What follows belongs to an exercise in optimizing a design on an open flow for small area; a production flow would make more cautious choices.
Only simulation tests tie the RTL to the original design; equivalence was not proved.
Some runs may be left out. An edit can pass the tests and still lose a function that they never use.

--- design/flow/design.v ---
module adder16(A,B,S,Cout);
input	[15:0]	A;
input	[15:0]	B;
output	[15:0]	S;
output			Cout;
assign	{Cout,S} = A + B;
endmodule
module	adder16_8(
					A1,
					A2,
					A3,
					A4,
					A5,
					A6,
					A7,
					A8,
					S
					);
input	[15:0]	A1;
input	[15:0]	A2;
input	[15:0]	A3;
input	[15:0]	A4;
input	[15:0]	A5;
input	[15:0]	A6;
input	[15:0]	A7;
input	[15:0]	A8;
output	[15:0]	S;
wire	[15:0]	A21;
wire	[15:0]	A22;
wire	[15:0]	A23;
wire	[15:0]	A24;
wire	[15:0]	A31;
wire	[15:0]	A32;
adder16		adder16_ins1(.A(A1),.B(A2),.S(A21));
adder16		adder16_ins2(.A(A3),.B(A4),.S(A22));
adder16		adder16_ins3(.A(A5),.B(A6),.S(A23));
adder16		adder16_ins4(.A(A7),.B(A8),.S(A24));
adder16		adder16_ins5(.A(A21),.B(A22),.S(A31));
adder16		adder16_ins6(.A(A23),.B(A24),.S(A32));
adder16		adder16_ins7(.A(A31),.B(A32),.S(S));
endmodule
module mul_gain(
				IN,
				GAIN,
				OUT
				);
input	[15:0]	IN;
input	[7:0]	GAIN;
output	[15:0]	OUT;
wire	[15:0]	adder11;
wire	[15:0]	adder12;
wire	[15:0]	adder13;
wire	[15:0]	adder14;
wire	[15:0]	adder15;
wire	[15:0]	adder16;
wire	[15:0]	adder17;
wire	[15:0]	adder18;
assign	adder11 = GAIN[7]?({IN[15],IN[15],IN[15],IN[15],IN[15:4]}):16'h0000;
assign	adder12 = GAIN[6]?({IN[15],IN[15],IN[15],IN[15],IN[15],IN[15:5]}):16'h0000;
assign	adder13 = GAIN[5]?({IN[15],IN[15],IN[15],IN[15],IN[15],IN[15],IN[15:6]}):16'h0000;
assign	adder14 = GAIN[4]?({IN[15],IN[15],IN[15],IN[15],IN[15],IN[15],IN[15],IN[15:7]}):16'h0000;
assign	adder15 = GAIN[3]?({IN[15],IN[15],IN[15],IN[15],IN[15],IN[15],IN[15],IN[15],IN[15:8]}):16'h0000;
assign	adder16 = GAIN[2]?({IN[15],IN[15],IN[15],IN[15],IN[15],IN[15],IN[15],IN[15],IN[15],IN[15:9]}):16'h0000;
assign	adder17 = GAIN[1]?({IN[15],IN[15],IN[15],IN[15],IN[15],IN[15],IN[15],IN[15],IN[15],IN[15],IN[15:10]}):16'h0000;
assign	adder18 = GAIN[0]?({IN[15],IN[15],IN[15],IN[15],IN[15],IN[15],IN[15],IN[15],IN[15],IN[15],IN[15],IN[15:11]}):16'h0000;
adder16_8	adder16_8_ins1(.A1(adder11),.A2(adder12),.A3(adder13),.A4(adder14),.A5(adder15),.A6(adder16),.A7(adder17),.A8(adder18),.S(OUT));
endmodule 
module ws_bck_gen(
					clk,
					nRst,
					ws,		 
					bck		 
					);
input	clk;
input	nRst;
output	ws;
output	bck;
parameter	CNT_WS_WIDTH = 6;				
parameter	CNT_BCK_WIDTH = 11;
parameter	DIV_VALUE = 12; 
reg	[4:0] cnt_ws;
reg	[3:0]	cnt_bck;
reg	bck_reg;
reg	ws_reg;
always@(posedge clk or negedge nRst)
begin
	if(!nRst)
	begin
		cnt_bck <= 4'b0000;
		cnt_ws  <= 5'b0_0000;
		bck_reg	<= 1'b0;
		ws_reg <= 1'b1;
	end
	else 
	begin
		if(cnt_bck < 4'b0111) 
			cnt_bck[3:0] <= cnt_bck[3:0] + 4'b0001;
		else
		begin
			cnt_bck <= 4'b0000;
			bck_reg <= ~bck_reg;
			if(bck_reg == 1'b1)
			begin
				if(cnt_ws < 5'b0_1111)	 
					cnt_ws[4:0] <= cnt_ws[4:0] + 5'b0_0001;
				else
				begin
					cnt_ws <= 5'b0_0000;
					ws_reg <= ~ws_reg;
				end
			end
		end
	end
end
assign ws = ws_reg;		 
assign bck = bck_reg;	
endmodule
module cmd_decoder(
					clk,
					nRst,
					wr_en,						 
					cmd_data_sw,				 
					data,
					ws,
					codec1_in,
					codec2_in,
					codec3_in,
					codec4_in,
					codec5_in,
					codec6_in,
					codec7_in,
					codec8_in,
					codec1_out,
					codec2_out,
					codec3_out,
					codec4_out
					);
input			clk;
input			nRst;
input			wr_en;
input			cmd_data_sw;
input	[7:0]	data;
input			ws;
input	[15:0]	codec1_in;
input	[15:0]	codec2_in;
input	[15:0]	codec3_in;
input	[15:0]	codec4_in;
input	[15:0]	codec5_in;
input	[15:0]	codec6_in;
input	[15:0]	codec7_in;
input	[15:0]	codec8_in;
output	reg	[15:0]	codec1_out;
output	reg [15:0]	codec2_out;
output	reg [15:0]	codec3_out;
output	reg [15:0]	codec4_out;
reg		[7:0]	cmd_r;
reg		[7:0]	data_r;
reg				ws_reg;
reg		[7:0]	codec_1to1_gain;
reg		[7:0]	codec_2to1_gain;
reg		[7:0]	codec_3to1_gain;
reg		[7:0]	codec_4to1_gain;
reg		[7:0]	codec_5to1_gain;
reg		[7:0]	codec_6to1_gain;
reg		[7:0]	codec_7to1_gain;
reg		[7:0]	codec_8to1_gain;
reg		[7:0]	codec_1to2_gain;
reg		[7:0]	codec_2to2_gain;
reg		[7:0]	codec_3to2_gain;
reg		[7:0]	codec_4to2_gain;
reg		[7:0]	codec_5to2_gain;
reg		[7:0]	codec_6to2_gain;
reg		[7:0]	codec_7to2_gain;
reg		[7:0]	codec_8to2_gain;
reg		[7:0]	codec_1to3_gain;
reg		[7:0]	codec_2to3_gain;
reg		[7:0]	codec_3to3_gain;
reg		[7:0]	codec_4to3_gain;
reg		[7:0]	codec_5to3_gain;
reg		[7:0]	codec_6to3_gain;
reg		[7:0]	codec_7to3_gain;
reg		[7:0]	codec_8to3_gain;
reg		[7:0]	codec_1to4_gain;
reg		[7:0]	codec_2to4_gain;
reg		[7:0]	codec_3to4_gain;
reg		[7:0]	codec_4to4_gain;
reg		[7:0]	codec_5to4_gain;
reg		[7:0]	codec_6to4_gain;
reg		[7:0]	codec_7to4_gain;
reg		[7:0]	codec_8to4_gain;
reg		[7:0]	codec_1to5_gain;
reg		[7:0]	codec_2to5_gain;
reg		[7:0]	codec_3to5_gain;
reg		[7:0]	codec_4to5_gain;
reg		[7:0]	codec_5to5_gain;
reg		[7:0]	codec_6to5_gain;
reg		[7:0]	codec_7to5_gain;
reg		[7:0]	codec_8to5_gain;
reg		[7:0]	codec_1to6_gain;
reg		[7:0]	codec_2to6_gain;
reg		[7:0]	codec_3to6_gain;
reg		[7:0]	codec_4to6_gain;
reg		[7:0]	codec_5to6_gain;
reg		[7:0]	codec_6to6_gain;
reg		[7:0]	codec_7to6_gain;
reg		[7:0]	codec_8to6_gain;
reg		[7:0]	codec_1to7_gain;
reg		[7:0]	codec_2to7_gain;
reg		[7:0]	codec_3to7_gain;
reg		[7:0]	codec_4to7_gain;
reg		[7:0]	codec_5to7_gain;
reg		[7:0]	codec_6to7_gain;
reg		[7:0]	codec_7to7_gain;
reg		[7:0]	codec_8to7_gain;
reg		[7:0]	codec_1to8_gain;
reg		[7:0]	codec_2to8_gain;
reg		[7:0]	codec_3to8_gain;
reg		[7:0]	codec_4to8_gain;
reg		[7:0]	codec_5to8_gain;
reg		[7:0]	codec_6to8_gain;
reg		[7:0]	codec_7to8_gain;
reg		[7:0]	codec_8to8_gain;
localparam LD_1TO1_GAIN = 8'b1100_0000;
localparam LD_2TO1_GAIN = 8'b1100_0001;
localparam LD_3TO1_GAIN = 8'b1100_0010;
localparam LD_4TO1_GAIN = 8'b1100_0011;
localparam LD_5TO1_GAIN = 8'b1100_0100;
localparam LD_6TO1_GAIN = 8'b1100_0101;
localparam LD_7TO1_GAIN = 8'b1100_0110;
localparam LD_8TO1_GAIN = 8'b1100_0111;
localparam LD_1TO2_GAIN = 8'b1100_1000;
localparam LD_2TO2_GAIN = 8'b1100_1001;
localparam LD_3TO2_GAIN = 8'b1100_1010;
localparam LD_4TO2_GAIN = 8'b1100_1011;
localparam LD_5TO2_GAIN = 8'b1100_1100;
localparam LD_6TO2_GAIN = 8'b1100_1101;
localparam LD_7TO2_GAIN = 8'b1100_1110;
localparam LD_8TO2_GAIN = 8'b1100_1111;
localparam LD_1TO3_GAIN = 8'b1101_0000;
localparam LD_2TO3_GAIN = 8'b1101_0001;
localparam LD_3TO3_GAIN = 8'b1101_0010;
localparam LD_4TO3_GAIN = 8'b1101_0011;
localparam LD_5TO3_GAIN = 8'b1101_0100;
localparam LD_6TO3_GAIN = 8'b1101_0101;
localparam LD_7TO3_GAIN = 8'b1101_0110;
localparam LD_8TO3_GAIN = 8'b1101_0111;
localparam LD_1TO4_GAIN = 8'b1101_1000;
localparam LD_2TO4_GAIN = 8'b1101_1001;
localparam LD_3TO4_GAIN = 8'b1101_1010;
localparam LD_4TO4_GAIN = 8'b1101_1011;
localparam LD_5TO4_GAIN = 8'b1101_1100;
localparam LD_6TO4_GAIN = 8'b1101_1101;
localparam LD_7TO4_GAIN = 8'b1101_1110;
localparam LD_8TO4_GAIN = 8'b1101_1111;
localparam LD_1TO5_GAIN = 8'b1110_0000;
localparam LD_2TO5_GAIN = 8'b1110_0001;
localparam LD_3TO5_GAIN = 8'b1110_0010;
localparam LD_4TO5_GAIN = 8'b1110_0011;
localparam LD_5TO5_GAIN = 8'b1110_0100;
localparam LD_6TO5_GAIN = 8'b1110_0101;
localparam LD_7TO5_GAIN = 8'b1110_0110;
localparam LD_8TO5_GAIN = 8'b1110_0111;
localparam LD_1TO6_GAIN = 8'b1110_1000;
localparam LD_2TO6_GAIN = 8'b1110_1001;
localparam LD_3TO6_GAIN = 8'b1110_1010;
localparam LD_4TO6_GAIN = 8'b1110_1011;
localparam LD_5TO6_GAIN = 8'b1110_1100;
localparam LD_6TO6_GAIN = 8'b1110_1101;
localparam LD_7TO6_GAIN = 8'b1110_1110;
localparam LD_8TO6_GAIN = 8'b1110_1111;
localparam LD_1TO7_GAIN = 8'b1111_0000;
localparam LD_2TO7_GAIN = 8'b1111_0001;
localparam LD_3TO7_GAIN = 8'b1111_0010;
localparam LD_4TO7_GAIN = 8'b1111_0011;
localparam LD_5TO7_GAIN = 8'b1111_0100;
localparam LD_6TO7_GAIN = 8'b1111_0101;
localparam LD_7TO7_GAIN = 8'b1111_0110;
localparam LD_8TO7_GAIN = 8'b1111_0111;
localparam LD_1TO8_GAIN = 8'b1111_1000;
localparam LD_2TO8_GAIN = 8'b1111_1001;
localparam LD_3TO8_GAIN = 8'b1111_1010;
localparam LD_4TO8_GAIN = 8'b1111_1011;
localparam LD_5TO8_GAIN = 8'b1111_1100;
localparam LD_6TO8_GAIN = 8'b1111_1101;
localparam LD_7TO8_GAIN = 8'b1111_1110;
localparam LD_8TO8_GAIN = 8'b1111_1111;
wire	[15:0]	adder11,adder12,adder13,adder14,adder15,adder16,adder17,adder18;
wire	[15:0]	adder21,adder22,adder23,adder24,adder25,adder26,adder27,adder28;
wire	[15:0]	adder31,adder32,adder33,adder34,adder35,adder36,adder37,adder38;
wire	[15:0]	adder41,adder42,adder43,adder44,adder45,adder46,adder47,adder48;
wire	[15:0]	adder51,adder52,adder53,adder54,adder55,adder56,adder57,adder58;
wire	[15:0]	adder61,adder62,adder63,adder64,adder65,adder66,adder67,adder68;
wire	[15:0]	adder71,adder72,adder73,adder74,adder75,adder76,adder77,adder78;
wire	[15:0]	adder81,adder82,adder83,adder84,adder85,adder86,adder87,adder88;
wire	[15:0]	codec1_mixer,codec2_mixer,codec3_mixer,codec4_mixer,codec5_mixer,codec6_mixer,codec7_mixer,codec8_mixer;
always@(posedge clk or negedge nRst)
begin
	if(!nRst)
		ws_reg	<= 1'b0;
	else
		ws_reg <= ws;
end
always@(posedge clk or negedge nRst)
begin
	if(!nRst)
	begin
		codec1_out	<= 16'h0000;
		codec2_out	<= 16'h0000;
		codec3_out	<= 16'h0000;
		codec4_out	<= 16'h0000;	
	end
 	else if({ws_reg,ws} == 2'b01)		 
	begin
		codec1_out <= codec2_mixer;
		codec2_out <= codec4_mixer;
		codec3_out <= codec6_mixer;
		codec4_out <= codec8_mixer;
	end
	else if({ws_reg,ws} == 2'b10)		 
	begin
		codec1_out <= codec1_mixer;
		codec2_out <= codec3_mixer;
		codec3_out <= codec5_mixer;
		codec4_out <= codec7_mixer;
	end
end
always@(posedge clk or negedge nRst)
begin
	if(!nRst)
	begin
		cmd_r <= 8'h00;
		data_r <= 8'h00;
	end
	else if(wr_en)
	begin
		if(cmd_data_sw)			 
			cmd_r <= data;
		else					 
			data_r <= data;
	end		
end					
always@(posedge clk or negedge nRst)
begin
	if(!nRst)
	begin
		codec_1to1_gain <= 8'h80;
		codec_2to1_gain <= 8'h80;
		codec_3to1_gain <= 8'h80;
		codec_4to1_gain <= 8'h80;
		codec_5to1_gain <= 8'h80;
		codec_6to1_gain <= 8'h80;
		codec_7to1_gain <= 8'h80;
		codec_8to1_gain <= 8'h80;
		codec_1to2_gain <= 8'h80;
		codec_2to2_gain <= 8'h80;
		codec_3to2_gain <= 8'h80;
		codec_4to2_gain <= 8'h80;
		codec_5to2_gain <= 8'h80;
		codec_6to2_gain <= 8'h80;
		codec_7to2_gain <= 8'h80;
		codec_8to2_gain <= 8'h80;
		codec_1to3_gain <= 8'h80;
		codec_2to3_gain <= 8'h80;
		codec_3to3_gain <= 8'h80;
		codec_4to3_gain <= 8'h80;
		codec_5to3_gain <= 8'h80;
		codec_6to3_gain <= 8'h80;
		codec_7to3_gain <= 8'h80;
		codec_8to3_gain <= 8'h80;
		codec_1to4_gain <= 8'h80;
		codec_2to4_gain <= 8'h80;
		codec_3to4_gain <= 8'h80;
		codec_4to4_gain <= 8'h80;
		codec_5to4_gain <= 8'h80;
		codec_6to4_gain <= 8'h80;
		codec_7to4_gain <= 8'h80;
		codec_8to4_gain <= 8'h80;
		codec_1to5_gain <= 8'h80;
		codec_2to5_gain <= 8'h80;
		codec_3to5_gain <= 8'h80;
		codec_4to5_gain <= 8'h80;
		codec_5to5_gain <= 8'h80;
		codec_6to5_gain <= 8'h80;
		codec_7to5_gain <= 8'h80;
		codec_8to5_gain <= 8'h80;
		codec_1to6_gain <= 8'h80;
		codec_2to6_gain <= 8'h80;
		codec_3to6_gain <= 8'h80;
		codec_4to6_gain <= 8'h80;
		codec_5to6_gain <= 8'h80;
		codec_6to6_gain <= 8'h80;
		codec_7to6_gain <= 8'h80;
		codec_8to6_gain <= 8'h80;
		codec_1to7_gain <= 8'h80;
		codec_2to7_gain <= 8'h80;
		codec_3to7_gain <= 8'h80;
		codec_4to7_gain <= 8'h80;
		codec_5to7_gain <= 8'h80;
		codec_6to7_gain <= 8'h80;
		codec_7to7_gain <= 8'h80;
		codec_8to7_gain <= 8'h80;
		codec_1to8_gain <= 8'h80;
		codec_2to8_gain <= 8'h80;
		codec_3to8_gain <= 8'h80;
		codec_4to8_gain <= 8'h80;
		codec_5to8_gain <= 8'h80;
		codec_6to8_gain <= 8'h80;
		codec_7to8_gain <= 8'h80;
		codec_8to8_gain <= 8'h80;
	end
	else if(wr_en&(!cmd_data_sw))	 
	begin
		case(cmd_r)
		LD_1TO1_GAIN:
				 codec_1to1_gain <= data;
		LD_2TO1_GAIN:
				codec_2to1_gain <= data;
		LD_3TO1_GAIN:
				codec_3to1_gain <= data;
		LD_4TO1_GAIN:
				codec_4to1_gain <= data;
		LD_5TO1_GAIN:
				codec_5to1_gain <= data;
		LD_6TO1_GAIN:
				codec_6to1_gain <= data;
		LD_7TO1_GAIN:
				codec_7to1_gain <= data;
		LD_8TO1_GAIN:
				codec_8to1_gain <= data;
		LD_1TO2_GAIN:
				 codec_1to2_gain <= data;
		LD_2TO2_GAIN:
				codec_2to2_gain <= data;
		LD_3TO2_GAIN:
				codec_3to2_gain <= data;
		LD_4TO2_GAIN:
				codec_4to2_gain <= data;
		LD_5TO2_GAIN:
				codec_5to2_gain <= data;
		LD_6TO2_GAIN:
				codec_6to2_gain <= data;
		LD_7TO2_GAIN:
				codec_7to2_gain <= data;
		LD_8TO2_GAIN:
				codec_8to2_gain <= data;
		LD_1TO3_GAIN:
				 codec_1to3_gain <= data;
		LD_2TO3_GAIN:
				codec_2to3_gain <= data;
		LD_3TO3_GAIN:
				codec_3to3_gain <= data;
		LD_4TO3_GAIN:
				codec_4to3_gain <= data;
		LD_5TO3_GAIN:
				codec_5to3_gain <= data;
		LD_6TO3_GAIN:
				codec_6to3_gain <= data;
		LD_7TO3_GAIN:
				codec_7to3_gain <= data;
		LD_8TO3_GAIN:
				codec_8to3_gain <= data;
		LD_1TO4_GAIN:
				 codec_1to4_gain <= data;
		LD_2TO4_GAIN:
				codec_2to4_gain <= data;
		LD_3TO4_GAIN:
				codec_3to4_gain <= data;
		LD_4TO4_GAIN:
				codec_4to4_gain <= data;
		LD_5TO4_GAIN:
				codec_5to4_gain <= data;
		LD_6TO4_GAIN:
				codec_6to4_gain <= data;
		LD_7TO4_GAIN:
				codec_7to4_gain <= data;
		LD_8TO4_GAIN:
				codec_8to4_gain <= data;
		LD_1TO5_GAIN:
				 codec_1to5_gain <= data;
		LD_2TO5_GAIN:
				codec_2to5_gain <= data;
		LD_3TO5_GAIN:
				codec_3to5_gain <= data;
		LD_4TO5_GAIN:
				codec_4to5_gain <= data;
		LD_5TO5_GAIN:
				codec_5to5_gain <= data;
		LD_6TO5_GAIN:
				codec_6to5_gain <= data;
		LD_7TO5_GAIN:
				codec_7to5_gain <= data;
		LD_8TO5_GAIN:
				codec_8to5_gain <= data;
		LD_1TO6_GAIN:
				 codec_1to6_gain <= data;
		LD_2TO6_GAIN:
				codec_2to6_gain <= data;
		LD_3TO6_GAIN:
				codec_3to6_gain <= data;
		LD_4TO6_GAIN:
				codec_4to6_gain <= data;
		LD_5TO6_GAIN:
				codec_5to6_gain <= data;
		LD_6TO6_GAIN:
				codec_6to6_gain <= data;
		LD_7TO6_GAIN:
				codec_7to6_gain <= data;
		LD_8TO6_GAIN:
				codec_8to6_gain <= data;
		LD_1TO7_GAIN:
				 codec_1to7_gain <= data;
		LD_2TO7_GAIN:
				codec_2to7_gain <= data;
		LD_3TO7_GAIN:
				codec_3to7_gain <= data;
		LD_4TO7_GAIN:
				codec_4to7_gain <= data;
		LD_5TO7_GAIN:
				codec_5to7_gain <= data;
		LD_6TO7_GAIN:
				codec_6to7_gain <= data;
		LD_7TO7_GAIN:
				codec_7to7_gain <= data;
		LD_8TO7_GAIN:
				codec_8to7_gain <= data;
		LD_1TO8_GAIN:
				 codec_1to8_gain <= data;
		LD_2TO8_GAIN:
				codec_2to8_gain <= data;
		LD_3TO8_GAIN:
				codec_3to8_gain <= data;
		LD_4TO8_GAIN:
				codec_4to8_gain <= data;
		LD_5TO8_GAIN:
				codec_5to8_gain <= data;
		LD_6TO8_GAIN:
				codec_6to8_gain <= data;
		LD_7TO8_GAIN:
				codec_7to8_gain <= data;
		LD_8TO8_GAIN:
				codec_8to8_gain <= data;
		default:;
		endcase
	end
end		
mul_gain	mul_gain_ins11(.IN(codec1_in),.GAIN(codec_1to1_gain),.OUT(adder11));
mul_gain	mul_gain_ins12(.IN(codec2_in),.GAIN(codec_2to1_gain),.OUT(adder12));
mul_gain	mul_gain_ins13(.IN(codec3_in),.GAIN(codec_3to1_gain),.OUT(adder13));
mul_gain	mul_gain_ins14(.IN(codec4_in),.GAIN(codec_4to1_gain),.OUT(adder14));
mul_gain	mul_gain_ins15(.IN(codec5_in),.GAIN(codec_5to1_gain),.OUT(adder15));
mul_gain	mul_gain_ins16(.IN(codec6_in),.GAIN(codec_6to1_gain),.OUT(adder16));
mul_gain	mul_gain_ins17(.IN(codec7_in),.GAIN(codec_7to1_gain),.OUT(adder17));
mul_gain	mul_gain_ins18(.IN(codec8_in),.GAIN(codec_8to1_gain),.OUT(adder18));
mul_gain	mul_gain_ins21(.IN(codec1_in),.GAIN(codec_1to2_gain),.OUT(adder21));
mul_gain	mul_gain_ins22(.IN(codec2_in),.GAIN(codec_2to2_gain),.OUT(adder22));
mul_gain	mul_gain_ins23(.IN(codec3_in),.GAIN(codec_3to2_gain),.OUT(adder23));
mul_gain	mul_gain_ins24(.IN(codec4_in),.GAIN(codec_4to2_gain),.OUT(adder24));
mul_gain	mul_gain_ins25(.IN(codec5_in),.GAIN(codec_5to2_gain),.OUT(adder25));
mul_gain	mul_gain_ins26(.IN(codec6_in),.GAIN(codec_6to2_gain),.OUT(adder26));
mul_gain	mul_gain_ins27(.IN(codec7_in),.GAIN(codec_7to2_gain),.OUT(adder27));
mul_gain	mul_gain_ins28(.IN(codec8_in),.GAIN(codec_8to2_gain),.OUT(adder28));
mul_gain	mul_gain_ins31(.IN(codec1_in),.GAIN(codec_1to3_gain),.OUT(adder31));
mul_gain	mul_gain_ins32(.IN(codec2_in),.GAIN(codec_2to3_gain),.OUT(adder32));
mul_gain	mul_gain_ins33(.IN(codec3_in),.GAIN(codec_3to3_gain),.OUT(adder33));
mul_gain	mul_gain_ins34(.IN(codec4_in),.GAIN(codec_4to3_gain),.OUT(adder34));
mul_gain	mul_gain_ins35(.IN(codec5_in),.GAIN(codec_5to3_gain),.OUT(adder35));
mul_gain	mul_gain_ins36(.IN(codec6_in),.GAIN(codec_6to3_gain),.OUT(adder36));
mul_gain	mul_gain_ins37(.IN(codec7_in),.GAIN(codec_7to3_gain),.OUT(adder37));
mul_gain	mul_gain_ins38(.IN(codec8_in),.GAIN(codec_8to3_gain),.OUT(adder38));
mul_gain	mul_gain_ins41(.IN(codec1_in),.GAIN(codec_1to4_gain),.OUT(adder41));
mul_gain	mul_gain_ins42(.IN(codec2_in),.GAIN(codec_2to4_gain),.OUT(adder42));
mul_gain	mul_gain_ins43(.IN(codec3_in),.GAIN(codec_3to4_gain),.OUT(adder43));
mul_gain	mul_gain_ins44(.IN(codec4_in),.GAIN(codec_4to4_gain),.OUT(adder44));
mul_gain	mul_gain_ins45(.IN(codec5_in),.GAIN(codec_5to4_gain),.OUT(adder45));
mul_gain	mul_gain_ins46(.IN(codec6_in),.GAIN(codec_6to4_gain),.OUT(adder46));
mul_gain	mul_gain_ins47(.IN(codec7_in),.GAIN(codec_7to4_gain),.OUT(adder47));
mul_gain	mul_gain_ins48(.IN(codec8_in),.GAIN(codec_8to4_gain),.OUT(adder48));
mul_gain	mul_gain_ins51(.IN(codec1_in),.GAIN(codec_1to5_gain),.OUT(adder51));
mul_gain	mul_gain_ins52(.IN(codec2_in),.GAIN(codec_2to5_gain),.OUT(adder52));
mul_gain	mul_gain_ins53(.IN(codec3_in),.GAIN(codec_3to5_gain),.OUT(adder53));
mul_gain	mul_gain_ins54(.IN(codec4_in),.GAIN(codec_4to5_gain),.OUT(adder54));
mul_gain	mul_gain_ins55(.IN(codec5_in),.GAIN(codec_5to5_gain),.OUT(adder55));
mul_gain	mul_gain_ins56(.IN(codec6_in),.GAIN(codec_6to5_gain),.OUT(adder56));
mul_gain	mul_gain_ins57(.IN(codec7_in),.GAIN(codec_7to5_gain),.OUT(adder57));
mul_gain	mul_gain_ins58(.IN(codec8_in),.GAIN(codec_8to5_gain),.OUT(adder58));
mul_gain	mul_gain_ins61(.IN(codec1_in),.GAIN(codec_1to6_gain),.OUT(adder61));
mul_gain	mul_gain_ins62(.IN(codec2_in),.GAIN(codec_2to6_gain),.OUT(adder62));
mul_gain	mul_gain_ins63(.IN(codec3_in),.GAIN(codec_3to6_gain),.OUT(adder63));
mul_gain	mul_gain_ins64(.IN(codec4_in),.GAIN(codec_4to6_gain),.OUT(adder64));
mul_gain	mul_gain_ins65(.IN(codec5_in),.GAIN(codec_5to6_gain),.OUT(adder65));
mul_gain	mul_gain_ins66(.IN(codec6_in),.GAIN(codec_6to6_gain),.OUT(adder66));
mul_gain	mul_gain_ins67(.IN(codec7_in),.GAIN(codec_7to6_gain),.OUT(adder67));
mul_gain	mul_gain_ins68(.IN(codec8_in),.GAIN(codec_8to6_gain),.OUT(adder68));
mul_gain	mul_gain_ins71(.IN(codec1_in),.GAIN(codec_1to7_gain),.OUT(adder71));
mul_gain	mul_gain_ins72(.IN(codec2_in),.GAIN(codec_2to7_gain),.OUT(adder72));
mul_gain	mul_gain_ins73(.IN(codec3_in),.GAIN(codec_3to7_gain),.OUT(adder73));
mul_gain	mul_gain_ins74(.IN(codec4_in),.GAIN(codec_4to7_gain),.OUT(adder74));
mul_gain	mul_gain_ins75(.IN(codec5_in),.GAIN(codec_5to7_gain),.OUT(adder75));
mul_gain	mul_gain_ins76(.IN(codec6_in),.GAIN(codec_6to7_gain),.OUT(adder76));
mul_gain	mul_gain_ins77(.IN(codec7_in),.GAIN(codec_7to7_gain),.OUT(adder77));
mul_gain	mul_gain_ins78(.IN(codec8_in),.GAIN(codec_8to7_gain),.OUT(adder78));
mul_gain	mul_gain_ins81(.IN(codec1_in),.GAIN(codec_1to8_gain),.OUT(adder81));
mul_gain	mul_gain_ins82(.IN(codec2_in),.GAIN(codec_2to8_gain),.OUT(adder82));
mul_gain	mul_gain_ins83(.IN(codec3_in),.GAIN(codec_3to8_gain),.OUT(adder83));
mul_gain	mul_gain_ins84(.IN(codec4_in),.GAIN(codec_4to8_gain),.OUT(adder84));
mul_gain	mul_gain_ins85(.IN(codec5_in),.GAIN(codec_5to8_gain),.OUT(adder85));
mul_gain	mul_gain_ins86(.IN(codec6_in),.GAIN(codec_6to8_gain),.OUT(adder86));
mul_gain	mul_gain_ins87(.IN(codec7_in),.GAIN(codec_7to8_gain),.OUT(adder87));
mul_gain	mul_gain_ins88(.IN(codec8_in),.GAIN(codec_8to8_gain),.OUT(adder88));
adder16_8	adder16_8_ins1(.A1(adder11),.A2(adder12),.A3(adder13),.A4(adder14),.A5(adder15),.A6(adder16),.A7(adder17),.A8(adder18),.S(codec1_mixer));
adder16_8	adder16_8_ins2(.A1(adder21),.A2(adder22),.A3(adder23),.A4(adder24),.A5(adder25),.A6(adder26),.A7(adder27),.A8(adder28),.S(codec2_mixer));
adder16_8	adder16_8_ins3(.A1(adder31),.A2(adder32),.A3(adder33),.A4(adder34),.A5(adder35),.A6(adder36),.A7(adder37),.A8(adder38),.S(codec3_mixer));
adder16_8	adder16_8_ins4(.A1(adder41),.A2(adder42),.A3(adder43),.A4(adder44),.A5(adder45),.A6(adder46),.A7(adder47),.A8(adder48),.S(codec4_mixer));
adder16_8	adder16_8_ins5(.A1(adder51),.A2(adder52),.A3(adder53),.A4(adder54),.A5(adder55),.A6(adder56),.A7(adder57),.A8(adder58),.S(codec5_mixer));
adder16_8	adder16_8_ins6(.A1(adder61),.A2(adder62),.A3(adder63),.A4(adder64),.A5(adder65),.A6(adder66),.A7(adder67),.A8(adder68),.S(codec6_mixer));
adder16_8	adder16_8_ins7(.A1(adder71),.A2(adder72),.A3(adder73),.A4(adder74),.A5(adder75),.A6(adder76),.A7(adder77),.A8(adder78),.S(codec7_mixer));
adder16_8	adder16_8_ins8(.A1(adder81),.A2(adder82),.A3(adder83),.A4(adder84),.A5(adder85),.A6(adder86),.A7(adder87),.A8(adder88),.S(codec8_mixer));
endmodule
module channel_tx(
			clk,
			nRst,			
			ws,
			bck,
			data_in,
			data_bit_tx
		);
input	clk;
input	nRst;		
input	ws;
input	bck;
input	[15:0] data_in;
output	data_bit_tx;
reg		[3:0] bck_reg;
reg		ws_reg;
reg		[16:0] data_reg;
always@(posedge clk or negedge nRst)
begin
	if(!nRst)
		bck_reg <= 4'b0000;
	else
		bck_reg <= {bck_reg[2:0],bck};
end
always@(posedge clk or negedge nRst)
begin
	if(!nRst)
		ws_reg <= 1'b0;
	else
		ws_reg <= ws;
end
always@(posedge clk or negedge nRst)
begin
	if(!nRst)
		data_reg <= 17'h0000000;
	else if({ws_reg,ws} == 2'b01 || {ws_reg,ws} == 2'b10)
		data_reg <= {1'b0,data_in};						 
	else if(bck_reg == 4'b1000)						 
		data_reg <= {data_reg[15:0],1'b0};			 
end
assign	data_bit_tx = data_reg[16];
endmodule 
module channel_rx(
					clk,
					nRst,		
					bck,				 
					data_out,			 
					data_bit_rx			 
				);
input	clk;
input	nRst;
input	bck;
output	[15:0]	data_out;
input	data_bit_rx;
reg		bck_reg;
reg		[15:0]	data_reg;
always@(posedge clk or negedge nRst)
begin
	if(!nRst)
		bck_reg <= 1'b0;
	else
		bck_reg <= bck;
end
assign	data_out = data_reg[15:0];
always@(posedge clk or negedge nRst)
begin
	if(!nRst)
		data_reg <= 16'h0000;		
	else if((bck_reg == 1'b0) && (bck == 1'b1))		 
		data_reg <= {data_reg[14:0],data_bit_rx};		
end
endmodule
module audio_mixer(
			clk,	 
			nRst,
			ad_ws,
			ad_bck,
			ad_di,
			ad_do,
			ad_l3md,
			ad_l3clk,
			ad_l3data,
			mcu_data,
			mcu_wr,
			mcu_cmd_data_sw,
			mcu_l3md,
			mcu_l3clk,
			mcu_l3data,
			mcu_cs1,
			mcu_cs0,		
			led	
			);
input	clk;
input	nRst;
output	[3:0] ad_ws;
output	[3:0] ad_bck;		
input	[3:0] ad_di;		
output	[3:0] ad_do;
output	[3:0] ad_l3md;
output	[3:0] ad_l3clk;
output	[3:0] ad_l3data;
input	[7:0]	mcu_data;
input 	mcu_wr;
input	mcu_cmd_data_sw;
input	mcu_l3md;
input	mcu_l3clk;
input	mcu_l3data;
input	mcu_cs1;
input	mcu_cs0;		
output	[2:0]	led;			
wire			CLK_24MHZ;
wire			ws;
wire			bck;
wire	[15:0]	data_out0;
wire	[15:0]	data_out1;
wire	[15:0]	data_out2;
wire	[15:0]	data_out3;
reg		[15:0]	data_left0;	
reg		[15:0]	data_left1;	
reg		[15:0]	data_left2;	
reg		[15:0]	data_left3;	
reg		[15:0]	data_right0;
reg		[15:0]	data_right1;
reg		[15:0]	data_right2;
reg		[15:0]	data_right3;
reg		[15:0]	data_left_buf0;	
reg		[15:0]	data_left_buf1;	
reg		[15:0]	data_left_buf2;	
reg		[15:0]	data_left_buf3;
reg		[15:0]	data_right_buf0;
reg		[15:0]	data_right_buf1;
reg		[15:0]	data_right_buf2;
reg		[15:0]	data_right_buf3;
wire	[15:0]	mixer_data0;		
wire	[15:0]	mixer_data1;		
wire	[15:0]	mixer_data2;		
wire	[15:0]	mixer_data3;		
reg				bck_reg;
reg				ws_reg;			
assign CLK_24MHZ = clk;
ws_bck_gen	ws_bck_gen_ins(
							.clk(CLK_24MHZ),
							.nRst(nRst),
							.ws(ws),					 
							.bck(bck)					 
							);					   
channel_rx	channel_rx_ins0(		
						.clk(CLK_24MHZ),
						.nRst(nRst),			
						.bck(bck),						 
						.data_out(data_out0),			 
						.data_bit_rx(ad_di[0])			 
						);
channel_tx	channel_tx_ins0(
						.clk(CLK_24MHZ),
						.nRst(nRst),
						.ws(ws),
						.bck(bck),
						.data_in(mixer_data0),
						.data_bit_tx(ad_do[0])
						);
channel_rx	channel_rx_ins1(		
						.clk(CLK_24MHZ),
						.nRst(nRst),			
						.bck(bck),						 
						.data_out(data_out1),			 
						.data_bit_rx(ad_di[1])			 
						);
channel_tx	channel_tx_ins1(
						.clk(CLK_24MHZ),
						.nRst(nRst),
						.ws(ws),
						.bck(bck),
						.data_in(mixer_data1),
						.data_bit_tx(ad_do[1])
						);
channel_rx	channel_rx_ins2(		
						.clk(CLK_24MHZ),
						.nRst(nRst),			
						.bck(bck),						 
						.data_out(data_out2),			 
						.data_bit_rx(ad_di[2])			 
						);
channel_tx	channel_tx_ins2(
						.clk(CLK_24MHZ),
						.nRst(nRst),
						.ws(ws),
						.bck(bck),
						.data_in(mixer_data2),
						.data_bit_tx(ad_do[2])
						);
channel_rx	channel_rx_ins3(		
						.clk(CLK_24MHZ),
						.nRst(nRst),			
						.bck(bck),						 
						.data_out(data_out3),			 
						.data_bit_rx(ad_di[3])			 
						);
channel_tx	channel_tx_ins3(
						.clk(CLK_24MHZ),
						.nRst(nRst),
						.ws(ws),
						.bck(bck),
						.data_in(mixer_data3),
						.data_bit_tx(ad_do[3])
						);
cmd_decoder	cmd_decoder_ins		
						(
						.clk(CLK_24MHZ),
						.nRst(nRst),
						.wr_en(mcu_wr),					 
						.cmd_data_sw(mcu_cmd_data_sw),	 
						.data(mcu_data),
						.ws(ws),
						.codec1_in(data_left_buf0),
						.codec2_in(data_right_buf0),
						.codec3_in(data_left_buf1),
						.codec4_in(data_right_buf1),
						.codec5_in(data_left_buf2),
						.codec6_in(data_right_buf2),
						.codec7_in(data_left_buf3),
						.codec8_in(data_right_buf3),
						.codec1_out(mixer_data0),
						.codec2_out(mixer_data1),
						.codec3_out(mixer_data2),
						.codec4_out(mixer_data3)
						);
always@(posedge CLK_24MHZ or negedge nRst)
begin
	if(!nRst)
		ws_reg <= 1'b0;
	else
		ws_reg <= ws;
end
always@(posedge CLK_24MHZ or negedge nRst)
begin
	if(!nRst)
		bck_reg <= 1'b0;
	else
		bck_reg <= bck;
end
always@(posedge CLK_24MHZ or negedge nRst)
begin
	if(!nRst)
	begin
		data_left0 <= 16'h0000;
		data_left1 <= 16'h0000;
		data_left2 <= 16'h0000;
		data_left3 <= 16'h0000;
	end
	else if({ws_reg,ws} == 2'b01)
	begin
		data_left0 <= data_out0;
		data_left1 <= data_out1;
		data_left2 <= data_out2;
		data_left3 <= data_out3;
	end	
end
always@(posedge CLK_24MHZ or negedge nRst)
begin
	if(!nRst)
	begin
		data_right0 <= 16'h0000;
		data_right1 <= 16'h0000;
		data_right2 <= 16'h0000;
		data_right3 <= 16'h0000;
	end
	else if({ws_reg,ws} == 2'b10)
	begin
		data_right0 <= data_out0;
		data_right1 <= data_out1;
		data_right2 <= data_out2;
		data_right3 <= data_out3;
	end	
end
always@(posedge CLK_24MHZ or negedge nRst)
begin
	if(!nRst)
	begin	
		data_left_buf0 <= 16'h0000;
		data_right_buf0 <= 16'h0000;
		data_left_buf1 <= 16'h0000;
		data_right_buf1 <= 16'h0000;
		data_left_buf2 <= 16'h0000;
		data_right_buf2 <= 16'h0000;
		data_left_buf3 <= 16'h0000;
		data_right_buf3 <= 16'h0000;
	end
	else if({bck_reg,bck} == 2'b01)
	begin
		data_left_buf0 <= data_left0;
		data_right_buf0 <= data_right0;
		data_left_buf1 <= data_left1;
		data_right_buf1 <= data_right1;
		data_left_buf2 <= data_left2;
		data_right_buf2 <= data_right2;
		data_left_buf3 <= data_left3;
		data_right_buf3 <= data_right3;
	end	
end
assign led[0] = ad_di;
assign led[1] = ad_di;
assign led[2] = ad_di;
assign ad_l3md[0] = ({mcu_cs1,mcu_cs0} == 2'b00)?mcu_l3md:2'b11;
assign ad_l3clk[0] = ({mcu_cs1,mcu_cs0} == 2'b00)?mcu_l3clk:2'b11;
assign ad_l3data[0] = ({mcu_cs1,mcu_cs0} == 2'b00)?mcu_l3data:2'b11;
assign ad_l3md[1] = ({mcu_cs1,mcu_cs0} == 2'b01)?mcu_l3md:2'b11;
assign ad_l3clk[1] = ({mcu_cs1,mcu_cs0} == 2'b01)?mcu_l3clk:2'b11;
assign ad_l3data[1] = ({mcu_cs1,mcu_cs0} == 2'b01)?mcu_l3data:2'b11;
assign ad_l3md[2] = ({mcu_cs1,mcu_cs0} == 2'b10)?mcu_l3md:2'b11;
assign ad_l3clk[2] = ({mcu_cs1,mcu_cs0} == 2'b10)?mcu_l3clk:2'b11;
assign ad_l3data[2] = ({mcu_cs1,mcu_cs0} == 2'b10)?mcu_l3data:2'b11;
assign ad_l3md[3] = ({mcu_cs1,mcu_cs0} == 2'b11)?mcu_l3md:2'b11;
assign ad_l3clk[3] = ({mcu_cs1,mcu_cs0} == 2'b11)?mcu_l3clk:2'b11;
assign ad_l3data[3] = ({mcu_cs1,mcu_cs0} == 2'b11)?mcu_l3data:2'b11;
assign ad_ws[0] = ws;
assign ad_bck[0] = bck;
assign ad_ws[1] = ws;
assign ad_bck[1] = bck;
assign ad_ws[2] = ws;
assign ad_bck[2] = bck;
assign ad_ws[3] = ws;
assign ad_bck[3] = bck;		
endmodule 
--- design/flow/run.sh ---
#!/bin/bash
# synth_recipe.tcl (not shown) runs the flow's synth.tcl, then flattens the netlist and writes it again
# the make line also repeats each setting of config.mk as NAME=value (left out here)
make -C /OpenROAD-flow-scripts/flow DESIGN_CONFIG=/design/flow/config.mk WORK_HOME=/design/flow/orfs CLKGATE_MAP_FILE= SYNTH_SCRIPT=/design/flow/synth_recipe.tcl finish
--- design/flow/config.mk ---
export PLATFORM = sky130hd
export DESIGN_NAME = audio_mixer
export DESIGN_NICKNAME = audio_mixer
export VERILOG_FILES = /design/flow/design.v
export SDC_FILE = /design/flow/constraint.sdc
export NUM_CORES = 4
export LEC_CHECK = 0
export CAP_MARGIN = 20
export CORE_MARGIN = 2
export CORE_UTILIZATION = 45
export PLACE_DENSITY = 0.55
export SLEW_MARGIN = 20
--- design/flow/constraint.sdc ---
create_clock -name core_clock -period 20.0 [get_ports {clk}]
set_input_delay 4.0000 -clock core_clock [delete_from_list [all_inputs] [get_ports {clk}]]
set_output_delay 4.0000 -clock core_clock [all_outputs]
set_load 0.01 [all_outputs]
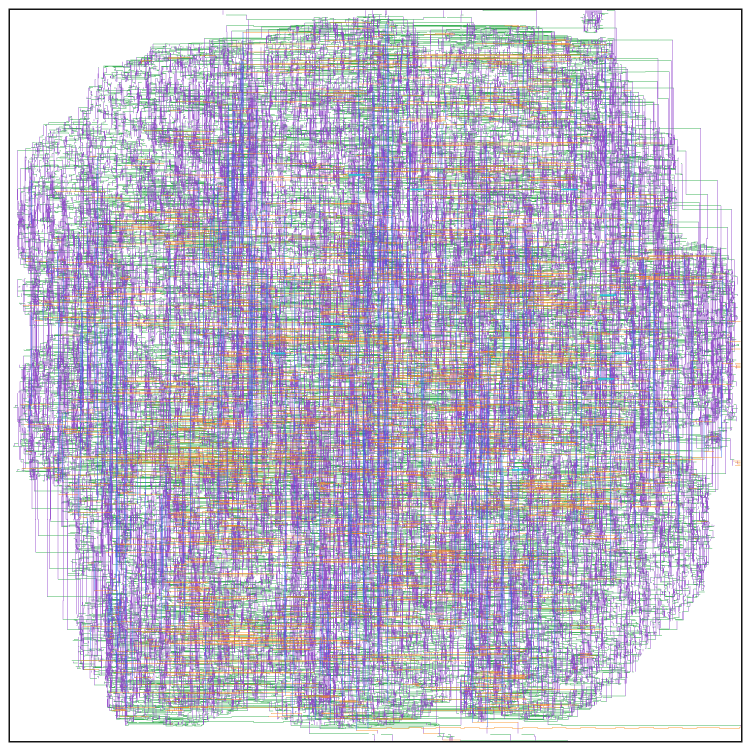
run_1/layers.png
| color | layer | wire length |
|---|---|---|
| green | M1 | 273 mm |
| cyan | M5 | 126 um |
| blue | M4 | 30.0 mm |
| purple | M2 | 315 mm |
| orange | M3 | 53.9 mm |
Global Route Usage Sum: 30.1%
per-cell routed wire length: 26.2 um
via count: 133000

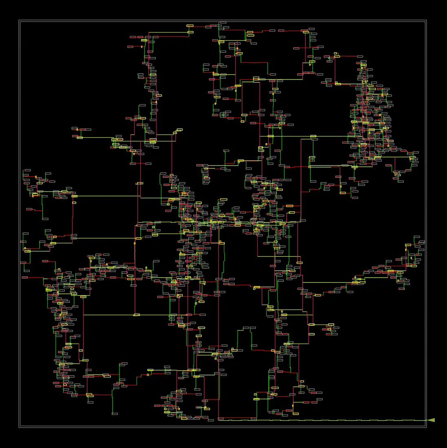
run_1/clock_nets.png
Fin Clk Skew: 115 ps
number of clock sinks: 924
later-pin clock latency in the skew report: 930 ps

==> metrics.yaml, run 1 <==
status:
  status: "complete, no violations"
sta:
  fin_crit_sh_pct: 51.9
  slew_violations: 0
  report.final.hold_viol_count: 0
  worst_slew_pin_slew_ps: 1220
critical_path:
  critPathMaxFanout: 25
  crit_path_start_kind: "flip-flop"
  arrival_ps: 11080
  path_class: "reg -> reg"
placed_design:
  port_buffers: 47
  place.gp.congestion: 0.950
  dpl.hpwl_mm: 542
  placed_area_um2: 214000
  post-place-ws_ps: 9720
route:
  routed_wl_mm: 672
  drtIter0Drc: 11300
  first_pass_iters: 5
  antenna_left: 0
  drc_errors: 0
cells_and_area:
  layout_commonest_cell: "fa_1"
  nNetsFinal: 25600
  instances_no_fill: 25700
  stdcell_area_um2: 219000
  fillers: 43300
  area_growth_pct: 5.50
synthesis:
  ys_dominant_reg_cell: "dfrtp_1"
  postSynthAreaPerCell_um2: 10.4
  ys_seq_area_share_pct: 11.2
  yosysTopAreaCellShare_pct: 55.9
  yosysTopAreaCell: "fa_1"
  synth_edf_count: 0
  muxShareOfSynthArea_pct: 4.79
  synth_compound_area_share_pct: 1.08
  mappedNetlistArea_um2: 207000
  syn_inst: 19900
  synth_seq_cells: 924
  synth-simple-area-share_pct: 11.6
  synthAdderAreaFrac_pct: 58.5
  synth_xor_area_share_pct: 1.19
floorplan:
  die_area_um2: 466000
  initial_core_util_pct: 45.1
  die_h_um: 683
  ios: 48
cts:
  postCtsSetupBuffers: 0
  clk_path_buf_depth: 4
  clk_pin_slew_worst_paths_ps: 60
  cts_resized: 0
  cts_hold_buf: 0
  cts_buffers: 139
global_routing:
  grt_pass1_vias: 147000
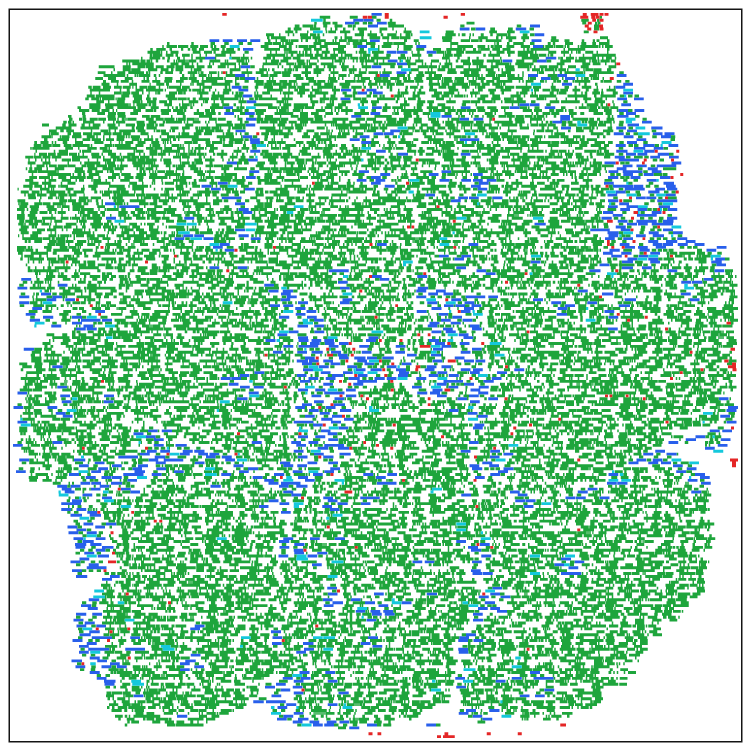
run_1/class_map.png
| color | class | cells | share of their area |
|---|---|---|---|
| cyan | clock drivers and dummy loads | 248 | 2.2% |
| green | remaining logic cells | 18062 | 86% |
| blue | registers | 924 | 11% |
| red | remaining buffers and delay cells | 231 | 0.92% |

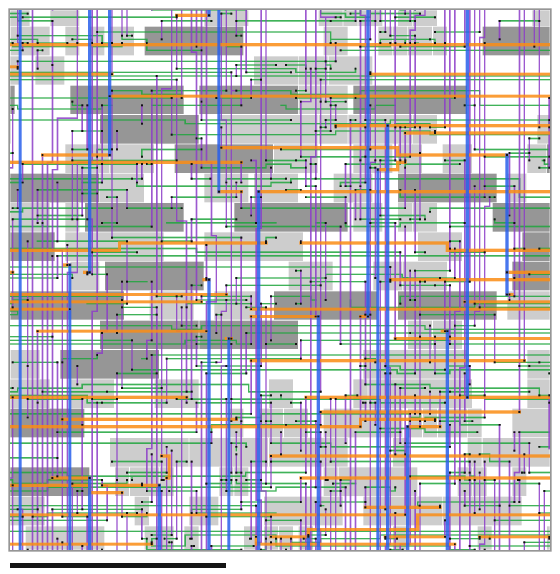
run_1/closeup.png
The bar under the picture is 20 um long. Window x 316 to 366, y 316 to 366 um. Cells in gray, sequential cells in the stronger gray; small squares are vias.
| color | layer |
|---|---|
| blue | M4 |
| purple | M2 |
| green | M1 |
| orange | M3 |
most frequent: mux2_2 (18), nand2_1 (17), dfrtp_1 (15)
netlist names of flops here include: `cmd_decoder_ins.codec_8to1_gain` (8), `cmd_decoder_ins.cmd_r` (2), `data_left1` (2)
sequential cells in the window: 21
cells with their middle in the window: 129

[run 1: synth_stat cells (all sizes together) (6+ instances only)]
library cell,count
fa,5792
inv,5513
nand2,2262
and2,2223
dfrtp,859
clkbuf,810
mux2,799
ha,428
xnor2,203
nor2,144
a21oi,140
mux2i,94
buf,78
dfstp,65
xor2,58
nand3,51
nor3,45
a21o,37
o21ai,36
a211o,35
a31oi,24
nand2b,24
o211ai,18
nand3b,16
and3,13
or2,13
or3,12
a211oi,9
a41oi,9
xnor3,8
o22ai,6
o31ai,6
[run 1: area by class of cell]
cell class / instances / area (um2) / share of cell area (%)
clock inverters: 59 / 810 / 0.370
well taps: 6149 / 7690 / 3.52
flip-flops and latches: 924 / 23400 / 10.7
clock buffers: 189 / 3880 / 1.77
inverters: 5515 / 20700 / 9.47
repair buffers: 231 / 1930 / 0.883
diodes: 65 / 163 / 0.0744
multi-input cells: 12500 / 160000 / 73.2
[run 1: metal layers]
metal  wire, um  up-vias  GRT usage [%]
li1           -    54700              -
met1     273000    72400           41.7
met2     315000     4867           48.1
met3      53900      886           4.75
met4      30000       18           11.1
met5        126        -              0
[run 1: critical path, stage by stage (launching register included)]
cell and delay (ps):
dfrtp_2 1110, buf_4 570, buf_4 280, nand2_1 270, fa_1 560, fa_1 530
fa_1 550, inv_1 50, fa_1 510, inv_1 70, fa_1 500, fa_1 510
inv_1 50, fa_1 560, fa_1 430, fa_1 490, inv_1 60, fa_1 510
inv_1 60, ha_1 360, o211ai_1 240, a211o_1 380, a31oi_1 280, a31oi_1 150
xnor2_1 910, o211ai_1 170
[run 1: stage by stage]
stage          util (%)  hold slack [ps]
2_1_floorplan         -              355
3_3_place_gp       46.6              384
3_5_place_dp       46.6              385
4_1_cts            47.6              398
5_1_grt            47.6              412
6_report           47.6              398
[run 1: final timing paths]
path	startpoint	end	slack, ps	cells after the start
max	data_right_buf0[9]$_DFFE_PN0P_	cmd_decoder_ins.codec4_out[15]$_DFFE_PN0N_	9610	25
min	channel_tx_ins3.bck_reg[2]$_DFF_PN0_	channel_tx_ins0.bck_reg[3]$_DFF_PN0_	400	0
max reg2reg	data_right_buf0[9]$_DFFE_PN0P_	cmd_decoder_ins.codec4_out[15]$_DFFE_PN0N_	9610	25
min reg2reg	channel_tx_ins3.bck_reg[2]$_DFF_PN0_	channel_tx_ins0.bck_reg[3]$_DFF_PN0_	400	0
max in group asynchronous	nRst	cmd_decoder_ins.codec_3to4_gain[5]$_DFFE_PN0P_	13020	5
min in group asynchronous	nRst	cmd_decoder_ins.codec_2to7_gain[1]$_DFFE_PN0P_	3070	1
[run 1: logic make-up after synthesis]
logic type,Yosys count
AO/OA/AOI/OAI,347
XOR/XNOR,269
adder cells (fa/ha/maj),6220
buffers and inverters,6403
flip-flops,924
multiplexers,893
AND/OR/NAND/NOR,4818
run_1/congestion_map.png
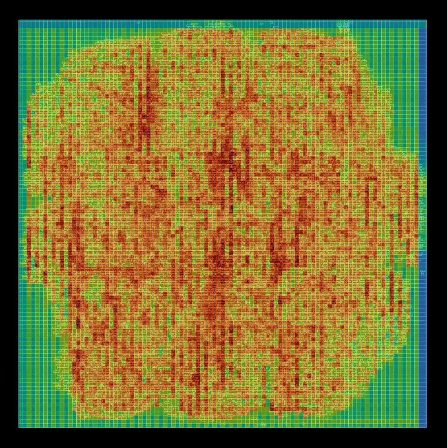

## Run 2: files that changed since run 1, shown whole
==> design/flow/design.v <==
module mac_sd(X, A, C, ACC, S);
input	[15:0]	X;
input	[7:0]	A;
input	[7:0]	C;
input	[15:0]	ACC;
output	[15:0]	S;
wire [7:0] pos = A & ~C;
wire [7:0] neg = C & ~A;
wire [4:0]  t0 = X[15:11];
wire [5:0]  t1 = X[15:10];
wire [6:0]  t2 = X[15:9];
wire [7:0]  t3 = X[15:8];
wire [8:0]  t4 = X[15:7];
wire [9:0]  t5 = X[15:6];
wire [10:0] t6 = X[15:5];
wire [11:0] t7 = X[15:4];
wire [4:0]  v0 = ((t0 & {5{pos[0]}})  | (~t0 & {5{neg[0]}}))  ^ 5'h10;
wire [5:0]  v1 = ((t1 & {6{pos[1]}})  | (~t1 & {6{neg[1]}}))  ^ 6'h20;
wire [6:0]  v2 = ((t2 & {7{pos[2]}})  | (~t2 & {7{neg[2]}}))  ^ 7'h40;
wire [7:0]  v3 = ((t3 & {8{pos[3]}})  | (~t3 & {8{neg[3]}}))  ^ 8'h80;
wire [8:0]  v4 = ((t4 & {9{pos[4]}})  | (~t4 & {9{neg[4]}}))  ^ 9'h100;
wire [9:0]  v5 = ((t5 & {10{pos[5]}}) | (~t5 & {10{neg[5]}})) ^ 10'h200;
wire [10:0] v6 = ((t6 & {11{pos[6]}}) | (~t6 & {11{neg[6]}})) ^ 11'h400;
wire [11:0] v7 = ((t7 & {12{pos[7]}}) | (~t7 & {12{neg[7]}})) ^ 12'h800;
wire [3:0] ncnt = neg[0] + neg[1] + neg[2] + neg[3] + neg[4] + neg[5] + neg[6] + neg[7];
assign S = ACC + v0 + v1 + v2 + v3 + v4 + v5 + v6 + v7 + ncnt + 16'hF010;
endmodule
module audio_mixer(
	clk,
	nRst,
	ad_ws,
	ad_bck,
	ad_di,
	ad_do,
	ad_l3md,
	ad_l3clk,
	ad_l3data,
	mcu_data,
	mcu_wr,
	mcu_cmd_data_sw,
	mcu_l3md,
	mcu_l3clk,
	mcu_l3data,
	mcu_cs1,
	mcu_cs0,
	led
);
input		clk;
input		nRst;
output	[3:0]	ad_ws;
output	[3:0]	ad_bck;
input	[3:0]	ad_di;
output	[3:0]	ad_do;
output	[3:0]	ad_l3md;
output	[3:0]	ad_l3clk;
output	[3:0]	ad_l3data;
input	[7:0]	mcu_data;
input		mcu_wr;
input		mcu_cmd_data_sw;
input		mcu_l3md;
input		mcu_l3clk;
input		mcu_l3data;
input		mcu_cs1;
input		mcu_cs0;
output	[2:0]	led;
reg	[8:0]	cnt;
always @(posedge clk or negedge nRst)
	if (!nRst)
		cnt <= 9'd0;
	else
		cnt <= cnt + 9'd1;
wire	ws_edge  = (cnt[7:0] == 8'd0);		 
wire	ws_rise  = ws_edge & ~cnt[8];
wire	ws_fall  = ws_edge &  cnt[8];
wire	bck_rise = (cnt[3:0] == 4'd8);		 
wire	tx_shift = (cnt[3:0] == 4'd3);		 
wire	par = cnt[8] ^ ws_edge;
assign ad_ws  = {4{~cnt[8]}};
assign ad_bck = {4{cnt[3]}};
wire [1:0] cs = {mcu_cs1, mcu_cs0};
genvar gk;
generate for (gk = 0; gk < 4; gk = gk + 1) begin : l3
	assign ad_l3md[gk]   = (cs == gk) ? mcu_l3md   : 1'b1;
	assign ad_l3clk[gk]  = (cs == gk) ? mcu_l3clk  : 1'b1;
	assign ad_l3data[gk] = (cs == gk) ? mcu_l3data : 1'b1;
end endgenerate
assign led = {3{ad_di[0]}};
reg	[15:0]	rx0, rx1, rx2, rx3;
reg	[15:0]	dl0, dl1, dl2, dl3;		 
reg	[15:0]	dr0, dr1, dr2, dr3;		 
always @(posedge clk or negedge nRst)
	if (!nRst) begin
		rx0 <= 16'd0; rx1 <= 16'd0; rx2 <= 16'd0; rx3 <= 16'd0;
	end else if (bck_rise) begin
		rx0 <= {rx0[14:0], ad_di[0]};
		rx1 <= {rx1[14:0], ad_di[1]};
		rx2 <= {rx2[14:0], ad_di[2]};
		rx3 <= {rx3[14:0], ad_di[3]};
	end
always @(posedge clk or negedge nRst)
	if (!nRst) begin
		dl0 <= 16'd0; dl1 <= 16'd0; dl2 <= 16'd0; dl3 <= 16'd0;
	end else if (ws_rise) begin
		dl0 <= rx0; dl1 <= rx1; dl2 <= rx2; dl3 <= rx3;
	end
always @(posedge clk or negedge nRst)
	if (!nRst) begin
		dr0 <= 16'd0; dr1 <= 16'd0; dr2 <= 16'd0; dr3 <= 16'd0;
	end else if (ws_fall) begin
		dr0 <= rx0; dr1 <= rx1; dr2 <= rx2; dr3 <= rx3;
	end
wire	cmd_wr  = mcu_wr &  mcu_cmd_data_sw;
wire	data_wr = mcu_wr & ~mcu_cmd_data_sw;
reg	[7:0]	cmd_r;
always @(posedge clk or negedge nRst)
	if (!nRst)
		cmd_r <= 8'h00;
	else if (cmd_wr)
		cmd_r <= mcu_data;
wire	tvalid = (cmd_r[7:6] == 2'b11);
wire	gain_we = data_wr & tvalid;
reg	[511:0]	gv;
genvar gi;
generate for (gi = 0; gi < 64; gi = gi + 1) begin : gain
	always @(posedge clk or negedge nRst)
		if (!nRst)
			gv[gi*8 +: 8] <= 8'h80;
		else if (gain_we && cmd_r[5:0] == gi)
			gv[gi*8 +: 8] <= mcu_data;
end endgenerate
reg	[5:0]	ecnt;		 
reg		hv;		 
reg	[7:0]	hg;		 
reg	[4:0]	hp;		 
reg		pend;		 
reg	[7:0]	cur;		 
reg	[7:0]	orig;		 
reg	[15:0]	acc0, acc1, acc2, acc3;
reg	[15:0]	out0, out1, out2, out3;
reg	[16:0]	tx0, tx1, tx2, tx3;
wire	[4:0]	tp = {cmd_r[5:4], cmd_r[2:0]};
wire		trel = tvalid & (cmd_r[3] == par);
wire		tdone = trel & ({1'b0, tp} < ecnt);
wire		capture = data_wr & tdone & ~pend;
wire		op = pend & (cmd_wr | ws_edge);
wire		proc = hv & ~op;
wire		rd = ~ecnt[5] & ~capture & (~hv | proc);
wire	[5:0]	eaddr = {ecnt[4:3], par, ecnt[2:0]};
wire	[5:0]	maddr = capture ? cmd_r[5:0] : eaddr;
wire	[7:0]	mval = gv[maddr*8 +: 8];
wire	[7:0]	rdval = (gain_we && cmd_r[5:0] == eaddr) ? mcu_data : mval;
wire	[2:0]	ui = op ? cmd_r[2:0] : hp[2:0];
wire	[1:0]	uk = op ? cmd_r[5:4] : hp[4:3];
wire	[7:0]	ua = op ? cur : hg;
wire	[7:0]	uc = op ? orig : 8'h00;
reg	[15:0]	x;
always @(*)
	case (ui)
	3'd0: x = dl0;
	3'd1: x = dr0;
	3'd2: x = dl1;
	3'd3: x = dr1;
	3'd4: x = dl2;
	3'd5: x = dr2;
	3'd6: x = dl3;
	default: x = dr3;
	endcase
reg	[15:0]	accs;
always @(*)
	case (uk)
	2'd0: accs = acc0;
	2'd1: accs = acc1;
	2'd2: accs = acc2;
	default: accs = acc3;
	endcase
wire	[15:0]	sum;
mac_sd mac(.X(x), .A(ua), .C(uc), .ACC(accs), .S(sum));
wire	wacc = op | proc;
always @(posedge clk or negedge nRst)
	if (!nRst) begin
		acc0 <= 16'd0; acc1 <= 16'd0; acc2 <= 16'd0; acc3 <= 16'd0;
		out0 <= 16'd0; out1 <= 16'd0; out2 <= 16'd0; out3 <= 16'd0;
	end else if (ws_edge) begin
		out0 <= (op && uk == 2'd0) ? sum : acc0;
		out1 <= (op && uk == 2'd1) ? sum : acc1;
		out2 <= (op && uk == 2'd2) ? sum : acc2;
		out3 <= (op && uk == 2'd3) ? sum : acc3;
		acc0 <= 16'd0; acc1 <= 16'd0; acc2 <= 16'd0; acc3 <= 16'd0;
	end else if (wacc) begin
		if (uk == 2'd0) acc0 <= sum;
		if (uk == 2'd1) acc1 <= sum;
		if (uk == 2'd2) acc2 <= sum;
		if (uk == 2'd3) acc3 <= sum;
	end
always @(posedge clk or negedge nRst)
	if (!nRst) begin
		ecnt <= 6'd0;
		hv <= 1'b0;
		hg <= 8'd0;
		hp <= 5'd0;
		pend <= 1'b0;
		orig <= 8'd0;
	end else if (ws_edge) begin
		ecnt <= 6'd0;
		hv <= 1'b0;
		pend <= 1'b0;
	end else begin
		if (rd) begin
			hv <= 1'b1;
			hg <= rdval;
			hp <= ecnt[4:0];
			ecnt <= ecnt + 6'd1;
		end else if (proc)
			hv <= 1'b0;
		if (capture) begin
			pend <= 1'b1;
			orig <= mval;
		end else if (cmd_wr)
			pend <= 1'b0;
	end
always @(posedge clk or negedge nRst)
	if (!nRst)
		cur <= 8'd0;
	else if (data_wr)
		cur <= mcu_data;
always @(posedge clk or negedge nRst)
	if (!nRst) begin
		tx0 <= 17'd0; tx1 <= 17'd0; tx2 <= 17'd0; tx3 <= 17'd0;
	end else if (ws_edge) begin
		tx0 <= {1'b0, out0}; tx1 <= {1'b0, out1};
		tx2 <= {1'b0, out2}; tx3 <= {1'b0, out3};
	end else if (tx_shift) begin
		tx0 <= {tx0[15:0], 1'b0}; tx1 <= {tx1[15:0], 1'b0};
		tx2 <= {tx2[15:0], 1'b0}; tx3 <= {tx3[15:0], 1'b0};
	end
assign ad_do = {tx3[16], tx2[16], tx1[16], tx0[16]};
endmodule
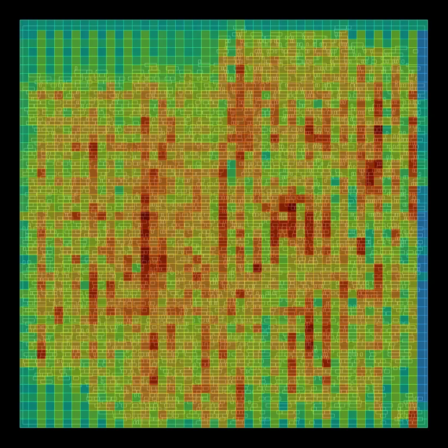
run_2/congestion_map.png
Final Util: 50.3%
Global Route Usage Sum: 23.2%
Top Usage Layer GRT: met2
met1 Use GR: 33.6%
per-cell routed wire length: 22.7 um

==> metrics.yaml, run 2 <==
status:
  status: "complete, no violations"  # unchanged
sta:
  worst_slew_pin_slew_ps: 1110  # was 1220 ps
  report.final.hold_viol_count: 0  # unchanged
  fin_crit_sh_pct: 63.7  # was 51.9%
  clock_skew_ps: 21.4  # was 115 ps
  whs_ps: 467  # was 398 ps
  slew_violations: 0  # unchanged
synthesis:
  synth-simple-area-share_pct: 9.65  # was 11.6%
  synthAdderAreaFrac_pct: 4.32  # was 58.5%
  synth_compound_area_share_pct: 8.43  # was 1.08%
  yosysTopAreaCellShare_pct: 46.1  # was 55.9%
  synth_common_cells: "dfrtp_1, mux2_2, nand2_1"  # was fa_1, inv_1, nand2_1
  postSynthAreaPerCell_um2: 11.4  # was 10.4 um2
  synth_edf_count: 0  # unchanged
critical_path:
  crit_path_end: "out0[13]$_DFFE_PN0P_"  # was cmd_decoder_ins.codec4_out[15]$_DFFE_PN0N_
  cp-startpoint: "mcu_cmd_data_sw"  # was data_right_buf0[9]$_DFFE_PN0P_
  critPathMaxFanout: 26  # was 25
  cp_slowest_cell: "fa_1"  # was dfrtp_2
  worst-r2r-setup-slack_ps: 10080  # was 9610 ps
  critPathMostFrequentCell: "fa_1"  # unchanged
  slowest_delay_ps: 540  # was 1110 ps
placed_design:
  dpl.hpwl_mm: 74.1  # was 542 mm
  port_buffers: 47  # unchanged
cts:
  postCtsSetupBuffers: 0  # unchanged
  cts_resized: 0  # unchanged
  clock_latency_ps: 690  # was 930 ps
  clk_path_buf_depth: 3  # was 4
route:
  drtIter0Drc: 2318  # was 11300
  antenna_left: 0  # unchanged
cells_and_area:
  antenna_cells: 0  # was 65
  layout_commonest_cell: "dfrtp_1"  # was fa_1
  area_growth_pct: 10.4  # was 5.50%
  nNetsFinal: 4115  # was 25600
floorplan:
  die_area_um2: 106000  # was 466000 um2
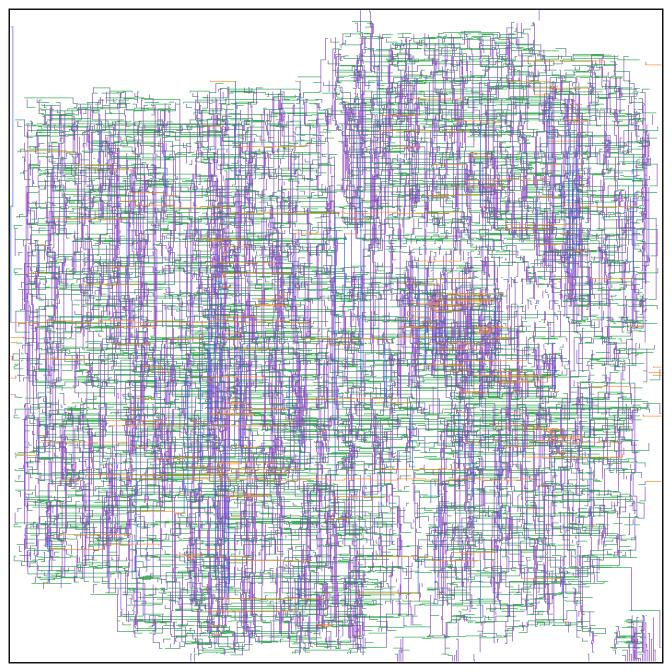
run_2/layers.png
| color | layer | wire length |
|---|---|---|
| blue | M4 | 2770 um |
| green | M1 | 58.4 mm |
| orange | M3 | 4220 um |
| purple | M2 | 57.3 mm |

## run 2: changes by cell type in the layout (fill, tap and decap cells not counted), sizes merged, moves of 65 or more
cell,previous run,this run
inv,5521,126
xnor2,203,25
buf,193,74
ha,428,63
mux2i,94,225
diode,65,0
mux2,799,719
and2,2223,12
nand2,2262,646
fa,5792,61
## run 2: area by class of cell
| cell class | instances | area (um2) |
|---|---|---|
| Inverter | 123 | 464 |
| Clock inverter | 15 | 235 |
| Multi-Input combinational cell | 2708 | 21700 |
| Timing Repair Buffer | 112 | 961 |
| Clock buffer | 169 | 3150 |
| Sequential cell | 922 | 23200 |
| Tap cell | 1368 | 1710 |
| Fill cell | 9305 | 50800 |
## run 2: how the worst min path moves through the flow
stage / start / cells past startpoint / end
after global routing: out1[0]$_DFFE_PN0P_ / 2 / tx1[0]$_DFFE_PN0P_
after CTS: out2[0]$_DFFE_PN0P_ / 2 / tx2[0]$_DFFE_PN0P_
after floorplan: out1[0]$_DFFE_PN0P_ / 2 / tx1[0]$_DFFE_PN0P_
after global placement: out1[0]$_DFFE_PN0P_ / 2 / tx1[0]$_DFFE_PN0P_
final: out2[0]$_DFFE_PN0P_ / 2 / tx2[0]$_DFFE_PN0P_
after detailed placement: out2[0]$_DFFE_PN0P_ / 2 / tx2[0]$_DFFE_PN0P_
## run 2: logic make-up after synthesis
logic type,after synthesis
AND/OR/NAND/NOR,1049
XOR/XNOR,30
AO/OA/AOI/OAI,539
flip-flops,922
buffers and inverters,449
adder cells (fa/ha/maj),124
multiplexers,966
## run 2: critical path, delay by kind of cell
family,cells,cell delay (ps)
AND/OR/NAND/NOR,7,1080
XOR/XNOR,2,710
AO/OA/AOI/OAI,6,1540
buffers and inverters,7,1000
adder cells (fa/ha/maj),11,5000
## run 2: per-stage QoR
step                      instances  cell area (um2)  util (%)  worst slack (ps)
final                          5417            51400      50.3              7260
after global routing           5417            51400      50.3              6800
after CTS                      5417            51400      50.3              7200
after detailed placement       5233            48000      47.0              6490
after global placement         5233            48000      47.0              6480
after floorplan                4079            46500         -              7520
## run 2: metal layers
layer | GRT usage, % | routed length, um | vias up
met1 | 33.6 | 58400 | 16200
met4 | 5.96 | 2770 | 0
met2 | 36.9 | 57300 | 568
met3 | 2.90 | 4220 | 172
li1 | - | - | 14300
met5 | 0 | 0 | -
run_2/ff_map.png
Other sequential cells in the stronger gray, the rest of the logic in the fainter gray.
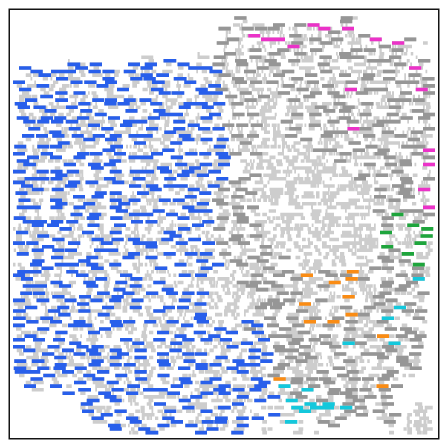

## Run 3: files that changed since run 2, shown whole
==> design/flow/design.v <==
module mac_sd(X, A, C, ACC, S);
input	[15:0]	X;
input	[7:0]	A;
input	[7:0]	C;
input	[15:0]	ACC;
output	[15:0]	S;
wire [7:0] pos = A & ~C;
wire [7:0] neg = C & ~A;
wire [4:0]  t0 = X[15:11];
wire [5:0]  t1 = X[15:10];
wire [6:0]  t2 = X[15:9];
wire [7:0]  t3 = X[15:8];
wire [8:0]  t4 = X[15:7];
wire [9:0]  t5 = X[15:6];
wire [10:0] t6 = X[15:5];
wire [11:0] t7 = X[15:4];
wire [4:0]  v0 = ((t0 & {5{pos[0]}})  | (~t0 & {5{neg[0]}}))  ^ 5'h10;
wire [5:0]  v1 = ((t1 & {6{pos[1]}})  | (~t1 & {6{neg[1]}}))  ^ 6'h20;
wire [6:0]  v2 = ((t2 & {7{pos[2]}})  | (~t2 & {7{neg[2]}}))  ^ 7'h40;
wire [7:0]  v3 = ((t3 & {8{pos[3]}})  | (~t3 & {8{neg[3]}}))  ^ 8'h80;
wire [8:0]  v4 = ((t4 & {9{pos[4]}})  | (~t4 & {9{neg[4]}}))  ^ 9'h100;
wire [9:0]  v5 = ((t5 & {10{pos[5]}}) | (~t5 & {10{neg[5]}})) ^ 10'h200;
wire [10:0] v6 = ((t6 & {11{pos[6]}}) | (~t6 & {11{neg[6]}})) ^ 11'h400;
wire [11:0] v7 = ((t7 & {12{pos[7]}}) | (~t7 & {12{neg[7]}})) ^ 12'h800;
wire [3:0] ncnt = neg[0] + neg[1] + neg[2] + neg[3] + neg[4] + neg[5] + neg[6] + neg[7];
assign S = ACC + v0 + v1 + v2 + v3 + v4 + v5 + v6 + v7 + ncnt + 16'hF010;
endmodule
module audio_mixer(
	clk,
	nRst,
	ad_ws,
	ad_bck,
	ad_di,
	ad_do,
	ad_l3md,
	ad_l3clk,
	ad_l3data,
	mcu_data,
	mcu_wr,
	mcu_cmd_data_sw,
	mcu_l3md,
	mcu_l3clk,
	mcu_l3data,
	mcu_cs1,
	mcu_cs0,
	led
);
input		clk;
input		nRst;
output	[3:0]	ad_ws;
output	[3:0]	ad_bck;
input	[3:0]	ad_di;
output	[3:0]	ad_do;
output	[3:0]	ad_l3md;
output	[3:0]	ad_l3clk;
output	[3:0]	ad_l3data;
input	[7:0]	mcu_data;
input		mcu_wr;
input		mcu_cmd_data_sw;
input		mcu_l3md;
input		mcu_l3clk;
input		mcu_l3data;
input		mcu_cs1;
input		mcu_cs0;
output	[2:0]	led;
reg	[8:0]	cnt;
reg		boot;		 
always @(posedge clk or negedge nRst)
	if (!nRst) begin
		cnt <= 9'd0;
		boot <= 1'b1;
	end else begin
		cnt <= cnt + 9'd1;
		boot <= 1'b0;
	end
wire	ws_edge  = (cnt[7:0] == 8'd0);		 
wire	ws_rise  = ws_edge & ~cnt[8];
wire	ws_fall  = ws_edge &  cnt[8];
wire	bck_rise = (cnt[3:0] == 4'd8);		 
wire	tx_shift = (cnt[3:0] == 4'd3) & (cnt[7:4] != 4'd0);
wire	tx_zero  = boot | (cnt[7:2] == 6'd0 && cnt[1:0] != 2'd0);
wire	par = cnt[8] ^ ws_edge;
assign ad_ws  = {4{~cnt[8]}};
assign ad_bck = {4{cnt[3]}};
wire [1:0] cs = {mcu_cs1, mcu_cs0};
genvar gk;
generate for (gk = 0; gk < 4; gk = gk + 1) begin : l3
	assign ad_l3md[gk]   = (cs == gk) ? mcu_l3md   : 1'b1;
	assign ad_l3clk[gk]  = (cs == gk) ? mcu_l3clk  : 1'b1;
	assign ad_l3data[gk] = (cs == gk) ? mcu_l3data : 1'b1;
end endgenerate
assign led = {3{ad_di[0]}};
reg	[15:0]	rx0, rx1, rx2, rx3;
reg	[15:0]	dl0, dl1, dl2, dl3;		 
reg	[15:0]	dr0, dr1, dr2, dr3;		 
reg		zl, zr;
always @(posedge clk)
	if (bck_rise) begin
		rx0 <= {rx0[14:0], ad_di[0]};
		rx1 <= {rx1[14:0], ad_di[1]};
		rx2 <= {rx2[14:0], ad_di[2]};
		rx3 <= {rx3[14:0], ad_di[3]};
	end
always @(posedge clk)
	if (ws_rise) begin
		dl0 <= rx0; dl1 <= rx1; dl2 <= rx2; dl3 <= rx3;
	end
always @(posedge clk)
	if (ws_fall) begin
		dr0 <= rx0; dr1 <= rx1; dr2 <= rx2; dr3 <= rx3;
	end
always @(posedge clk or negedge nRst)
	if (!nRst) begin
		zl <= 1'b1;
		zr <= 1'b1;
	end else begin
		if (ws_rise & ~boot) zl <= 1'b0;
		if (ws_fall) zr <= 1'b0;
	end
wire	cmd_wr  = mcu_wr &  mcu_cmd_data_sw;
wire	data_wr = mcu_wr & ~mcu_cmd_data_sw;
reg	[7:6]	cmd_hi;
reg	[5:0]	cmd_lo;
wire	[7:0]	cmd_r = {cmd_hi, cmd_lo};
always @(posedge clk or negedge nRst)
	if (!nRst)
		cmd_hi <= 2'b00;
	else if (cmd_wr)
		cmd_hi <= mcu_data[7:6];
always @(posedge clk)
	if (cmd_wr)
		cmd_lo <= mcu_data[5:0];
wire	tvalid = (cmd_r[7:6] == 2'b11);
wire	gain_we = data_wr & tvalid;
reg	[511:0]	gv;
reg	[63:0]	gf;
genvar gi;
generate for (gi = 0; gi < 64; gi = gi + 1) begin : gain
	always @(posedge clk)
		if (gain_we && cmd_r[5:0] == gi)
			gv[gi*8 +: 8] <= mcu_data;
	always @(posedge clk or negedge nRst)
		if (!nRst)
			gf[gi] <= 1'b0;
		else if (gain_we && cmd_r[5:0] == gi)
			gf[gi] <= 1'b1;
end endgenerate
reg	[5:0]	ecnt;		 
reg		hv;		 
reg	[7:0]	hg;		 
reg	[4:0]	hp;		 
reg		pend;		 
reg	[7:0]	cur;		 
reg	[7:0]	orig;		 
reg	[15:0]	acc0, acc1, acc2, acc3;
reg	[15:0]	out0, out1, out2, out3;
reg	[15:0]	tx0, tx1, tx2, tx3;
wire	[4:0]	tp = {cmd_r[5:4], cmd_r[2:0]};
wire		trel = tvalid & (cmd_r[3] == par);
wire		tdone = trel & ({1'b0, tp} < ecnt);
wire		capture = data_wr & tdone & ~pend;
wire		op = pend & (cmd_wr | ws_edge);
wire		proc = hv & ~op;
wire		rd = ~ecnt[5] & ~capture & (~hv | proc);
wire	[5:0]	eaddr = {ecnt[4:3], par, ecnt[2:0]};
wire	[5:0]	maddr = capture ? cmd_r[5:0] : eaddr;
wire	[7:0]	mraw = gv[maddr*8 +: 8];
wire		mflag = gf[maddr];
wire	[7:0]	mval = mflag ? mraw : 8'h80;
wire	[7:0]	rdval = (gain_we && cmd_r[5:0] == eaddr) ? mcu_data : mval;
wire	[2:0]	ui = op ? cmd_r[2:0] : hp[2:0];
wire	[1:0]	uk = op ? cmd_r[5:4] : hp[4:3];
wire	[7:0]	ua = op ? cur : hg;
wire	[7:0]	uc = op ? orig : 8'h00;
wire		first = ~op & (hp[2:0] == 3'd0);
reg	[15:0]	xm;
always @(*)
	case (ui)
	3'd0: xm = dl0;
	3'd1: xm = dr0;
	3'd2: xm = dl1;
	3'd3: xm = dr1;
	3'd4: xm = dl2;
	3'd5: xm = dr2;
	3'd6: xm = dl3;
	default: xm = dr3;
	endcase
wire	[15:0]	x = (ui[0] ? zr : zl) ? 16'd0 : xm;
reg	[15:0]	accs;
always @(*)
	case (uk)
	2'd0: accs = acc0;
	2'd1: accs = acc1;
	2'd2: accs = acc2;
	default: accs = acc3;
	endcase
wire	[15:0]	sum;
mac_sd mac(.X(x), .A(ua), .C(uc), .ACC(first ? 16'd0 : accs), .S(sum));
wire	wacc = (op | proc) & ~ws_edge;
always @(posedge clk) begin
	if (wacc && uk == 2'd0) acc0 <= sum;
	if (wacc && uk == 2'd1) acc1 <= sum;
	if (wacc && uk == 2'd2) acc2 <= sum;
	if (wacc && uk == 2'd3) acc3 <= sum;
end
always @(posedge clk or negedge nRst)
	if (!nRst) begin
		out0 <= 16'd0; out1 <= 16'd0; out2 <= 16'd0; out3 <= 16'd0;
	end else if (ws_edge & ~boot) begin
		out0 <= (op && uk == 2'd0) ? sum : acc0;
		out1 <= (op && uk == 2'd1) ? sum : acc1;
		out2 <= (op && uk == 2'd2) ? sum : acc2;
		out3 <= (op && uk == 2'd3) ? sum : acc3;
	end
always @(posedge clk)
	if (ws_edge) begin
		ecnt <= 6'd0;
		hv <= 1'b0;
		pend <= 1'b0;
	end else begin
		if (rd) begin
			hv <= 1'b1;
			ecnt <= ecnt + 6'd1;
		end else if (proc)
			hv <= 1'b0;
		if (capture)
			pend <= 1'b1;
		else if (cmd_wr)
			pend <= 1'b0;
	end
always @(posedge clk) begin
	if (rd) begin
		hg <= rdval;
		hp <= ecnt[4:0];
	end
	if (capture)
		orig <= mval;
	if (data_wr)
		cur <= mcu_data;
end
always @(posedge clk)
	if (ws_edge) begin
		tx0 <= out0; tx1 <= out1; tx2 <= out2; tx3 <= out3;
	end else if (tx_shift) begin
		tx0 <= {tx0[14:0], 1'b0}; tx1 <= {tx1[14:0], 1'b0};
		tx2 <= {tx2[14:0], 1'b0}; tx3 <= {tx3[14:0], 1'b0};
	end
assign ad_do = tx_zero ? 4'd0 : {tx3[15], tx2[15], tx1[15], tx0[15]};
endmodule
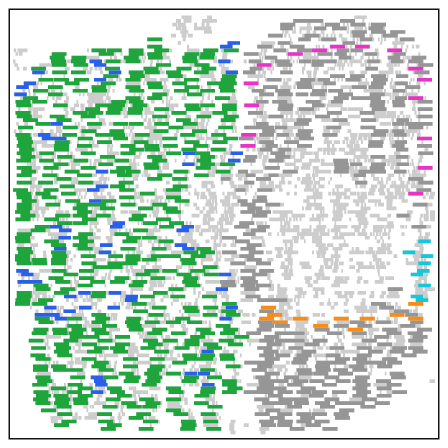
run_3/ff_map.png
Other sequential cells in the stronger gray, the rest of the logic in the fainter gray.
| color | signal | flops |
|---|---|---|
| blue | `gf` | 64 |
| magenta | `tx2` | 16 |
| green | `gv` | 512 |
| orange | `dr3` | 12 |
| cyan | `cnt` | 9 |
not colored: 372

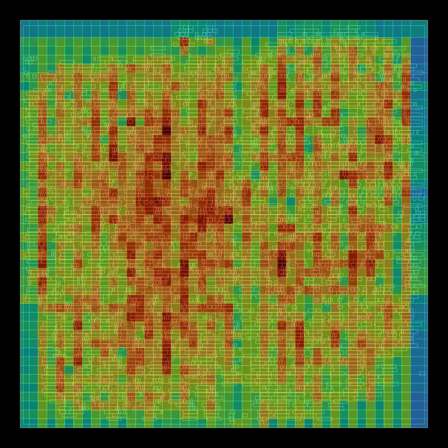
run_3/congestion_map.png
Final Util: 50.7%
met1 Use GR: 32.2%

==> metrics.yaml, run 3 <==
synthesis:
  yosysTopAreaCellShare_pct: 56.9  # was 46.1%
  synth.most_common_cell: "nand2_1"  # was dfrtp_1
  ys_dominant_reg_cell: "edfxtp_1"  # was dfrtp_1
  synthAdderAreaFrac_pct: 4.56  # was 4.32%
  synth_xor_area_share_pct: 0.654  # was 0.581%
  synth_edf_count: 835  # was 0
  postSynthAreaPerCell_um2: 12.4  # was 11.4 um2
  muxShareOfSynthArea_pct: 4.30  # was 23.3%
  synth_compound_area_share_pct: 6.64  # was 8.43%
  ys_seq_area_share_pct: 65.4  # was 49.7%
  mappedNetlistArea_um2: 44000  # was 46500 um2
  yosysTopAreaCell: "edfxtp_1"  # was dfrtp_1
cts:
  clk_path_buf_depth: 3  # unchanged
  clock_latency_ps: 710  # was 690 ps
  postCtsSetupBuffers: 0  # unchanged
  cts_hold_buf: 0  # unchanged
  cts_resized: 0  # unchanged
route:
  wl_met2_mm: 58.2  # was 57.3 mm
  first_pass_iters: 8  # was 6
  drc_errors: 0  # unchanged
  wl_met3_mm: 7.70  # was 4.22 mm
  antenna_left: 0  # unchanged
  drtIter0Drc: 2597  # was 2318
floorplan:
  ios: 48  # unchanged
  initial_core_util_pct: 45.5  # was 45.6%
critical_path:
  worst-path-buf-inv: 8  # was 7
  cp_slowest_cell: "fa_1"  # unchanged
  arrival_ps: 13330  # was 13340 ps
  critPathMostFrequentCell: "fa_1"  # unchanged
  path_class: "in -> reg"  # unchanged
global_routing:
  grt_pass1_vias: 28300  # was 31900
sta:
  fin_ws_ps: 7070  # was 7260 ps
  report.final.hold_viol_count: 0  # unchanged
  worst_slew_pin_slew_ps: 1120  # was 1110 ps
  slew_violations: 0  # unchanged
  clock_skew_ps: 69.4  # was 21.4 ps
cells_and_area:
  nNetsFinal: 3690  # was 4115
  layout_commonest_cell: "nand2_1"  # was dfrtp_1
  multiInputGateArea_um2: 14000  # was 21700 um2
placed_design:
  dpl.hpwl_mm: 75.2  # was 74.1 mm
  place.gp.congestion: 0.892  # was 0.852
status:
  status: "complete, no violations"  # unchanged
==> run 3: cells by family (layout without fill, tap and decap cells) <==
kind of cell / Yosys count / in the layout
other: 1 / 1
flip-flops: 985 / 985
AND/OR/NAND/NOR: 1524 / 1524
XOR/XNOR: 32 / 32
multiplexers: 163 / 163
buffers and inverters: 296 / 388
AO/OA/AOI/OAI: 417 / 417
adder cells (fa/ha/maj): 124 / 124
==> run 3: metrics by stage <==
step | instances | cell area (um2) | utilization [%] | hold WS (ps)
CTS | 4909 | 49100 | 50.6 | 421
floorplan | 3542 | 44000 | - | 400
detailed placement | 4714 | 45600 | 47.1 | 406
global route | 4910 | 49100 | 50.7 | 427
finish | 4910 | 49100 | 50.7 | 419
global placement | 4714 | 45600 | 47.1 | 401
==> run 3: cell type report <==
class	count	share of cell area, %
Sequential cell	985	58.7
Multi-Input combinational cell	2261	28.6
Clock buffer	146	5.85
Tap cell	1276	3.25
Timing Repair Buffer	103	1.77
Clock inverter	49	1.17
Inverter	90	0.688
==> run 3: final timing paths <==
kind	start	endpoint	slack, ps	cells after the start
setup / recovery	mcu_wr	acc0[14]$_DFFE_PP_	7070	33
hold / removal	rx1[3]$_DFFE_PN_	rx1[4]$_DFFE_PN_	420	0
setup reg to reg	cnt[0]$_DFF_PN0_	acc0[14]$_DFFE_PP_	9890	36
hold reg to reg	rx1[3]$_DFFE_PN_	rx1[4]$_DFFE_PN_	420	0
max in group asynchronous	nRst	gf[19]$_DFFE_PN0P_	15500	2
min in group asynchronous	nRst	cmd_hi[6]$_DFFE_PN0N_	3220	1
==> run 3: per-layer routing <==
metal	global-route usage, %	up-vias
met4	7.68	0
li1	-	12800
met1	32.2	14100
met3	3.61	212
met5	0	-
met2	40.2	1011
run_3/class_map.png
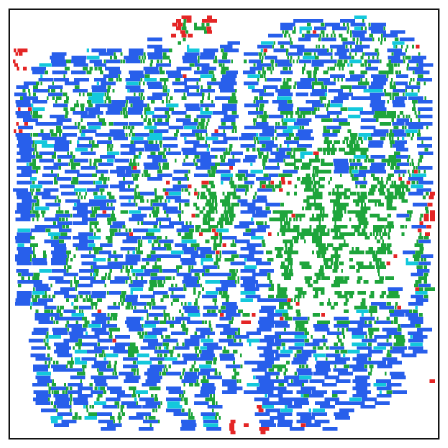

==> inputs of run 4 (changes only) <==
--- a/design/flow/design.v
+++ b/design/flow/design.v
@@ -196,21 +196,17 @@
 	endcase
 wire	[15:0]	sum;
 mac_sd mac(.X(x), .A(ua), .C(uc), .ACC(first ? 16'd0 : accs), .S(sum));
-wire	wacc = (op | proc) & ~ws_edge;
+wire	wacc = op | proc;
 always @(posedge clk) begin
 	if (wacc && uk == 2'd0) acc0 <= sum;
 	if (wacc && uk == 2'd1) acc1 <= sum;
 	if (wacc && uk == 2'd2) acc2 <= sum;
 	if (wacc && uk == 2'd3) acc3 <= sum;
 end
-always @(posedge clk or negedge nRst)
-	if (!nRst) begin
-		out0 <= 16'd0; out1 <= 16'd0; out2 <= 16'd0; out3 <= 16'd0;
-	end else if (ws_edge & ~boot) begin
-		out0 <= (op && uk == 2'd0) ? sum : acc0;
-		out1 <= (op && uk == 2'd1) ? sum : acc1;
-		out2 <= (op && uk == 2'd2) ? sum : acc2;
-		out3 <= (op && uk == 2'd3) ? sum : acc3;
+wire	out_ld = (cnt[7:0] == 8'd1);
+always @(posedge clk)
+	if (out_ld) begin
+		out0 <= acc0; out1 <= acc1; out2 <= acc2; out3 <= acc3;
 	end
 always @(posedge clk)
 	if (ws_edge) begin
@@ -245,5 +241,5 @@
 		tx0 <= {tx0[14:0], 1'b0}; tx1 <= {tx1[14:0], 1'b0};
 		tx2 <= {tx2[14:0], 1'b0}; tx3 <= {tx3[14:0], 1'b0};
 	end
-assign ad_do = tx_zero ? 4'd0 : {tx3[15], tx2[15], tx1[15], tx0[15]};
+assign ad_do = (tx_zero | zl) ? 4'd0 : {tx3[15], tx2[15], tx1[15], tx0[15]};
 endmodule
--- a/design/flow/config.mk
+++ b/design/flow/config.mk
@@ -7,6 +7,9 @@
 export LEC_CHECK = 0
 export CAP_MARGIN = 20
 export CORE_MARGIN = 2
-export CORE_UTILIZATION = 45
-export PLACE_DENSITY = 0.55
+export CORE_UTILIZATION = 65
+export CTS_BUF_LIST = sky130_fd_sc_hd__clkbuf_8 sky130_fd_sc_hd__clkbuf_16
+export CTS_CLUSTER_DIAMETER = 70
+export CTS_CLUSTER_SIZE = 28
+export PLACE_DENSITY = 0.75
 export SLEW_MARGIN = 20
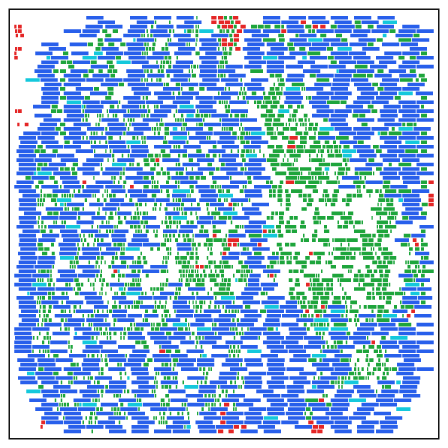
run_4/class_map.png
| color | class | cells | share of their area |
|---|---|---|---|
| cyan | clock drivers and dummy loads | 87 | 3.7% |
| red | remaining buffers and delay cells | 83 | 1.6% |
| blue | registers | 985 | 65% |
| green | remaining logic cells | 1925 | 30% |

==> metrics.yaml, run 4 <==
critical_path:
  crit_family: "compound AO/OA/AOI/OAI gates"  # was adder cells
  cp_slowest_cell: "nor2_4"  # was fa_1
  arrival_ps: 14000  # was 13330 ps
  critPathMaxFanout: 42  # was 21
  slowest_delay_ps: 670  # was 560 ps
  critPathMostFrequentCell: "fa_1"  # unchanged
  crit_path_start_kind: "input port"  # unchanged
  path_class: "in -> reg"  # unchanged
  worst-path-buf-inv: 7  # was 8
cells_and_area:
  stdcell_area_um2: 45900  # was 49100 um2
  area_growth_pct: 6.25  # was 11.4%
  regMostFlops: "gv"  # unchanged
  nNetsFinal: 3189  # was 3690
  drive_gt1_share_pct: 11.0  # was 10.6%
  antenna_cells: 0  # unchanged
  fillers: 4346  # was 8325
  layout_commonest_cell: "edfxtp_1"  # was nand2_1
route:
  routed_wl_mm: 100  # was 119 mm
  drtIter0Drc: 3111  # was 2597
  wire_per_inst_um: 25.4  # was 24.2 um
  vias: 25400  # was 28100
  drc_errors: 0  # unchanged
  antenna_left: 0  # unchanged
floorplan:
  initial_core_util_pct: 65.7  # was 45.5%
  die_h_um: 262  # was 317 um
  dieWidth_um: 262  # was 317 um
  die_area_um2: 68500  # was 100000 um2
  ios: 48  # unchanged
sta:
  clock_skew_ps: 50.4  # was 69.4 ps
  worst_slew_pin_slew_ps: 1130  # was 1120 ps
  fin_crit_sh_pct: 67.8  # was 64.6%
  report.final.hold_viol_count: 0  # unchanged
  slew_violations: 0  # unchanged
  fin_crit_ps: 13570  # was 12930 ps
placed_design:
  port_buffers: 47  # unchanged
  dpl.hpwl_mm: 65.1  # was 75.2 mm
synthesis:
  postSynthAreaPerCell_um2: 14.0  # was 12.4 um2
  ys_dominant_reg_cell: "edfxtp_1"  # unchanged
  synth_common_cells: "edfxtp_1, nand2_1, nand3_1"  # was nand2_1, edfxtp_1, nor2_1
  synth_edf_count: 899  # was 835
  syn_inst: 3088  # was 3542
  ys_seq_area_share_pct: 67.4  # was 65.4%
  yosysTopAreaCell: "edfxtp_1"  # unchanged
  synth.most_common_cell: "edfxtp_1"  # was nand2_1
  synth_seq_cells: 985  # unchanged
  yosysTopAreaCellShare_pct: 62.5  # was 56.9%
cts:
  cts_hold_buf: 0  # unchanged
  clk_pin_slew_worst_paths_ps: 100  # was 60 ps
  clk_path_buf_depth: 3  # unchanged
  clock_sinks: 985  # unchanged
  cts_buffers: 48  # was 104
  htreeDepth: 2  # was 3
  cts_resized: 0  # unchanged
  clock_latency_ps: 660  # was 710 ps
  postCtsSetupBuffers: 0  # unchanged
global_routing:
  track_usage_pct: 29.7  # was 23.9%
  antenna_found_initial: 0  # unchanged
status:
  status: "complete, no violations"  # unchanged
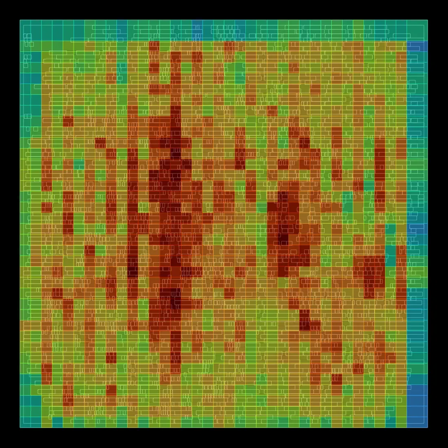
run_4/congestion_map.png
met3 Use GR: 3.57%
Global Route met2 Usage: 48.5%

-- run 4: cells by family (layout without fill, tap and decap cells) --
family | after synthesis | after routing | synth area share (%)
compound gates | 339 | 339 | 5.76
simple gates | 1054 | 1054 | 11.5
mux | 254 | 254 | 6.73
buf+inv | 298 | 290 | 3.19
flops | 985 | 985 | 67.4
other cells | 1 | 1 | 0.00868
fa+ha+maj | 125 | 125 | 4.68
xor+xnor | 32 | 32 | 0.710
-- run 4: path summary, 6_finish.rpt --
check	startpoint	end	slack (ps)	cells past startpoint
min reg2reg	rx3[3]$_DFFE_PN_	rx3[4]$_DFFE_PN_	430	0
min	rx3[3]$_DFFE_PN_	rx3[4]$_DFFE_PN_	430	0
max in group asynchronous	nRst	gf[25]$_DFFE_PN0P_	16070	1
max reg2reg	cnt[0]$_DFF_PN0_	acc0[15]$_DFFE_PP_	9710	29
min in group asynchronous	nRst	gf[1]$_DFFE_PN0P_	3410	1
max	mcu_wr	acc0[15]$_DFFE_PP_	6430	33
-- run 4: cell type report --
type / instances / area, um2 / share of cell area [%]
Sequential cell: 985 / 29100 / 63.4
Tap cell: 864 / 1080 / 2.36
Clock buffer: 52 / 1280 / 2.79
Multi-Input combinational cell: 1805 / 12900 / 28.0
Clock inverter: 35 / 383 / 0.834
Inverter: 120 / 450 / 0.981
Timing Repair Buffer: 83 / 737 / 1.61
-- run 4: per-layer routing --
metal	routed length [um]	track usage, %	vias up
met1	40300	41.1	12800
met2	48900	48.5	1121
met4	4390	12.4	0
li1	-	-	11300
met3	6760	3.57	213
met5	0	0	-
-- run 4: through the flow --
stage	hold WS (ps)	cells	worst slack [ps]	utilization, %
5_1_grt	436	3944	5770	69.8
3_5_place_dp	405	3854	5860	67.2
2_1_floorplan	400	3088	7430	-
6_report	425	3944	6430	69.8
4_1_cts	428	3941	6490	69.7
3_3_place_gp	401	3854	6070	67.2
run_4/closeup.png
The bar under the picture is 20 um long. Window x 106 to 156, y 106 to 156 um. Cells in gray, sequential cells in the stronger gray; small squares are vias.
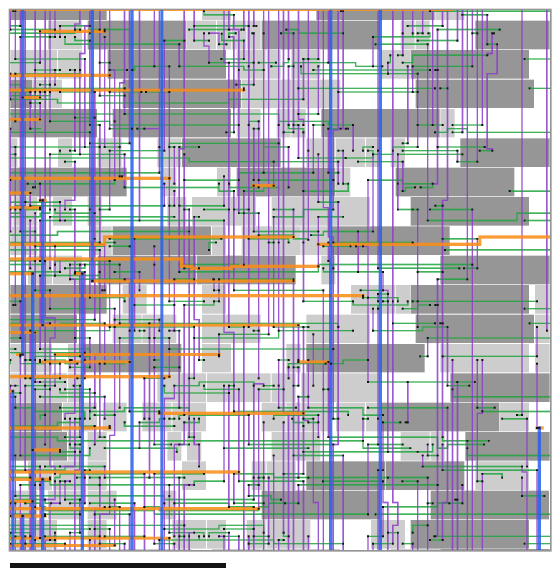

==> inputs of run 5 (changes only) <==
--- a/design/flow/design.v
+++ b/design/flow/design.v
@@ -22,8 +22,7 @@
 wire [9:0]  v5 = ((t5 & {10{pos[5]}}) | (~t5 & {10{neg[5]}})) ^ 10'h200;
 wire [10:0] v6 = ((t6 & {11{pos[6]}}) | (~t6 & {11{neg[6]}})) ^ 11'h400;
 wire [11:0] v7 = ((t7 & {12{pos[7]}}) | (~t7 & {12{neg[7]}})) ^ 12'h800;
-wire [3:0] ncnt = neg[0] + neg[1] + neg[2] + neg[3] + neg[4] + neg[5] + neg[6] + neg[7];
-assign S = ACC + v0 + v1 + v2 + v3 + v4 + v5 + v6 + v7 + ncnt + 16'hF010;
+assign S = ACC + v0 + v1 + v2 + v3 + v4 + v5 + v6 + v7 + neg[0] + neg[1] + neg[2] + neg[3] + neg[4] + neg[5] + neg[6] + neg[7] + 16'hF010;
 endmodule
 module audio_mixer(
 	clk,
@@ -77,7 +76,6 @@
 wire	ws_rise  = ws_edge & ~cnt[8];
 wire	ws_fall  = ws_edge &  cnt[8];
 wire	bck_rise = (cnt[3:0] == 4'd8);		 
-wire	tx_shift = (cnt[3:0] == 4'd3) & (cnt[7:4] != 4'd0);
 wire	tx_zero  = boot | (cnt[7:2] == 6'd0 && cnt[1:0] != 2'd0);
 wire	par = cnt[8] ^ ws_edge;
 assign ad_ws  = {4{~cnt[8]}};
@@ -90,16 +88,16 @@
 	assign ad_l3data[gk] = (cs == gk) ? mcu_l3data : 1'b1;
 end endgenerate
 assign led = {3{ad_di[0]}};
-reg	[15:0]	rx0, rx1, rx2, rx3;
-reg	[15:0]	dl0, dl1, dl2, dl3;		 
-reg	[15:0]	dr0, dr1, dr2, dr3;		 
+reg	[15:4]	rx0, rx1, rx2, rx3;
+reg	[15:4]	dl0, dl1, dl2, dl3;		 
+reg	[15:4]	dr0, dr1, dr2, dr3;		 
 reg		zl, zr;
 always @(posedge clk)
-	if (bck_rise) begin
-		rx0 <= {rx0[14:0], ad_di[0]};
-		rx1 <= {rx1[14:0], ad_di[1]};
-		rx2 <= {rx2[14:0], ad_di[2]};
-		rx3 <= {rx3[14:0], ad_di[3]};
+	if (bck_rise && cnt[7:6] != 2'b11) begin
+		rx0 <= {rx0[14:4], ad_di[0]};
+		rx1 <= {rx1[14:4], ad_di[1]};
+		rx2 <= {rx2[14:4], ad_di[2]};
+		rx3 <= {rx3[14:4], ad_di[3]};
 	end
 always @(posedge clk)
 	if (ws_rise) begin
@@ -173,7 +171,7 @@
 wire	[7:0]	ua = op ? cur : hg;
 wire	[7:0]	uc = op ? orig : 8'h00;
 wire		first = ~op & (hp[2:0] == 3'd0);
-reg	[15:0]	xm;
+reg	[15:4]	xm;
 always @(*)
 	case (ui)
 	3'd0: xm = dl0;
@@ -185,7 +183,8 @@
 	3'd6: xm = dl3;
 	default: xm = dr3;
 	endcase
-wire	[15:0]	x = (ui[0] ? zr : zl) ? 16'd0 : xm;
+wire	[15:4]	xs = (ui[0] ? zr : zl) ? 12'd0 : xm;
+wire	[15:0]	x = {xs, 4'd0};
 reg	[15:0]	accs;
 always @(*)
 	case (uk)
@@ -237,9 +236,7 @@
 always @(posedge clk)
 	if (ws_edge) begin
 		tx0 <= out0; tx1 <= out1; tx2 <= out2; tx3 <= out3;
-	end else if (tx_shift) begin
-		tx0 <= {tx0[14:0], 1'b0}; tx1 <= {tx1[14:0], 1'b0};
-		tx2 <= {tx2[14:0], 1'b0}; tx3 <= {tx3[14:0], 1'b0};
-	end
-assign ad_do = (tx_zero | zl) ? 4'd0 : {tx3[15], tx2[15], tx1[15], tx0[15]};
+	end
+wire	[3:0]	bsel = ~(cnt[7:4] - {3'd0, (cnt[3:0] < 4'd4)});
+assign ad_do = (tx_zero | zl) ? 4'd0 : {tx3[bsel], tx2[bsel], tx1[bsel], tx0[bsel]};
 endmodule
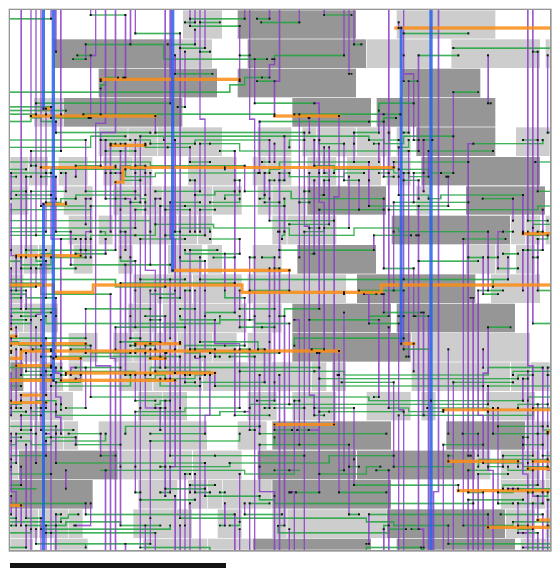
run_5/closeup.png
The bar under the picture is 20 um long. Window x 105 to 155, y 105 to 155 um. Cells in gray, sequential cells in the stronger gray; small squares are vias.
| color | layer |
|---|---|
| purple | M2 |
| blue | M4 |
| orange | M3 |
| green | M1 |
sequential cells in the window: 27
netlist names of flops here include: `cmd_lo` (6), `gv` (6), `ecnt` (5)
cells with their middle in the window: 148
most frequent: edfxtp_1 (16), nor2_1 (13), inv_1 (9)

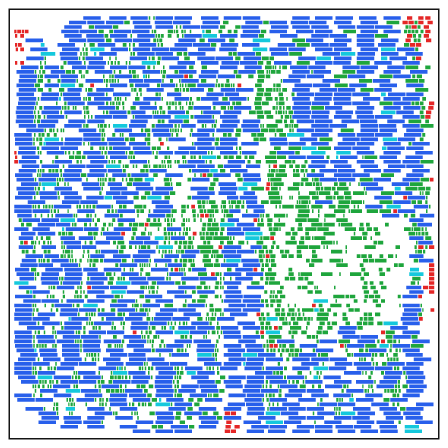
run_5/class_map.png
| color | class | cells | share of their area |
|---|---|---|---|
| cyan | clock drivers and dummy loads | 85 | 3.7% |
| green | remaining logic cells | 1856 | 29% |
| blue | registers | 969 | 65% |
| red | remaining buffers and delay cells | 92 | 1.7% |

==> metrics.yaml, run 5 <==
sta:
  fin_crit_ps: 13520  # was 13570 ps
  clock_skew_ps: 46.8  # was 50.4 ps
  fin_crit_sh_pct: 67.6  # was 67.8%
placed_design:
  port_buffers: 47  # unchanged
  place_inst: 3772  # was 3854
  dpl.hpwl_mm: 64.8  # was 65.1 mm
  place.gp.congestion: 0.936  # was 0.964
  placed_area_um2: 43300  # was 44200 um2
synthesis:
  muxShareOfSynthArea_pct: 6.23  # was 6.73%
  synth_seq_cells: 969  # was 985
  syn_inst: 2990  # was 3088
  synth_common_cells: "edfxtp_1, nand2_1, nand3_1"  # unchanged
  synth_compound_area_share_pct: 5.84  # was 5.76%
  synth.most_common_cell: "edfxtp_1"  # unchanged
  postSynthAreaPerCell_um2: 14.2  # was 14.0 um2
  ys_seq_area_share_pct: 67.7  # was 67.4%
  ys_dominant_reg_cell: "edfxtp_1"  # unchanged
  yosysTopAreaCellShare_pct: 62.7  # was 62.5%
  mappedNetlistArea_um2: 42300  # was 43200 um2
  synth_top_family_by_area: "simple AND/OR/NAND/NOR gates"  # unchanged
  yosysTopAreaCell: "edfxtp_1"  # unchanged
cts:
  clk_path_buf_depth: 3  # unchanged
  clock_latency_ps: 640  # was 660 ps
  htreeDepth: 2  # unchanged
  postCtsSetupBuffers: 0  # unchanged
  clock_sinks: 969  # was 985
  clk_pin_slew_worst_paths_ps: 90  # was 100 ps
route:
  routed_wl_mm: 99.5  # was 100 mm
  vias: 25000  # was 25400
  first_pass_iters: 7  # was 6
  wire_per_inst_um: 25.8  # was 25.4 um
  drtIter0Drc: 2854  # was 3111
critical_path:
  path_class: "in -> reg"  # unchanged
  worstReg2RegStart: "cnt[2]$_DFF_PN0_"  # was cnt[0]$_DFF_PN0_
  cp-startpoint: "mcu_cmd_data_sw"  # was mcu_wr
  slowest_delay_ps: 640  # was 670 ps
  r2r_cells: 30  # was 29
  crit_path_start_kind: "input port"  # unchanged
  critPathMaxFanout: 75  # was 42
  critPathMostFrequentCell: "fa_1"  # unchanged
status:
  status: "complete, no violations"  # unchanged
cells_and_area:
  layout_commonest_cell: "edfxtp_1"  # unchanged
  nNetsFinal: 3109  # was 3189
  final_core_util_pct: 69.7  # was 69.8%
  regMostFlops: "gv"  # unchanged
  area_growth_pct: 6.20  # was 6.25%
  drive_gt1_share_pct: 9.56  # was 11.0%
floorplan:
  dieWidth_um: 259  # was 262 um
  die_h_um: 259  # was 262 um
  initial_core_util_pct: 65.7  # about the same
worst_hold_path:
  holdCritStartpoint: "out3[12]$_DFFE_PN_"  # was rx3[3]$_DFFE_PN_
global_routing:
  antenna_found_initial: 1  # was 0
  track_usage_pct: 30.0  # was 29.7%
[run 5: changes by cell type after synthesis, sizes merged, moves of 15 or more]
cell / delta
a22oi: +16
clkbuf: -15
and2: -17
edfxtp: -16
mux2: -75
nand3: +46
o21ai: -17
inv: -44
mux2i: +29
[run 5: worst paths after layout]
check | to | slack, ps
max | acc0[15]$_DFFE_PP_ | 6480
min | tx3[12]$_DFFE_PN_ | 430
max reg2reg | acc0[15]$_DFFE_PP_ | 9650
min reg2reg | tx3[12]$_DFFE_PN_ | 430
max in group asynchronous | gf[2]$_DFFE_PN0P_ | 15540
min in group asynchronous | cnt[8]$_DFF_PN0_ | 3210
[run 5: per-layer routing]
metal	vias up	global-route usage [%]	wire length (um)
met5	-	0	0
met4	0	11.0	3790
met3	199	3.95	7740
met2	1195	48.6	48500
met1	12500	42.3	39500
li1	11100	-	-
[run 5: cell type report]
class                   count  area, um2
well taps                 855       1070
diodes                      1       2.50
repair buffers             92        766
fillers                  4325      19500
multi-input cells        1779      12600
clock inverters            36        417
clock buffers              49       1200
inverters                  77        289
flip-flops and latches    969      28600
[run 5: kinds of logic after synthesis]
kind of cell,Yosys count
AOI/OAI and AO/OA,324
xor gates and xnor gates,32
and+or+nand+nor,1079
buffers and inverters,242
other,1
adders and majority gates,122
muxes,221
DFF,969
[run 5: critical path, delay by kind of cell]
kind / cells / cell delay (ps)
AO/OA/AOI/OAI: 12 / 2960
XOR/XNOR: 1 / 320
adder cells (fa/ha/maj): 7 / 3020
buffers and inverters: 5 / 1940
multiplexers: 1 / 330
AND/OR/NAND/NOR: 6 / 1300
[run 5: through the flow]
stage / hold slack [ps]
3_5_place_dp: 405
2_1_floorplan: 400
6_report: 426
3_3_place_gp: 401
5_1_grt: 430
4_1_cts: 427
run_5/congestion_map.png
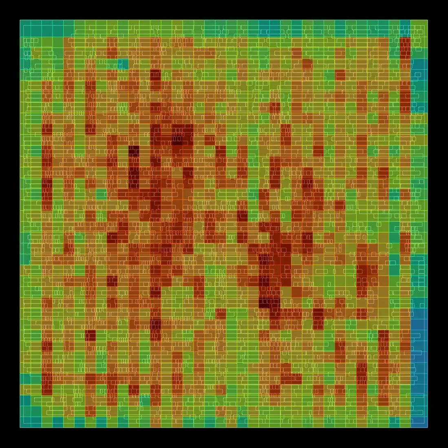

==> inputs of run 6 (changes only) <==
--- a/design/flow/config.mk
+++ b/design/flow/config.mk
@@ -7,9 +7,9 @@
 export LEC_CHECK = 0
 export CAP_MARGIN = 20
 export CORE_MARGIN = 2
-export CORE_UTILIZATION = 65
+export CORE_UTILIZATION = 60
 export CTS_BUF_LIST = sky130_fd_sc_hd__clkbuf_8 sky130_fd_sc_hd__clkbuf_16
-export CTS_CLUSTER_DIAMETER = 70
-export CTS_CLUSTER_SIZE = 28
-export PLACE_DENSITY = 0.75
+export CTS_CLUSTER_DIAMETER = 60
+export CTS_CLUSTER_SIZE = 32
+export PLACE_DENSITY = 0.7
 export SLEW_MARGIN = 20
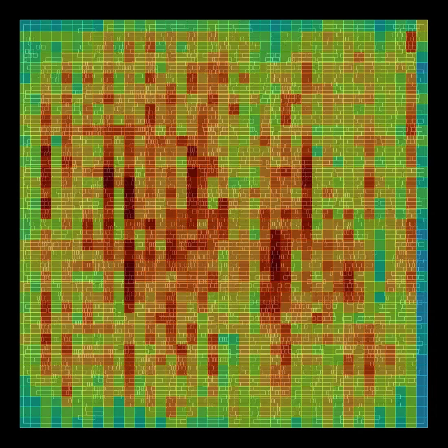
run_6/congestion_map.png
met3 Use GR: 4.29%
Global Route met2 Usage: 45.4%
met1 Use GR: 38.0%

==> metrics.yaml, run 6 <==
worst_hold_path:
  min_path_cells: 0  # unchanged
  holdCritStartpoint: "out1[6]$_DFFE_PN_"  # was out3[12]$_DFFE_PN_
  hold_end: "tx1[6]$_DFFE_PN_"  # was tx3[12]$_DFFE_PN_
global_routing:
  grt_pass1_vias: 24800  # was 24600
  antenna_found_initial: 1  # unchanged
critical_path:
  critPathMaxFanout: 31  # was 75
  slowest_delay_ps: 830  # was 640 ps
  rr_endpoint: "acc3[15]$_DFFE_PP_"  # was acc0[15]$_DFFE_PP_
  path_class: "in -> reg"  # unchanged
  crit_family: "compound AO/OA/AOI/OAI gates"  # was adder cells
  critPathMostFrequentCell: "fa_1"  # unchanged
  worstReg2RegStart: "cnt[2]$_DFF_PN0_"  # unchanged
cells_and_area:
  regMostFlops: "gv"  # unchanged
  nNetsFinal: 3122  # was 3109
  fillers: 4955  # was 4325
  drive_gt1_share_pct: 10.7  # was 9.56%
  area_growth_pct: 8.00  # was 6.20%
floorplan:
  initial_core_util_pct: 60.5  # was 65.7%
  ios: 48  # unchanged
  die_h_um: 270  # was 259 um
  die_area_um2: 72700  # was 67200 um2
synthesis:
  postSynthAreaPerCell_um2: 14.2  # unchanged
  ys_seq_area_share_pct: 67.7  # unchanged
  yosysTopAreaCell: "edfxtp_1"  # unchanged
  ys_dominant_reg_cell: "edfxtp_1"  # unchanged
route:
  drtIter0Drc: 2755  # was 2854
  vias: 24900  # was 25000
  antenna_left: 0  # unchanged
sta:
  worst_slew_pin_slew_ps: 1190  # was 1210 ps
  clock_skew_ps: 46.0  # was 46.8 ps
placed_design:
  dpl.hpwl_mm: 65.3  # was 64.8 mm
  place_inst: 3859  # was 3772
cts:
  cts_hold_buf: 0  # unchanged
  htreeDepth: 2  # unchanged
  clock_latency_ps: 670  # was 640 ps
  cts_buffers: 58  # was 47
  clk_pin_slew_worst_paths_ps: 100  # was 90 ps
status:
  status: "complete, no violations"  # unchanged
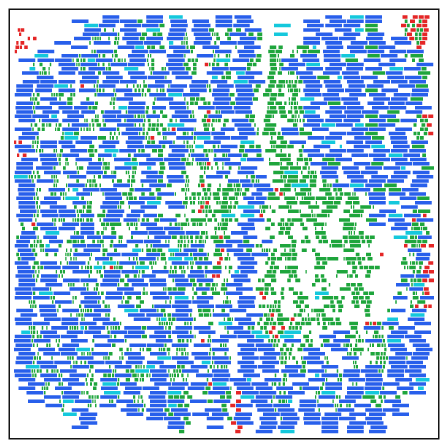
run_6/class_map.png
| color | class | cells | share of their area |
|---|---|---|---|
| cyan | clock drivers and dummy loads | 109 | 5.1% |
| red | remaining buffers and delay cells | 94 | 1.8% |
| blue | registers | 969 | 64% |
| green | remaining logic cells | 1856 | 29% |

-- run 6: cell counts after synthesis --
No cell type changed its count.
-- run 6: cells by family (layout without fill, tap and decap cells) --
| logic type | after synthesis | after routing | synth area share (%) |
|---|---|---|---|
| and+or+nand+nor | 1079 | 1079 | 11.9 |
| DFF | 969 | 969 | 67.7 |
| AOI/OAI and AO/OA | 324 | 324 | 5.84 |
| buffers and inverters | 242 | 280 | 2.93 |
| muxes | 221 | 221 | 6.23 |
| adders and majority gates | 122 | 122 | 4.69 |
| xor gates and xnor gates | 32 | 32 | 0.751 |
| other | 1 | 3 | 0.00886 |
-- run 6: cell type report --
class                   instances  area, um2  area share (%)
multi-input cells            1779      12600            27.5
repair buffers                 94        781            1.71
clock buffers                  60       1490            3.26
clock inverters                49        772            1.69
well taps                     940       1180            2.57
flip-flops and latches        969      28600            62.6
diodes                          2       5.00          0.0109
inverters                      77        289           0.632
-- run 6: layer usage --
layer  track usage [%]  vias to the layer above  share of wire (%)
met4              9.72                        0                3.6
met3              4.29                      209                7.4
met5                 0                        -                  0
met1              38.0                    12600                 40
li1                  -                    11100                  -
met2              45.4                     1051                 49
-- run 6: worst max path at each step --
stage,startpoint,end,slack (ps),depth (start not counted)
2_1_floorplan,mcu_cmd_data_sw,acc0[15]$_DFFE_PP_,8690,30
3_3_place_gp,mcu_wr,acc0[15]$_DFFE_PP_,6560,30
3_5_place_dp,mcu_wr,acc3[15]$_DFFE_PP_,6290,30
4_1_cts,mcu_wr,acc3[15]$_DFFE_PP_,6930,30
5_1_grt,mcu_wr,acc3[15]$_DFFE_PP_,6300,30
6_report,mcu_wr,acc3[15]$_DFFE_PP_,6860,29
-- run 6: through the flow --
step,setup WS (ps),cell area [um2],hold slack [ps]
after floorplan,8690,42300,400
after global placement,6560,43400,401
after detailed placement,6290,43400,405
after CTS,6930,45700,421
after global routing,6300,45700,425
final,6860,45700,417
run_6/layers.png
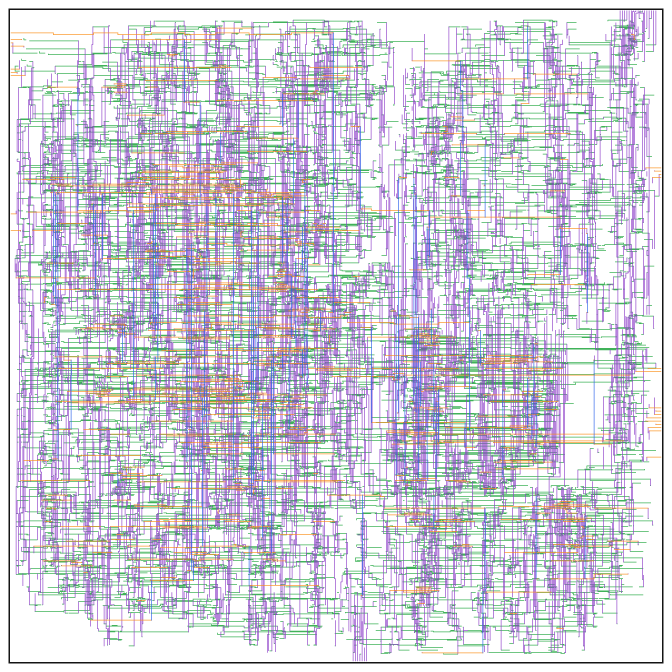

## Run 7: files that changed since run 6, shown whole
==> design/flow/design.v <==
module mac_sd(X, A, C, ACC, S);
input	[15:0]	X;
input	[7:0]	A;
input	[7:0]	C;
input	[15:0]	ACC;
output	[15:0]	S;
wire [7:0] pos = A & ~C;
wire [7:0] neg = C & ~A;
wire v1;
wire v2;
wire v3;
wire v4;
wire v5;
wire v6;
wire v7;
wire v8;
wire v9;
wire v10;
wire v11;
wire v12;
wire v13;
wire v14;
wire v15;
wire v16;
wire v17;
wire v18;
wire v19;
wire v20;
wire v21;
wire v22;
wire v23;
wire v24;
wire v25;
wire v26;
wire v27;
wire v28;
wire v29;
wire v30;
wire v31;
wire v32;
wire v33;
wire v34;
wire v35;
wire v36;
wire v37;
wire v38;
wire v39;
wire v40;
wire v41;
wire v42;
wire v43;
wire v44;
wire v45;
wire v46;
wire v47;
wire v48;
wire v49;
wire v50;
wire v51;
wire v52;
wire v53;
wire v54;
wire v55;
wire v56;
wire v57;
wire v58;
wire v59;
wire v60;
wire v61;
wire v62;
wire v63;
wire v64;
wire v65;
wire v66;
wire v67;
wire v68;
wire s69;
wire c70;
wire s71;
wire c72;
wire s73;
wire c74;
wire s75;
wire c76;
wire s77;
wire c78;
wire s79;
wire c80;
wire s81;
wire c82;
wire s83;
wire c84;
wire s85;
wire c86;
wire s87;
wire c88;
wire s89;
wire c90;
wire s91;
wire c92;
wire s93;
wire c94;
wire s95;
wire c96;
wire s97;
wire c98;
wire s99;
wire c100;
wire s101;
wire c102;
wire s103;
wire c104;
wire s105;
wire c106;
wire s107;
wire c108;
wire s109;
wire c110;
wire s111;
wire c112;
wire s113;
wire c114;
wire s115;
wire c116;
wire s117;
wire c118;
wire s119;
wire c120;
wire s121;
wire c122;
wire s123;
wire c124;
wire s125;
wire c126;
wire s127;
wire c128;
wire s129;
wire c130;
wire s131;
wire c132;
wire s133;
wire c134;
wire s135;
wire c136;
wire s137;
wire c138;
wire s139;
wire c140;
wire s141;
wire c142;
wire s143;
wire c144;
wire s145;
wire c146;
wire s147;
wire c148;
wire s149;
wire c150;
wire s151;
wire c152;
wire s153;
wire c154;
wire s155;
wire c156;
wire s157;
wire c158;
wire s159;
wire c160;
wire s161;
wire c162;
wire s163;
wire c164;
wire s165;
wire c166;
wire s167;
wire c168;
wire s169;
wire c170;
wire s171;
wire c172;
wire s173;
wire c174;
wire s175;
wire c176;
wire s177;
wire c178;
wire s179;
wire c180;
wire s181;
wire c182;
wire s183;
wire c184;
wire s185;
wire c186;
wire s187;
wire c188;
wire s189;
wire c190;
wire s191;
wire c192;
wire s193;
wire c194;
wire s195;
wire c196;
wire s197;
wire c198;
wire s199;
wire c200;
wire s201;
wire c202;
wire s203;
wire c204;
wire s205;
wire c206;
wire s207;
wire c208;
wire s209;
wire c210;
wire s211;
wire c212;
wire s213;
wire c214;
wire s215;
wire c216;
wire s217;
wire c218;
wire s219;
wire c220;
wire s221;
wire c222;
wire s223;
wire c224;
wire s225;
wire c226;
wire s227;
wire c228;
wire s229;
wire c230;
wire s231;
wire c232;
wire s233;
wire c234;
wire s235;
wire c236;
wire s237;
wire c238;
wire s239;
wire c240;
wire s241;
wire c242;
wire s243;
wire c244;
wire s245;
wire c246;
wire s247;
assign v1 = X[11] ? pos[0] : neg[0];
assign v2 = X[12] ? pos[0] : neg[0];
assign v3 = X[13] ? pos[0] : neg[0];
assign v4 = X[14] ? pos[0] : neg[0];
assign v5 = X[15] ? ~pos[0] : ~neg[0];
assign v6 = X[10] ? pos[1] : neg[1];
assign v7 = X[11] ? pos[1] : neg[1];
assign v8 = X[12] ? pos[1] : neg[1];
assign v9 = X[13] ? pos[1] : neg[1];
assign v10 = X[14] ? pos[1] : neg[1];
assign v11 = X[15] ? ~pos[1] : ~neg[1];
assign v12 = X[9] ? pos[2] : neg[2];
assign v13 = X[10] ? pos[2] : neg[2];
assign v14 = X[11] ? pos[2] : neg[2];
assign v15 = X[12] ? pos[2] : neg[2];
assign v16 = X[13] ? pos[2] : neg[2];
assign v17 = X[14] ? pos[2] : neg[2];
assign v18 = X[15] ? ~pos[2] : ~neg[2];
assign v19 = X[8] ? pos[3] : neg[3];
assign v20 = X[9] ? pos[3] : neg[3];
assign v21 = X[10] ? pos[3] : neg[3];
assign v22 = X[11] ? pos[3] : neg[3];
assign v23 = X[12] ? pos[3] : neg[3];
assign v24 = X[13] ? pos[3] : neg[3];
assign v25 = X[14] ? pos[3] : neg[3];
assign v26 = X[15] ? ~pos[3] : ~neg[3];
assign v27 = X[7] ? pos[4] : neg[4];
assign v28 = X[8] ? pos[4] : neg[4];
assign v29 = X[9] ? pos[4] : neg[4];
assign v30 = X[10] ? pos[4] : neg[4];
assign v31 = X[11] ? pos[4] : neg[4];
assign v32 = X[12] ? pos[4] : neg[4];
assign v33 = X[13] ? pos[4] : neg[4];
assign v34 = X[14] ? pos[4] : neg[4];
assign v35 = X[15] ? ~pos[4] : ~neg[4];
assign v36 = X[6] ? pos[5] : neg[5];
assign v37 = X[7] ? pos[5] : neg[5];
assign v38 = X[8] ? pos[5] : neg[5];
assign v39 = X[9] ? pos[5] : neg[5];
assign v40 = X[10] ? pos[5] : neg[5];
assign v41 = X[11] ? pos[5] : neg[5];
assign v42 = X[12] ? pos[5] : neg[5];
assign v43 = X[13] ? pos[5] : neg[5];
assign v44 = X[14] ? pos[5] : neg[5];
assign v45 = X[15] ? ~pos[5] : ~neg[5];
assign v46 = X[5] ? pos[6] : neg[6];
assign v47 = X[6] ? pos[6] : neg[6];
assign v48 = X[7] ? pos[6] : neg[6];
assign v49 = X[8] ? pos[6] : neg[6];
assign v50 = X[9] ? pos[6] : neg[6];
assign v51 = X[10] ? pos[6] : neg[6];
assign v52 = X[11] ? pos[6] : neg[6];
assign v53 = X[12] ? pos[6] : neg[6];
assign v54 = X[13] ? pos[6] : neg[6];
assign v55 = X[14] ? pos[6] : neg[6];
assign v56 = X[15] ? ~pos[6] : ~neg[6];
assign v57 = X[4] ? pos[7] : neg[7];
assign v58 = X[5] ? pos[7] : neg[7];
assign v59 = X[6] ? pos[7] : neg[7];
assign v60 = X[7] ? pos[7] : neg[7];
assign v61 = X[8] ? pos[7] : neg[7];
assign v62 = X[9] ? pos[7] : neg[7];
assign v63 = X[10] ? pos[7] : neg[7];
assign v64 = X[11] ? pos[7] : neg[7];
assign v65 = X[12] ? pos[7] : neg[7];
assign v66 = X[13] ? pos[7] : neg[7];
assign v67 = X[14] ? pos[7] : neg[7];
assign v68 = X[15] ? ~pos[7] : ~neg[7];
assign s69 = ACC[0] ^ v1 ^ neg[0];
assign c70 = (ACC[0] & v1) | (neg[0] & (ACC[0] ^ v1));
assign s71 = v6 ^ neg[1] ^ v12;
assign c72 = (v6 & neg[1]) | (v12 & (v6 ^ neg[1]));
assign s73 = s69 ^ s71 ^ neg[2];
assign c74 = (s69 & s71) | (neg[2] & (s69 ^ s71));
assign s75 = v19 ^ neg[3] ^ v27;
assign c76 = (v19 & neg[3]) | (v27 & (v19 ^ neg[3]));
assign s77 = c70 ^ c72 ^ ACC[1];
assign c78 = (c70 & c72) | (ACC[1] & (c70 ^ c72));
assign s79 = v2 ^ v7 ^ v13;
assign c80 = (v2 & v7) | (v13 & (v2 ^ v7));
assign s81 = ACC[2] ^ v3 ^ v8;
assign c82 = (ACC[2] & v3) | (v8 & (ACC[2] ^ v3));
assign s83 = ACC[3] ^ v4;
assign c84 = ACC[3] & v4;
assign s85 = ACC[4] ^ v5 ^ v10;
assign c86 = (ACC[4] & v5) | (v10 & (ACC[4] ^ v5));
assign s87 = s73 ^ s75 ^ neg[4];
assign c88 = (s73 & s75) | (neg[4] & (s73 ^ s75));
assign s89 = v36 ^ neg[5];
assign c90 = v36 & neg[5];
assign s91 = c74 ^ c76 ^ s77;
assign c92 = (c74 & c76) | (s77 & (c74 ^ c76));
assign s93 = s79 ^ v20 ^ v28;
assign c94 = (s79 & v20) | (v28 & (s79 ^ v20));
assign s95 = v37 ^ v47;
assign c96 = v37 & v47;
assign s97 = c78 ^ c80 ^ s81;
assign c98 = (c78 & c80) | (s81 & (c78 ^ c80));
assign s99 = v14 ^ v21 ^ v29;
assign c100 = (v14 & v21) | (v29 & (v14 ^ v21));
assign s101 = v38 ^ v48 ^ v59;
assign c102 = (v38 & v48) | (v59 & (v38 ^ v48));
assign s103 = c82 ^ s83 ^ v9;
assign c104 = (c82 & s83) | (v9 & (c82 ^ s83));
assign s105 = v15 ^ v22 ^ v30;
assign c106 = (v15 & v22) | (v30 & (v15 ^ v22));
assign s107 = v39 ^ v49 ^ v60;
assign c108 = (v39 & v49) | (v60 & (v39 ^ v49));
assign s109 = c84 ^ s85 ^ v16;
assign c110 = (c84 & s85) | (v16 & (c84 ^ s85));
assign s111 = v23 ^ v31 ^ v40;
assign c112 = (v23 & v31) | (v40 & (v23 ^ v31));
assign s113 = v50 ^ v61 ^ 1'b1;
assign c114 = (v50 & v61) | (1'b1 & (v50 ^ v61));
assign s115 = c86 ^ ACC[5] ^ v11;
assign c116 = (c86 & ACC[5]) | (v11 & (c86 ^ ACC[5]));
assign s117 = v17 ^ v24 ^ v32;
assign c118 = (v17 & v24) | (v32 & (v17 ^ v24));
assign s119 = v41 ^ v51 ^ v62;
assign c120 = (v41 & v51) | (v62 & (v41 ^ v51));
assign s121 = ACC[6] ^ v18 ^ v25;
assign c122 = (ACC[6] & v18) | (v25 & (ACC[6] ^ v18));
assign s123 = v33 ^ v42 ^ v52;
assign c124 = (v33 & v42) | (v52 & (v33 ^ v42));
assign s125 = ACC[7] ^ v26 ^ v34;
assign c126 = (ACC[7] & v26) | (v34 & (ACC[7] ^ v26));
assign s127 = s87 ^ s89 ^ v46;
assign c128 = (s87 & s89) | (v46 & (s87 ^ s89));
assign s129 = c88 ^ c90 ^ s91;
assign c130 = (c88 & c90) | (s91 & (c88 ^ c90));
assign s131 = s93 ^ s95;
assign c132 = s93 & s95;
assign s133 = c92 ^ c94 ^ c96;
assign c134 = (c92 & c94) | (c96 & (c92 ^ c94));
assign s135 = s97 ^ s99 ^ s101;
assign c136 = (s97 & s99) | (s101 & (s97 ^ s99));
assign s137 = c98 ^ c100 ^ c102;
assign c138 = (c98 & c100) | (c102 & (c98 ^ c100));
assign s139 = s103 ^ s105 ^ s107;
assign c140 = (s103 & s105) | (s107 & (s103 ^ s105));
assign s141 = c104 ^ c106 ^ c108;
assign c142 = (c104 & c106) | (c108 & (c104 ^ c106));
assign s143 = s109 ^ s111 ^ s113;
assign c144 = (s109 & s111) | (s113 & (s109 ^ s111));
assign s145 = c110 ^ c112 ^ c114;
assign c146 = (c110 & c112) | (c114 & (c110 ^ c112));
assign s147 = s115 ^ s117 ^ s119;
assign c148 = (s115 & s117) | (s119 & (s115 ^ s117));
assign s149 = c116 ^ c118 ^ c120;
assign c150 = (c116 & c118) | (c120 & (c116 ^ c118));
assign s151 = s121 ^ s123 ^ v63;
assign c152 = (s121 & s123) | (v63 & (s121 ^ s123));
assign s153 = c122 ^ c124 ^ s125;
assign c154 = (c122 & c124) | (s125 & (c122 ^ c124));
assign s155 = v43 ^ v53 ^ v64;
assign c156 = (v43 & v53) | (v64 & (v43 ^ v53));
assign s157 = c126 ^ ACC[8] ^ v35;
assign c158 = (c126 & ACC[8]) | (v35 & (c126 ^ ACC[8]));
assign s159 = v44 ^ v54 ^ v65;
assign c160 = (v44 & v54) | (v65 & (v44 ^ v54));
assign s161 = ACC[9] ^ v45 ^ v55;
assign c162 = (ACC[9] & v45) | (v55 & (ACC[9] ^ v45));
assign s163 = s127 ^ neg[6];
assign c164 = s127 & neg[6];
assign s165 = c128 ^ s129 ^ s131;
assign c166 = (c128 & s129) | (s131 & (c128 ^ s129));
assign s167 = c130 ^ c132 ^ s133;
assign c168 = (c130 & c132) | (s133 & (c130 ^ c132));
assign s169 = c134 ^ c136 ^ s137;
assign c170 = (c134 & c136) | (s137 & (c134 ^ c136));
assign s171 = c138 ^ c140 ^ s141;
assign c172 = (c138 & c140) | (s141 & (c138 ^ c140));
assign s173 = c142 ^ c144 ^ s145;
assign c174 = (c142 & c144) | (s145 & (c142 ^ c144));
assign s175 = c146 ^ c148 ^ s149;
assign c176 = (c146 & c148) | (s149 & (c146 ^ c148));
assign s177 = c150 ^ c152 ^ s153;
assign c178 = (c150 & c152) | (s153 & (c150 ^ c152));
assign s179 = c154 ^ c156 ^ s157;
assign c180 = (c154 & c156) | (s157 & (c154 ^ c156));
assign s181 = c158 ^ c160 ^ s161;
assign c182 = (c158 & c160) | (s161 & (c158 ^ c160));
assign s183 = c162 ^ ACC[10] ^ v56;
assign c184 = (c162 & ACC[10]) | (v56 & (c162 ^ ACC[10]));
assign s185 = s163 ^ v57;
assign c186 = s163 & v57;
assign s187 = c164 ^ s165 ^ v58;
assign c188 = (c164 & s165) | (v58 & (c164 ^ s165));
assign s189 = c166 ^ s167 ^ s135;
assign c190 = (c166 & s167) | (s135 & (c166 ^ s167));
assign s191 = c168 ^ s169 ^ s139;
assign c192 = (c168 & s169) | (s139 & (c168 ^ s169));
assign s193 = c170 ^ s171 ^ s143;
assign c194 = (c170 & s171) | (s143 & (c170 ^ s171));
assign s195 = c172 ^ s173 ^ s147;
assign c196 = (c172 & s173) | (s147 & (c172 ^ s173));
assign s197 = c174 ^ s175 ^ s151;
assign c198 = (c174 & s175) | (s151 & (c174 ^ s175));
assign s199 = c176 ^ s177 ^ s155;
assign c200 = (c176 & s177) | (s155 & (c176 ^ s177));
assign s201 = c178 ^ s179 ^ s159;
assign c202 = (c178 & s179) | (s159 & (c178 ^ s179));
assign s203 = c180 ^ s181 ^ v66;
assign c204 = (c180 & s181) | (v66 & (c180 ^ s181));
assign s205 = c182 ^ s183 ^ v67;
assign c206 = (c182 & s183) | (v67 & (c182 ^ s183));
assign s207 = c184 ^ ACC[11] ^ v68;
assign c208 = (c184 & ACC[11]) | (v68 & (c184 ^ ACC[11]));
assign s209 = ACC[12] ^ 1'b1;
assign c210 = ACC[12] & 1'b1;
assign s211 = ACC[13] ^ 1'b1;
assign c212 = ACC[13] & 1'b1;
assign s213 = ACC[14] ^ 1'b1;
assign c214 = ACC[14] & 1'b1;
assign s215 = ACC[15] ^ 1'b1;
assign c216 = ACC[15] & 1'b1;
assign s217 = s185 ^ neg[7];
assign c218 = s185 & neg[7];
assign s219 = c186 ^ s187 ^ c218;
assign c220 = (c186 & s187) | (c218 & (c186 ^ s187));
assign s221 = c188 ^ s189 ^ c220;
assign c222 = (c188 & s189) | (c220 & (c188 ^ s189));
assign s223 = c190 ^ s191 ^ c222;
assign c224 = (c190 & s191) | (c222 & (c190 ^ s191));
assign s225 = c192 ^ s193 ^ c224;
assign c226 = (c192 & s193) | (c224 & (c192 ^ s193));
assign s227 = c194 ^ s195 ^ c226;
assign c228 = (c194 & s195) | (c226 & (c194 ^ s195));
assign s229 = c196 ^ s197 ^ c228;
assign c230 = (c196 & s197) | (c228 & (c196 ^ s197));
assign s231 = c198 ^ s199 ^ c230;
assign c232 = (c198 & s199) | (c230 & (c198 ^ s199));
assign s233 = c200 ^ s201 ^ c232;
assign c234 = (c200 & s201) | (c232 & (c200 ^ s201));
assign s235 = c202 ^ s203 ^ c234;
assign c236 = (c202 & s203) | (c234 & (c202 ^ s203));
assign s237 = c204 ^ s205 ^ c236;
assign c238 = (c204 & s205) | (c236 & (c204 ^ s205));
assign s239 = c206 ^ s207 ^ c238;
assign c240 = (c206 & s207) | (c238 & (c206 ^ s207));
assign s241 = c208 ^ s209 ^ c240;
assign c242 = (c208 & s209) | (c240 & (c208 ^ s209));
assign s243 = c210 ^ s211 ^ c242;
assign c244 = (c210 & s211) | (c242 & (c210 ^ s211));
assign s245 = c212 ^ s213 ^ c244;
assign c246 = (c212 & s213) | (c244 & (c212 ^ s213));
assign s247 = c214 ^ s215 ^ c246;
assign S = {s247, s245, s243, s241, s239, s237, s235, s233, s231, s229, s227, s225, s223, s221, s219, s217};
endmodule
module audio_mixer(
	clk,
	nRst,
	ad_ws,
	ad_bck,
	ad_di,
	ad_do,
	ad_l3md,
	ad_l3clk,
	ad_l3data,
	mcu_data,
	mcu_wr,
	mcu_cmd_data_sw,
	mcu_l3md,
	mcu_l3clk,
	mcu_l3data,
	mcu_cs1,
	mcu_cs0,
	led
);
input		clk;
input		nRst;
output	[3:0]	ad_ws;
output	[3:0]	ad_bck;
input	[3:0]	ad_di;
output	[3:0]	ad_do;
output	[3:0]	ad_l3md;
output	[3:0]	ad_l3clk;
output	[3:0]	ad_l3data;
input	[7:0]	mcu_data;
input		mcu_wr;
input		mcu_cmd_data_sw;
input		mcu_l3md;
input		mcu_l3clk;
input		mcu_l3data;
input		mcu_cs1;
input		mcu_cs0;
output	[2:0]	led;
reg	[8:0]	cnt;
reg		boot;		 
always @(posedge clk or negedge nRst)
	if (!nRst) begin
		cnt <= 9'd0;
		boot <= 1'b1;
	end else begin
		cnt <= cnt ^ {&cnt[7:0], &cnt[6:0], &cnt[5:0], &cnt[4:0], &cnt[3:0], &cnt[2:0], &cnt[1:0], cnt[0], 1'b1};
		boot <= 1'b0;
	end
wire	ws_edge  = (cnt[7:0] == 8'd0);		 
wire	ws_rise  = ws_edge & ~cnt[8];
wire	ws_fall  = ws_edge &  cnt[8];
wire	bck_rise = (cnt[3:0] == 4'd8);		 
wire	tx_zero  = boot | (cnt[7:2] == 6'd0 && cnt[1:0] != 2'd0);
wire	par = cnt[8] ^ ws_edge;
assign ad_ws  = {4{~cnt[8]}};
assign ad_bck = {4{cnt[3]}};
wire [1:0] cs = {mcu_cs1, mcu_cs0};
genvar gk;
generate for (gk = 0; gk < 4; gk = gk + 1) begin : l3
	assign ad_l3md[gk]   = (cs == gk) ? mcu_l3md   : 1'b1;
	assign ad_l3clk[gk]  = (cs == gk) ? mcu_l3clk  : 1'b1;
	assign ad_l3data[gk] = (cs == gk) ? mcu_l3data : 1'b1;
end endgenerate
assign led = {3{ad_di[0]}};
reg	[15:4]	rx0, rx1, rx2, rx3;
reg	[15:4]	dl0, dl1, dl2, dl3;		 
reg	[15:4]	dr0, dr1, dr2, dr3;		 
reg		zl, zr;
always @(posedge clk)
	if (bck_rise && cnt[7:6] != 2'b11) begin
		rx0 <= {rx0[14:4], ad_di[0]};
		rx1 <= {rx1[14:4], ad_di[1]};
		rx2 <= {rx2[14:4], ad_di[2]};
		rx3 <= {rx3[14:4], ad_di[3]};
	end
always @(posedge clk)
	if (ws_rise) begin
		dl0 <= rx0; dl1 <= rx1; dl2 <= rx2; dl3 <= rx3;
	end
always @(posedge clk)
	if (ws_fall) begin
		dr0 <= rx0; dr1 <= rx1; dr2 <= rx2; dr3 <= rx3;
	end
always @(posedge clk or negedge nRst)
	if (!nRst) begin
		zl <= 1'b1;
		zr <= 1'b1;
	end else begin
		if (ws_rise & ~boot) zl <= 1'b0;
		if (ws_fall) zr <= 1'b0;
	end
wire	cmd_wr  = mcu_wr &  mcu_cmd_data_sw;
wire	data_wr = mcu_wr & ~mcu_cmd_data_sw;
reg	[7:6]	cmd_hi;
reg	[5:0]	cmd_lo;
wire	[7:0]	cmd_r = {cmd_hi, cmd_lo};
always @(posedge clk or negedge nRst)
	if (!nRst)
		cmd_hi <= 2'b00;
	else if (cmd_wr)
		cmd_hi <= mcu_data[7:6];
always @(posedge clk)
	if (cmd_wr)
		cmd_lo <= mcu_data[5:0];
wire	tvalid = (cmd_r[7:6] == 2'b11);
wire	gain_we = data_wr & tvalid;
reg	[511:0]	gv;
reg	[63:0]	gf;
genvar gi;
generate for (gi = 0; gi < 64; gi = gi + 1) begin : gain
	always @(posedge clk)
		if (gain_we && cmd_r[5:0] == gi)
			gv[gi*8 +: 8] <= mcu_data;
	always @(posedge clk or negedge nRst)
		if (!nRst)
			gf[gi] <= 1'b0;
		else if (gain_we && cmd_r[5:0] == gi)
			gf[gi] <= 1'b1;
end endgenerate
reg	[5:0]	ecnt;		 
reg		hv;		 
reg	[7:0]	hg;		 
reg	[4:0]	hp;		 
reg		pend;		 
reg	[7:0]	cur;		 
reg	[7:0]	orig;		 
reg	[15:0]	acc0, acc1, acc2, acc3;
reg	[15:0]	out0, out1, out2, out3;
reg	[15:0]	tx0, tx1, tx2, tx3;
wire	[4:0]	tp = {cmd_r[5:4], cmd_r[2:0]};
wire		trel = tvalid & (cmd_r[3] == par);
wire		tdone = trel & ({1'b0, tp} < ecnt);
wire		capture = data_wr & tdone & ~pend;
wire		op = pend & (cmd_wr | ws_edge);
wire		proc = hv & ~op;
wire		rd = ~ecnt[5] & ~capture & (~hv | proc);
wire	[5:0]	eaddr = {ecnt[4:3], par, ecnt[2:0]};
wire	[5:0]	maddr = capture ? cmd_r[5:0] : eaddr;
wire	[7:0]	mraw = gv[maddr*8 +: 8];
wire		mflag = gf[maddr];
wire	[7:0]	mval = mflag ? mraw : 8'h80;
wire	[7:0]	rdval = (gain_we && cmd_r[5:0] == eaddr) ? mcu_data : mval;
wire	[2:0]	ui = op ? cmd_r[2:0] : hp[2:0];
wire	[1:0]	uk = op ? cmd_r[5:4] : hp[4:3];
wire	[7:0]	ua = op ? cur : hg;
wire	[7:0]	uc = op ? orig : 8'h00;
wire		first = ~op & (hp[2:0] == 3'd0);
reg	[15:4]	xm;
always @(*)
	case (ui)
	3'd0: xm = dl0;
	3'd1: xm = dr0;
	3'd2: xm = dl1;
	3'd3: xm = dr1;
	3'd4: xm = dl2;
	3'd5: xm = dr2;
	3'd6: xm = dl3;
	default: xm = dr3;
	endcase
wire	[15:4]	xs = (ui[0] ? zr : zl) ? 12'd0 : xm;
wire	[15:0]	x = {xs, 4'd0};
reg	[15:0]	accs;
always @(*)
	case (uk)
	2'd0: accs = acc0;
	2'd1: accs = acc1;
	2'd2: accs = acc2;
	default: accs = acc3;
	endcase
wire	[15:0]	sum;
mac_sd mac(.X(x), .A(ua), .C(uc), .ACC(first ? 16'd0 : accs), .S(sum));
wire	wacc = op | proc;
always @(posedge clk) begin
	if (wacc && uk == 2'd0) acc0 <= sum;
	if (wacc && uk == 2'd1) acc1 <= sum;
	if (wacc && uk == 2'd2) acc2 <= sum;
	if (wacc && uk == 2'd3) acc3 <= sum;
end
wire	out_ld = (cnt[7:0] == 8'd1);
always @(posedge clk)
	if (out_ld) begin
		out0 <= acc0; out1 <= acc1; out2 <= acc2; out3 <= acc3;
	end
always @(posedge clk)
	if (ws_edge) begin
		ecnt <= 6'd0;
		hv <= 1'b0;
		pend <= 1'b0;
	end else begin
		if (rd) begin
			hv <= 1'b1;
			ecnt <= ecnt ^ {&ecnt[4:0], &ecnt[3:0], &ecnt[2:0], &ecnt[1:0], ecnt[0], 1'b1};
		end else if (proc)
			hv <= 1'b0;
		if (capture)
			pend <= 1'b1;
		else if (cmd_wr)
			pend <= 1'b0;
	end
always @(posedge clk) begin
	if (rd) begin
		hg <= rdval;
		hp <= ecnt[4:0];
	end
	if (capture)
		orig <= mval;
	if (data_wr)
		cur <= mcu_data;
end
always @(posedge clk)
	if (ws_edge) begin
		tx0 <= out0; tx1 <= out1; tx2 <= out2; tx3 <= out3;
	end
wire	[3:0]	bsel = ~(cnt[7:4] - {3'd0, (cnt[3:0] < 4'd4)});
assign ad_do = (tx_zero | zl) ? 4'd0 : {tx3[bsel], tx2[bsel], tx1[bsel], tx0[bsel]};
endmodule
==> design/flow/config.mk <==
export PLATFORM = sky130hd
export DESIGN_NAME = audio_mixer
export DESIGN_NICKNAME = audio_mixer
export VERILOG_FILES = /design/flow/design.v
export SDC_FILE = /design/flow/constraint.sdc
export NUM_CORES = 4
export LEC_CHECK = 0
export CAP_MARGIN = 20
export CORE_MARGIN = 2
export CORE_UTILIZATION = 65
export CTS_BUF_LIST = sky130_fd_sc_hd__clkbuf_8 sky130_fd_sc_hd__clkbuf_16
export CTS_CLUSTER_DIAMETER = 70
export CTS_CLUSTER_SIZE = 28
export PLACE_DENSITY = 0.75
export SLEW_MARGIN = 20
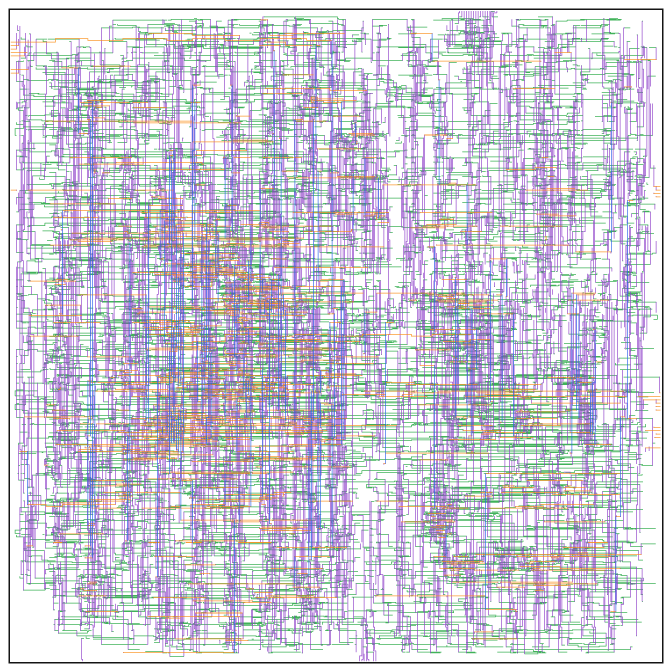
run_7/layers.png
| color | layer | wire length |
|---|---|---|
| purple | M2 | 50.2 mm |
| green | M1 | 40.5 mm |
| orange | M3 | 8890 um |
| blue | M4 | 5070 um |

==> metrics.yaml, run 7 <==
status:
  status: "complete, no violations"  # unchanged
critical_path:
  crit_family: "adder cells"  # was compound AO/OA/AOI/OAI gates
  slowest_delay_ps: 790  # was 830 ps
  worstReg2RegStart: "cnt[6]$_DFF_PN0_"  # was cnt[2]$_DFF_PN0_
  critPathMaxFanout: 20  # was 31
  worst-path-buf-inv: 7  # was 4
  critPathMostFrequentCell: "fa_1"  # unchanged
worst_hold_path:
  holdCritStartpoint: "out2[13]$_DFFE_PN_"  # was out1[6]$_DFFE_PN_
floorplan:
  initial_core_util_pct: 65.3  # was 60.5%
synthesis:
  synth_edf_count: 883  # unchanged
  mappedNetlistArea_um2: 41900  # was 42300 um2
  syn_inst: 2870  # was 2990
  yosysTopAreaCell: "edfxtp_1"  # unchanged
  yosysTopAreaCellShare_pct: 63.3  # was 62.7%
  ys_dominant_reg_cell: "edfxtp_1"  # unchanged
route:
  first_pass_iters: 7  # was 6
  drtIter0Drc: 3150  # was 2755
  wire_per_inst_um: 28.0  # was 25.2 um
  vias: 25200  # was 24900
placed_design:
  placed_area_um2: 43100  # was 43400 um2
  place.gp.congestion: 0.976  # was 0.927
cts:
  clk_pin_slew_worst_paths_ps: 100  # about the same
  cts_hold_buf: 0  # unchanged
  htreeDepth: 2  # unchanged
  clock_latency_ps: 650  # was 670 ps
  cts_buffers: 47  # was 58
global_routing:
  antenna_found_initial: 1  # unchanged
  grt_pass1_vias: 24600  # was 24800
cells_and_area:
  multiInputGateArea_um2: 12200  # was 12600 um2
  drive_gt1_share_pct: 11.1  # was 10.7%
  regMostFlops: "gv"  # unchanged
sta:
  clock_skew_ps: 52.0  # was 46.0 ps
  fin_crit_sh_pct: 83.2  # was 65.7%
  slew_violations: 0  # unchanged
  fin_ws_ps: 3360  # was 6860 ps
  worst_slew_pin_slew_ps: 1170  # was 1190 ps
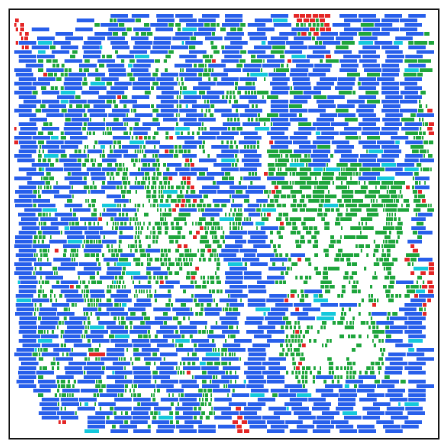
run_7/class_map.png
| color | class | cells | share of their area |
|---|---|---|---|
| cyan | clock drivers and dummy loads | 84 | 3.6% |
| green | remaining logic cells | 1721 | 29% |
| red | remaining buffers and delay cells | 111 | 2.1% |
| blue | registers | 969 | 66% |

[run 7: changes by cell type after synthesis, moves of 26 or more]
cell / delta
a21oi_1: +46
clkbuf_1: +40
mux2i_1: -29
nand2_1: -224
a31oi_1: +26
and3_1: +36
nand3_1: -114
nand4_1: -42
ha_1: -36
o22ai_1: +42
o21ai_0: +57
[run 7: cell type report]
class | instances | area share (%)
clock inverters | 34 | 0.764
multi-input cells | 1642 | 27.4
flip-flops and latches | 969 | 64.0
diodes | 1 | 0.00560
well taps | 855 | 2.39
repair buffers | 111 | 2.08
clock buffers | 50 | 2.72
inverters | 79 | 0.663
[run 7: final timing paths]
path                                           end  depth (start not counted)
worst min-delay path             tx2[13]$_DFFE_PN_                          0
worst min register to register   tx2[13]$_DFFE_PN_                          0
worst max-delay path            acc0[14]$_DFFE_PP_                         35
max in group asynchronous       gf[34]$_DFFE_PN0P_                          2
min in group asynchronous         cnt[4]$_DFF_PN0_                          1
worst max register to register  acc0[14]$_DFFE_PP_                         34
[run 7: per-stage QoR]
stage | instances | util, %
after floorplan | 2870 | -
after global placement | 3654 | 67.2
after detailed placement | 3655 | 67.3
after CTS | 3739 | 69.7
after global routing | 3740 | 69.7
final | 3741 | 69.7
[run 7: cell families (layout without fill, tap and decap cells)]
logic type                 after synthesis  count (layout)  synth area share (%)
adders and majority gates              102             102                  4.43
and+or+nand+nor                        784             784                  9.26
xor gates and xnor gates                13              13                 0.290
buffers and inverters                  259             274                  2.71
other                                    1               2               0.00895
DFF                                    969             969                  68.4
AOI/OAI and AO/OA                      532             532                  8.89
muxes                                  210             210                  6.06
[run 7: metal layers]
layer  wire (um)  track usage, %  vias up
li1            -               -    10900
met1       40500            43.8    12600
met2       50200            51.4     1360
met3        8890            5.06      285
met4        5070            13.2        0
met5           0               0        -
[run 7: worst reg2reg max path: cells and delay by family, from the launching register on]
kind | cells | cell delay, ps
AO/OA/AOI/OAI | 4 | 1570
adder cells (fa/ha/maj) | 20 | 8500
buffers and inverters | 6 | 710
flip-flops | 1 | 590
multiplexers | 1 | 610
AND/OR/NAND/NOR | 3 | 1070
run_7/ff_map.png
Other sequential cells in the stronger gray, the rest of the logic in the fainter gray.
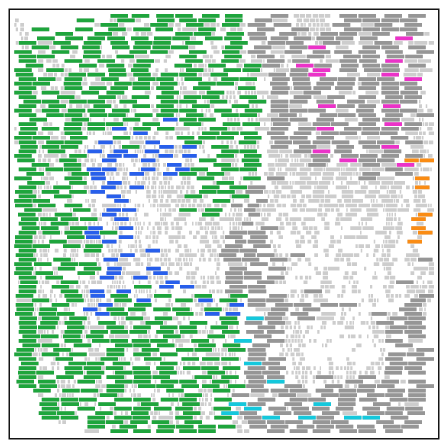

==> inputs of run 8 (changes only) <==
--- a/design/flow/config.mk
+++ b/design/flow/config.mk
@@ -8,8 +8,8 @@
 export CAP_MARGIN = 20
 export CORE_MARGIN = 2
 export CORE_UTILIZATION = 65
-export CTS_BUF_LIST = sky130_fd_sc_hd__clkbuf_8 sky130_fd_sc_hd__clkbuf_16
-export CTS_CLUSTER_DIAMETER = 70
-export CTS_CLUSTER_SIZE = 28
+export CTS_BUF_LIST = sky130_fd_sc_hd__clkbuf_16
+export CTS_CLUSTER_DIAMETER = 90
+export CTS_CLUSTER_SIZE = 32
 export PLACE_DENSITY = 0.75
 export SLEW_MARGIN = 20
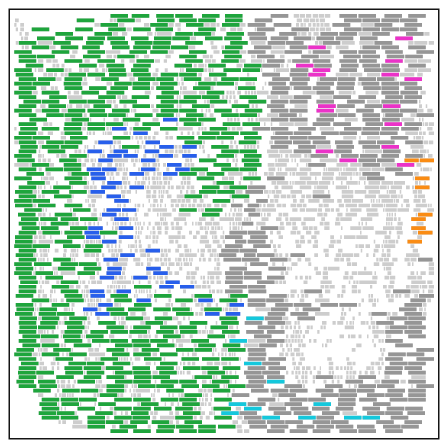
run_8/ff_map.png
Other sequential cells in the stronger gray, the rest of the logic in the fainter gray.
| color | signal | flops |
|---|---|---|
| blue | `gf` | 64 |
| cyan | `rx0` | 12 |
| magenta | `tx2` | 16 |
| orange | `cnt` | 9 |
| green | `gv` | 512 |
storage element area: 28600 um2
Seq area share: 64.4%
Final Util: 69.3%

==> metrics.yaml, run 8 <==
status:
  status: "complete, no violations"  # unchanged
synthesis:
  synth_edf_count: 883  # unchanged
  synth_common_cells: "edfxtp_1, nand2_1, mux2i_1"  # unchanged
  yosysTopAreaCellShare_pct: 63.3  # unchanged
  synth_seq_cells: 969  # unchanged
  mappedNetlistArea_um2: 41900  # unchanged
  ys_dominant_reg_cell: "edfxtp_1"  # unchanged
  postSynthAreaPerCell_um2: 14.6  # unchanged
  yosysTopAreaCell: "edfxtp_1"  # unchanged
  syn_inst: 2870  # unchanged
  ys_seq_area_share_pct: 68.4  # unchanged
  synth.most_common_cell: "edfxtp_1"  # unchanged
critical_path:
  path_class: "in -> reg"  # unchanged
  worst-path-buf-inv: 7  # unchanged
  crit_path_start_kind: "input port"  # unchanged
  arrival_ps: 17220  # was 17120 ps
  critPathMaxFanout: 20  # unchanged
  cp_slowest_cell: "nor3_1"  # unchanged
  slowest_delay_ps: 810  # was 790 ps
cts:
  clk_path_buf_depth: 3  # unchanged
  htreeDepth: 2  # unchanged
  clk_pin_slew_worst_paths_ps: 110  # was 100 ps
  cts_buffers: 40  # was 47
  clock_sinks: 969  # unchanged
  cts_resized: 0  # unchanged
route:
  wire_per_inst_um: 28.2  # was 28.0 um
  vias: 25100  # was 25200
  drc_errors: 0  # unchanged
  antenna_left: 0  # unchanged
  routed_wl_mm: 105  # about the same
  drtIter0Drc: 3185  # was 3150
  first_pass_iters: 6  # was 7
cells_and_area:
  layout_commonest_cell: "edfxtp_1"  # unchanged
  regMostFlops: "gv"  # unchanged
  fillers: 4265  # was 4252
  antenna_cells: 0  # was 1
  drive_gt1_share_pct: 10.3  # was 11.1%
  instances_no_fill: 3728  # was 3741
global_routing:
  busiest_layer: "met2"  # unchanged
  grt_pass1_vias: 24700  # was 24600
  met3_usage_pct: 4.92  # was 5.06%
  track_usage_pct: 31.9  # was 31.8%
  antenna_found_initial: 0  # was 1
placed_design:
  place_inst: 3655  # unchanged
  port_buffers: 47  # unchanged
  place.gp.congestion: 0.976  # unchanged
floorplan:
  ios: 48  # unchanged
  die_h_um: 258  # unchanged
  initial_core_util_pct: 65.3  # unchanged
  dieWidth_um: 258  # unchanged
  die_area_um2: 66500  # unchanged
sta:
  report.final.hold_viol_count: 0  # unchanged
  clock_skew_ps: 34.1  # was 52.0 ps
  worst_slew_pin_slew_ps: 1190  # was 1170 ps
  fin_crit_ps: 16750  # was 16640 ps
  slew_violations: 0  # unchanged
  fin_crit_sh_pct: 83.8  # was 83.2%
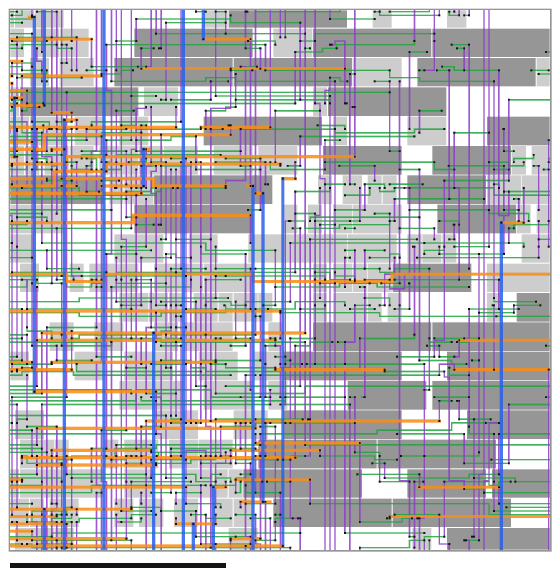
run_8/closeup.png
The bar under the picture is 20 um long. Window x 104 to 154, y 104 to 154 um. Cells in gray, sequential cells in the stronger gray; small squares are vias.
| color | layer |
|---|---|
| blue | M4 |
| orange | M3 |
| purple | M2 |
| green | M1 |
netlist names of flops here include: `gv` (11), `ecnt` (6), `hg` (4)
cells with their middle in the window: 150
most frequent: edfxtp_1 (26), nor2_1 (16), nand2_1 (10)
sequential cells in the window: 34

[run 8: cell types whose count changed in the layout (fill, tap and decap cells not counted), moves of 3 or more]
cell       before  now
inv_6           7    0
clkbuf_8        3    0
clkbuf_16      47   41
clkinv_8        3    0
inv_1          89   98
[run 8: routing by layer]
layer	vias up	routed length (um)
met3	299	8910
met2	1376	50200
li1	10900	-
met1	12600	40600
met4	2	5240
met5	-	21
[run 8: worst paths after layout]
| kind | start | end | slack, ps | cells past startpoint |
|---|---|---|---|---|
| max reg2reg | cnt[6]$_DFF_PN0_ | acc1[14]$_DFFE_PP_ | 6760 | 34 |
| min reg2reg | out1[8]$_DFFE_PN_ | tx1[8]$_DFFE_PN_ | 430 | 0 |
| min | out1[8]$_DFFE_PN_ | tx1[8]$_DFFE_PN_ | 430 | 0 |
| min in group asynchronous | nRst | cnt[7]$_DFF_PN0_ | 3210 | 1 |
| max | mcu_wr | acc1[14]$_DFFE_PP_ | 3250 | 35 |
| max in group asynchronous | nRst | gf[31]$_DFFE_PN0P_ | 15600 | 2 |
[run 8: kinds of logic after synthesis]
logic type	share of synthesized area, %
flops	68.4
simple gates	9.26
compound gates	8.89
buf+inv	2.71
mux	6.06
fa+ha+maj	4.43
xor+xnor	0.290
other cells	0.00895
[run 8: per-stage QoR]
stage               worst slack, ps  utilization (%)  hold WS, ps  area, um2
floorplan                      4830                -          400      41900
global placement               3070             67.2          402      43100
detailed placement             2670             67.3          405      43100
CTS                            3300             69.3          430      44400
global route                   2750             69.3          439      44500
finish                         3250             69.3          428      44500
[run 8: final cells by class]
cell class | count | area, um2 | share of cell area, %
flip-flops and latches | 969 | 28600 | 64.4
repair buffers | 111 | 928 | 2.09
well taps | 855 | 1070 | 2.41
clock inverters | 31 | 278 | 0.625
clock buffers | 41 | 1030 | 2.31
inverters | 79 | 297 | 0.667
multi-input cells | 1642 | 12200 | 27.5
run_8/clock_nets.png
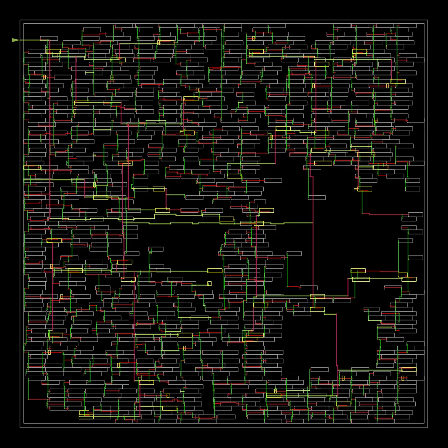

==> inputs of run 9 (changes only) <==
--- a/design/flow/design.v
+++ b/design/flow/design.v
@@ -609,18 +609,31 @@
 wire	tvalid = (cmd_r[7:6] == 2'b11);
 wire	gain_we = data_wr & tvalid;
 reg	[511:0]	gv;
-reg	[63:0]	gf;
+wire	[7:0]	gdata = boot ? 8'h80 : mcu_data;
 genvar gi;
 generate for (gi = 0; gi < 64; gi = gi + 1) begin : gain
 	always @(posedge clk)
-		if (gain_we && cmd_r[5:0] == gi)
-			gv[gi*8 +: 8] <= mcu_data;
-	always @(posedge clk or negedge nRst)
-		if (!nRst)
-			gf[gi] <= 1'b0;
-		else if (gain_we && cmd_r[5:0] == gi)
-			gf[gi] <= 1'b1;
+		if (boot || (gain_we && cmd_r[5:0] == gi))
+			gv[gi*8 +: 8] <= gdata;
 end endgenerate
+function [7:0] mux4g(input [31:0] v, input [1:0] s);
+	case (s)
+	2'd0: mux4g = v[7:0];
+	2'd1: mux4g = v[15:8];
+	2'd2: mux4g = v[23:16];
+	default: mux4g = v[31:24];
+	endcase
+endfunction
+wire	[5:0]	maddr;
+wire	[127:0]	gl1;
+wire	[31:0]	gl2;
+generate for (gi = 0; gi < 16; gi = gi + 1) begin : gmux1
+	assign gl1[gi*8 +: 8] = mux4g(gv[gi*32 +: 32], maddr[1:0]);
+end endgenerate
+generate for (gi = 0; gi < 4; gi = gi + 1) begin : gmux2
+	assign gl2[gi*8 +: 8] = mux4g(gl1[gi*32 +: 32], maddr[3:2]);
+end endgenerate
+wire	[7:0]	mval = mux4g(gl2, maddr[5:4]);
 reg	[5:0]	ecnt;		 
 reg		hv;		 
 reg	[7:0]	hg;		 
@@ -639,10 +652,7 @@
 wire		proc = hv & ~op;
 wire		rd = ~ecnt[5] & ~capture & (~hv | proc);
 wire	[5:0]	eaddr = {ecnt[4:3], par, ecnt[2:0]};
-wire	[5:0]	maddr = capture ? cmd_r[5:0] : eaddr;
-wire	[7:0]	mraw = gv[maddr*8 +: 8];
-wire		mflag = gf[maddr];
-wire	[7:0]	mval = mflag ? mraw : 8'h80;
+assign		maddr = capture ? cmd_r[5:0] : eaddr;
 wire	[7:0]	rdval = (gain_we && cmd_r[5:0] == eaddr) ? mcu_data : mval;
 wire	[2:0]	ui = op ? cmd_r[2:0] : hp[2:0];
 wire	[1:0]	uk = op ? cmd_r[5:4] : hp[4:3];
--- a/design/flow/config.mk
+++ b/design/flow/config.mk
@@ -8,8 +8,8 @@
 export CAP_MARGIN = 20
 export CORE_MARGIN = 2
 export CORE_UTILIZATION = 65
-export CTS_BUF_LIST = sky130_fd_sc_hd__clkbuf_16
-export CTS_CLUSTER_DIAMETER = 90
-export CTS_CLUSTER_SIZE = 32
+export CTS_BUF_LIST = sky130_fd_sc_hd__clkbuf_8 sky130_fd_sc_hd__clkbuf_16
+export CTS_CLUSTER_DIAMETER = 70
+export CTS_CLUSTER_SIZE = 28
 export PLACE_DENSITY = 0.75
 export SLEW_MARGIN = 20
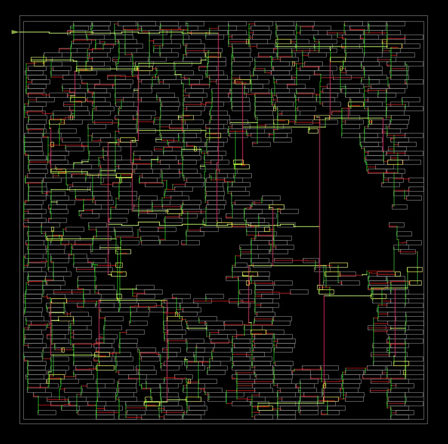
run_9/clock_nets.png
CTS Buf Count: 42

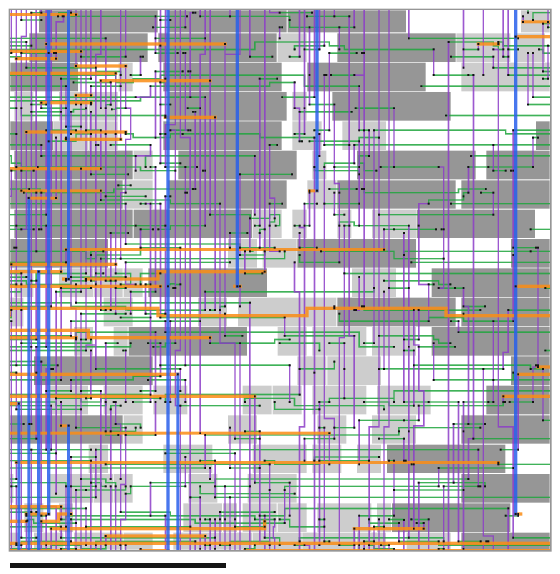
run_9/closeup.png
The bar under the picture is 20 um long. Window x 99 to 149, y 99 to 149 um. Cells in gray, sequential cells in the stronger gray; small squares are vias.
| color | layer |
|---|---|
| orange | M3 |
| blue | M4 |
| purple | M2 |
| green | M1 |
most frequent: edfxtp_1 (39), buf_4 (9)
cells with their middle in the window: 116
sequential cells in the window: 39
netlist names of flops here include: `gv` (20), `hg` (8), `orig` (8)

==> metrics.yaml, run 9 <==
status:
  status: "complete, no violations"  # unchanged
sta:
  slew_violations: 0  # unchanged
  clock_skew_ps: 42.8  # was 34.1 ps
  report.final.hold_viol_count: 0  # unchanged
  fin_crit_ps: 16790  # was 16750 ps
synthesis:
  postSynthAreaPerCell_um2: 15.4  # was 14.6 um2
  ys_seq_area_share_pct: 69.7  # was 68.4%
  synth_seq_cells: 905  # was 969
  synth_common_cells: "edfxtp_1, o21ai_0, nand2_1"  # was edfxtp_1, nand2_1, mux2i_1
cells_and_area:
  ff_latch_area_um2: 27000  # was 28600 um2
  antenna_cells: 0  # unchanged
  instances_no_fill: 3315  # was 3728
  multiInputGateArea_um2: 10900  # was 12200 um2
cts:
  cts_hold_buf: 0  # unchanged
  cts_resized: 0  # unchanged
  clock_latency_ps: 640  # was 620 ps
critical_path:
  worst-path-buf-inv: 7  # unchanged
floorplan:
  die_h_um: 248  # was 258 um
global_routing:
  track_usage_pct: 31.9  # about the same
  antenna_found_initial: 1  # was 0
placed_design:
  port_buffers: 47  # unchanged
  place.gp.congestion: 0.955  # was 0.976
  place_inst: 3242  # was 3655
  dpl.hpwl_mm: 63.1  # was 68.6 mm
  placed_area_um2: 40100  # was 43100 um2
route:
  drc_errors: 0  # unchanged
  routed_wl_mm: 97.3  # was 105 mm
==> run 9: cell types whose count changed in the layout (fill, tap and decap cells not counted), sizes merged, moves of 21 or more <==
cell,previous run,this run
o22ai,45,4
nor2,128,89
a22oi,52,92
nand3,99,36
a222oi,0,50
o21bai,1,26
a31oi,39,18
dfrtp,75,11
o21ai,101,198
and3,56,20
nand2,263,154
or2,66,13
mux2i,150,82
==> run 9: path summary, 6_finish.rpt <==
path	to	slack [ps]	startpoint	depth (start not counted)
max	acc0[14]$_DFFE_PP_	3210	mcu_wr	36
min	tx0[10]$_DFFE_PN_	420	out0[10]$_DFFE_PN_	0
max reg2reg	acc0[14]$_DFFE_PP_	6520	cnt[3]$_DFF_PN0_	33
min reg2reg	tx0[10]$_DFFE_PN_	420	out0[10]$_DFFE_PN_	0
max in group asynchronous	cnt[5]$_DFF_PN0_	15710	nRst	1
min in group asynchronous	cmd_hi[7]$_DFFE_PN0P_	3810	nRst	1
==> run 9: logic make-up (layout without fill, tap and decap cells) <==
kind of cell / Yosys count / in the layout / synth area share, %
other: 1 / 1 / 0.00966
muxes: 133 / 133 / 4.57
buffers and inverters: 251 / 265 / 2.75
DFF: 905 / 905 / 69.7
and+or+nand+nor: 439 / 439 / 5.66
adders and majority gates: 102 / 102 / 4.78
AOI/OAI and AO/OA: 684 / 684 / 12.3
xor gates and xnor gates: 13 / 13 / 0.293
==> run 9: layout make-up <==
| class | count | area share [%] |
|---|---|---|
| multi-input cells | 1372 | 26.3 |
| well taps | 773 | 2.33 |
| inverters | 83 | 0.755 |
| clock inverters | 31 | 0.637 |
| clock buffers | 42 | 2.54 |
| repair buffers | 109 | 2.26 |
| flip-flops and latches | 905 | 65.2 |
==> run 9: through the flow <==
stage               util, %  setup slack (ps)  hold WS, ps
floorplan                 -              4420          400
global route           70.2              2450          428
CTS                    70.2              3250          421
global placement       68.0              2940          401
detailed placement     68.0              2610          405
finish                 70.2              3210          417
==> run 9: layer usage <==
metal	GRT usage [%]	up-vias	share of wire, %
met5	0	-	0.013
met4	12.7	2	4.6
met3	5.23	219	9.6
met2	50.8	1343	47
met1	44.8	11600	39
li1	-	9832	-
run_9/layers.png
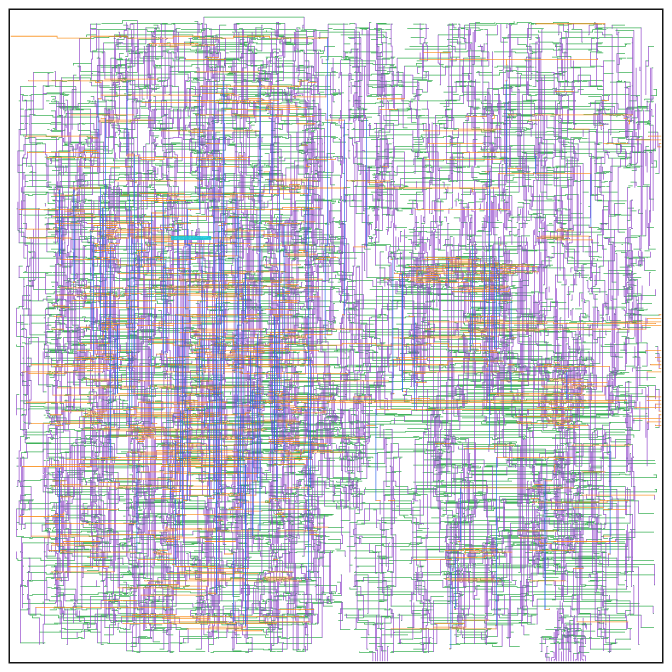

==> inputs of run 10 (changes only) <==
==> design/flow/flow/run.sh (new file) <==
#!/bin/bash
# The standard layout (standard.sh, standard synthesis), with two
# changes to how it is built: the buffers that synthesis inserted are removed
# at floorplan (the resizer re-buffers where slew or load needs it), and
# clock tree synthesis inserts no dummy loads.
export REMOVE_ABC_BUFFERS=1
export CTS_ARGS="-sink_clustering_enable -repair_clock_nets -sink_clustering_size 28 -sink_clustering_max_diameter 70 -buf_list {sky130_fd_sc_hd__clkbuf_8 sky130_fd_sc_hd__clkbuf_16} -dont_use_dummy_load"
bash standard.sh > standard.log 2>&1
==> design/flow/standard.sh (new file) <==
#!/bin/bash
# synth_recipe.tcl (not shown) runs the flow's synth.tcl, then flattens the netlist and writes it again
# the make line also repeats each setting of config.mk as NAME=value (left out here)
make -C /OpenROAD-flow-scripts/flow DESIGN_CONFIG=/design/flow/config.mk WORK_HOME=/design/flow/orfs CLKGATE_MAP_FILE= SYNTH_SCRIPT=/design/flow/synth_recipe.tcl "${@:-finish}"
removed: design/flow/run.sh
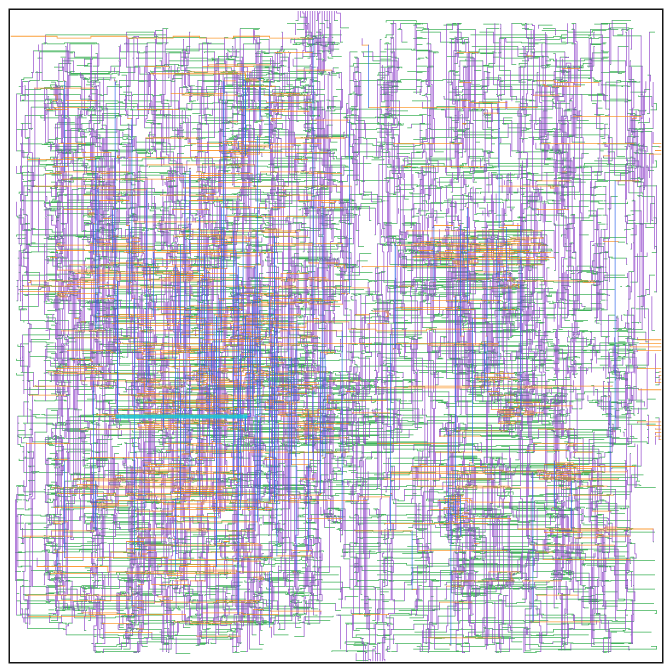
run_10/layers.png
| color | layer | wire length |
|---|---|---|
| orange | M3 | 9750 um |
| purple | M2 | 46.5 mm |
| green | M1 | 36.1 mm |
| blue | M4 | 4750 um |
| cyan | M5 | 48.8 um |

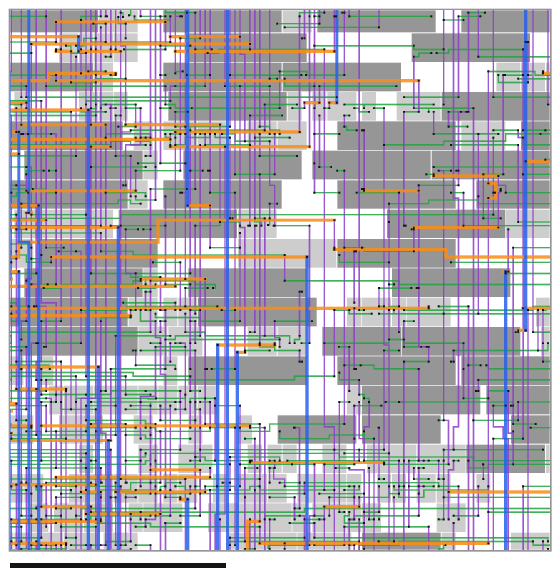
run_10/closeup.png
The bar under the picture is 20 um long. Window x 99 to 149, y 99 to 149 um. Cells in gray, sequential cells in the stronger gray; small squares are vias.
| color | layer |
|---|---|
| orange | M3 |
| green | M1 |
| purple | M2 |
| blue | M4 |
netlist names of flops here include: `gv` (21), `hg` (6), `orig` (5)
most frequent: edfxtp_1 (37), nor2_1 (21)
cells with their middle in the window: 147
sequential cells in the window: 42

==> metrics.yaml, run 10 <==
cts:
  clk_path_buf_depth: 3  # unchanged
  htreeDepth: 2  # unchanged
  cts_hold_buf: 0  # unchanged
  clock_latency_ps: 640  # about the same
  clk_pin_slew_worst_paths_ps: 100  # about the same
route:
  first_pass_iters: 7  # was 9
  routed_wl_mm: 97.1  # was 97.3 mm
  antenna_left: 0  # unchanged
  vias: 22900  # about the same
  drc_errors: 0  # unchanged
  drtIter0Drc: 3422  # was 3431
critical_path:
  cp-startpoint: "mcu_wr"  # unchanged
  worstReg2RegStart: "cnt[3]$_DFF_PN0_"  # unchanged
  critPathMostFrequentCell: "fa_1"  # unchanged
  slowest_delay_ps: 660  # was 590 ps
  worst-r2r-setup-slack_ps: 6650  # was 6520 ps
  crit_path_start_kind: "input port"  # unchanged
  critPathMaxFanout: 19  # was 18
  arrival_ps: 17080  # was 17260 ps
synthesis:
  synth_common_cells: "edfxtp_1, o21ai_0, nand2_1"  # unchanged
  synth_edf_count: 883  # unchanged
  synth.most_common_cell: "edfxtp_1"  # unchanged
global_routing:
  track_usage_pct: 32.2  # was 31.9%
  grt_pass1_vias: 22500  # was 22100
cells_and_area:
  area_growth_pct: 6.36  # was 6.80%
  nNetsFinal: 2641  # was 2636
  stdcell_area_um2: 41300  # was 41400 um2
placed_design:
  dpl.hpwl_mm: 63.4  # was 63.1 mm
  placed_area_um2: 40200  # was 40100 um2
  place_inst: 3245  # was 3242
sta:
  clock_skew_ps: 78.6  # was 42.8 ps
  worst_slew_pin_slew_ps: 1260  # was 1280 ps
status:
  status: "complete, no violations"  # unchanged
floorplan:
  initial_core_util_pct: 65.8  # unchanged
  dieWidth_um: 248  # unchanged
[run 10: worst min-delay path by stage]
stage	start	end	slack (ps)	depth (start not counted)
4_1_cts	out2[10]$_DFFE_PN_	tx2[10]$_DFFE_PN_	420	0
5_1_grt	out1[4]$_DFFE_PN_	tx1[4]$_DFFE_PN_	430	0
3_5_place_dp	out0[4]$_DFFE_PN_	tx0[4]$_DFFE_PN_	400	0
3_3_place_gp	out3[11]$_DFFE_PN_	tx3[11]$_DFFE_PN_	400	0
2_1_floorplan	out0[0]$_DFFE_PN_	tx0[0]$_DFFE_PN_	400	0
6_report	out2[11]$_DFFE_PN_	tx2[11]$_DFFE_PN_	420	0
[run 10: metrics by stage]
step / worst slack, ps / hold slack [ps]
final: 3370 / 422
after global routing: 2660 / 431
after CTS: 3380 / 424
after detailed placement: 2730 / 405
after global placement: 2970 / 401
after floorplan: 3630 / 400
[run 10: worst max-delay path, delay by kind of cell]
| kind | cells | cell delay (ps) |
|---|---|---|
| simple gates | 3 | 770 |
| compound gates | 6 | 2100 |
| fa+ha+maj | 20 | 9030 |
| buf+inv | 6 | 1170 |
[run 10: per-layer routing]
metal / global-route usage, % / vias up / share of wire, %
met2: 52.3 / 1420 / 48
met3: 5.21 / 259 / 10
met1: 44.1 / 11400 / 37
met5: 0.636 / - / 0.049
li1: - / 9804 / -
met4: 13.6 / 2 / 4.9
[run 10: layout make-up]
class	instances	area [um2]	share of cell area [%]
multi-input cells	1372	10900	26.4
repair buffers	113	978	2.37
well taps	773	967	2.34
inverters	83	312	0.755
clock buffers	43	1080	2.61
flip-flops and latches	905	27000	65.5
[run 10: kinds of logic after synthesis]
logic type      Yosys count  share of synthesized area, %
buf+inv                 251                          2.75
fa+ha+maj               102                          4.78
mux                     133                          4.57
flops                   905                          69.7
other cells               1                       0.00966
simple gates            439                          5.66
xor+xnor                 13                         0.293
compound gates          684                          12.3
run_10/ff_map.png
Other sequential cells in the stronger gray, the rest of the logic in the fainter gray.
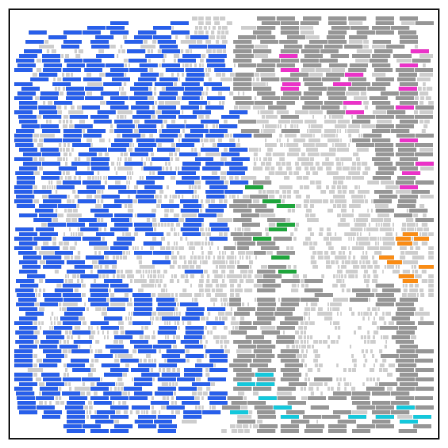

==> inputs of run 11 (changes only) <==
--- a/design/flow/design.v
+++ b/design/flow/design.v
@@ -616,24 +616,28 @@
 		if (boot || (gain_we && cmd_r[5:0] == gi))
 			gv[gi*8 +: 8] <= gdata;
 end endgenerate
-function [7:0] mux4g(input [31:0] v, input [1:0] s);
-	case (s)
-	2'd0: mux4g = v[7:0];
-	2'd1: mux4g = v[15:8];
-	2'd2: mux4g = v[23:16];
-	default: mux4g = v[31:24];
-	endcase
-endfunction
 wire	[5:0]	maddr;
-wire	[127:0]	gl1;
-wire	[31:0]	gl2;
-generate for (gi = 0; gi < 16; gi = gi + 1) begin : gmux1
-	assign gl1[gi*8 +: 8] = mux4g(gv[gi*32 +: 32], maddr[1:0]);
+wire	[7:0]	mlo, mhi;
+wire	[63:0]	msel;
+generate for (gi = 0; gi < 8; gi = gi + 1) begin : mdec
+	assign mlo[gi] = (maddr[2:0] == gi);
+	assign mhi[gi] = (maddr[5:3] == gi);
+end endgenerate
+generate for (gi = 0; gi < 64; gi = gi + 1) begin : msl
+	assign msel[gi] = mhi[gi / 8] & mlo[gi % 8];
 end endgenerate
-generate for (gi = 0; gi < 4; gi = gi + 1) begin : gmux2
-	assign gl2[gi*8 +: 8] = mux4g(gl1[gi*32 +: 32], maddr[3:2]);
+wire	[7:0]	mval;
+genvar gb;
+generate for (gb = 0; gb < 8; gb = gb + 1) begin : mrd
+	wire [21:0] y;
+	for (gi = 0; gi < 21; gi = gi + 1) begin : t
+		aoi222 u(.A1(msel[3*gi]), .A2(gv[3*gi*8+gb]),
+			 .B1(msel[3*gi+1]), .B2(gv[(3*gi+1)*8+gb]),
+			 .C1(msel[3*gi+2]), .C2(gv[(3*gi+2)*8+gb]), .Y(y[gi]));
+	end
+	assign y[21] = ~(msel[63] & gv[63*8+gb]);
+	assign mval[gb] = ~&y;
 end endgenerate
-wire	[7:0]	mval = mux4g(gl2, maddr[5:4]);
 reg	[5:0]	ecnt;		 
 reg		hv;		 
 reg	[7:0]	hg;		 
@@ -659,18 +663,18 @@
 wire	[7:0]	ua = op ? cur : hg;
 wire	[7:0]	uc = op ? orig : 8'h00;
 wire		first = ~op & (hp[2:0] == 3'd0);
-reg	[15:4]	xm;
-always @(*)
-	case (ui)
-	3'd0: xm = dl0;
-	3'd1: xm = dr0;
-	3'd2: xm = dl1;
-	3'd3: xm = dr1;
-	3'd4: xm = dl2;
-	3'd5: xm = dr2;
-	3'd6: xm = dl3;
-	default: xm = dr3;
-	endcase
+wire	[7:0]	xsel;
+generate for (gi = 0; gi < 8; gi = gi + 1) begin : xdec
+	assign xsel[gi] = (ui == gi);
+end endgenerate
+wire	[15:4]	xm;
+generate for (gb = 4; gb < 16; gb = gb + 1) begin : xrd
+	wire [2:0] y;
+	aoi222 u0(.A1(xsel[0]), .A2(dl0[gb]), .B1(xsel[1]), .B2(dr0[gb]), .C1(xsel[2]), .C2(dl1[gb]), .Y(y[0]));
+	aoi222 u1(.A1(xsel[3]), .A2(dr1[gb]), .B1(xsel[4]), .B2(dl2[gb]), .C1(xsel[5]), .C2(dr2[gb]), .Y(y[1]));
+	assign y[2] = ~((xsel[6] & dl3[gb]) | (xsel[7] & dr3[gb]));
+	assign xm[gb] = ~&y;
+end endgenerate
 wire	[15:4]	xs = (ui[0] ? zr : zl) ? 12'd0 : xm;
 wire	[15:0]	x = {xs, 4'd0};
 reg	[15:0]	accs;
@@ -728,3 +732,8 @@
 wire	[3:0]	bsel = ~(cnt[7:4] - {3'd0, (cnt[3:0] < 4'd4)});
 assign ad_do = (tx_zero | zl) ? 4'd0 : {tx3[bsel], tx2[bsel], tx1[bsel], tx0[bsel]};
 endmodule
+module aoi222(A1, A2, B1, B2, C1, C2, Y);
+input A1, A2, B1, B2, C1, C2;
+output Y;
+assign Y = ~((A1 & A2) | (B1 & B2) | (C1 & C2));
+endmodule
==> design/flow/run.sh (new file) <==
#!/bin/bash
# synth_recipe.tcl (not shown) runs the flow's synth.tcl, then flattens the netlist and writes it again
# the make line also repeats each setting of config.mk as NAME=value (left out here)
make -C /OpenROAD-flow-scripts/flow DESIGN_CONFIG=/design/flow/config.mk WORK_HOME=/design/flow/orfs CLKGATE_MAP_FILE= SYNTH_SCRIPT=/design/flow/synth_recipe.tcl finish
--- a/design/flow/config.mk
+++ b/design/flow/config.mk
@@ -13,3 +13,4 @@
 export CTS_CLUSTER_SIZE = 28
 export PLACE_DENSITY = 0.75
 export SLEW_MARGIN = 20
+export SYNTH_HIERARCHICAL = 1
removed: design/flow/flow/run.sh
removed: design/flow/standard.sh
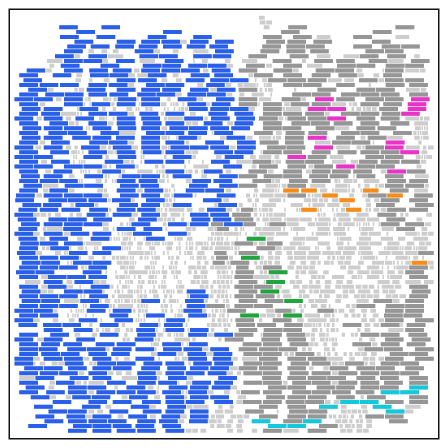
run_11/ff_map.png
Other sequential cells in the stronger gray, the rest of the logic in the fainter gray.
| color | signal | flops |
|---|---|---|
| magenta | `tx2` | 16 |
| green | `cur` | 8 |
| cyan | `rx0` | 12 |
| blue | `gv` | 512 |
| orange | `cnt` | 9 |
not colored: 348
storage element area: 27000 um2
Seq area share: 68.2%

==> metrics.yaml, run 11 <==
floorplan:
  die_area_um2: 58700  # was 61700 um2
  initial_core_util_pct: 65.6  # was 65.8%
sta:
  fin_crit_ps: 17130  # was 16630 ps
  report.final.hold_viol_count: 0  # unchanged
cells_and_area:
  regMostFlops: "gv"  # unchanged
  drive_gt1_share_pct: 8.71  # was 9.46%
  antenna_cells: 0  # unchanged
  stdcell_area_um2: 39600  # was 41300 um2
  area_growth_pct: 7.28  # was 6.36%
synthesis:
  syn_inst: 2171  # was 2528
  synth_top_family_by_area: "compound AO/OA/AOI/OAI gates"  # unchanged
  ys_dominant_reg_cell: "edfxtp_1"  # unchanged
  postSynthAreaPerCell_um2: 17.0  # was 15.4 um2
  yosysTopAreaCell: "edfxtp_1"  # unchanged
  muxShareOfSynthArea_pct: 5.04  # was 4.57%
  synth_seq_cells: 905  # unchanged
  synth_compound_area_share_pct: 7.25  # was 12.3%
  synth_common_cells: "edfxtp_1, a222oi_1, nor2_1"  # was edfxtp_1, o21ai_0, nand2_1
  ys_seq_area_share_pct: 73.2  # was 69.7%
  yosysTopAreaCellShare_pct: 71.8  # was 68.3%
  mappedNetlistArea_um2: 36900  # was 38800 um2
  synthAdderAreaFrac_pct: 5.02  # was 4.78%
  synth_xor_area_share_pct: 0.261  # was 0.293%
critical_path:
  slowest_delay_ps: 890  # was 660 ps
  arrival_ps: 17530  # was 17080 ps
  crit_path_start_kind: "input port"  # unchanged
  critPathMostFrequentCell: "fa_1"  # unchanged
  cp_slowest_cell: "a31oi_1"  # was o21ai_2
  critPathMaxFanout: 42  # was 19
  path_class: "in -> reg"  # unchanged
  crit_family: "adder cells"  # unchanged
  worst-path-buf-inv: 6  # unchanged
cts:
  clock_sinks: 905  # unchanged
  postCtsSetupBuffers: 0  # unchanged
  cts_buffers: 44  # was 43
  cts_resized: 0  # unchanged
  clock_latency_ps: 630  # was 640 ps
  htreeDepth: 2  # unchanged
  clk_path_buf_depth: 3  # unchanged
  clk_pin_slew_worst_paths_ps: 100  # about the same
placed_design:
  place.gp.congestion: 0.926  # was 0.940
  dpl.hpwl_mm: 54.8  # was 63.4 mm
  placed_area_um2: 38200  # was 40200 um2
  port_buffers: 47  # unchanged
route:
  routed_wl_mm: 81.6  # was 97.1 mm
  drtIter0Drc: 3023  # was 3422
  drc_errors: 0  # unchanged
global_routing:
  grt_pass1_vias: 19900  # was 22500
  track_usage_pct: 28.0  # was 32.2%
  antenna_found_initial: 1  # was 0
status:
  status: "complete, no violations"  # unchanged
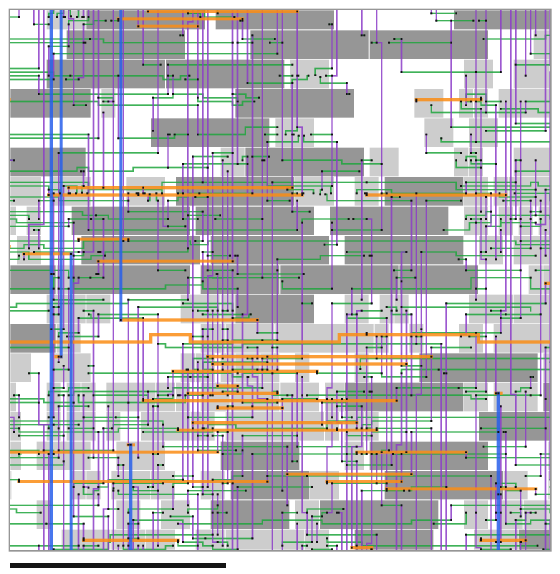
run_11/closeup.png
The bar under the picture is 20 um long. Window x 96 to 146, y 96 to 146 um. Cells in gray, sequential cells in the stronger gray; small squares are vias.
| color | layer |
|---|---|
| green | M1 |
| orange | M3 |
| purple | M2 |
| blue | M4 |
most frequent: edfxtp_1 (28), nor2_1 (15), nand2_1 (11)
cells with their middle in the window: 141
netlist names of flops here include: `gv` (18), `ecnt` (6), `hp` (3)
sequential cells in the window: 36

run 11: changes by cell type after synthesis, sizes merged, moves of 32 or more:
cell,change
o21ai,-176
a222oi,+142
a22oi,-80
a21oi,-70
clkbuf,-56
nor2b,+54
nor2,+53
mux2i,+36
a211oi,-35
nand4,+32
run 11: area by class of cell:
class                      count  area (um2)
tap                          756         946
clock buffer                  46        1140
timing repair buffer          91         796
clock inverter                28         290
multi-input combinational   1091        9130
sequential                   905       27000
fill                        3608       16700
inverter                      77         289
run 11: Yosys stat by module, one instance, submodules excluded:
module	times used	area, um2	flops+latches	cells inside
mac_sd	1	2960	0	268
aoi222	192	10.0	0	1
audio_mixer	1	32000	905	1711
run 11: metrics by stage:
step                      worst slack, ps  cells  hold WS, ps  utilization (%)
after floorplan                      4330   2171          400                -
after global placement               2760   2918          401             67.8
after detailed placement             2350   2919          405             67.8
after CTS                            2970   2993          417             70.4
after global routing                 2320   2994          417             70.4
final                                2870   2994          415             70.4
run 11: cells by family after synthesis:
group                    count (synthesis)
multiplexers                           160
other                                    1
flip-flops                             905
AND/OR/NAND/NOR                        511
XOR/XNOR                                11
AO/OA/AOI/OAI                          306
buffers and inverters                  175
adder cells (fa/ha/maj)                102
run 11: layer usage:
| metal | vias up | global-route usage (%) | part of all wire (%) |
|---|---|---|---|
| met5 | - | 0 | 0 |
| met4 | 0 | 9.42 | 3.5 |
| met3 | 160 | 3.46 | 8.9 |
| met2 | 1201 | 45.8 | 49 |
| met1 | 10200 | 39.8 | 39 |
| li1 | 8734 | - | - |
run 11: path summary, 6_finish.rpt:
path,slack [ps],cells past startpoint,start,end
max,2870,35,mcu_wr,acc1[15]$_DFFE_PP_
min,420,0,out1[6]$_DFFE_PN_,tx1[6]$_DFFE_PN_
max reg2reg,6100,36,cnt[0]$_DFF_PN0_,acc1[15]$_DFFE_PP_
min reg2reg,420,0,out1[6]$_DFFE_PN_,tx1[6]$_DFFE_PN_
max in group asynchronous,15620,1,nRst,cmd_hi[6]$_DFFE_PN0P_
min in group asynchronous,3860,1,nRst,cnt[6]$_DFF_PN0_
run_11/layers.png
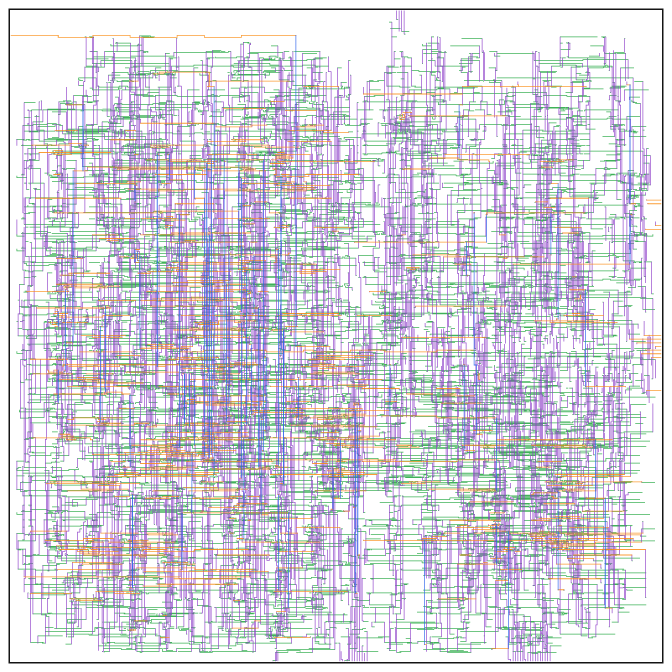

==> inputs of run 12 (changes only) <==
--- a/design/flow/design.v
+++ b/design/flow/design.v
@@ -730,7 +730,23 @@
 		tx0 <= out0; tx1 <= out1; tx2 <= out2; tx3 <= out3;
 	end
 wire	[3:0]	bsel = ~(cnt[7:4] - {3'd0, (cnt[3:0] < 4'd4)});
-assign ad_do = (tx_zero | zl) ? 4'd0 : {tx3[bsel], tx2[bsel], tx1[bsel], tx0[bsel]};
+wire	[15:0]	bdec;
+generate for (gi = 0; gi < 16; gi = gi + 1) begin : bdc
+	assign bdec[gi] = (bsel == gi);
+end endgenerate
+wire	[63:0]	txw = {tx3, tx2, tx1, tx0};
+wire	[3:0]	txb;
+generate for (gk = 0; gk < 4; gk = gk + 1) begin : txs
+	wire [5:0] y;
+	for (gi = 0; gi < 5; gi = gi + 1) begin : t
+		aoi222 u(.A1(bdec[3*gi]), .A2(txw[gk*16+3*gi]),
+			 .B1(bdec[3*gi+1]), .B2(txw[gk*16+3*gi+1]),
+			 .C1(bdec[3*gi+2]), .C2(txw[gk*16+3*gi+2]), .Y(y[gi]));
+	end
+	assign y[5] = ~(bdec[15] & txw[gk*16+15]);
+	assign txb[gk] = ~&y;
+end endgenerate
+assign ad_do = (tx_zero | zl) ? 4'd0 : txb;
 endmodule
 module aoi222(A1, A2, B1, B2, C1, C2, Y);
 input A1, A2, B1, B2, C1, C2;
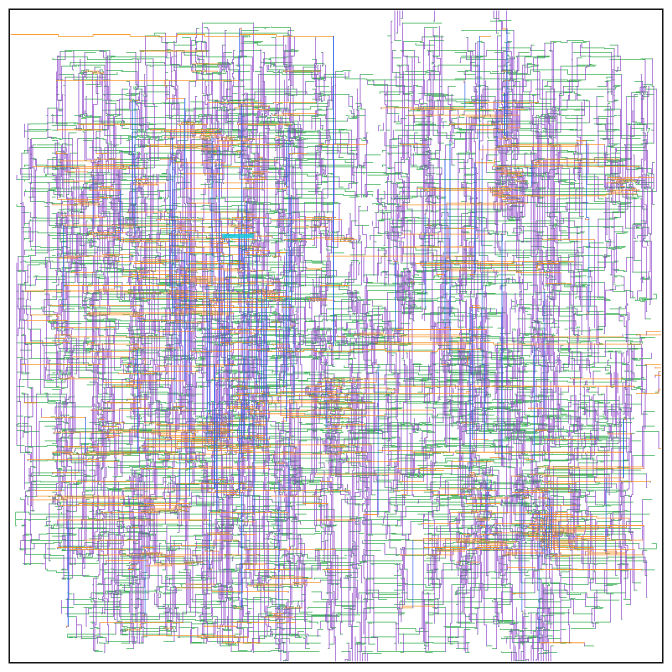
run_12/layers.png
| color | layer | wire length |
|---|---|---|
| orange | M3 | 8380 um |
| blue | M4 | 3420 um |
| cyan | M5 | 10.1 um |
| green | M1 | 31.3 mm |
| purple | M2 | 40.8 mm |
final wirelength: 83.9 mm
Global Route Usage Sum: 28.7%
via count: 20700
per-cell routed wire length: 27.8 um

==> metrics.yaml, run 12 <==
sta:
  fin_crit_sh_pct: 83.6  # was 85.6%
  clock_skew_ps: 24.0  # was 30.4 ps
  worst_slew_pin_slew_ps: 1090  # was 1330 ps
  fin_ws_ps: 3280  # was 2870 ps
synthesis:
  postSynthAreaPerCell_um2: 16.8  # was 17.0 um2
  mappedNetlistArea_um2: 36800  # was 36900 um2
  synth.most_common_cell: "edfxtp_1"  # unchanged
  ys_dominant_reg_cell: "edfxtp_1"  # unchanged
  ys_seq_area_share_pct: 73.4  # was 73.2%
  syn_inst: 2191  # was 2171
  yosysTopAreaCell: "edfxtp_1"  # unchanged
  synth_edf_count: 883  # unchanged
critical_path:
  slowest_delay_ps: 870  # was 890 ps
  worst-path-buf-inv: 6  # unchanged
  r2r_cells: 35  # was 36
  path_class: "in -> reg"  # unchanged
  worst-r2r-setup-slack_ps: 6310  # was 6100 ps
  critPathMostFrequentCell: "fa_1"  # unchanged
  rr_endpoint: "acc2[15]$_DFFE_PP_"  # was acc1[15]$_DFFE_PP_
  cp_num_cells: 35  # unchanged
placed_design:
  place.gp.congestion: 0.957  # was 0.926
status:
  status: "complete, no violations"  # unchanged
route:
  antenna_left: 0  # unchanged
  first_pass_iters: 10  # was 9
cells_and_area:
  area_growth_pct: 7.36  # was 7.28%
  nNetsFinal: 2358  # was 2333
worst_hold_path:
  hold_end: "tx1[9]$_DFFE_PN_"  # was tx1[6]$_DFFE_PN_
cts:
  clock_latency_ps: 630  # about the same
  clk_path_buf_depth: 3  # unchanged
  htreeDepth: 2  # unchanged
  cts_resized: 0  # unchanged
floorplan:
  die_area_um2: 58600  # was 58700 um2
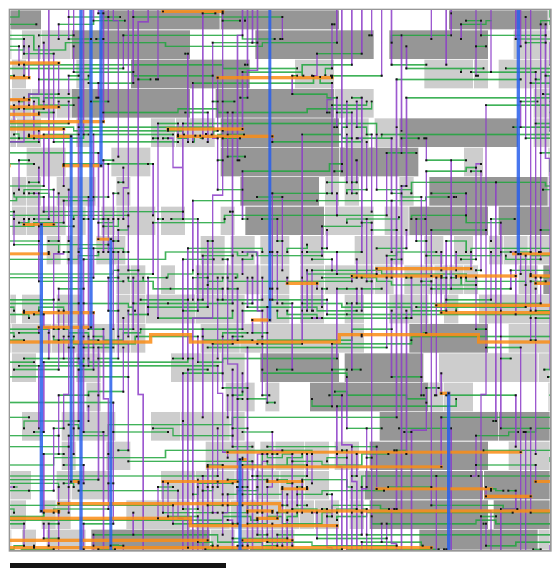
run_12/closeup.png
The bar under the picture is 20 um long. Window x 96 to 146, y 96 to 146 um. Cells in gray, sequential cells in the stronger gray; small squares are vias.
| color | layer |
|---|---|
| orange | M3 |
| green | M1 |
| purple | M2 |
| blue | M4 |
netlist names of flops here include: `gv` (10), `ecnt` (6), `orig` (3)
sequential cells in the window: 29
cells with their middle in the window: 170
most frequent: nor2_1 (28), edfxtp_1 (19), nand2_1 (12)

==> run 12: cell count changes in the layout (fill, tap and decap cells not counted), sizes merged, moves of 7 or more <==
cell,before,now
nor3,9,16
a222oi,192,212
nand2,134,126
mux2i,118,110
nor2,142,154
mux4,16,0
==> run 12: area by class of cell <==
class | instances | area (um2)
Sequential cell | 905 | 27000
Inverter | 79 | 297
Antenna cell | 2 | 5.00
Multi-Input combinational cell | 1110 | 8980
Clock buffer | 46 | 1140
Clock inverter | 28 | 294
Fill cell | 3602 | 16600
Timing Repair Buffer | 96 | 833
Tap cell | 756 | 946
==> run 12: modules after synthesis (local to each module, per instance) <==
module,flops+latches,copies in the design,cells inside
mac_sd,0,1,268
audio_mixer,905,1,1711
aoi222,0,212,1
==> run 12: worst max path at each step <==
stage           start                  to  slack (ps)
2_1_floorplan  mcu_wr  acc0[15]$_DFFE_PP_        4270
3_3_place_gp   mcu_wr  acc0[15]$_DFFE_PP_        2950
3_5_place_dp   mcu_wr  acc1[15]$_DFFE_PP_        2610
4_1_cts        mcu_wr  acc2[15]$_DFFE_PP_        3300
5_1_grt        mcu_wr  acc2[15]$_DFFE_PP_        2610
6_report       mcu_wr  acc2[15]$_DFFE_PP_        3280
==> run 12: layer usage <==
metal	wire length, um	track usage (%)	part of all wire, %	vias up
li1	-	-	-	8876
met2	40800	47.0	49	1260
met4	3420	10.9	4.1	2
met1	31300	39.3	37	10400
met5	10	0	0.012	-
met3	8380	4.82	10	192
==> run 12: worst register-to-register path, delay by kind of cell, from the launching register on <==
kind                     cells  cell delay, ps
AO/OA/AOI/OAI                4            1440
XOR/XNOR                     2             350
adder cells (fa/ha/maj)     20            8750
buffers and inverters        5             570
flip-flops                   1             560
multiplexers                 1             330
AND/OR/NAND/NOR              3            1490
==> run 12: kinds of logic (layout without fill, tap and decap cells) <==
| group | count (synthesis) | count (layout) | share of synthesized area, % |
|---|---|---|---|
| flops | 905 | 905 | 73.4 |
| simple gates | 527 | 527 | 7.04 |
| compound gates | 335 | 335 | 7.98 |
| buf+inv | 176 | 249 | 2.42 |
| mux | 136 | 136 | 3.89 |
| fa+ha+maj | 102 | 102 | 5.04 |
| xor+xnor | 9 | 9 | 0.214 |
| other cells | 1 | 3 | 0.0102 |
==> run 12: stage by stage <==
step | util, % | hold WS (ps)
finish | 70.4 | 422
CTS | 70.3 | 424
global route | 70.4 | 431
global placement | 67.8 | 401
detailed placement | 67.8 | 405
floorplan | - | 400
run_12/congestion_map.png
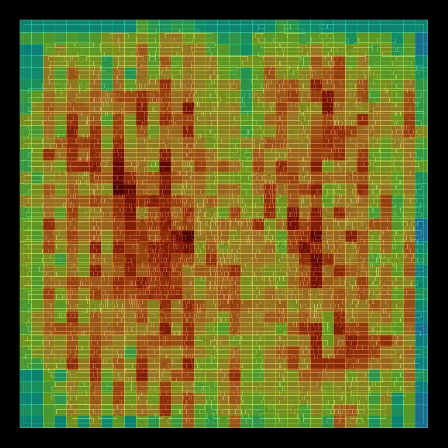

==> inputs of run 13 (changes only) <==
--- a/design/flow/config.mk
+++ b/design/flow/config.mk
@@ -10,7 +10,7 @@
 export CORE_UTILIZATION = 65
 export CTS_BUF_LIST = sky130_fd_sc_hd__clkbuf_8 sky130_fd_sc_hd__clkbuf_16
 export CTS_CLUSTER_DIAMETER = 70
-export CTS_CLUSTER_SIZE = 28
+export CTS_CLUSTER_SIZE = 32
 export PLACE_DENSITY = 0.75
 export SLEW_MARGIN = 20
 export SYNTH_HIERARCHICAL = 1
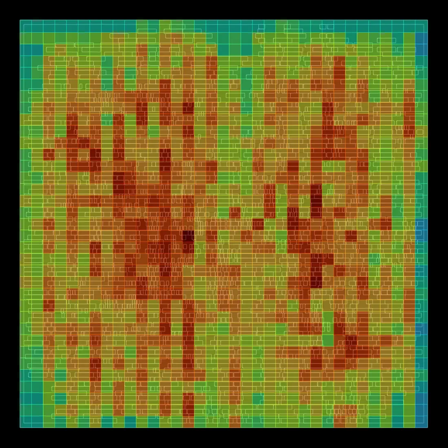
run_13/congestion_map.png
met3 Use GR: 4.25%
per-cell routed wire length: 27.8 um
Global Route Usage Sum: 28.7%
Final Util: 70.6%

==> metrics.yaml, run 13 <==
status:
  status: "complete, no violations"  # unchanged
worst_hold_path:
  hold_class: "reg -> reg"  # unchanged
placed_design:
  placed_area_um2: 38100  # unchanged
  dpl.hpwl_mm: 56.1  # unchanged
  place.gp.congestion: 0.957  # unchanged
critical_path:
  critPathMostFrequentCell: "fa_1"  # unchanged
  cp_slowest_cell: "a31oi_1"  # unchanged
  arrival_ps: 17240  # was 17140 ps
  critPathMaxFanout: 41  # unchanged
  path_class: "in -> reg"  # unchanged
cells_and_area:
  stdcell_area_um2: 39600  # was 39500 um2
  layout_commonest_cell: "edfxtp_1"  # unchanged
  nNetsFinal: 2357  # was 2358
  drive_gt1_share_pct: 8.17  # was 7.99%
  regMostFlops: "gv"  # unchanged
  fillers: 3597  # was 3602
  area_growth_pct: 7.68  # was 7.36%
  multiInputGateArea_um2: 8980  # about the same
  largest_reg_flops: 512  # unchanged
route:
  drtIter0Drc: 3532  # was 3427
  drc_errors: 0  # unchanged
  vias: 20600  # was 20700
  antenna_left: 0  # unchanged
  first_pass_iters: 10  # unchanged
sta:
  fin_crit_sh_pct: 84.1  # was 83.6%
  fin_crit_ps: 16820  # was 16720 ps
  whs_ps: 414  # was 422 ps
  slew_violations: 0  # unchanged
  report.final.hold_viol_count: 0  # unchanged
  clock_skew_ps: 32.8  # was 24.0 ps
  worst_slew_pin_slew_ps: 1190  # was 1090 ps
floorplan:
  initial_core_util_pct: 65.5  # unchanged
  ios: 48  # unchanged
  die_h_um: 242  # unchanged
  die_area_um2: 58600  # unchanged
cts:
  cts_resized: 0  # unchanged
  clk_path_buf_depth: 3  # unchanged
  postCtsSetupBuffers: 0  # unchanged
  htreeDepth: 2  # unchanged
  clk_pin_slew_worst_paths_ps: 110  # was 100 ps
  clock_sinks: 905  # unchanged
  cts_hold_buf: 0  # unchanged
global_routing:
  grt_pass1_vias: 20100  # about the same
  grt.met2_usage_pct: 47.0  # about the same
  antenna_found_initial: 2  # was 3
  overflow: 0  # unchanged
  use_met1_pct: 39.9  # was 39.3%
synthesis:
  ys_dominant_reg_cell: "edfxtp_1"  # unchanged
  mappedNetlistArea_um2: 36800  # unchanged
  synth_common_cells: "edfxtp_1, a222oi_1, nor2_1"  # unchanged
  synth.most_common_cell: "edfxtp_1"  # unchanged
  ys_seq_area_share_pct: 73.4  # unchanged
  postSynthAreaPerCell_um2: 16.8  # unchanged
  synth_edf_count: 883  # unchanged
  syn_inst: 2191  # unchanged
  synth_seq_cells: 905  # unchanged
  yosysTopAreaCellShare_pct: 72.0  # unchanged
  yosysTopAreaCell: "edfxtp_1"  # unchanged
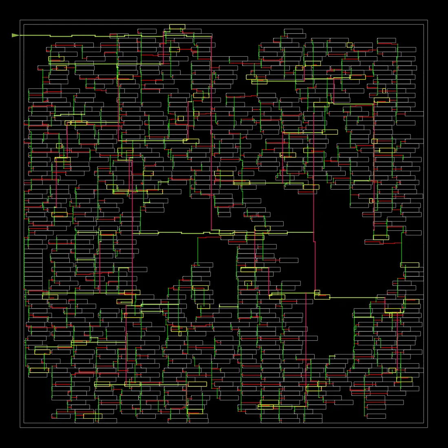
run_13/clock_nets.png
Clock Buffer Count: 44
later-pin clock latency in the skew report: 630 ps
Seq Cell Count: 905

[run 13: changes by cell type in the layout (fill, tap and decap cells not counted), moves of 2 or more]
cell / delta
clkbuf_16: -2
inv_16: -2
inv_8: +2
bufinv_16: +2
clkinv_8: +2
inv_1: -6
clkinv_16: +4
[run 13: modules after synthesis, one instance, submodules excluded]
module | flip-flops and latches | cells inside
audio_mixer | 905 | 1711
mac_sd | 0 | 268
aoi222 | 0 | 1
[run 13: final cells by class]
type | count | share of cell area, %
diodes | 1 | 0.00631
clock buffers | 44 | 2.75
clock inverters | 29 | 1.19
inverters | 79 | 0.748
multi-input cells | 1110 | 22.6
flip-flops and latches | 905 | 68.2
well taps | 756 | 2.39
repair buffers | 96 | 2.10
[run 13: per-layer routing]
metal	part of all wire, %	up-vias
met1	38	10400
met4	3.8	2
li1	-	8860
met3	9.3	172
met5	0.012	-
met2	48	1224
[run 13: cell families (layout without fill, tap and decap cells)]
kind of cell,Yosys count,after routing,share of synthesized area [%]
AOI/OAI and AO/OA,335,335,7.98
xor gates and xnor gates,9,9,0.214
adders and majority gates,102,102,5.04
buffers and inverters,176,248,2.42
DFF,905,905,73.4
muxes,136,136,3.89
other,1,2,0.0102
and+or+nand+nor,527,527,7.04
[run 13: per-stage QoR]
| stage | utilization [%] | instances | worst slack, ps |
|---|---|---|---|
| 2_1_floorplan | - | 2191 | 4270 |
| 3_3_place_gp | 67.8 | 2944 | 2950 |
| 3_5_place_dp | 67.8 | 2945 | 2610 |
| 4_1_cts | 70.6 | 3018 | 3210 |
| 5_1_grt | 70.6 | 3019 | 2570 |
| 6_report | 70.6 | 3020 | 3180 |
[run 13: final timing paths]
| path | endpoint | cells past startpoint | slack (ps) | start |
|---|---|---|---|---|
| max in group asynchronous | cmd_hi[6]$_DFFE_PN0P_ | 1 | 15480 | nRst |
| worst min register to register | tx1[1]$_DFFE_PN_ | 0 | 410 | out1[1]$_DFFE_PN_ |
| worst max register to register | acc2[15]$_DFFE_PP_ | 35 | 6170 | cnt[6]$_DFF_PN0_ |
| min in group asynchronous | cnt[6]$_DFF_PN0_ | 1 | 3900 | nRst |
| worst max-delay path | acc2[15]$_DFFE_PP_ | 35 | 3180 | mcu_wr |
| worst min-delay path | tx1[1]$_DFFE_PN_ | 0 | 410 | out1[1]$_DFFE_PN_ |
[run 13: critical path: cells and delay by family]
kind                     cells  cell delay [ps]
AND/OR/NAND/NOR              2             1030
adder cells (fa/ha/maj)     20             8810
XOR/XNOR                     2              340
multiplexers                 1              330
AO/OA/AOI/OAI                4             1520
buffers and inverters        6             1180
run_13/layers.png
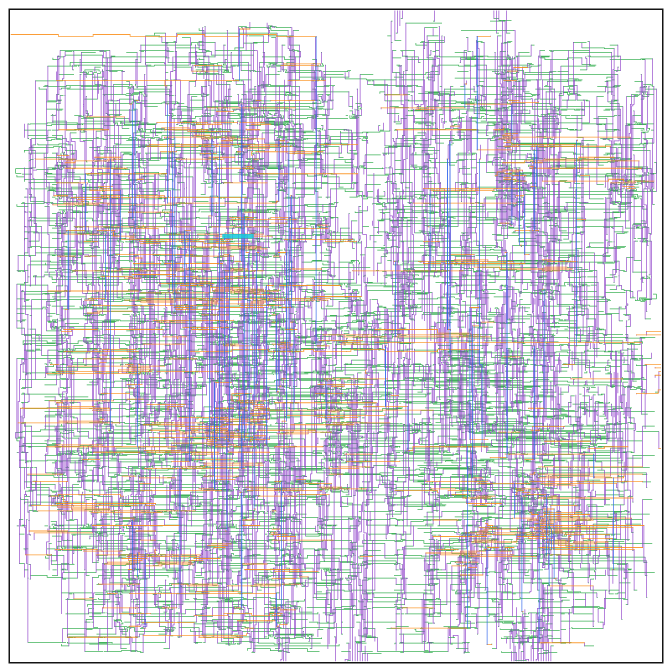

==> inputs of run 14 (changes only) <==
==> design/flow/flow/run.sh (new file) <==
#!/bin/bash
# The standard layout (standard.sh, standard synthesis), with three
# changes to how it is built: the buffers that synthesis inserted are removed
# at floorplan (the resizer re-buffers where slew or load needs it), the
# port buffers are the smallest buffer cell, and clock tree synthesis inserts
# no dummy loads.  standard.sh's output goes to standard.log; ORFS writes each
# step's log under orfs/logs.
export REMOVE_ABC_BUFFERS=1
export BUFFER_PORTS_ARGS="-buffer_cell sky130_fd_sc_hd__buf_1"
export CTS_ARGS="-sink_clustering_enable -repair_clock_nets -sink_clustering_size 28 -sink_clustering_max_diameter 70 -buf_list {sky130_fd_sc_hd__clkbuf_8 sky130_fd_sc_hd__clkbuf_16} -dont_use_dummy_load"
bash standard.sh > standard.log 2>&1
==> design/flow/standard.sh (new file) <==
#!/bin/bash
# synth_recipe.tcl (not shown) runs the flow's synth.tcl, then flattens the netlist and writes it again
# the make line also repeats each setting of config.mk as NAME=value (left out here)
make -C /OpenROAD-flow-scripts/flow DESIGN_CONFIG=/design/flow/config.mk WORK_HOME=/design/flow/orfs CLKGATE_MAP_FILE= SYNTH_SCRIPT=/design/flow/synth_recipe.tcl "${@:-finish}"
--- a/design/flow/config.mk
+++ b/design/flow/config.mk
@@ -10,7 +10,7 @@
 export CORE_UTILIZATION = 65
 export CTS_BUF_LIST = sky130_fd_sc_hd__clkbuf_8 sky130_fd_sc_hd__clkbuf_16
 export CTS_CLUSTER_DIAMETER = 70
-export CTS_CLUSTER_SIZE = 32
+export CTS_CLUSTER_SIZE = 28
 export PLACE_DENSITY = 0.75
 export SLEW_MARGIN = 20
 export SYNTH_HIERARCHICAL = 1
removed: design/flow/run.sh
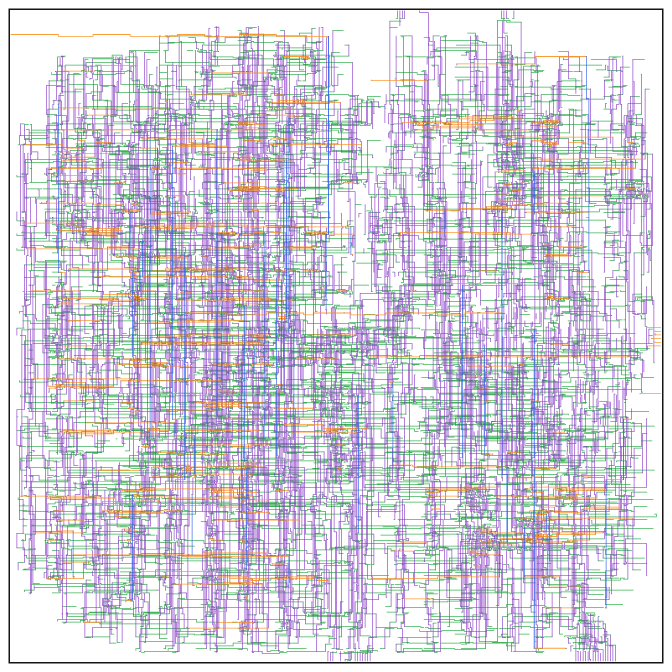
run_14/layers.png
| color | layer | wire length |
|---|---|---|
| purple | M2 | 41.1 mm |
| blue | M4 | 2790 um |
| green | M1 | 31.7 mm |
| orange | M3 | 6670 um |

==> metrics.yaml, run 14 <==
cells_and_area:
  nNetsFinal: 2356  # was 2357
  ff_latch_area_um2: 27000  # unchanged
  area_growth_pct: 5.59  # was 7.68%
  layout_commonest_cell: "edfxtp_1"  # unchanged
  regMostFlops: "gv"  # unchanged
  stdcell_area_um2: 38900  # was 39600 um2
  largest_reg_flops: 512  # unchanged
  antenna_cells: 0  # was 1
  fillers: 3692  # was 3597
  drive_gt1_share_pct: 6.95  # was 8.17%
placed_design:
  dpl.hpwl_mm: 55.6  # was 56.1 mm
  port_buffers: 47  # unchanged
  post-place-ws_ps: 2740  # was 2610 ps
critical_path:
  crit_family: "adder cells"  # unchanged
  cp-startpoint: "mcu_wr"  # unchanged
  arrival_ps: 17040  # was 17240 ps
  path_class: "in -> reg"  # unchanged
  critPathMostFrequentCell: "fa_1"  # unchanged
  critPathMaxFanout: 42  # was 41
  cp_slowest_cell: "a21oi_1"  # was a31oi_1
  crit_path_start_kind: "input port"  # unchanged
  slowest_delay_ps: 820  # was 890 ps
  worst-path-buf-inv: 6  # unchanged
  worstReg2RegStart: "cnt[6]$_DFF_PN0_"  # unchanged
cts:
  postCtsSetupBuffers: 0  # unchanged
  clk_path_buf_depth: 3  # unchanged
  clock_latency_ps: 620  # was 630 ps
  cts_resized: 0  # unchanged
  cts_hold_buf: 0  # unchanged
route:
  vias: 20300  # was 20600
  first_pass_iters: 9  # was 10
  drtIter0Drc: 3338  # was 3532
synthesis:
  ys_dominant_reg_cell: "edfxtp_1"  # unchanged
  yosysTopAreaCell: "edfxtp_1"  # unchanged
  synth_common_cells: "edfxtp_1, a222oi_1, nor2_1"  # unchanged
  postSynthAreaPerCell_um2: 16.8  # unchanged
  synthAdderAreaFrac_pct: 5.04  # unchanged
  synth_xor_area_share_pct: 0.214  # unchanged
  synth.most_common_cell: "edfxtp_1"  # unchanged
  synth_compound_area_share_pct: 7.98  # unchanged
  yosysTopAreaCellShare_pct: 72.0  # unchanged
  synth_seq_cells: 905  # unchanged
  synth_edf_count: 883  # unchanged
  synth_top_family_by_area: "compound AO/OA/AOI/OAI gates"  # unchanged
floorplan:
  dieWidth_um: 242  # unchanged
  ios: 48  # unchanged
global_routing:
  overflow: 0  # unchanged
  antenna_found_initial: 0  # was 2
  track_usage_pct: 28.3  # was 28.7%
sta:
  report.final.hold_viol_count: 0  # unchanged
  fin_crit_sh_pct: 83.3  # was 84.1%
worst_hold_path:
  holdCritStartpoint: "out0[12]$_DFFE_PN_"  # was out1[1]$_DFFE_PN_
  hold_class: "reg -> reg"  # unchanged
status:
  status: "complete, no violations"  # unchanged
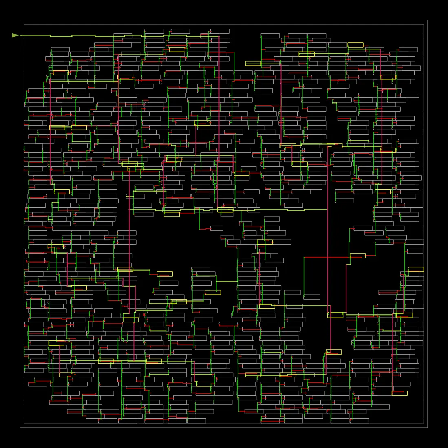
run_14/clock_nets.png
CTS Buf Count: 44
Fin Clk Skew: 65.3 ps
number of clock sinks: 905

[run 14: cell counts after synthesis]
Identical to the previous run, type by type.
[run 14: worst register-to-register path, delay by kind of cell (launching register included)]
| kind | cells | cell delay (ps) |
|---|---|---|
| buf+inv | 5 | 550 |
| simple gates | 1 | 600 |
| compound gates | 4 | 2010 |
| xor+xnor | 2 | 330 |
| mux | 2 | 730 |
| fa+ha+maj | 20 | 8820 |
| flops | 1 | 560 |
[run 14: cells by family (layout without fill, tap and decap cells)]
family,count (synthesis),in the layout
AO/OA/AOI/OAI,335,335
other,1,1
XOR/XNOR,9,9
adder cells (fa/ha/maj),102,102
AND/OR/NAND/NOR,527,527
buffers and inverters,176,216
flip-flops,905,905
multiplexers,136,136
[run 14: per-module statistics from Yosys (local to each module, per instance)]
module       cell area, um2  cells  copies in the design
audio_mixer           31800   1711                     1
mac_sd                 2930    268                     1
aoi222                 10.0      1                   212
[run 14: through the flow]
step / instances / utilization, % / hold slack (ps)
2_1_floorplan: 2094 / - / 400
5_1_grt: 2987 / 69.2 / 414
6_report: 2987 / 69.2 / 415
3_5_place_dp: 2941 / 67.2 / 405
4_1_cts: 2985 / 69.2 / 409
3_3_place_gp: 2941 / 67.2 / 401
[run 14: path summary, 6_finish.rpt]
kind | end | slack, ps | depth (start not counted)
min | tx0[12]$_DFFE_PN_ | 420 | 0
min in group asynchronous | cnt[4]$_DFF_PN0_ | 3520 | 1
min reg2reg | tx0[12]$_DFFE_PN_ | 420 | 0
max | acc3[15]$_DFFE_PP_ | 3350 | 35
max reg2reg | acc3[15]$_DFFE_PP_ | 6190 | 34
max in group asynchronous | cmd_hi[6]$_DFFE_PN0P_ | 15800 | 1
[run 14: area by class of cell]
class	count	share of cell area (%)
tap	756	2.43
timing repair buffer	93	1.34
clock buffer	44	2.83
inverter	79	0.763
multi-input combinational	1110	23.1
sequential	905	69.5
[run 14: per-layer routing]
| metal | track usage (%) | vias up | part of all wire, % |
|---|---|---|---|
| li1 | - | 8834 | - |
| met1 | 39.4 | 10200 | 39 |
| met2 | 47.5 | 1126 | 50 |
| met3 | 3.18 | 151 | 8.1 |
| met4 | 9.44 | 0 | 3.4 |
| met5 | 0 | - | 0 |
run_14/ff_map.png
Other sequential cells in the stronger gray, the rest of the logic in the fainter gray.
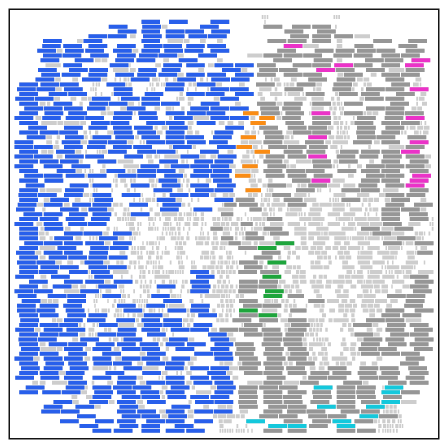

==> inputs of run 15 (changes only) <==
--- a/design/flow/config.mk
+++ b/design/flow/config.mk
@@ -5,12 +5,12 @@
 export SDC_FILE = /design/flow/constraint.sdc
 export NUM_CORES = 4
 export LEC_CHECK = 0
-export CAP_MARGIN = 20
+export CAP_MARGIN = 5
 export CORE_MARGIN = 2
 export CORE_UTILIZATION = 65
 export CTS_BUF_LIST = sky130_fd_sc_hd__clkbuf_8 sky130_fd_sc_hd__clkbuf_16
 export CTS_CLUSTER_DIAMETER = 70
 export CTS_CLUSTER_SIZE = 28
 export PLACE_DENSITY = 0.75
-export SLEW_MARGIN = 20
+export SLEW_MARGIN = 5
 export SYNTH_HIERARCHICAL = 1
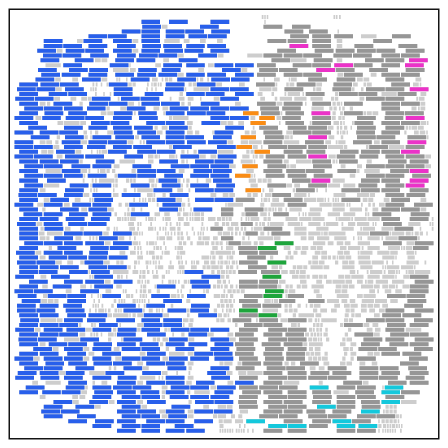
run_15/ff_map.png
Other sequential cells in the stronger gray, the rest of the logic in the fainter gray.
| color | signal | flops |
|---|---|---|
| magenta | `tx2` | 16 |
| cyan | `rx0` | 12 |
| blue | `gv` | 512 |
| orange | `cnt` | 9 |
| green | `cur` | 8 |
not colored: 348
Seq area share: 69.6%
Final Util: 69.1%

==> metrics.yaml, run 15 <==
synthesis:
  mappedNetlistArea_um2: 36800  # unchanged
  synth_edf_count: 883  # unchanged
  ys_seq_area_share_pct: 73.4  # unchanged
  yosysTopAreaCell: "edfxtp_1"  # unchanged
  postSynthAreaPerCell_um2: 16.8  # unchanged
  synth_seq_cells: 905  # unchanged
  ys_dominant_reg_cell: "edfxtp_1"  # unchanged
  yosysTopAreaCellShare_pct: 72.0  # unchanged
  synth_common_cells: "edfxtp_1, a222oi_1, nor2_1"  # unchanged
route:
  wire_per_inst_um: 27.6  # was 27.5 um
  drc_errors: 0  # unchanged
  antenna_left: 0  # unchanged
  routed_wl_mm: 82.3  # was 82.2 mm
  drtIter0Drc: 3395  # was 3338
worst_hold_path:
  hold_class: "reg -> reg"  # unchanged
global_routing:
  grt.met2_usage_pct: 47.5  # about the same
  antenna_found_initial: 0  # unchanged
  grt_pass1_vias: 20000  # was 19900
  met3_usage_pct: 3.26  # was 3.18%
  overflow: 0  # unchanged
  track_usage_pct: 28.2  # was 28.3%
critical_path:
  arrival_ps: 17090  # was 17040 ps
  crit_path_start_kind: "input port"  # unchanged
  slowest_delay_ps: 820  # about the same
  critPathMaxFanout: 42  # unchanged
placed_design:
  post-place-ws_ps: 2720  # was 2740 ps
  place.gp.congestion: 0.939  # unchanged
  dpl.hpwl_mm: 55.6  # about the same
cts:
  cts_buffers: 43  # was 44
  postCtsSetupBuffers: 0  # unchanged
  clk_pin_slew_worst_paths_ps: 100  # was 90 ps
  htreeDepth: 2  # unchanged
  cts_resized: 0  # unchanged
  cts_hold_buf: 0  # unchanged
cells_and_area:
  largest_reg_flops: 512  # unchanged
  area_growth_pct: 5.49  # was 5.59%
  antenna_cells: 0  # unchanged
  nNetsFinal: 2353  # was 2356
  fillers: 3692  # unchanged
status:
  status: "complete, no violations"  # unchanged
floorplan:
  die_area_um2: 58600  # unchanged
  ios: 48  # unchanged
  initial_core_util_pct: 65.5  # unchanged
  die_h_um: 242  # unchanged
sta:
  clock_skew_ps: 89.9  # was 65.3 ps
  fin_crit_sh_pct: 83.6  # was 83.3%
  fin_crit_ps: 16710  # was 16650 ps
  worst_slew_pin_slew_ps: 1360  # was 1160 ps
  fin_ws_ps: 3290  # was 3350 ps
  report.final.hold_viol_count: 0  # unchanged
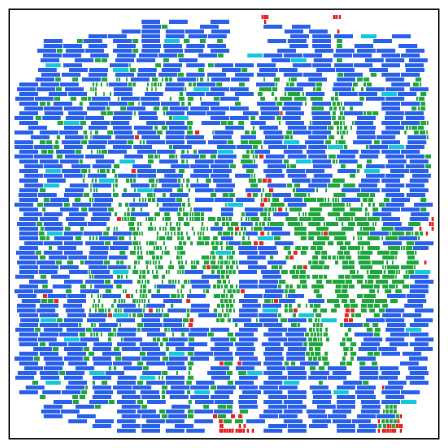
run_15/class_map.png
| color | class | cells | share of their area |
|---|---|---|---|
| cyan | clock-net drivers | 43 | 2.8% |
| red | remaining buffers and delay cells | 91 | 1.3% |
| green | remaining logic cells | 1189 | 24% |
| blue | registers | 905 | 71% |

[run 15: cell types whose count changed in the layout (fill, tap and decap cells not counted), sizes merged]
cell | previous run | this run
clkbuf | 45 | 43
buf | 92 | 91
[run 15: path summary, 6_finish.rpt]
path                       slack [ps]                    end                from  cells after the start
min in group asynchronous        3530       cnt[8]$_DFF_PN0_                nRst                      1
min reg2reg                       400      tx0[12]$_DFFE_PN_  out0[12]$_DFFE_PN_                      0
max in group asynchronous       15770  cmd_hi[6]$_DFFE_PN0P_                nRst                      1
min                               400      tx0[12]$_DFFE_PN_  out0[12]$_DFFE_PN_                      0
max reg2reg                      6130     acc3[15]$_DFFE_PP_    cnt[6]$_DFF_PN0_                     34
max                              3290     acc3[15]$_DFFE_PP_              mcu_wr                     35
[run 15: logic make-up after synthesis]
| family | synth area share [%] |
|---|---|
| xor gates and xnor gates | 0.214 |
| other | 0.0102 |
| adders and majority gates | 5.04 |
| muxes | 3.89 |
| and+or+nand+nor | 7.04 |
| AOI/OAI and AO/OA | 7.98 |
| buffers and inverters | 2.42 |
| DFF | 73.4 |
[run 15: layout make-up]
type                            count  area [um2]  share of cell area (%)
Multi-Input combinational cell   1110        8980                    23.1
Tap cell                          756         946                    2.44
Sequential cell                   905       27000                    69.6
Timing Repair Buffer               91         507                    1.30
Clock buffer                       43        1080                    2.77
Inverter                           79         297                   0.763
[run 15: metrics by stage]
stage | util [%] | hold WS [ps] | std cells | cell area [um2]
final | 69.1 | 401 | 2984 | 38800
after global routing | 69.1 | 409 | 2984 | 38800
after CTS | 69.1 | 403 | 2984 | 38800
after detailed placement | 67.2 | 405 | 2941 | 37800
after global placement | 67.2 | 401 | 2941 | 37800
after floorplan | - | 400 | 2094 | 36200
[run 15: critical path, delay by kind of cell]
family,cells,cell delay (ps)
simple gates,1,260
xor+xnor,2,330
fa+ha+maj,20,8840
buf+inv,6,810
mux,2,770
compound gates,4,2030
[run 15: per-module statistics from Yosys (local to each module, per instance)]
module       flip-flops and latches  area (um2)  copies in the design
audio_mixer                     905       31800                     1
mac_sd                            0        2930                     1
aoi222                            0        10.0                   212
[run 15: metal layers]
layer	vias up	share of wire, %
met4	0	3.1
met3	149	8.3
li1	8805	-
met2	1140	50
met1	10300	39
met5	-	0
run_15/congestion_map.png
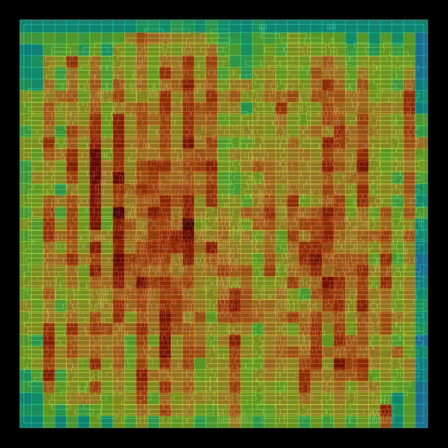

==> inputs of run 16 (changes only) <==
--- a/design/flow/design.v
+++ b/design/flow/design.v
@@ -665,7 +665,7 @@
 wire		first = ~op & (hp[2:0] == 3'd0);
 wire	[7:0]	xsel;
 generate for (gi = 0; gi < 8; gi = gi + 1) begin : xdec
-	assign xsel[gi] = (ui == gi);
+	assign xsel[gi] = (ui == gi) & ~((gi % 2) ? zr : zl);
 end endgenerate
 wire	[15:4]	xm;
 generate for (gb = 4; gb < 16; gb = gb + 1) begin : xrd
@@ -675,18 +675,20 @@
 	assign y[2] = ~((xsel[6] & dl3[gb]) | (xsel[7] & dr3[gb]));
 	assign xm[gb] = ~&y;
 end endgenerate
-wire	[15:4]	xs = (ui[0] ? zr : zl) ? 12'd0 : xm;
+wire	[15:4]	xs = xm;	 
 wire	[15:0]	x = {xs, 4'd0};
-reg	[15:0]	accs;
-always @(*)
-	case (uk)
-	2'd0: accs = acc0;
-	2'd1: accs = acc1;
-	2'd2: accs = acc2;
-	default: accs = acc3;
-	endcase
+wire	[3:0]	asel;
+generate for (gi = 0; gi < 4; gi = gi + 1) begin : adec
+	assign asel[gi] = (uk == gi) & ~first;
+end endgenerate
+wire	[15:0]	accs;
+generate for (gb = 0; gb < 16; gb = gb + 1) begin : ard
+	wire y0;
+	aoi222 u(.A1(asel[0]), .A2(acc0[gb]), .B1(asel[1]), .B2(acc1[gb]), .C1(asel[2]), .C2(acc2[gb]), .Y(y0));
+	assign accs[gb] = ~(y0 & ~(asel[3] & acc3[gb]));
+end endgenerate
 wire	[15:0]	sum;
-mac_sd mac(.X(x), .A(ua), .C(uc), .ACC(first ? 16'd0 : accs), .S(sum));
+mac_sd mac(.X(x), .A(ua), .C(uc), .ACC(accs), .S(sum));
 wire	wacc = op | proc;
 always @(posedge clk) begin
 	if (wacc && uk == 2'd0) acc0 <= sum;
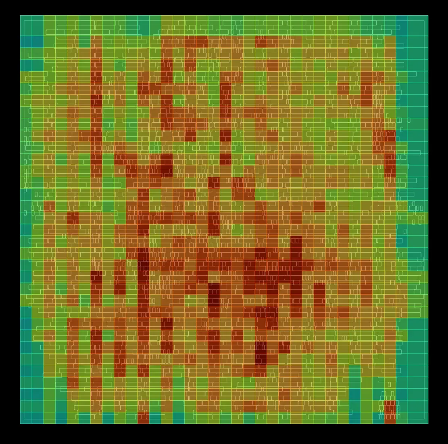
run_16/congestion_map.png
Global Route met2 Usage: 42.7%
Top Usage Layer GRT: met1

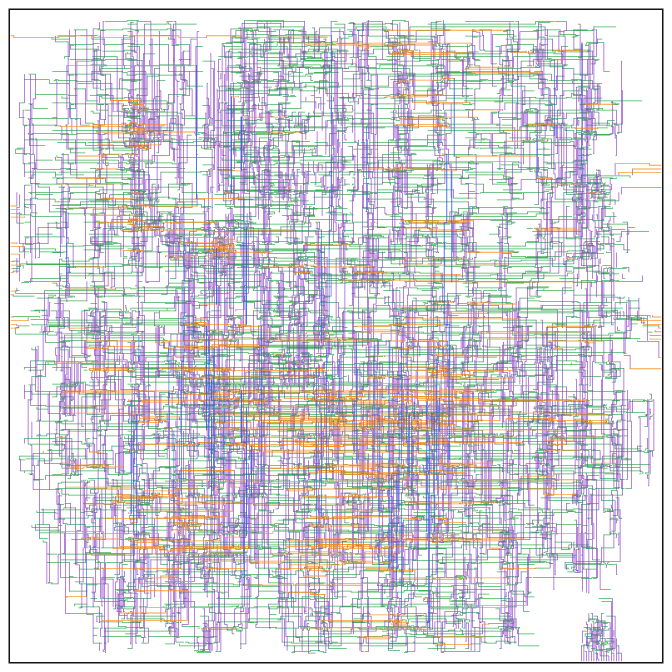
run_16/layers.png
| color | layer | wire length |
|---|---|---|
| blue | M4 | 2350 um |
| purple | M2 | 36.3 mm |
| orange | M3 | 9430 um |
| green | M1 | 32.2 mm |
Global Route Usage Sum: 28.7%
via count: 20200
final wirelength: 80.3 mm

==> metrics.yaml, run 16 <==
route:
  first_pass_iters: 12  # was 7
  wl_met3_mm: 9.43  # was 6.81 mm
  drt-met1-wl_mm: 32.2  # was 31.9 mm
  drtIter0Drc: 3960  # was 3395
  top_layer_used: "met4"  # unchanged
  wire_per_inst_um: 27.7  # was 27.6 um
sta:
  fin_ws_ps: 3870  # was 3290 ps
critical_path:
  critPathMaxFanout: 20  # was 42
  crit_family: "adder cells"  # unchanged
  critPathMostFrequentCell: "fa_1"  # unchanged
  slowest_delay_ps: 690  # was 820 ps
  r2r_cells: 38  # was 34
synthesis:
  mappedNetlistArea_um2: 36100  # was 36800 um2
  synth_seq_cells: 905  # unchanged
  ys_seq_area_share_pct: 74.9  # was 73.4%
  synth_top_family_by_area: "compound AO/OA/AOI/OAI gates"  # unchanged
  synthAdderAreaFrac_pct: 5.14  # was 5.04%
  synth_common_cells: "edfxtp_1, a222oi_1, nand2_1"  # was edfxtp_1, a222oi_1, nor2_1
  synth_xor_area_share_pct: 0.218  # was 0.214%
  synth.most_common_cell: "edfxtp_1"  # unchanged
  postSynthAreaPerCell_um2: 17.2  # was 16.8 um2
global_routing:
  grt_pass1_vias: 19500  # was 20000
  antenna_found_initial: 0  # unchanged
placed_design:
  place.gp.congestion: 0.952  # was 0.939
  post-place-ws_ps: 3270  # was 2720 ps
floorplan:
  initial_core_util_pct: 65.6  # was 65.5%
  ios: 48  # unchanged
  die_h_um: 240  # was 242 um
cells_and_area:
  layout_commonest_cell: "edfxtp_1"  # unchanged
  drive_gt1_share_pct: 6.85  # was 6.82%
  area_growth_pct: 5.97  # was 5.49%
  ff_latch_area_um2: 27000  # unchanged
status:
  status: "complete, no violations"  # unchanged
cts:
  htreeDepth: 2  # unchanged
  cts_resized: 0  # unchanged
  clk_path_buf_depth: 3  # unchanged
[run 16: changes by cell type after synthesis, sizes merged, moves of 14 or more]
cell | previous run | this run
o221ai | 16 | 0
nor2b | 73 | 32
nor2 | 154 | 100
or3 | 24 | 8
clkbuf | 41 | 27
a21oi | 23 | 9
a31oi | 30 | 13
a222oi | 212 | 228
mux2i | 110 | 67
nand2 | 126 | 177
nor3 | 16 | 32
[run 16: final cells by class]
type,count,share of cell area (%)
well taps,748,2.45
clock buffers,43,2.81
diodes,1,0.00654
repair buffers,89,1.29
multi-input cells,1028,22.0
flip-flops and latches,905,70.7
inverters,82,0.805
[run 16: path summary, 6_finish.rpt]
check	from	endpoint	slack [ps]
max	mcu_cmd_data_sw	acc1[15]$_DFFE_PP_	3870
min	out2[10]$_DFFE_PN_	tx2[10]$_DFFE_PN_	420
max reg2reg	cnt[0]$_DFF_PN0_	acc1[15]$_DFFE_PP_	6550
min reg2reg	out2[10]$_DFFE_PN_	tx2[10]$_DFFE_PN_	420
max in group asynchronous	nRst	cnt[8]$_DFF_PN0_	15770
min in group asynchronous	nRst	cnt[7]$_DFF_PN0_	3570
[run 16: kinds of logic after synthesis]
kind of cell,after synthesis
buffers and inverters,161
adder cells (fa/ha/maj),102
XOR/XNOR,9
AND/OR/NAND/NOR,499
flip-flops,905
multiplexers,81
AO/OA/AOI/OAI,336
other,1
[run 16: modules after synthesis (local to each module, per instance)]
module       copies in the design  flops+latches
aoi222                        228              0
mac_sd                          1              0
audio_mixer                     1            905
[run 16: worst reg2reg max path: cells and delay by family (launching register included)]
family | cells | cell delay [ps]
simple gates | 4 | 1540
fa+ha+maj | 21 | 9090
xor+xnor | 2 | 260
mux | 2 | 480
flops | 1 | 410
compound gates | 3 | 890
buf+inv | 6 | 560
[run 16: stage by stage]
step / cell area [um2] / hold slack [ps] / util [%] / cells
2_1_floorplan: 35600 / 400 / - / 2015
3_3_place_gp: 37200 / 401 / 67.6 / 2852
3_5_place_dp: 37200 / 405 / 67.6 / 2852
4_1_cts: 38300 / 422 / 69.6 / 2895
5_1_grt: 38300 / 428 / 69.6 / 2895
6_report: 38300 / 422 / 69.6 / 2896
[run 16: routing by layer]
metal  GRT usage (%)  vias up
li1                -     8596
met1            44.4    10100
met2            42.7     1333
met3            5.06      148
met4            8.48        0
met5               0        -
run_16/clock_nets.png
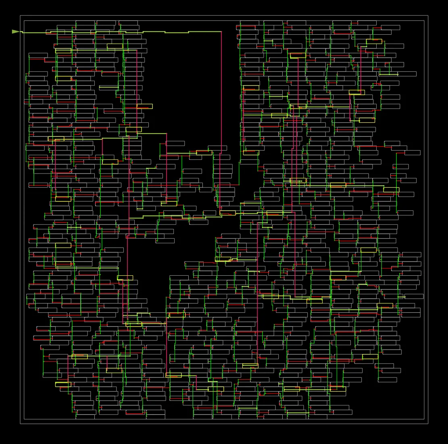

==> inputs of run 17 (changes only) <==
--- a/design/flow/config.mk
+++ b/design/flow/config.mk
@@ -7,10 +7,10 @@
 export LEC_CHECK = 0
 export CAP_MARGIN = 5
 export CORE_MARGIN = 2
-export CORE_UTILIZATION = 65
+export CORE_UTILIZATION = 75
 export CTS_BUF_LIST = sky130_fd_sc_hd__clkbuf_8 sky130_fd_sc_hd__clkbuf_16
 export CTS_CLUSTER_DIAMETER = 70
 export CTS_CLUSTER_SIZE = 28
-export PLACE_DENSITY = 0.75
+export PLACE_DENSITY = 0.85
 export SLEW_MARGIN = 5
 export SYNTH_HIERARCHICAL = 1
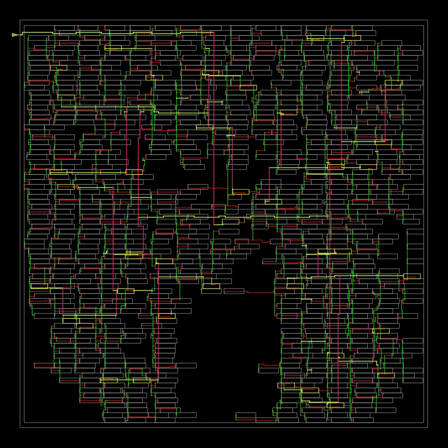
run_17/clock_nets.png
Fin Clk Skew: 68.3 ps
CTS Buf Count: 42
Clock Buffer Count: 42

==> metrics.yaml, run 17 <==
critical_path:
  crit_path_start_kind: "input port"  # unchanged
  arrival_ps: 16870  # was 16470 ps
cts:
  htreeDepth: 2  # unchanged
  postCtsSetupBuffers: 0  # unchanged
  clk_pin_slew_worst_paths_ps: 100  # was 90 ps
  clock_sinks: 905  # unchanged
  cts_resized: 0  # unchanged
synthesis:
  muxShareOfSynthArea_pct: 2.34  # unchanged
  synth_common_cells: "edfxtp_1, a222oi_1, nand2_1"  # unchanged
  synth_top_family_by_area: "compound AO/OA/AOI/OAI gates"  # unchanged
  mappedNetlistArea_um2: 36100  # unchanged
  synth_compound_area_share_pct: 8.45  # unchanged
  ys_seq_area_share_pct: 74.9  # unchanged
  synthAdderAreaFrac_pct: 5.14  # unchanged
placed_design:
  place.gp.congestion: 0.956  # was 0.952
sta:
  worst_slew_pin_slew_ps: 1510  # was 1320 ps
  report.final.hold_viol_count: 0  # unchanged
  fin_crit_ps: 16490  # was 16130 ps
  slew_violations: 5  # was 0
route:
  routed_wl_mm: 83.2  # was 80.3 mm
  first_pass_iters: 10  # was 12
  wire_per_inst_um: 30.1  # was 27.7 um
floorplan:
  ios: 48  # unchanged
  die_h_um: 223  # was 240 um
global_routing:
  overflow: 0  # unchanged
  antenna_found_initial: 3  # was 0
status:
  violations: "capacitance limit, slew limit"
  status: "finished with violations"  # was complete, no violations
flow_run:
  max-cap-violations: 1  # was 0
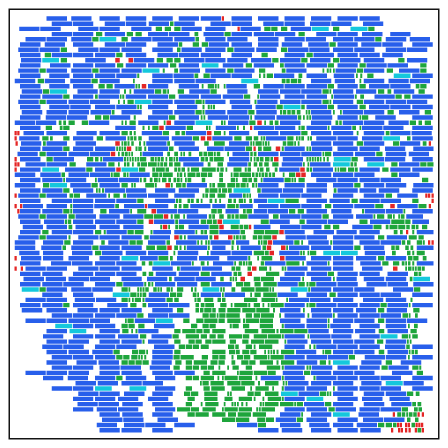
run_17/class_map.png
| color | class | cells | share of their area |
|---|---|---|---|
| green | remaining logic cells | 1110 | 23% |
| blue | registers | 905 | 73% |
| red | remaining buffers and delay cells | 88 | 1.3% |
| cyan | clock-net drivers | 42 | 2.8% |

==> run 17: cell counts after synthesis <==
No cell type changed its count.
==> run 17: kinds of logic after synthesis <==
| logic type | after synthesis |
|---|---|
| AOI/OAI and AO/OA | 336 |
| xor gates and xnor gates | 9 |
| adders and majority gates | 102 |
| buffers and inverters | 161 |
| DFF | 905 |
| muxes | 81 |
| other | 1 |
| and+or+nand+nor | 499 |
==> run 17: final timing paths <==
kind / startpoint / endpoint / slack [ps] / cells past startpoint
hold / removal: out1[7]$_DFFE_PN_ / tx1[7]$_DFFE_PN_ / 420 / 0
max in group asynchronous: nRst / cnt[7]$_DFF_PN0_ / 15700 / 1
setup reg to reg: cnt[0]$_DFF_PN0_ / acc0[15]$_DFFE_PP_ / 6200 / 37
min in group asynchronous: nRst / cmd_hi[7]$_DFFE_PN0P_ / 3570 / 1
hold reg to reg: out1[7]$_DFFE_PN_ / tx1[7]$_DFFE_PN_ / 420 / 0
setup / recovery: mcu_wr / acc0[15]$_DFFE_PP_ / 3510 / 36
==> run 17: critical path, delay by kind of cell <==
kind	cells	cell delay, ps
AOI/OAI and AO/OA	3	1310
xor gates and xnor gates	2	400
adders and majority gates	20	8900
buffers and inverters	5	370
muxes	2	520
and+or+nand+nor	4	1350
==> run 17: routing by layer <==
metal | global-route usage [%] | share of wire, %
met1 | 47.5 | 35
met2 | 53.4 | 47
met3 | 7.76 | 13
met4 | 12.7 | 4.3
met5 | 0.782 | 0.097
==> run 17: per-module statistics from Yosys (local to each module, per instance) <==
module	cells inside	copies in the design	flops+latches	area, um2
mac_sd	268	1	0	2960
aoi222	1	228	0	10.0
audio_mixer	1598	1	905	30900
==> run 17: area by class of cell <==
| type | instances | area, um2 |
|---|---|---|
| Sequential cell | 905 | 27000 |
| Fill cell | 2366 | 9600 |
| Multi-Input combinational cell | 1028 | 8400 |
| Clock buffer | 42 | 1050 |
| Tap cell | 615 | 769 |
| Timing Repair Buffer | 88 | 484 |
| Inverter | 82 | 308 |
| Antenna cell | 1 | 2.50 |
==> run 17: through the flow <==
stage	instance area, um2	std cells	worst slack (ps)
global placement	37000	2718	3430
floorplan	35600	2015	4370
global route	38000	2761	2980
CTS	38000	2760	3530
detailed placement	37000	2718	3060
finish	38000	2761	3510
run_17/ff_map.png
Other sequential cells in the stronger gray, the rest of the logic in the fainter gray.
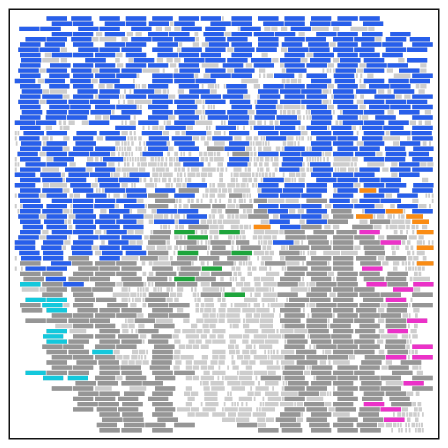

==> inputs of run 18 (changes only) <==
--- a/design/flow/config.mk
+++ b/design/flow/config.mk
@@ -7,10 +7,10 @@
 export LEC_CHECK = 0
 export CAP_MARGIN = 5
 export CORE_MARGIN = 2
-export CORE_UTILIZATION = 75
+export CORE_UTILIZATION = 70
 export CTS_BUF_LIST = sky130_fd_sc_hd__clkbuf_8 sky130_fd_sc_hd__clkbuf_16
 export CTS_CLUSTER_DIAMETER = 70
 export CTS_CLUSTER_SIZE = 28
-export PLACE_DENSITY = 0.85
+export PLACE_DENSITY = 0.8
 export SLEW_MARGIN = 5
 export SYNTH_HIERARCHICAL = 1
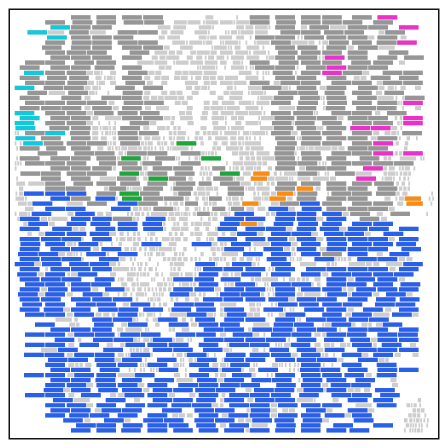
run_18/ff_map.png
Other sequential cells in the stronger gray, the rest of the logic in the fainter gray.
| color | signal | flops |
|---|---|---|
| blue | `gv` | 512 |
| cyan | `rx0` | 12 |
| orange | `cnt` | 9 |
| magenta | `tx2` | 16 |
| green | `cur` | 8 |
not colored: 348
Final Util: 74.5%
Seq area share: 70.9%

==> metrics.yaml, run 18 <==
cts:
  clk_pin_slew_worst_paths_ps: 100  # about the same
  postCtsSetupBuffers: 0  # unchanged
  cts_resized: 0  # unchanged
  clock_latency_ps: 620  # was 630 ps
cells_and_area:
  drive_gt1_share_pct: 6.76  # was 6.71%
floorplan:
  die_area_um2: 53400  # was 49900 um2
  die_h_um: 231  # was 223 um
placed_design:
  port_buffers: 47  # unchanged
  dpl.hpwl_mm: 54.2  # was 55.5 mm
  post-place-ws_ps: 3130  # was 3060 ps
worst_hold_path:
  hold_class: "reg -> reg"  # unchanged
sta:
  worst_slew_pin_slew_ps: 1340  # was 1510 ps
  fin_ws_ps: 3630  # was 3510 ps
  report.final.hold_viol_count: 0  # unchanged
status:
  status: "complete, no violations"  # was finished with violations
synthesis:
  yosysTopAreaCellShare_pct: 73.5  # unchanged
  synth_edf_count: 883  # unchanged
  ys_seq_area_share_pct: 74.9  # unchanged
critical_path:
  critPathMostFrequentCell: "fa_1"  # unchanged
  arrival_ps: 16770  # was 16870 ps
  path_class: "in -> reg"  # unchanged
  slowest_delay_ps: 660  # was 720 ps
global_routing:
  overflow: 0  # unchanged
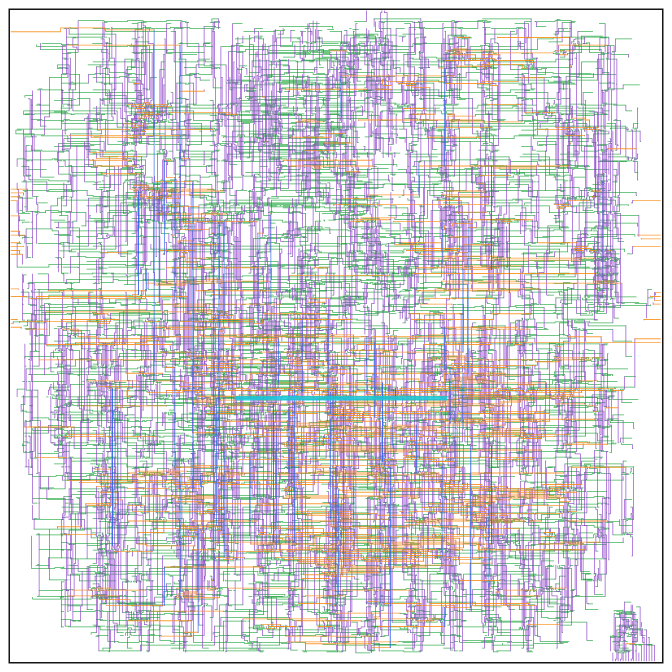
run_18/layers.png
| color | layer | wire length |
|---|---|---|
| blue | M4 | 2750 um |
| green | M1 | 30.8 mm |
| orange | M3 | 10600 um |
| cyan | M5 | 73.6 um |
| purple | M2 | 37.7 mm |
Global Route Usage Sum: 31.2%
per-cell routed wire length: 29.0 um
final wirelength: 81.9 mm

==> run 18: through the flow <==
step,util [%],cell area (um2),hold slack (ps),std cells
3_3_place_gp,72.4,37100,402,2782
6_report,74.5,38100,425,2825
4_1_cts,74.5,38100,423,2824
5_1_grt,74.5,38100,436,2824
2_1_floorplan,-,35600,400,2015
3_5_place_dp,72.4,37100,405,2782
==> run 18: worst reg2reg max path: cells and delay by family (launching register included) <==
family | cells | cell delay, ps
AOI/OAI and AO/OA | 3 | 1140
adders and majority gates | 20 | 8910
DFF | 1 | 560
and+or+nand+nor | 4 | 1720
muxes | 2 | 530
xor gates and xnor gates | 2 | 430
buffers and inverters | 4 | 230
==> run 18: worst paths after layout <==
path,end,cells after the start,slack [ps],startpoint
min in group asynchronous,cnt[3]$_DFF_PN0_,1,3540,nRst
max,acc0[15]$_DFFE_PP_,36,3630,mcu_cmd_data_sw
max in group asynchronous,cnt[7]$_DFF_PN0_,1,15790,nRst
max reg2reg,acc0[15]$_DFFE_PP_,35,6290,cnt[6]$_DFF_PN0_
min reg2reg,tx2[2]$_DFFE_PN_,0,430,out2[2]$_DFFE_PN_
min,tx2[2]$_DFFE_PN_,0,430,out2[2]$_DFFE_PN_
==> run 18: logic make-up (layout without fill, tap and decap cells) <==
family / Yosys count / count (layout) / share of synthesized area [%]
buffers and inverters: 161 / 211 / 2.17
adder cells (fa/ha/maj): 102 / 102 / 5.14
other: 1 / 2 / 0.0104
AND/OR/NAND/NOR: 499 / 499 / 6.80
AO/OA/AOI/OAI: 336 / 336 / 8.45
flip-flops: 905 / 905 / 74.9
XOR/XNOR: 9 / 9 / 0.218
multiplexers: 81 / 81 / 2.34
==> run 18: per-module statistics from Yosys (local to each module, per instance) <==
| module | cells | times used |
|---|---|---|
| aoi222 | 1 | 228 |
| audio_mixer | 1598 | 1 |
| mac_sd | 268 | 1 |
==> run 18: layout make-up <==
type	count	area [um2]
Sequential cell	905	27000
Multi-Input combinational cell	1028	8410
Tap cell	680	851
Clock buffer	42	1050
Fill cell	2921	13100
Antenna cell	1	2.50
Timing Repair Buffer	87	477
Inverter	82	308
==> run 18: per-layer routing <==
metal | vias up | global-route usage, % | wire, um
met4 | 2 | 10.3 | 2750
met1 | 10200 | 46.4 | 30800
met2 | 1536 | 47.2 | 37700
met5 | - | 1.56 | 73
met3 | 197 | 6.50 | 10600
li1 | 8601 | - | -
run_18/class_map.png
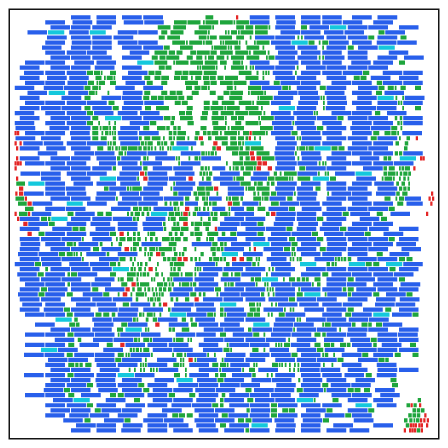

==> inputs of run 19 (changes only) <==
==> design/flow/run.sh (new file) <==
#!/bin/bash
# synth_recipe.tcl (not shown) runs the flow's synth.tcl, then flattens the netlist and writes it again
# the make line also repeats each setting of config.mk as NAME=value (left out here)
make -C /OpenROAD-flow-scripts/flow DESIGN_CONFIG=/design/flow/config.mk WORK_HOME=/design/flow/orfs CLKGATE_MAP_FILE= SYNTH_SCRIPT=/design/flow/synth_recipe.tcl finish
==> design/flow/config.mk (replaced) <==
export PLATFORM = sky130hd
export DESIGN_NAME = audio_mixer
export DESIGN_NICKNAME = audio_mixer
export VERILOG_FILES = /design/flow/design.v
export SDC_FILE = /design/flow/constraint.sdc
export NUM_CORES = 4
export LEC_CHECK = 0
export CAP_MARGIN = 20
export CORE_MARGIN = 2
export CORE_UTILIZATION = 65
export CTS_BUF_LIST = sky130_fd_sc_hd__clkbuf_8 sky130_fd_sc_hd__clkbuf_16
export CTS_CLUSTER_DIAMETER = 70
export CTS_CLUSTER_SIZE = 28
export PLACE_DENSITY = 0.75
export SLEW_MARGIN = 20
export SYNTH_HIERARCHICAL = 1
removed: design/flow/flow/run.sh
removed: design/flow/standard.sh
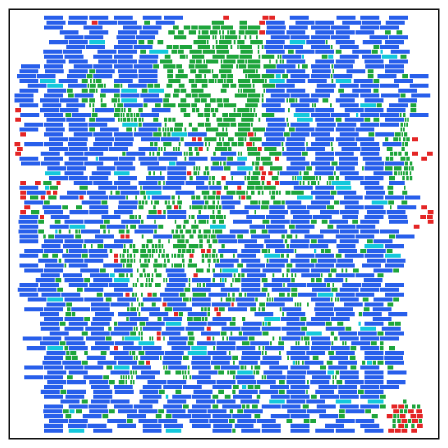
run_19/class_map.png
| color | class | cells | share of their area |
|---|---|---|---|
| green | remaining logic cells | 1110 | 23% |
| red | remaining buffers and delay cells | 92 | 2.1% |
| cyan | clock drivers and dummy loads | 72 | 3.7% |
| blue | registers | 905 | 71% |
FP Rows: 86
CORE AREA: 55000 um2

==> metrics.yaml, run 19 <==
status:
  status: "complete, no violations"  # unchanged
global_routing:
  overflow: 0  # unchanged
  grt.met2_usage_pct: 45.3  # was 47.2%
  met3_usage_pct: 5.16  # was 6.50%
  grt_pass1_vias: 19900  # was 20000
cells_and_area:
  drive_gt1_share_pct: 8.03  # was 6.76%
  nNetsFinal: 2274  # was 2269
  area_growth_pct: 7.83  # was 5.64%
  layout_commonest_cell: "edfxtp_1"  # unchanged
floorplan:
  die_area_um2: 57400  # was 53400 um2
  ios: 48  # unchanged
sta:
  slew_violations: 0  # unchanged
  fin_crit_sh_pct: 81.8  # was 81.9%
  worst_slew_pin_slew_ps: 1220  # was 1340 ps
  fin_crit_ps: 16350  # was 16370 ps
critical_path:
  critPathMaxFanout: 20  # unchanged
  arrival_ps: 16760  # was 16770 ps
  crit_family: "adder cells"  # unchanged
  worstReg2RegStart: "cnt[6]$_DFF_PN0_"  # unchanged
  crit_path_start_kind: "input port"  # unchanged
cts:
  clock_sinks: 905  # unchanged
  postCtsSetupBuffers: 0  # unchanged
  clk_path_buf_depth: 3  # unchanged
  cts_hold_buf: 0  # unchanged
  cts_buffers: 42  # unchanged
  clock_latency_ps: 630  # was 620 ps
worst_hold_path:
  holdCritStartpoint: "out1[10]$_DFFE_PN_"  # was out2[2]$_DFFE_PN_
  hold_class: "reg -> reg"  # unchanged
route:
  vias: 20500  # about the same
  antenna_left: 0  # unchanged
  drc_errors: 0  # unchanged
  wire_per_inst_um: 28.2  # was 29.0 um
  first_pass_iters: 10  # was 14
  drtIter0Drc: 3582  # was 3975
synthesis:
  synthAdderAreaFrac_pct: 5.14  # unchanged
  synth_seq_cells: 905  # unchanged
  synth.most_common_cell: "edfxtp_1"  # unchanged
  ys_seq_area_share_pct: 74.9  # unchanged
  mappedNetlistArea_um2: 36100  # unchanged
  yosysTopAreaCell: "edfxtp_1"  # unchanged
  synth_xor_area_share_pct: 0.218  # unchanged
  syn_inst: 2094  # unchanged
  synth_common_cells: "edfxtp_1, a222oi_1, nand2_1"  # unchanged
  synth_edf_count: 883  # unchanged
placed_design:
  dpl.hpwl_mm: 54.6  # was 54.2 mm
  place.gp.congestion: 0.893  # was 0.933
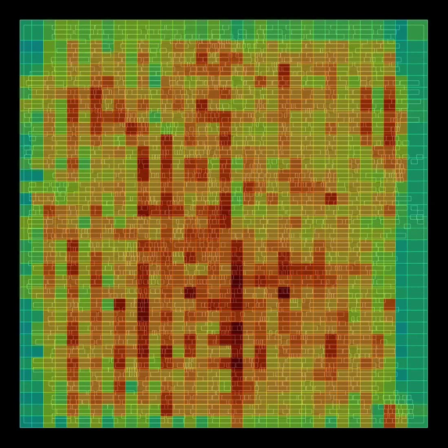
run_19/congestion_map.png
Final Util: 70.8%
met1 Use GR: 44.1%
Global Route Usage Sum: 29.3%
Top Usage Layer GRT: met2

-- run 19: cell counts after synthesis --
No cell type changed its count.
-- run 19: layout make-up --
| cell class | instances | area [um2] |
|---|---|---|
| Clock buffer | 45 | 1130 |
| Clock inverter | 27 | 275 |
| Fill cell | 3381 | 16100 |
| Inverter | 82 | 308 |
| Multi-Input combinational cell | 1028 | 8440 |
| Sequential cell | 905 | 27000 |
| Tap cell | 748 | 936 |
| Timing Repair Buffer | 92 | 806 |
-- run 19: cell families after synthesis --
family | after synthesis
and+or+nand+nor | 499
other | 1
buffers and inverters | 161
muxes | 81
adders and majority gates | 102
xor gates and xnor gates | 9
AOI/OAI and AO/OA | 336
DFF | 905
-- run 19: per-module statistics from Yosys, one instance, submodules excluded --
module       times used  cells inside  cell area [um2]  flip-flops and latches
mac_sd                1           268             2960                       0
aoi222              228             1             10.0                       0
audio_mixer           1          1598            30900                     905
-- run 19: stage by stage --
stage | util [%] | instances | hold slack (ps)
floorplan | - | 2094 | 400
global placement | 68.2 | 2853 | 401
detailed placement | 68.2 | 2855 | 405
CTS | 70.8 | 2927 | 424
global route | 70.8 | 2927 | 431
finish | 70.8 | 2927 | 427
-- run 19: final timing paths --
path                                              end  slack [ps]  depth (start not counted)
min in group asynchronous            cnt[1]$_DFF_PN0_        3890                          1
worst min-delay path                tx1[10]$_DFFE_PN_         430                          0
worst min register to register      tx1[10]$_DFFE_PN_         430                          0
worst max register to register     acc2[15]$_DFFE_PP_        6510                         37
worst max-delay path               acc2[15]$_DFFE_PP_        3650                         38
max in group asynchronous       cmd_hi[7]$_DFFE_PN0P_       15540                          1
-- run 19: per-layer routing --
| layer | vias to the layer above | part of all wire [%] |
|---|---|---|
| li1 | 8635 | - |
| met1 | 10300 | 39 |
| met2 | 1362 | 47 |
| met3 | 166 | 11 |
| met4 | 0 | 2.9 |
| met5 | - | 0 |

==> layout pictures side by side <==
Routing congestion.
(a)
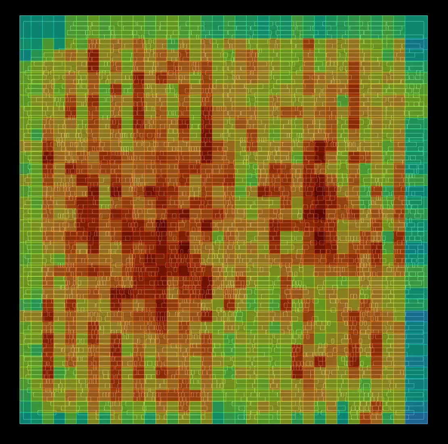
(b)
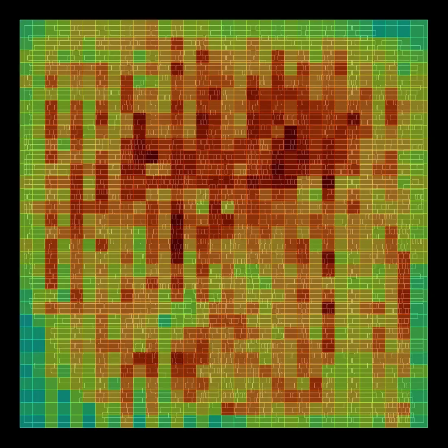
(c)
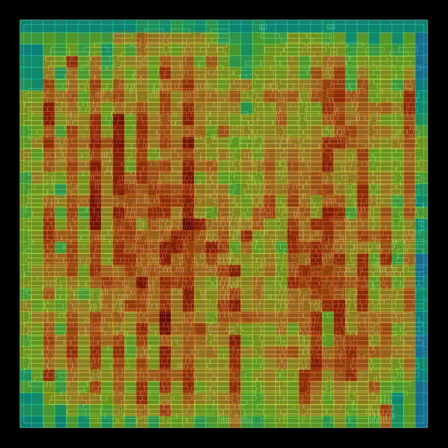
(d)
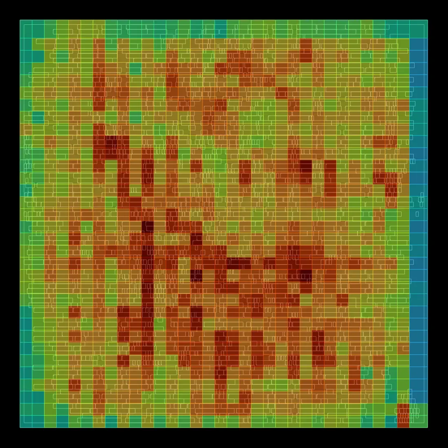
(e)
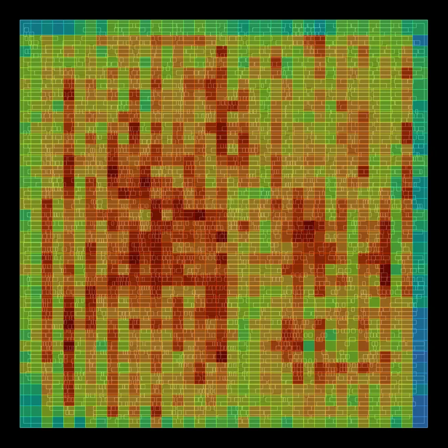
Run 9 is (a).
Run 18 is (d).
Run 7 is (e).
Run 14 is (c).
Run 17 is (b).

==> static timing again, ports no longer ideal <==
Ports are ideal in the flow. The routed layouts listed here were re-timed in OpenROAD. Step 1 sets driving cells, clkbuf_16 on the clock port and buf_2 on the other inputs (assumed; they add their load-dependent delay and slew). Step 2 adds t to the input delays and takes it off the output delays; t is the mean of the earliest and latest rising clock arrival at the registers after step 1. Input paths then give back, and output paths get back, about the clock's delay inside the block. a / b / c = ideal / step 1 / step 2; a / b = the first two.
run	shift t [ns]	setup WS [ns]	hold slack, ns
run 1	0.996	9.611 / 9.611 / 9.611	0.398 / 0.398 / 0.398
run 2	0.744	7.261 / 7.303 / 6.558	0.467 / 0.467 / 0.467
run 3	0.750	7.071 / 7.118 / 6.368	0.419 / 0.419 / 0.419
run 4	0.704	6.433 / 6.465 / 5.761	0.425 / 0.425 / 0.425
run 5	0.683	6.484 / 6.525 / 5.841	0.426 / 0.426 / 0.426
run 6	0.717	6.856 / 6.900 / 6.183	0.417 / 0.417 / 0.417
run 7	0.695	3.355 / 3.389 / 2.694	0.425 / 0.425 / 0.425
run 8	0.681	3.247 / 3.283 / 2.602	0.428 / 0.428 / 0.428
run 9	0.683	3.206 / 3.239 / 2.556	0.417 / 0.417 / 0.417
run 10	0.665	3.371 / 3.406 / 2.741	0.422 / 0.422 / 0.422
run 11	0.667	2.873 / 2.908 / 2.241	0.415 / 0.415 / 0.415
run 12	0.679	3.279 / 3.316 / 2.637	0.422 / 0.422 / 0.422
run 13	0.672	3.180 / 3.220 / 2.547	0.414 / 0.414 / 0.414
run 14	0.649	3.345 / 3.381 / 2.732	0.415 / 0.415 / 0.415
run 15	0.642	3.288 / 3.326 / 2.684	0.401 / 0.401 / 0.401
run 16	0.656	3.873 / 3.907 / 3.251	0.422 / 0.422 / 0.422
run 17	0.648	3.507 / 3.500 / 2.852	0.417 / 0.417 / 0.417
run 18	0.659	3.627 / 3.637 / 2.977	0.425 / 0.425 / 0.425
run 19	0.666	3.647 / 3.637 / 2.970	0.427 / 0.427 / 0.427
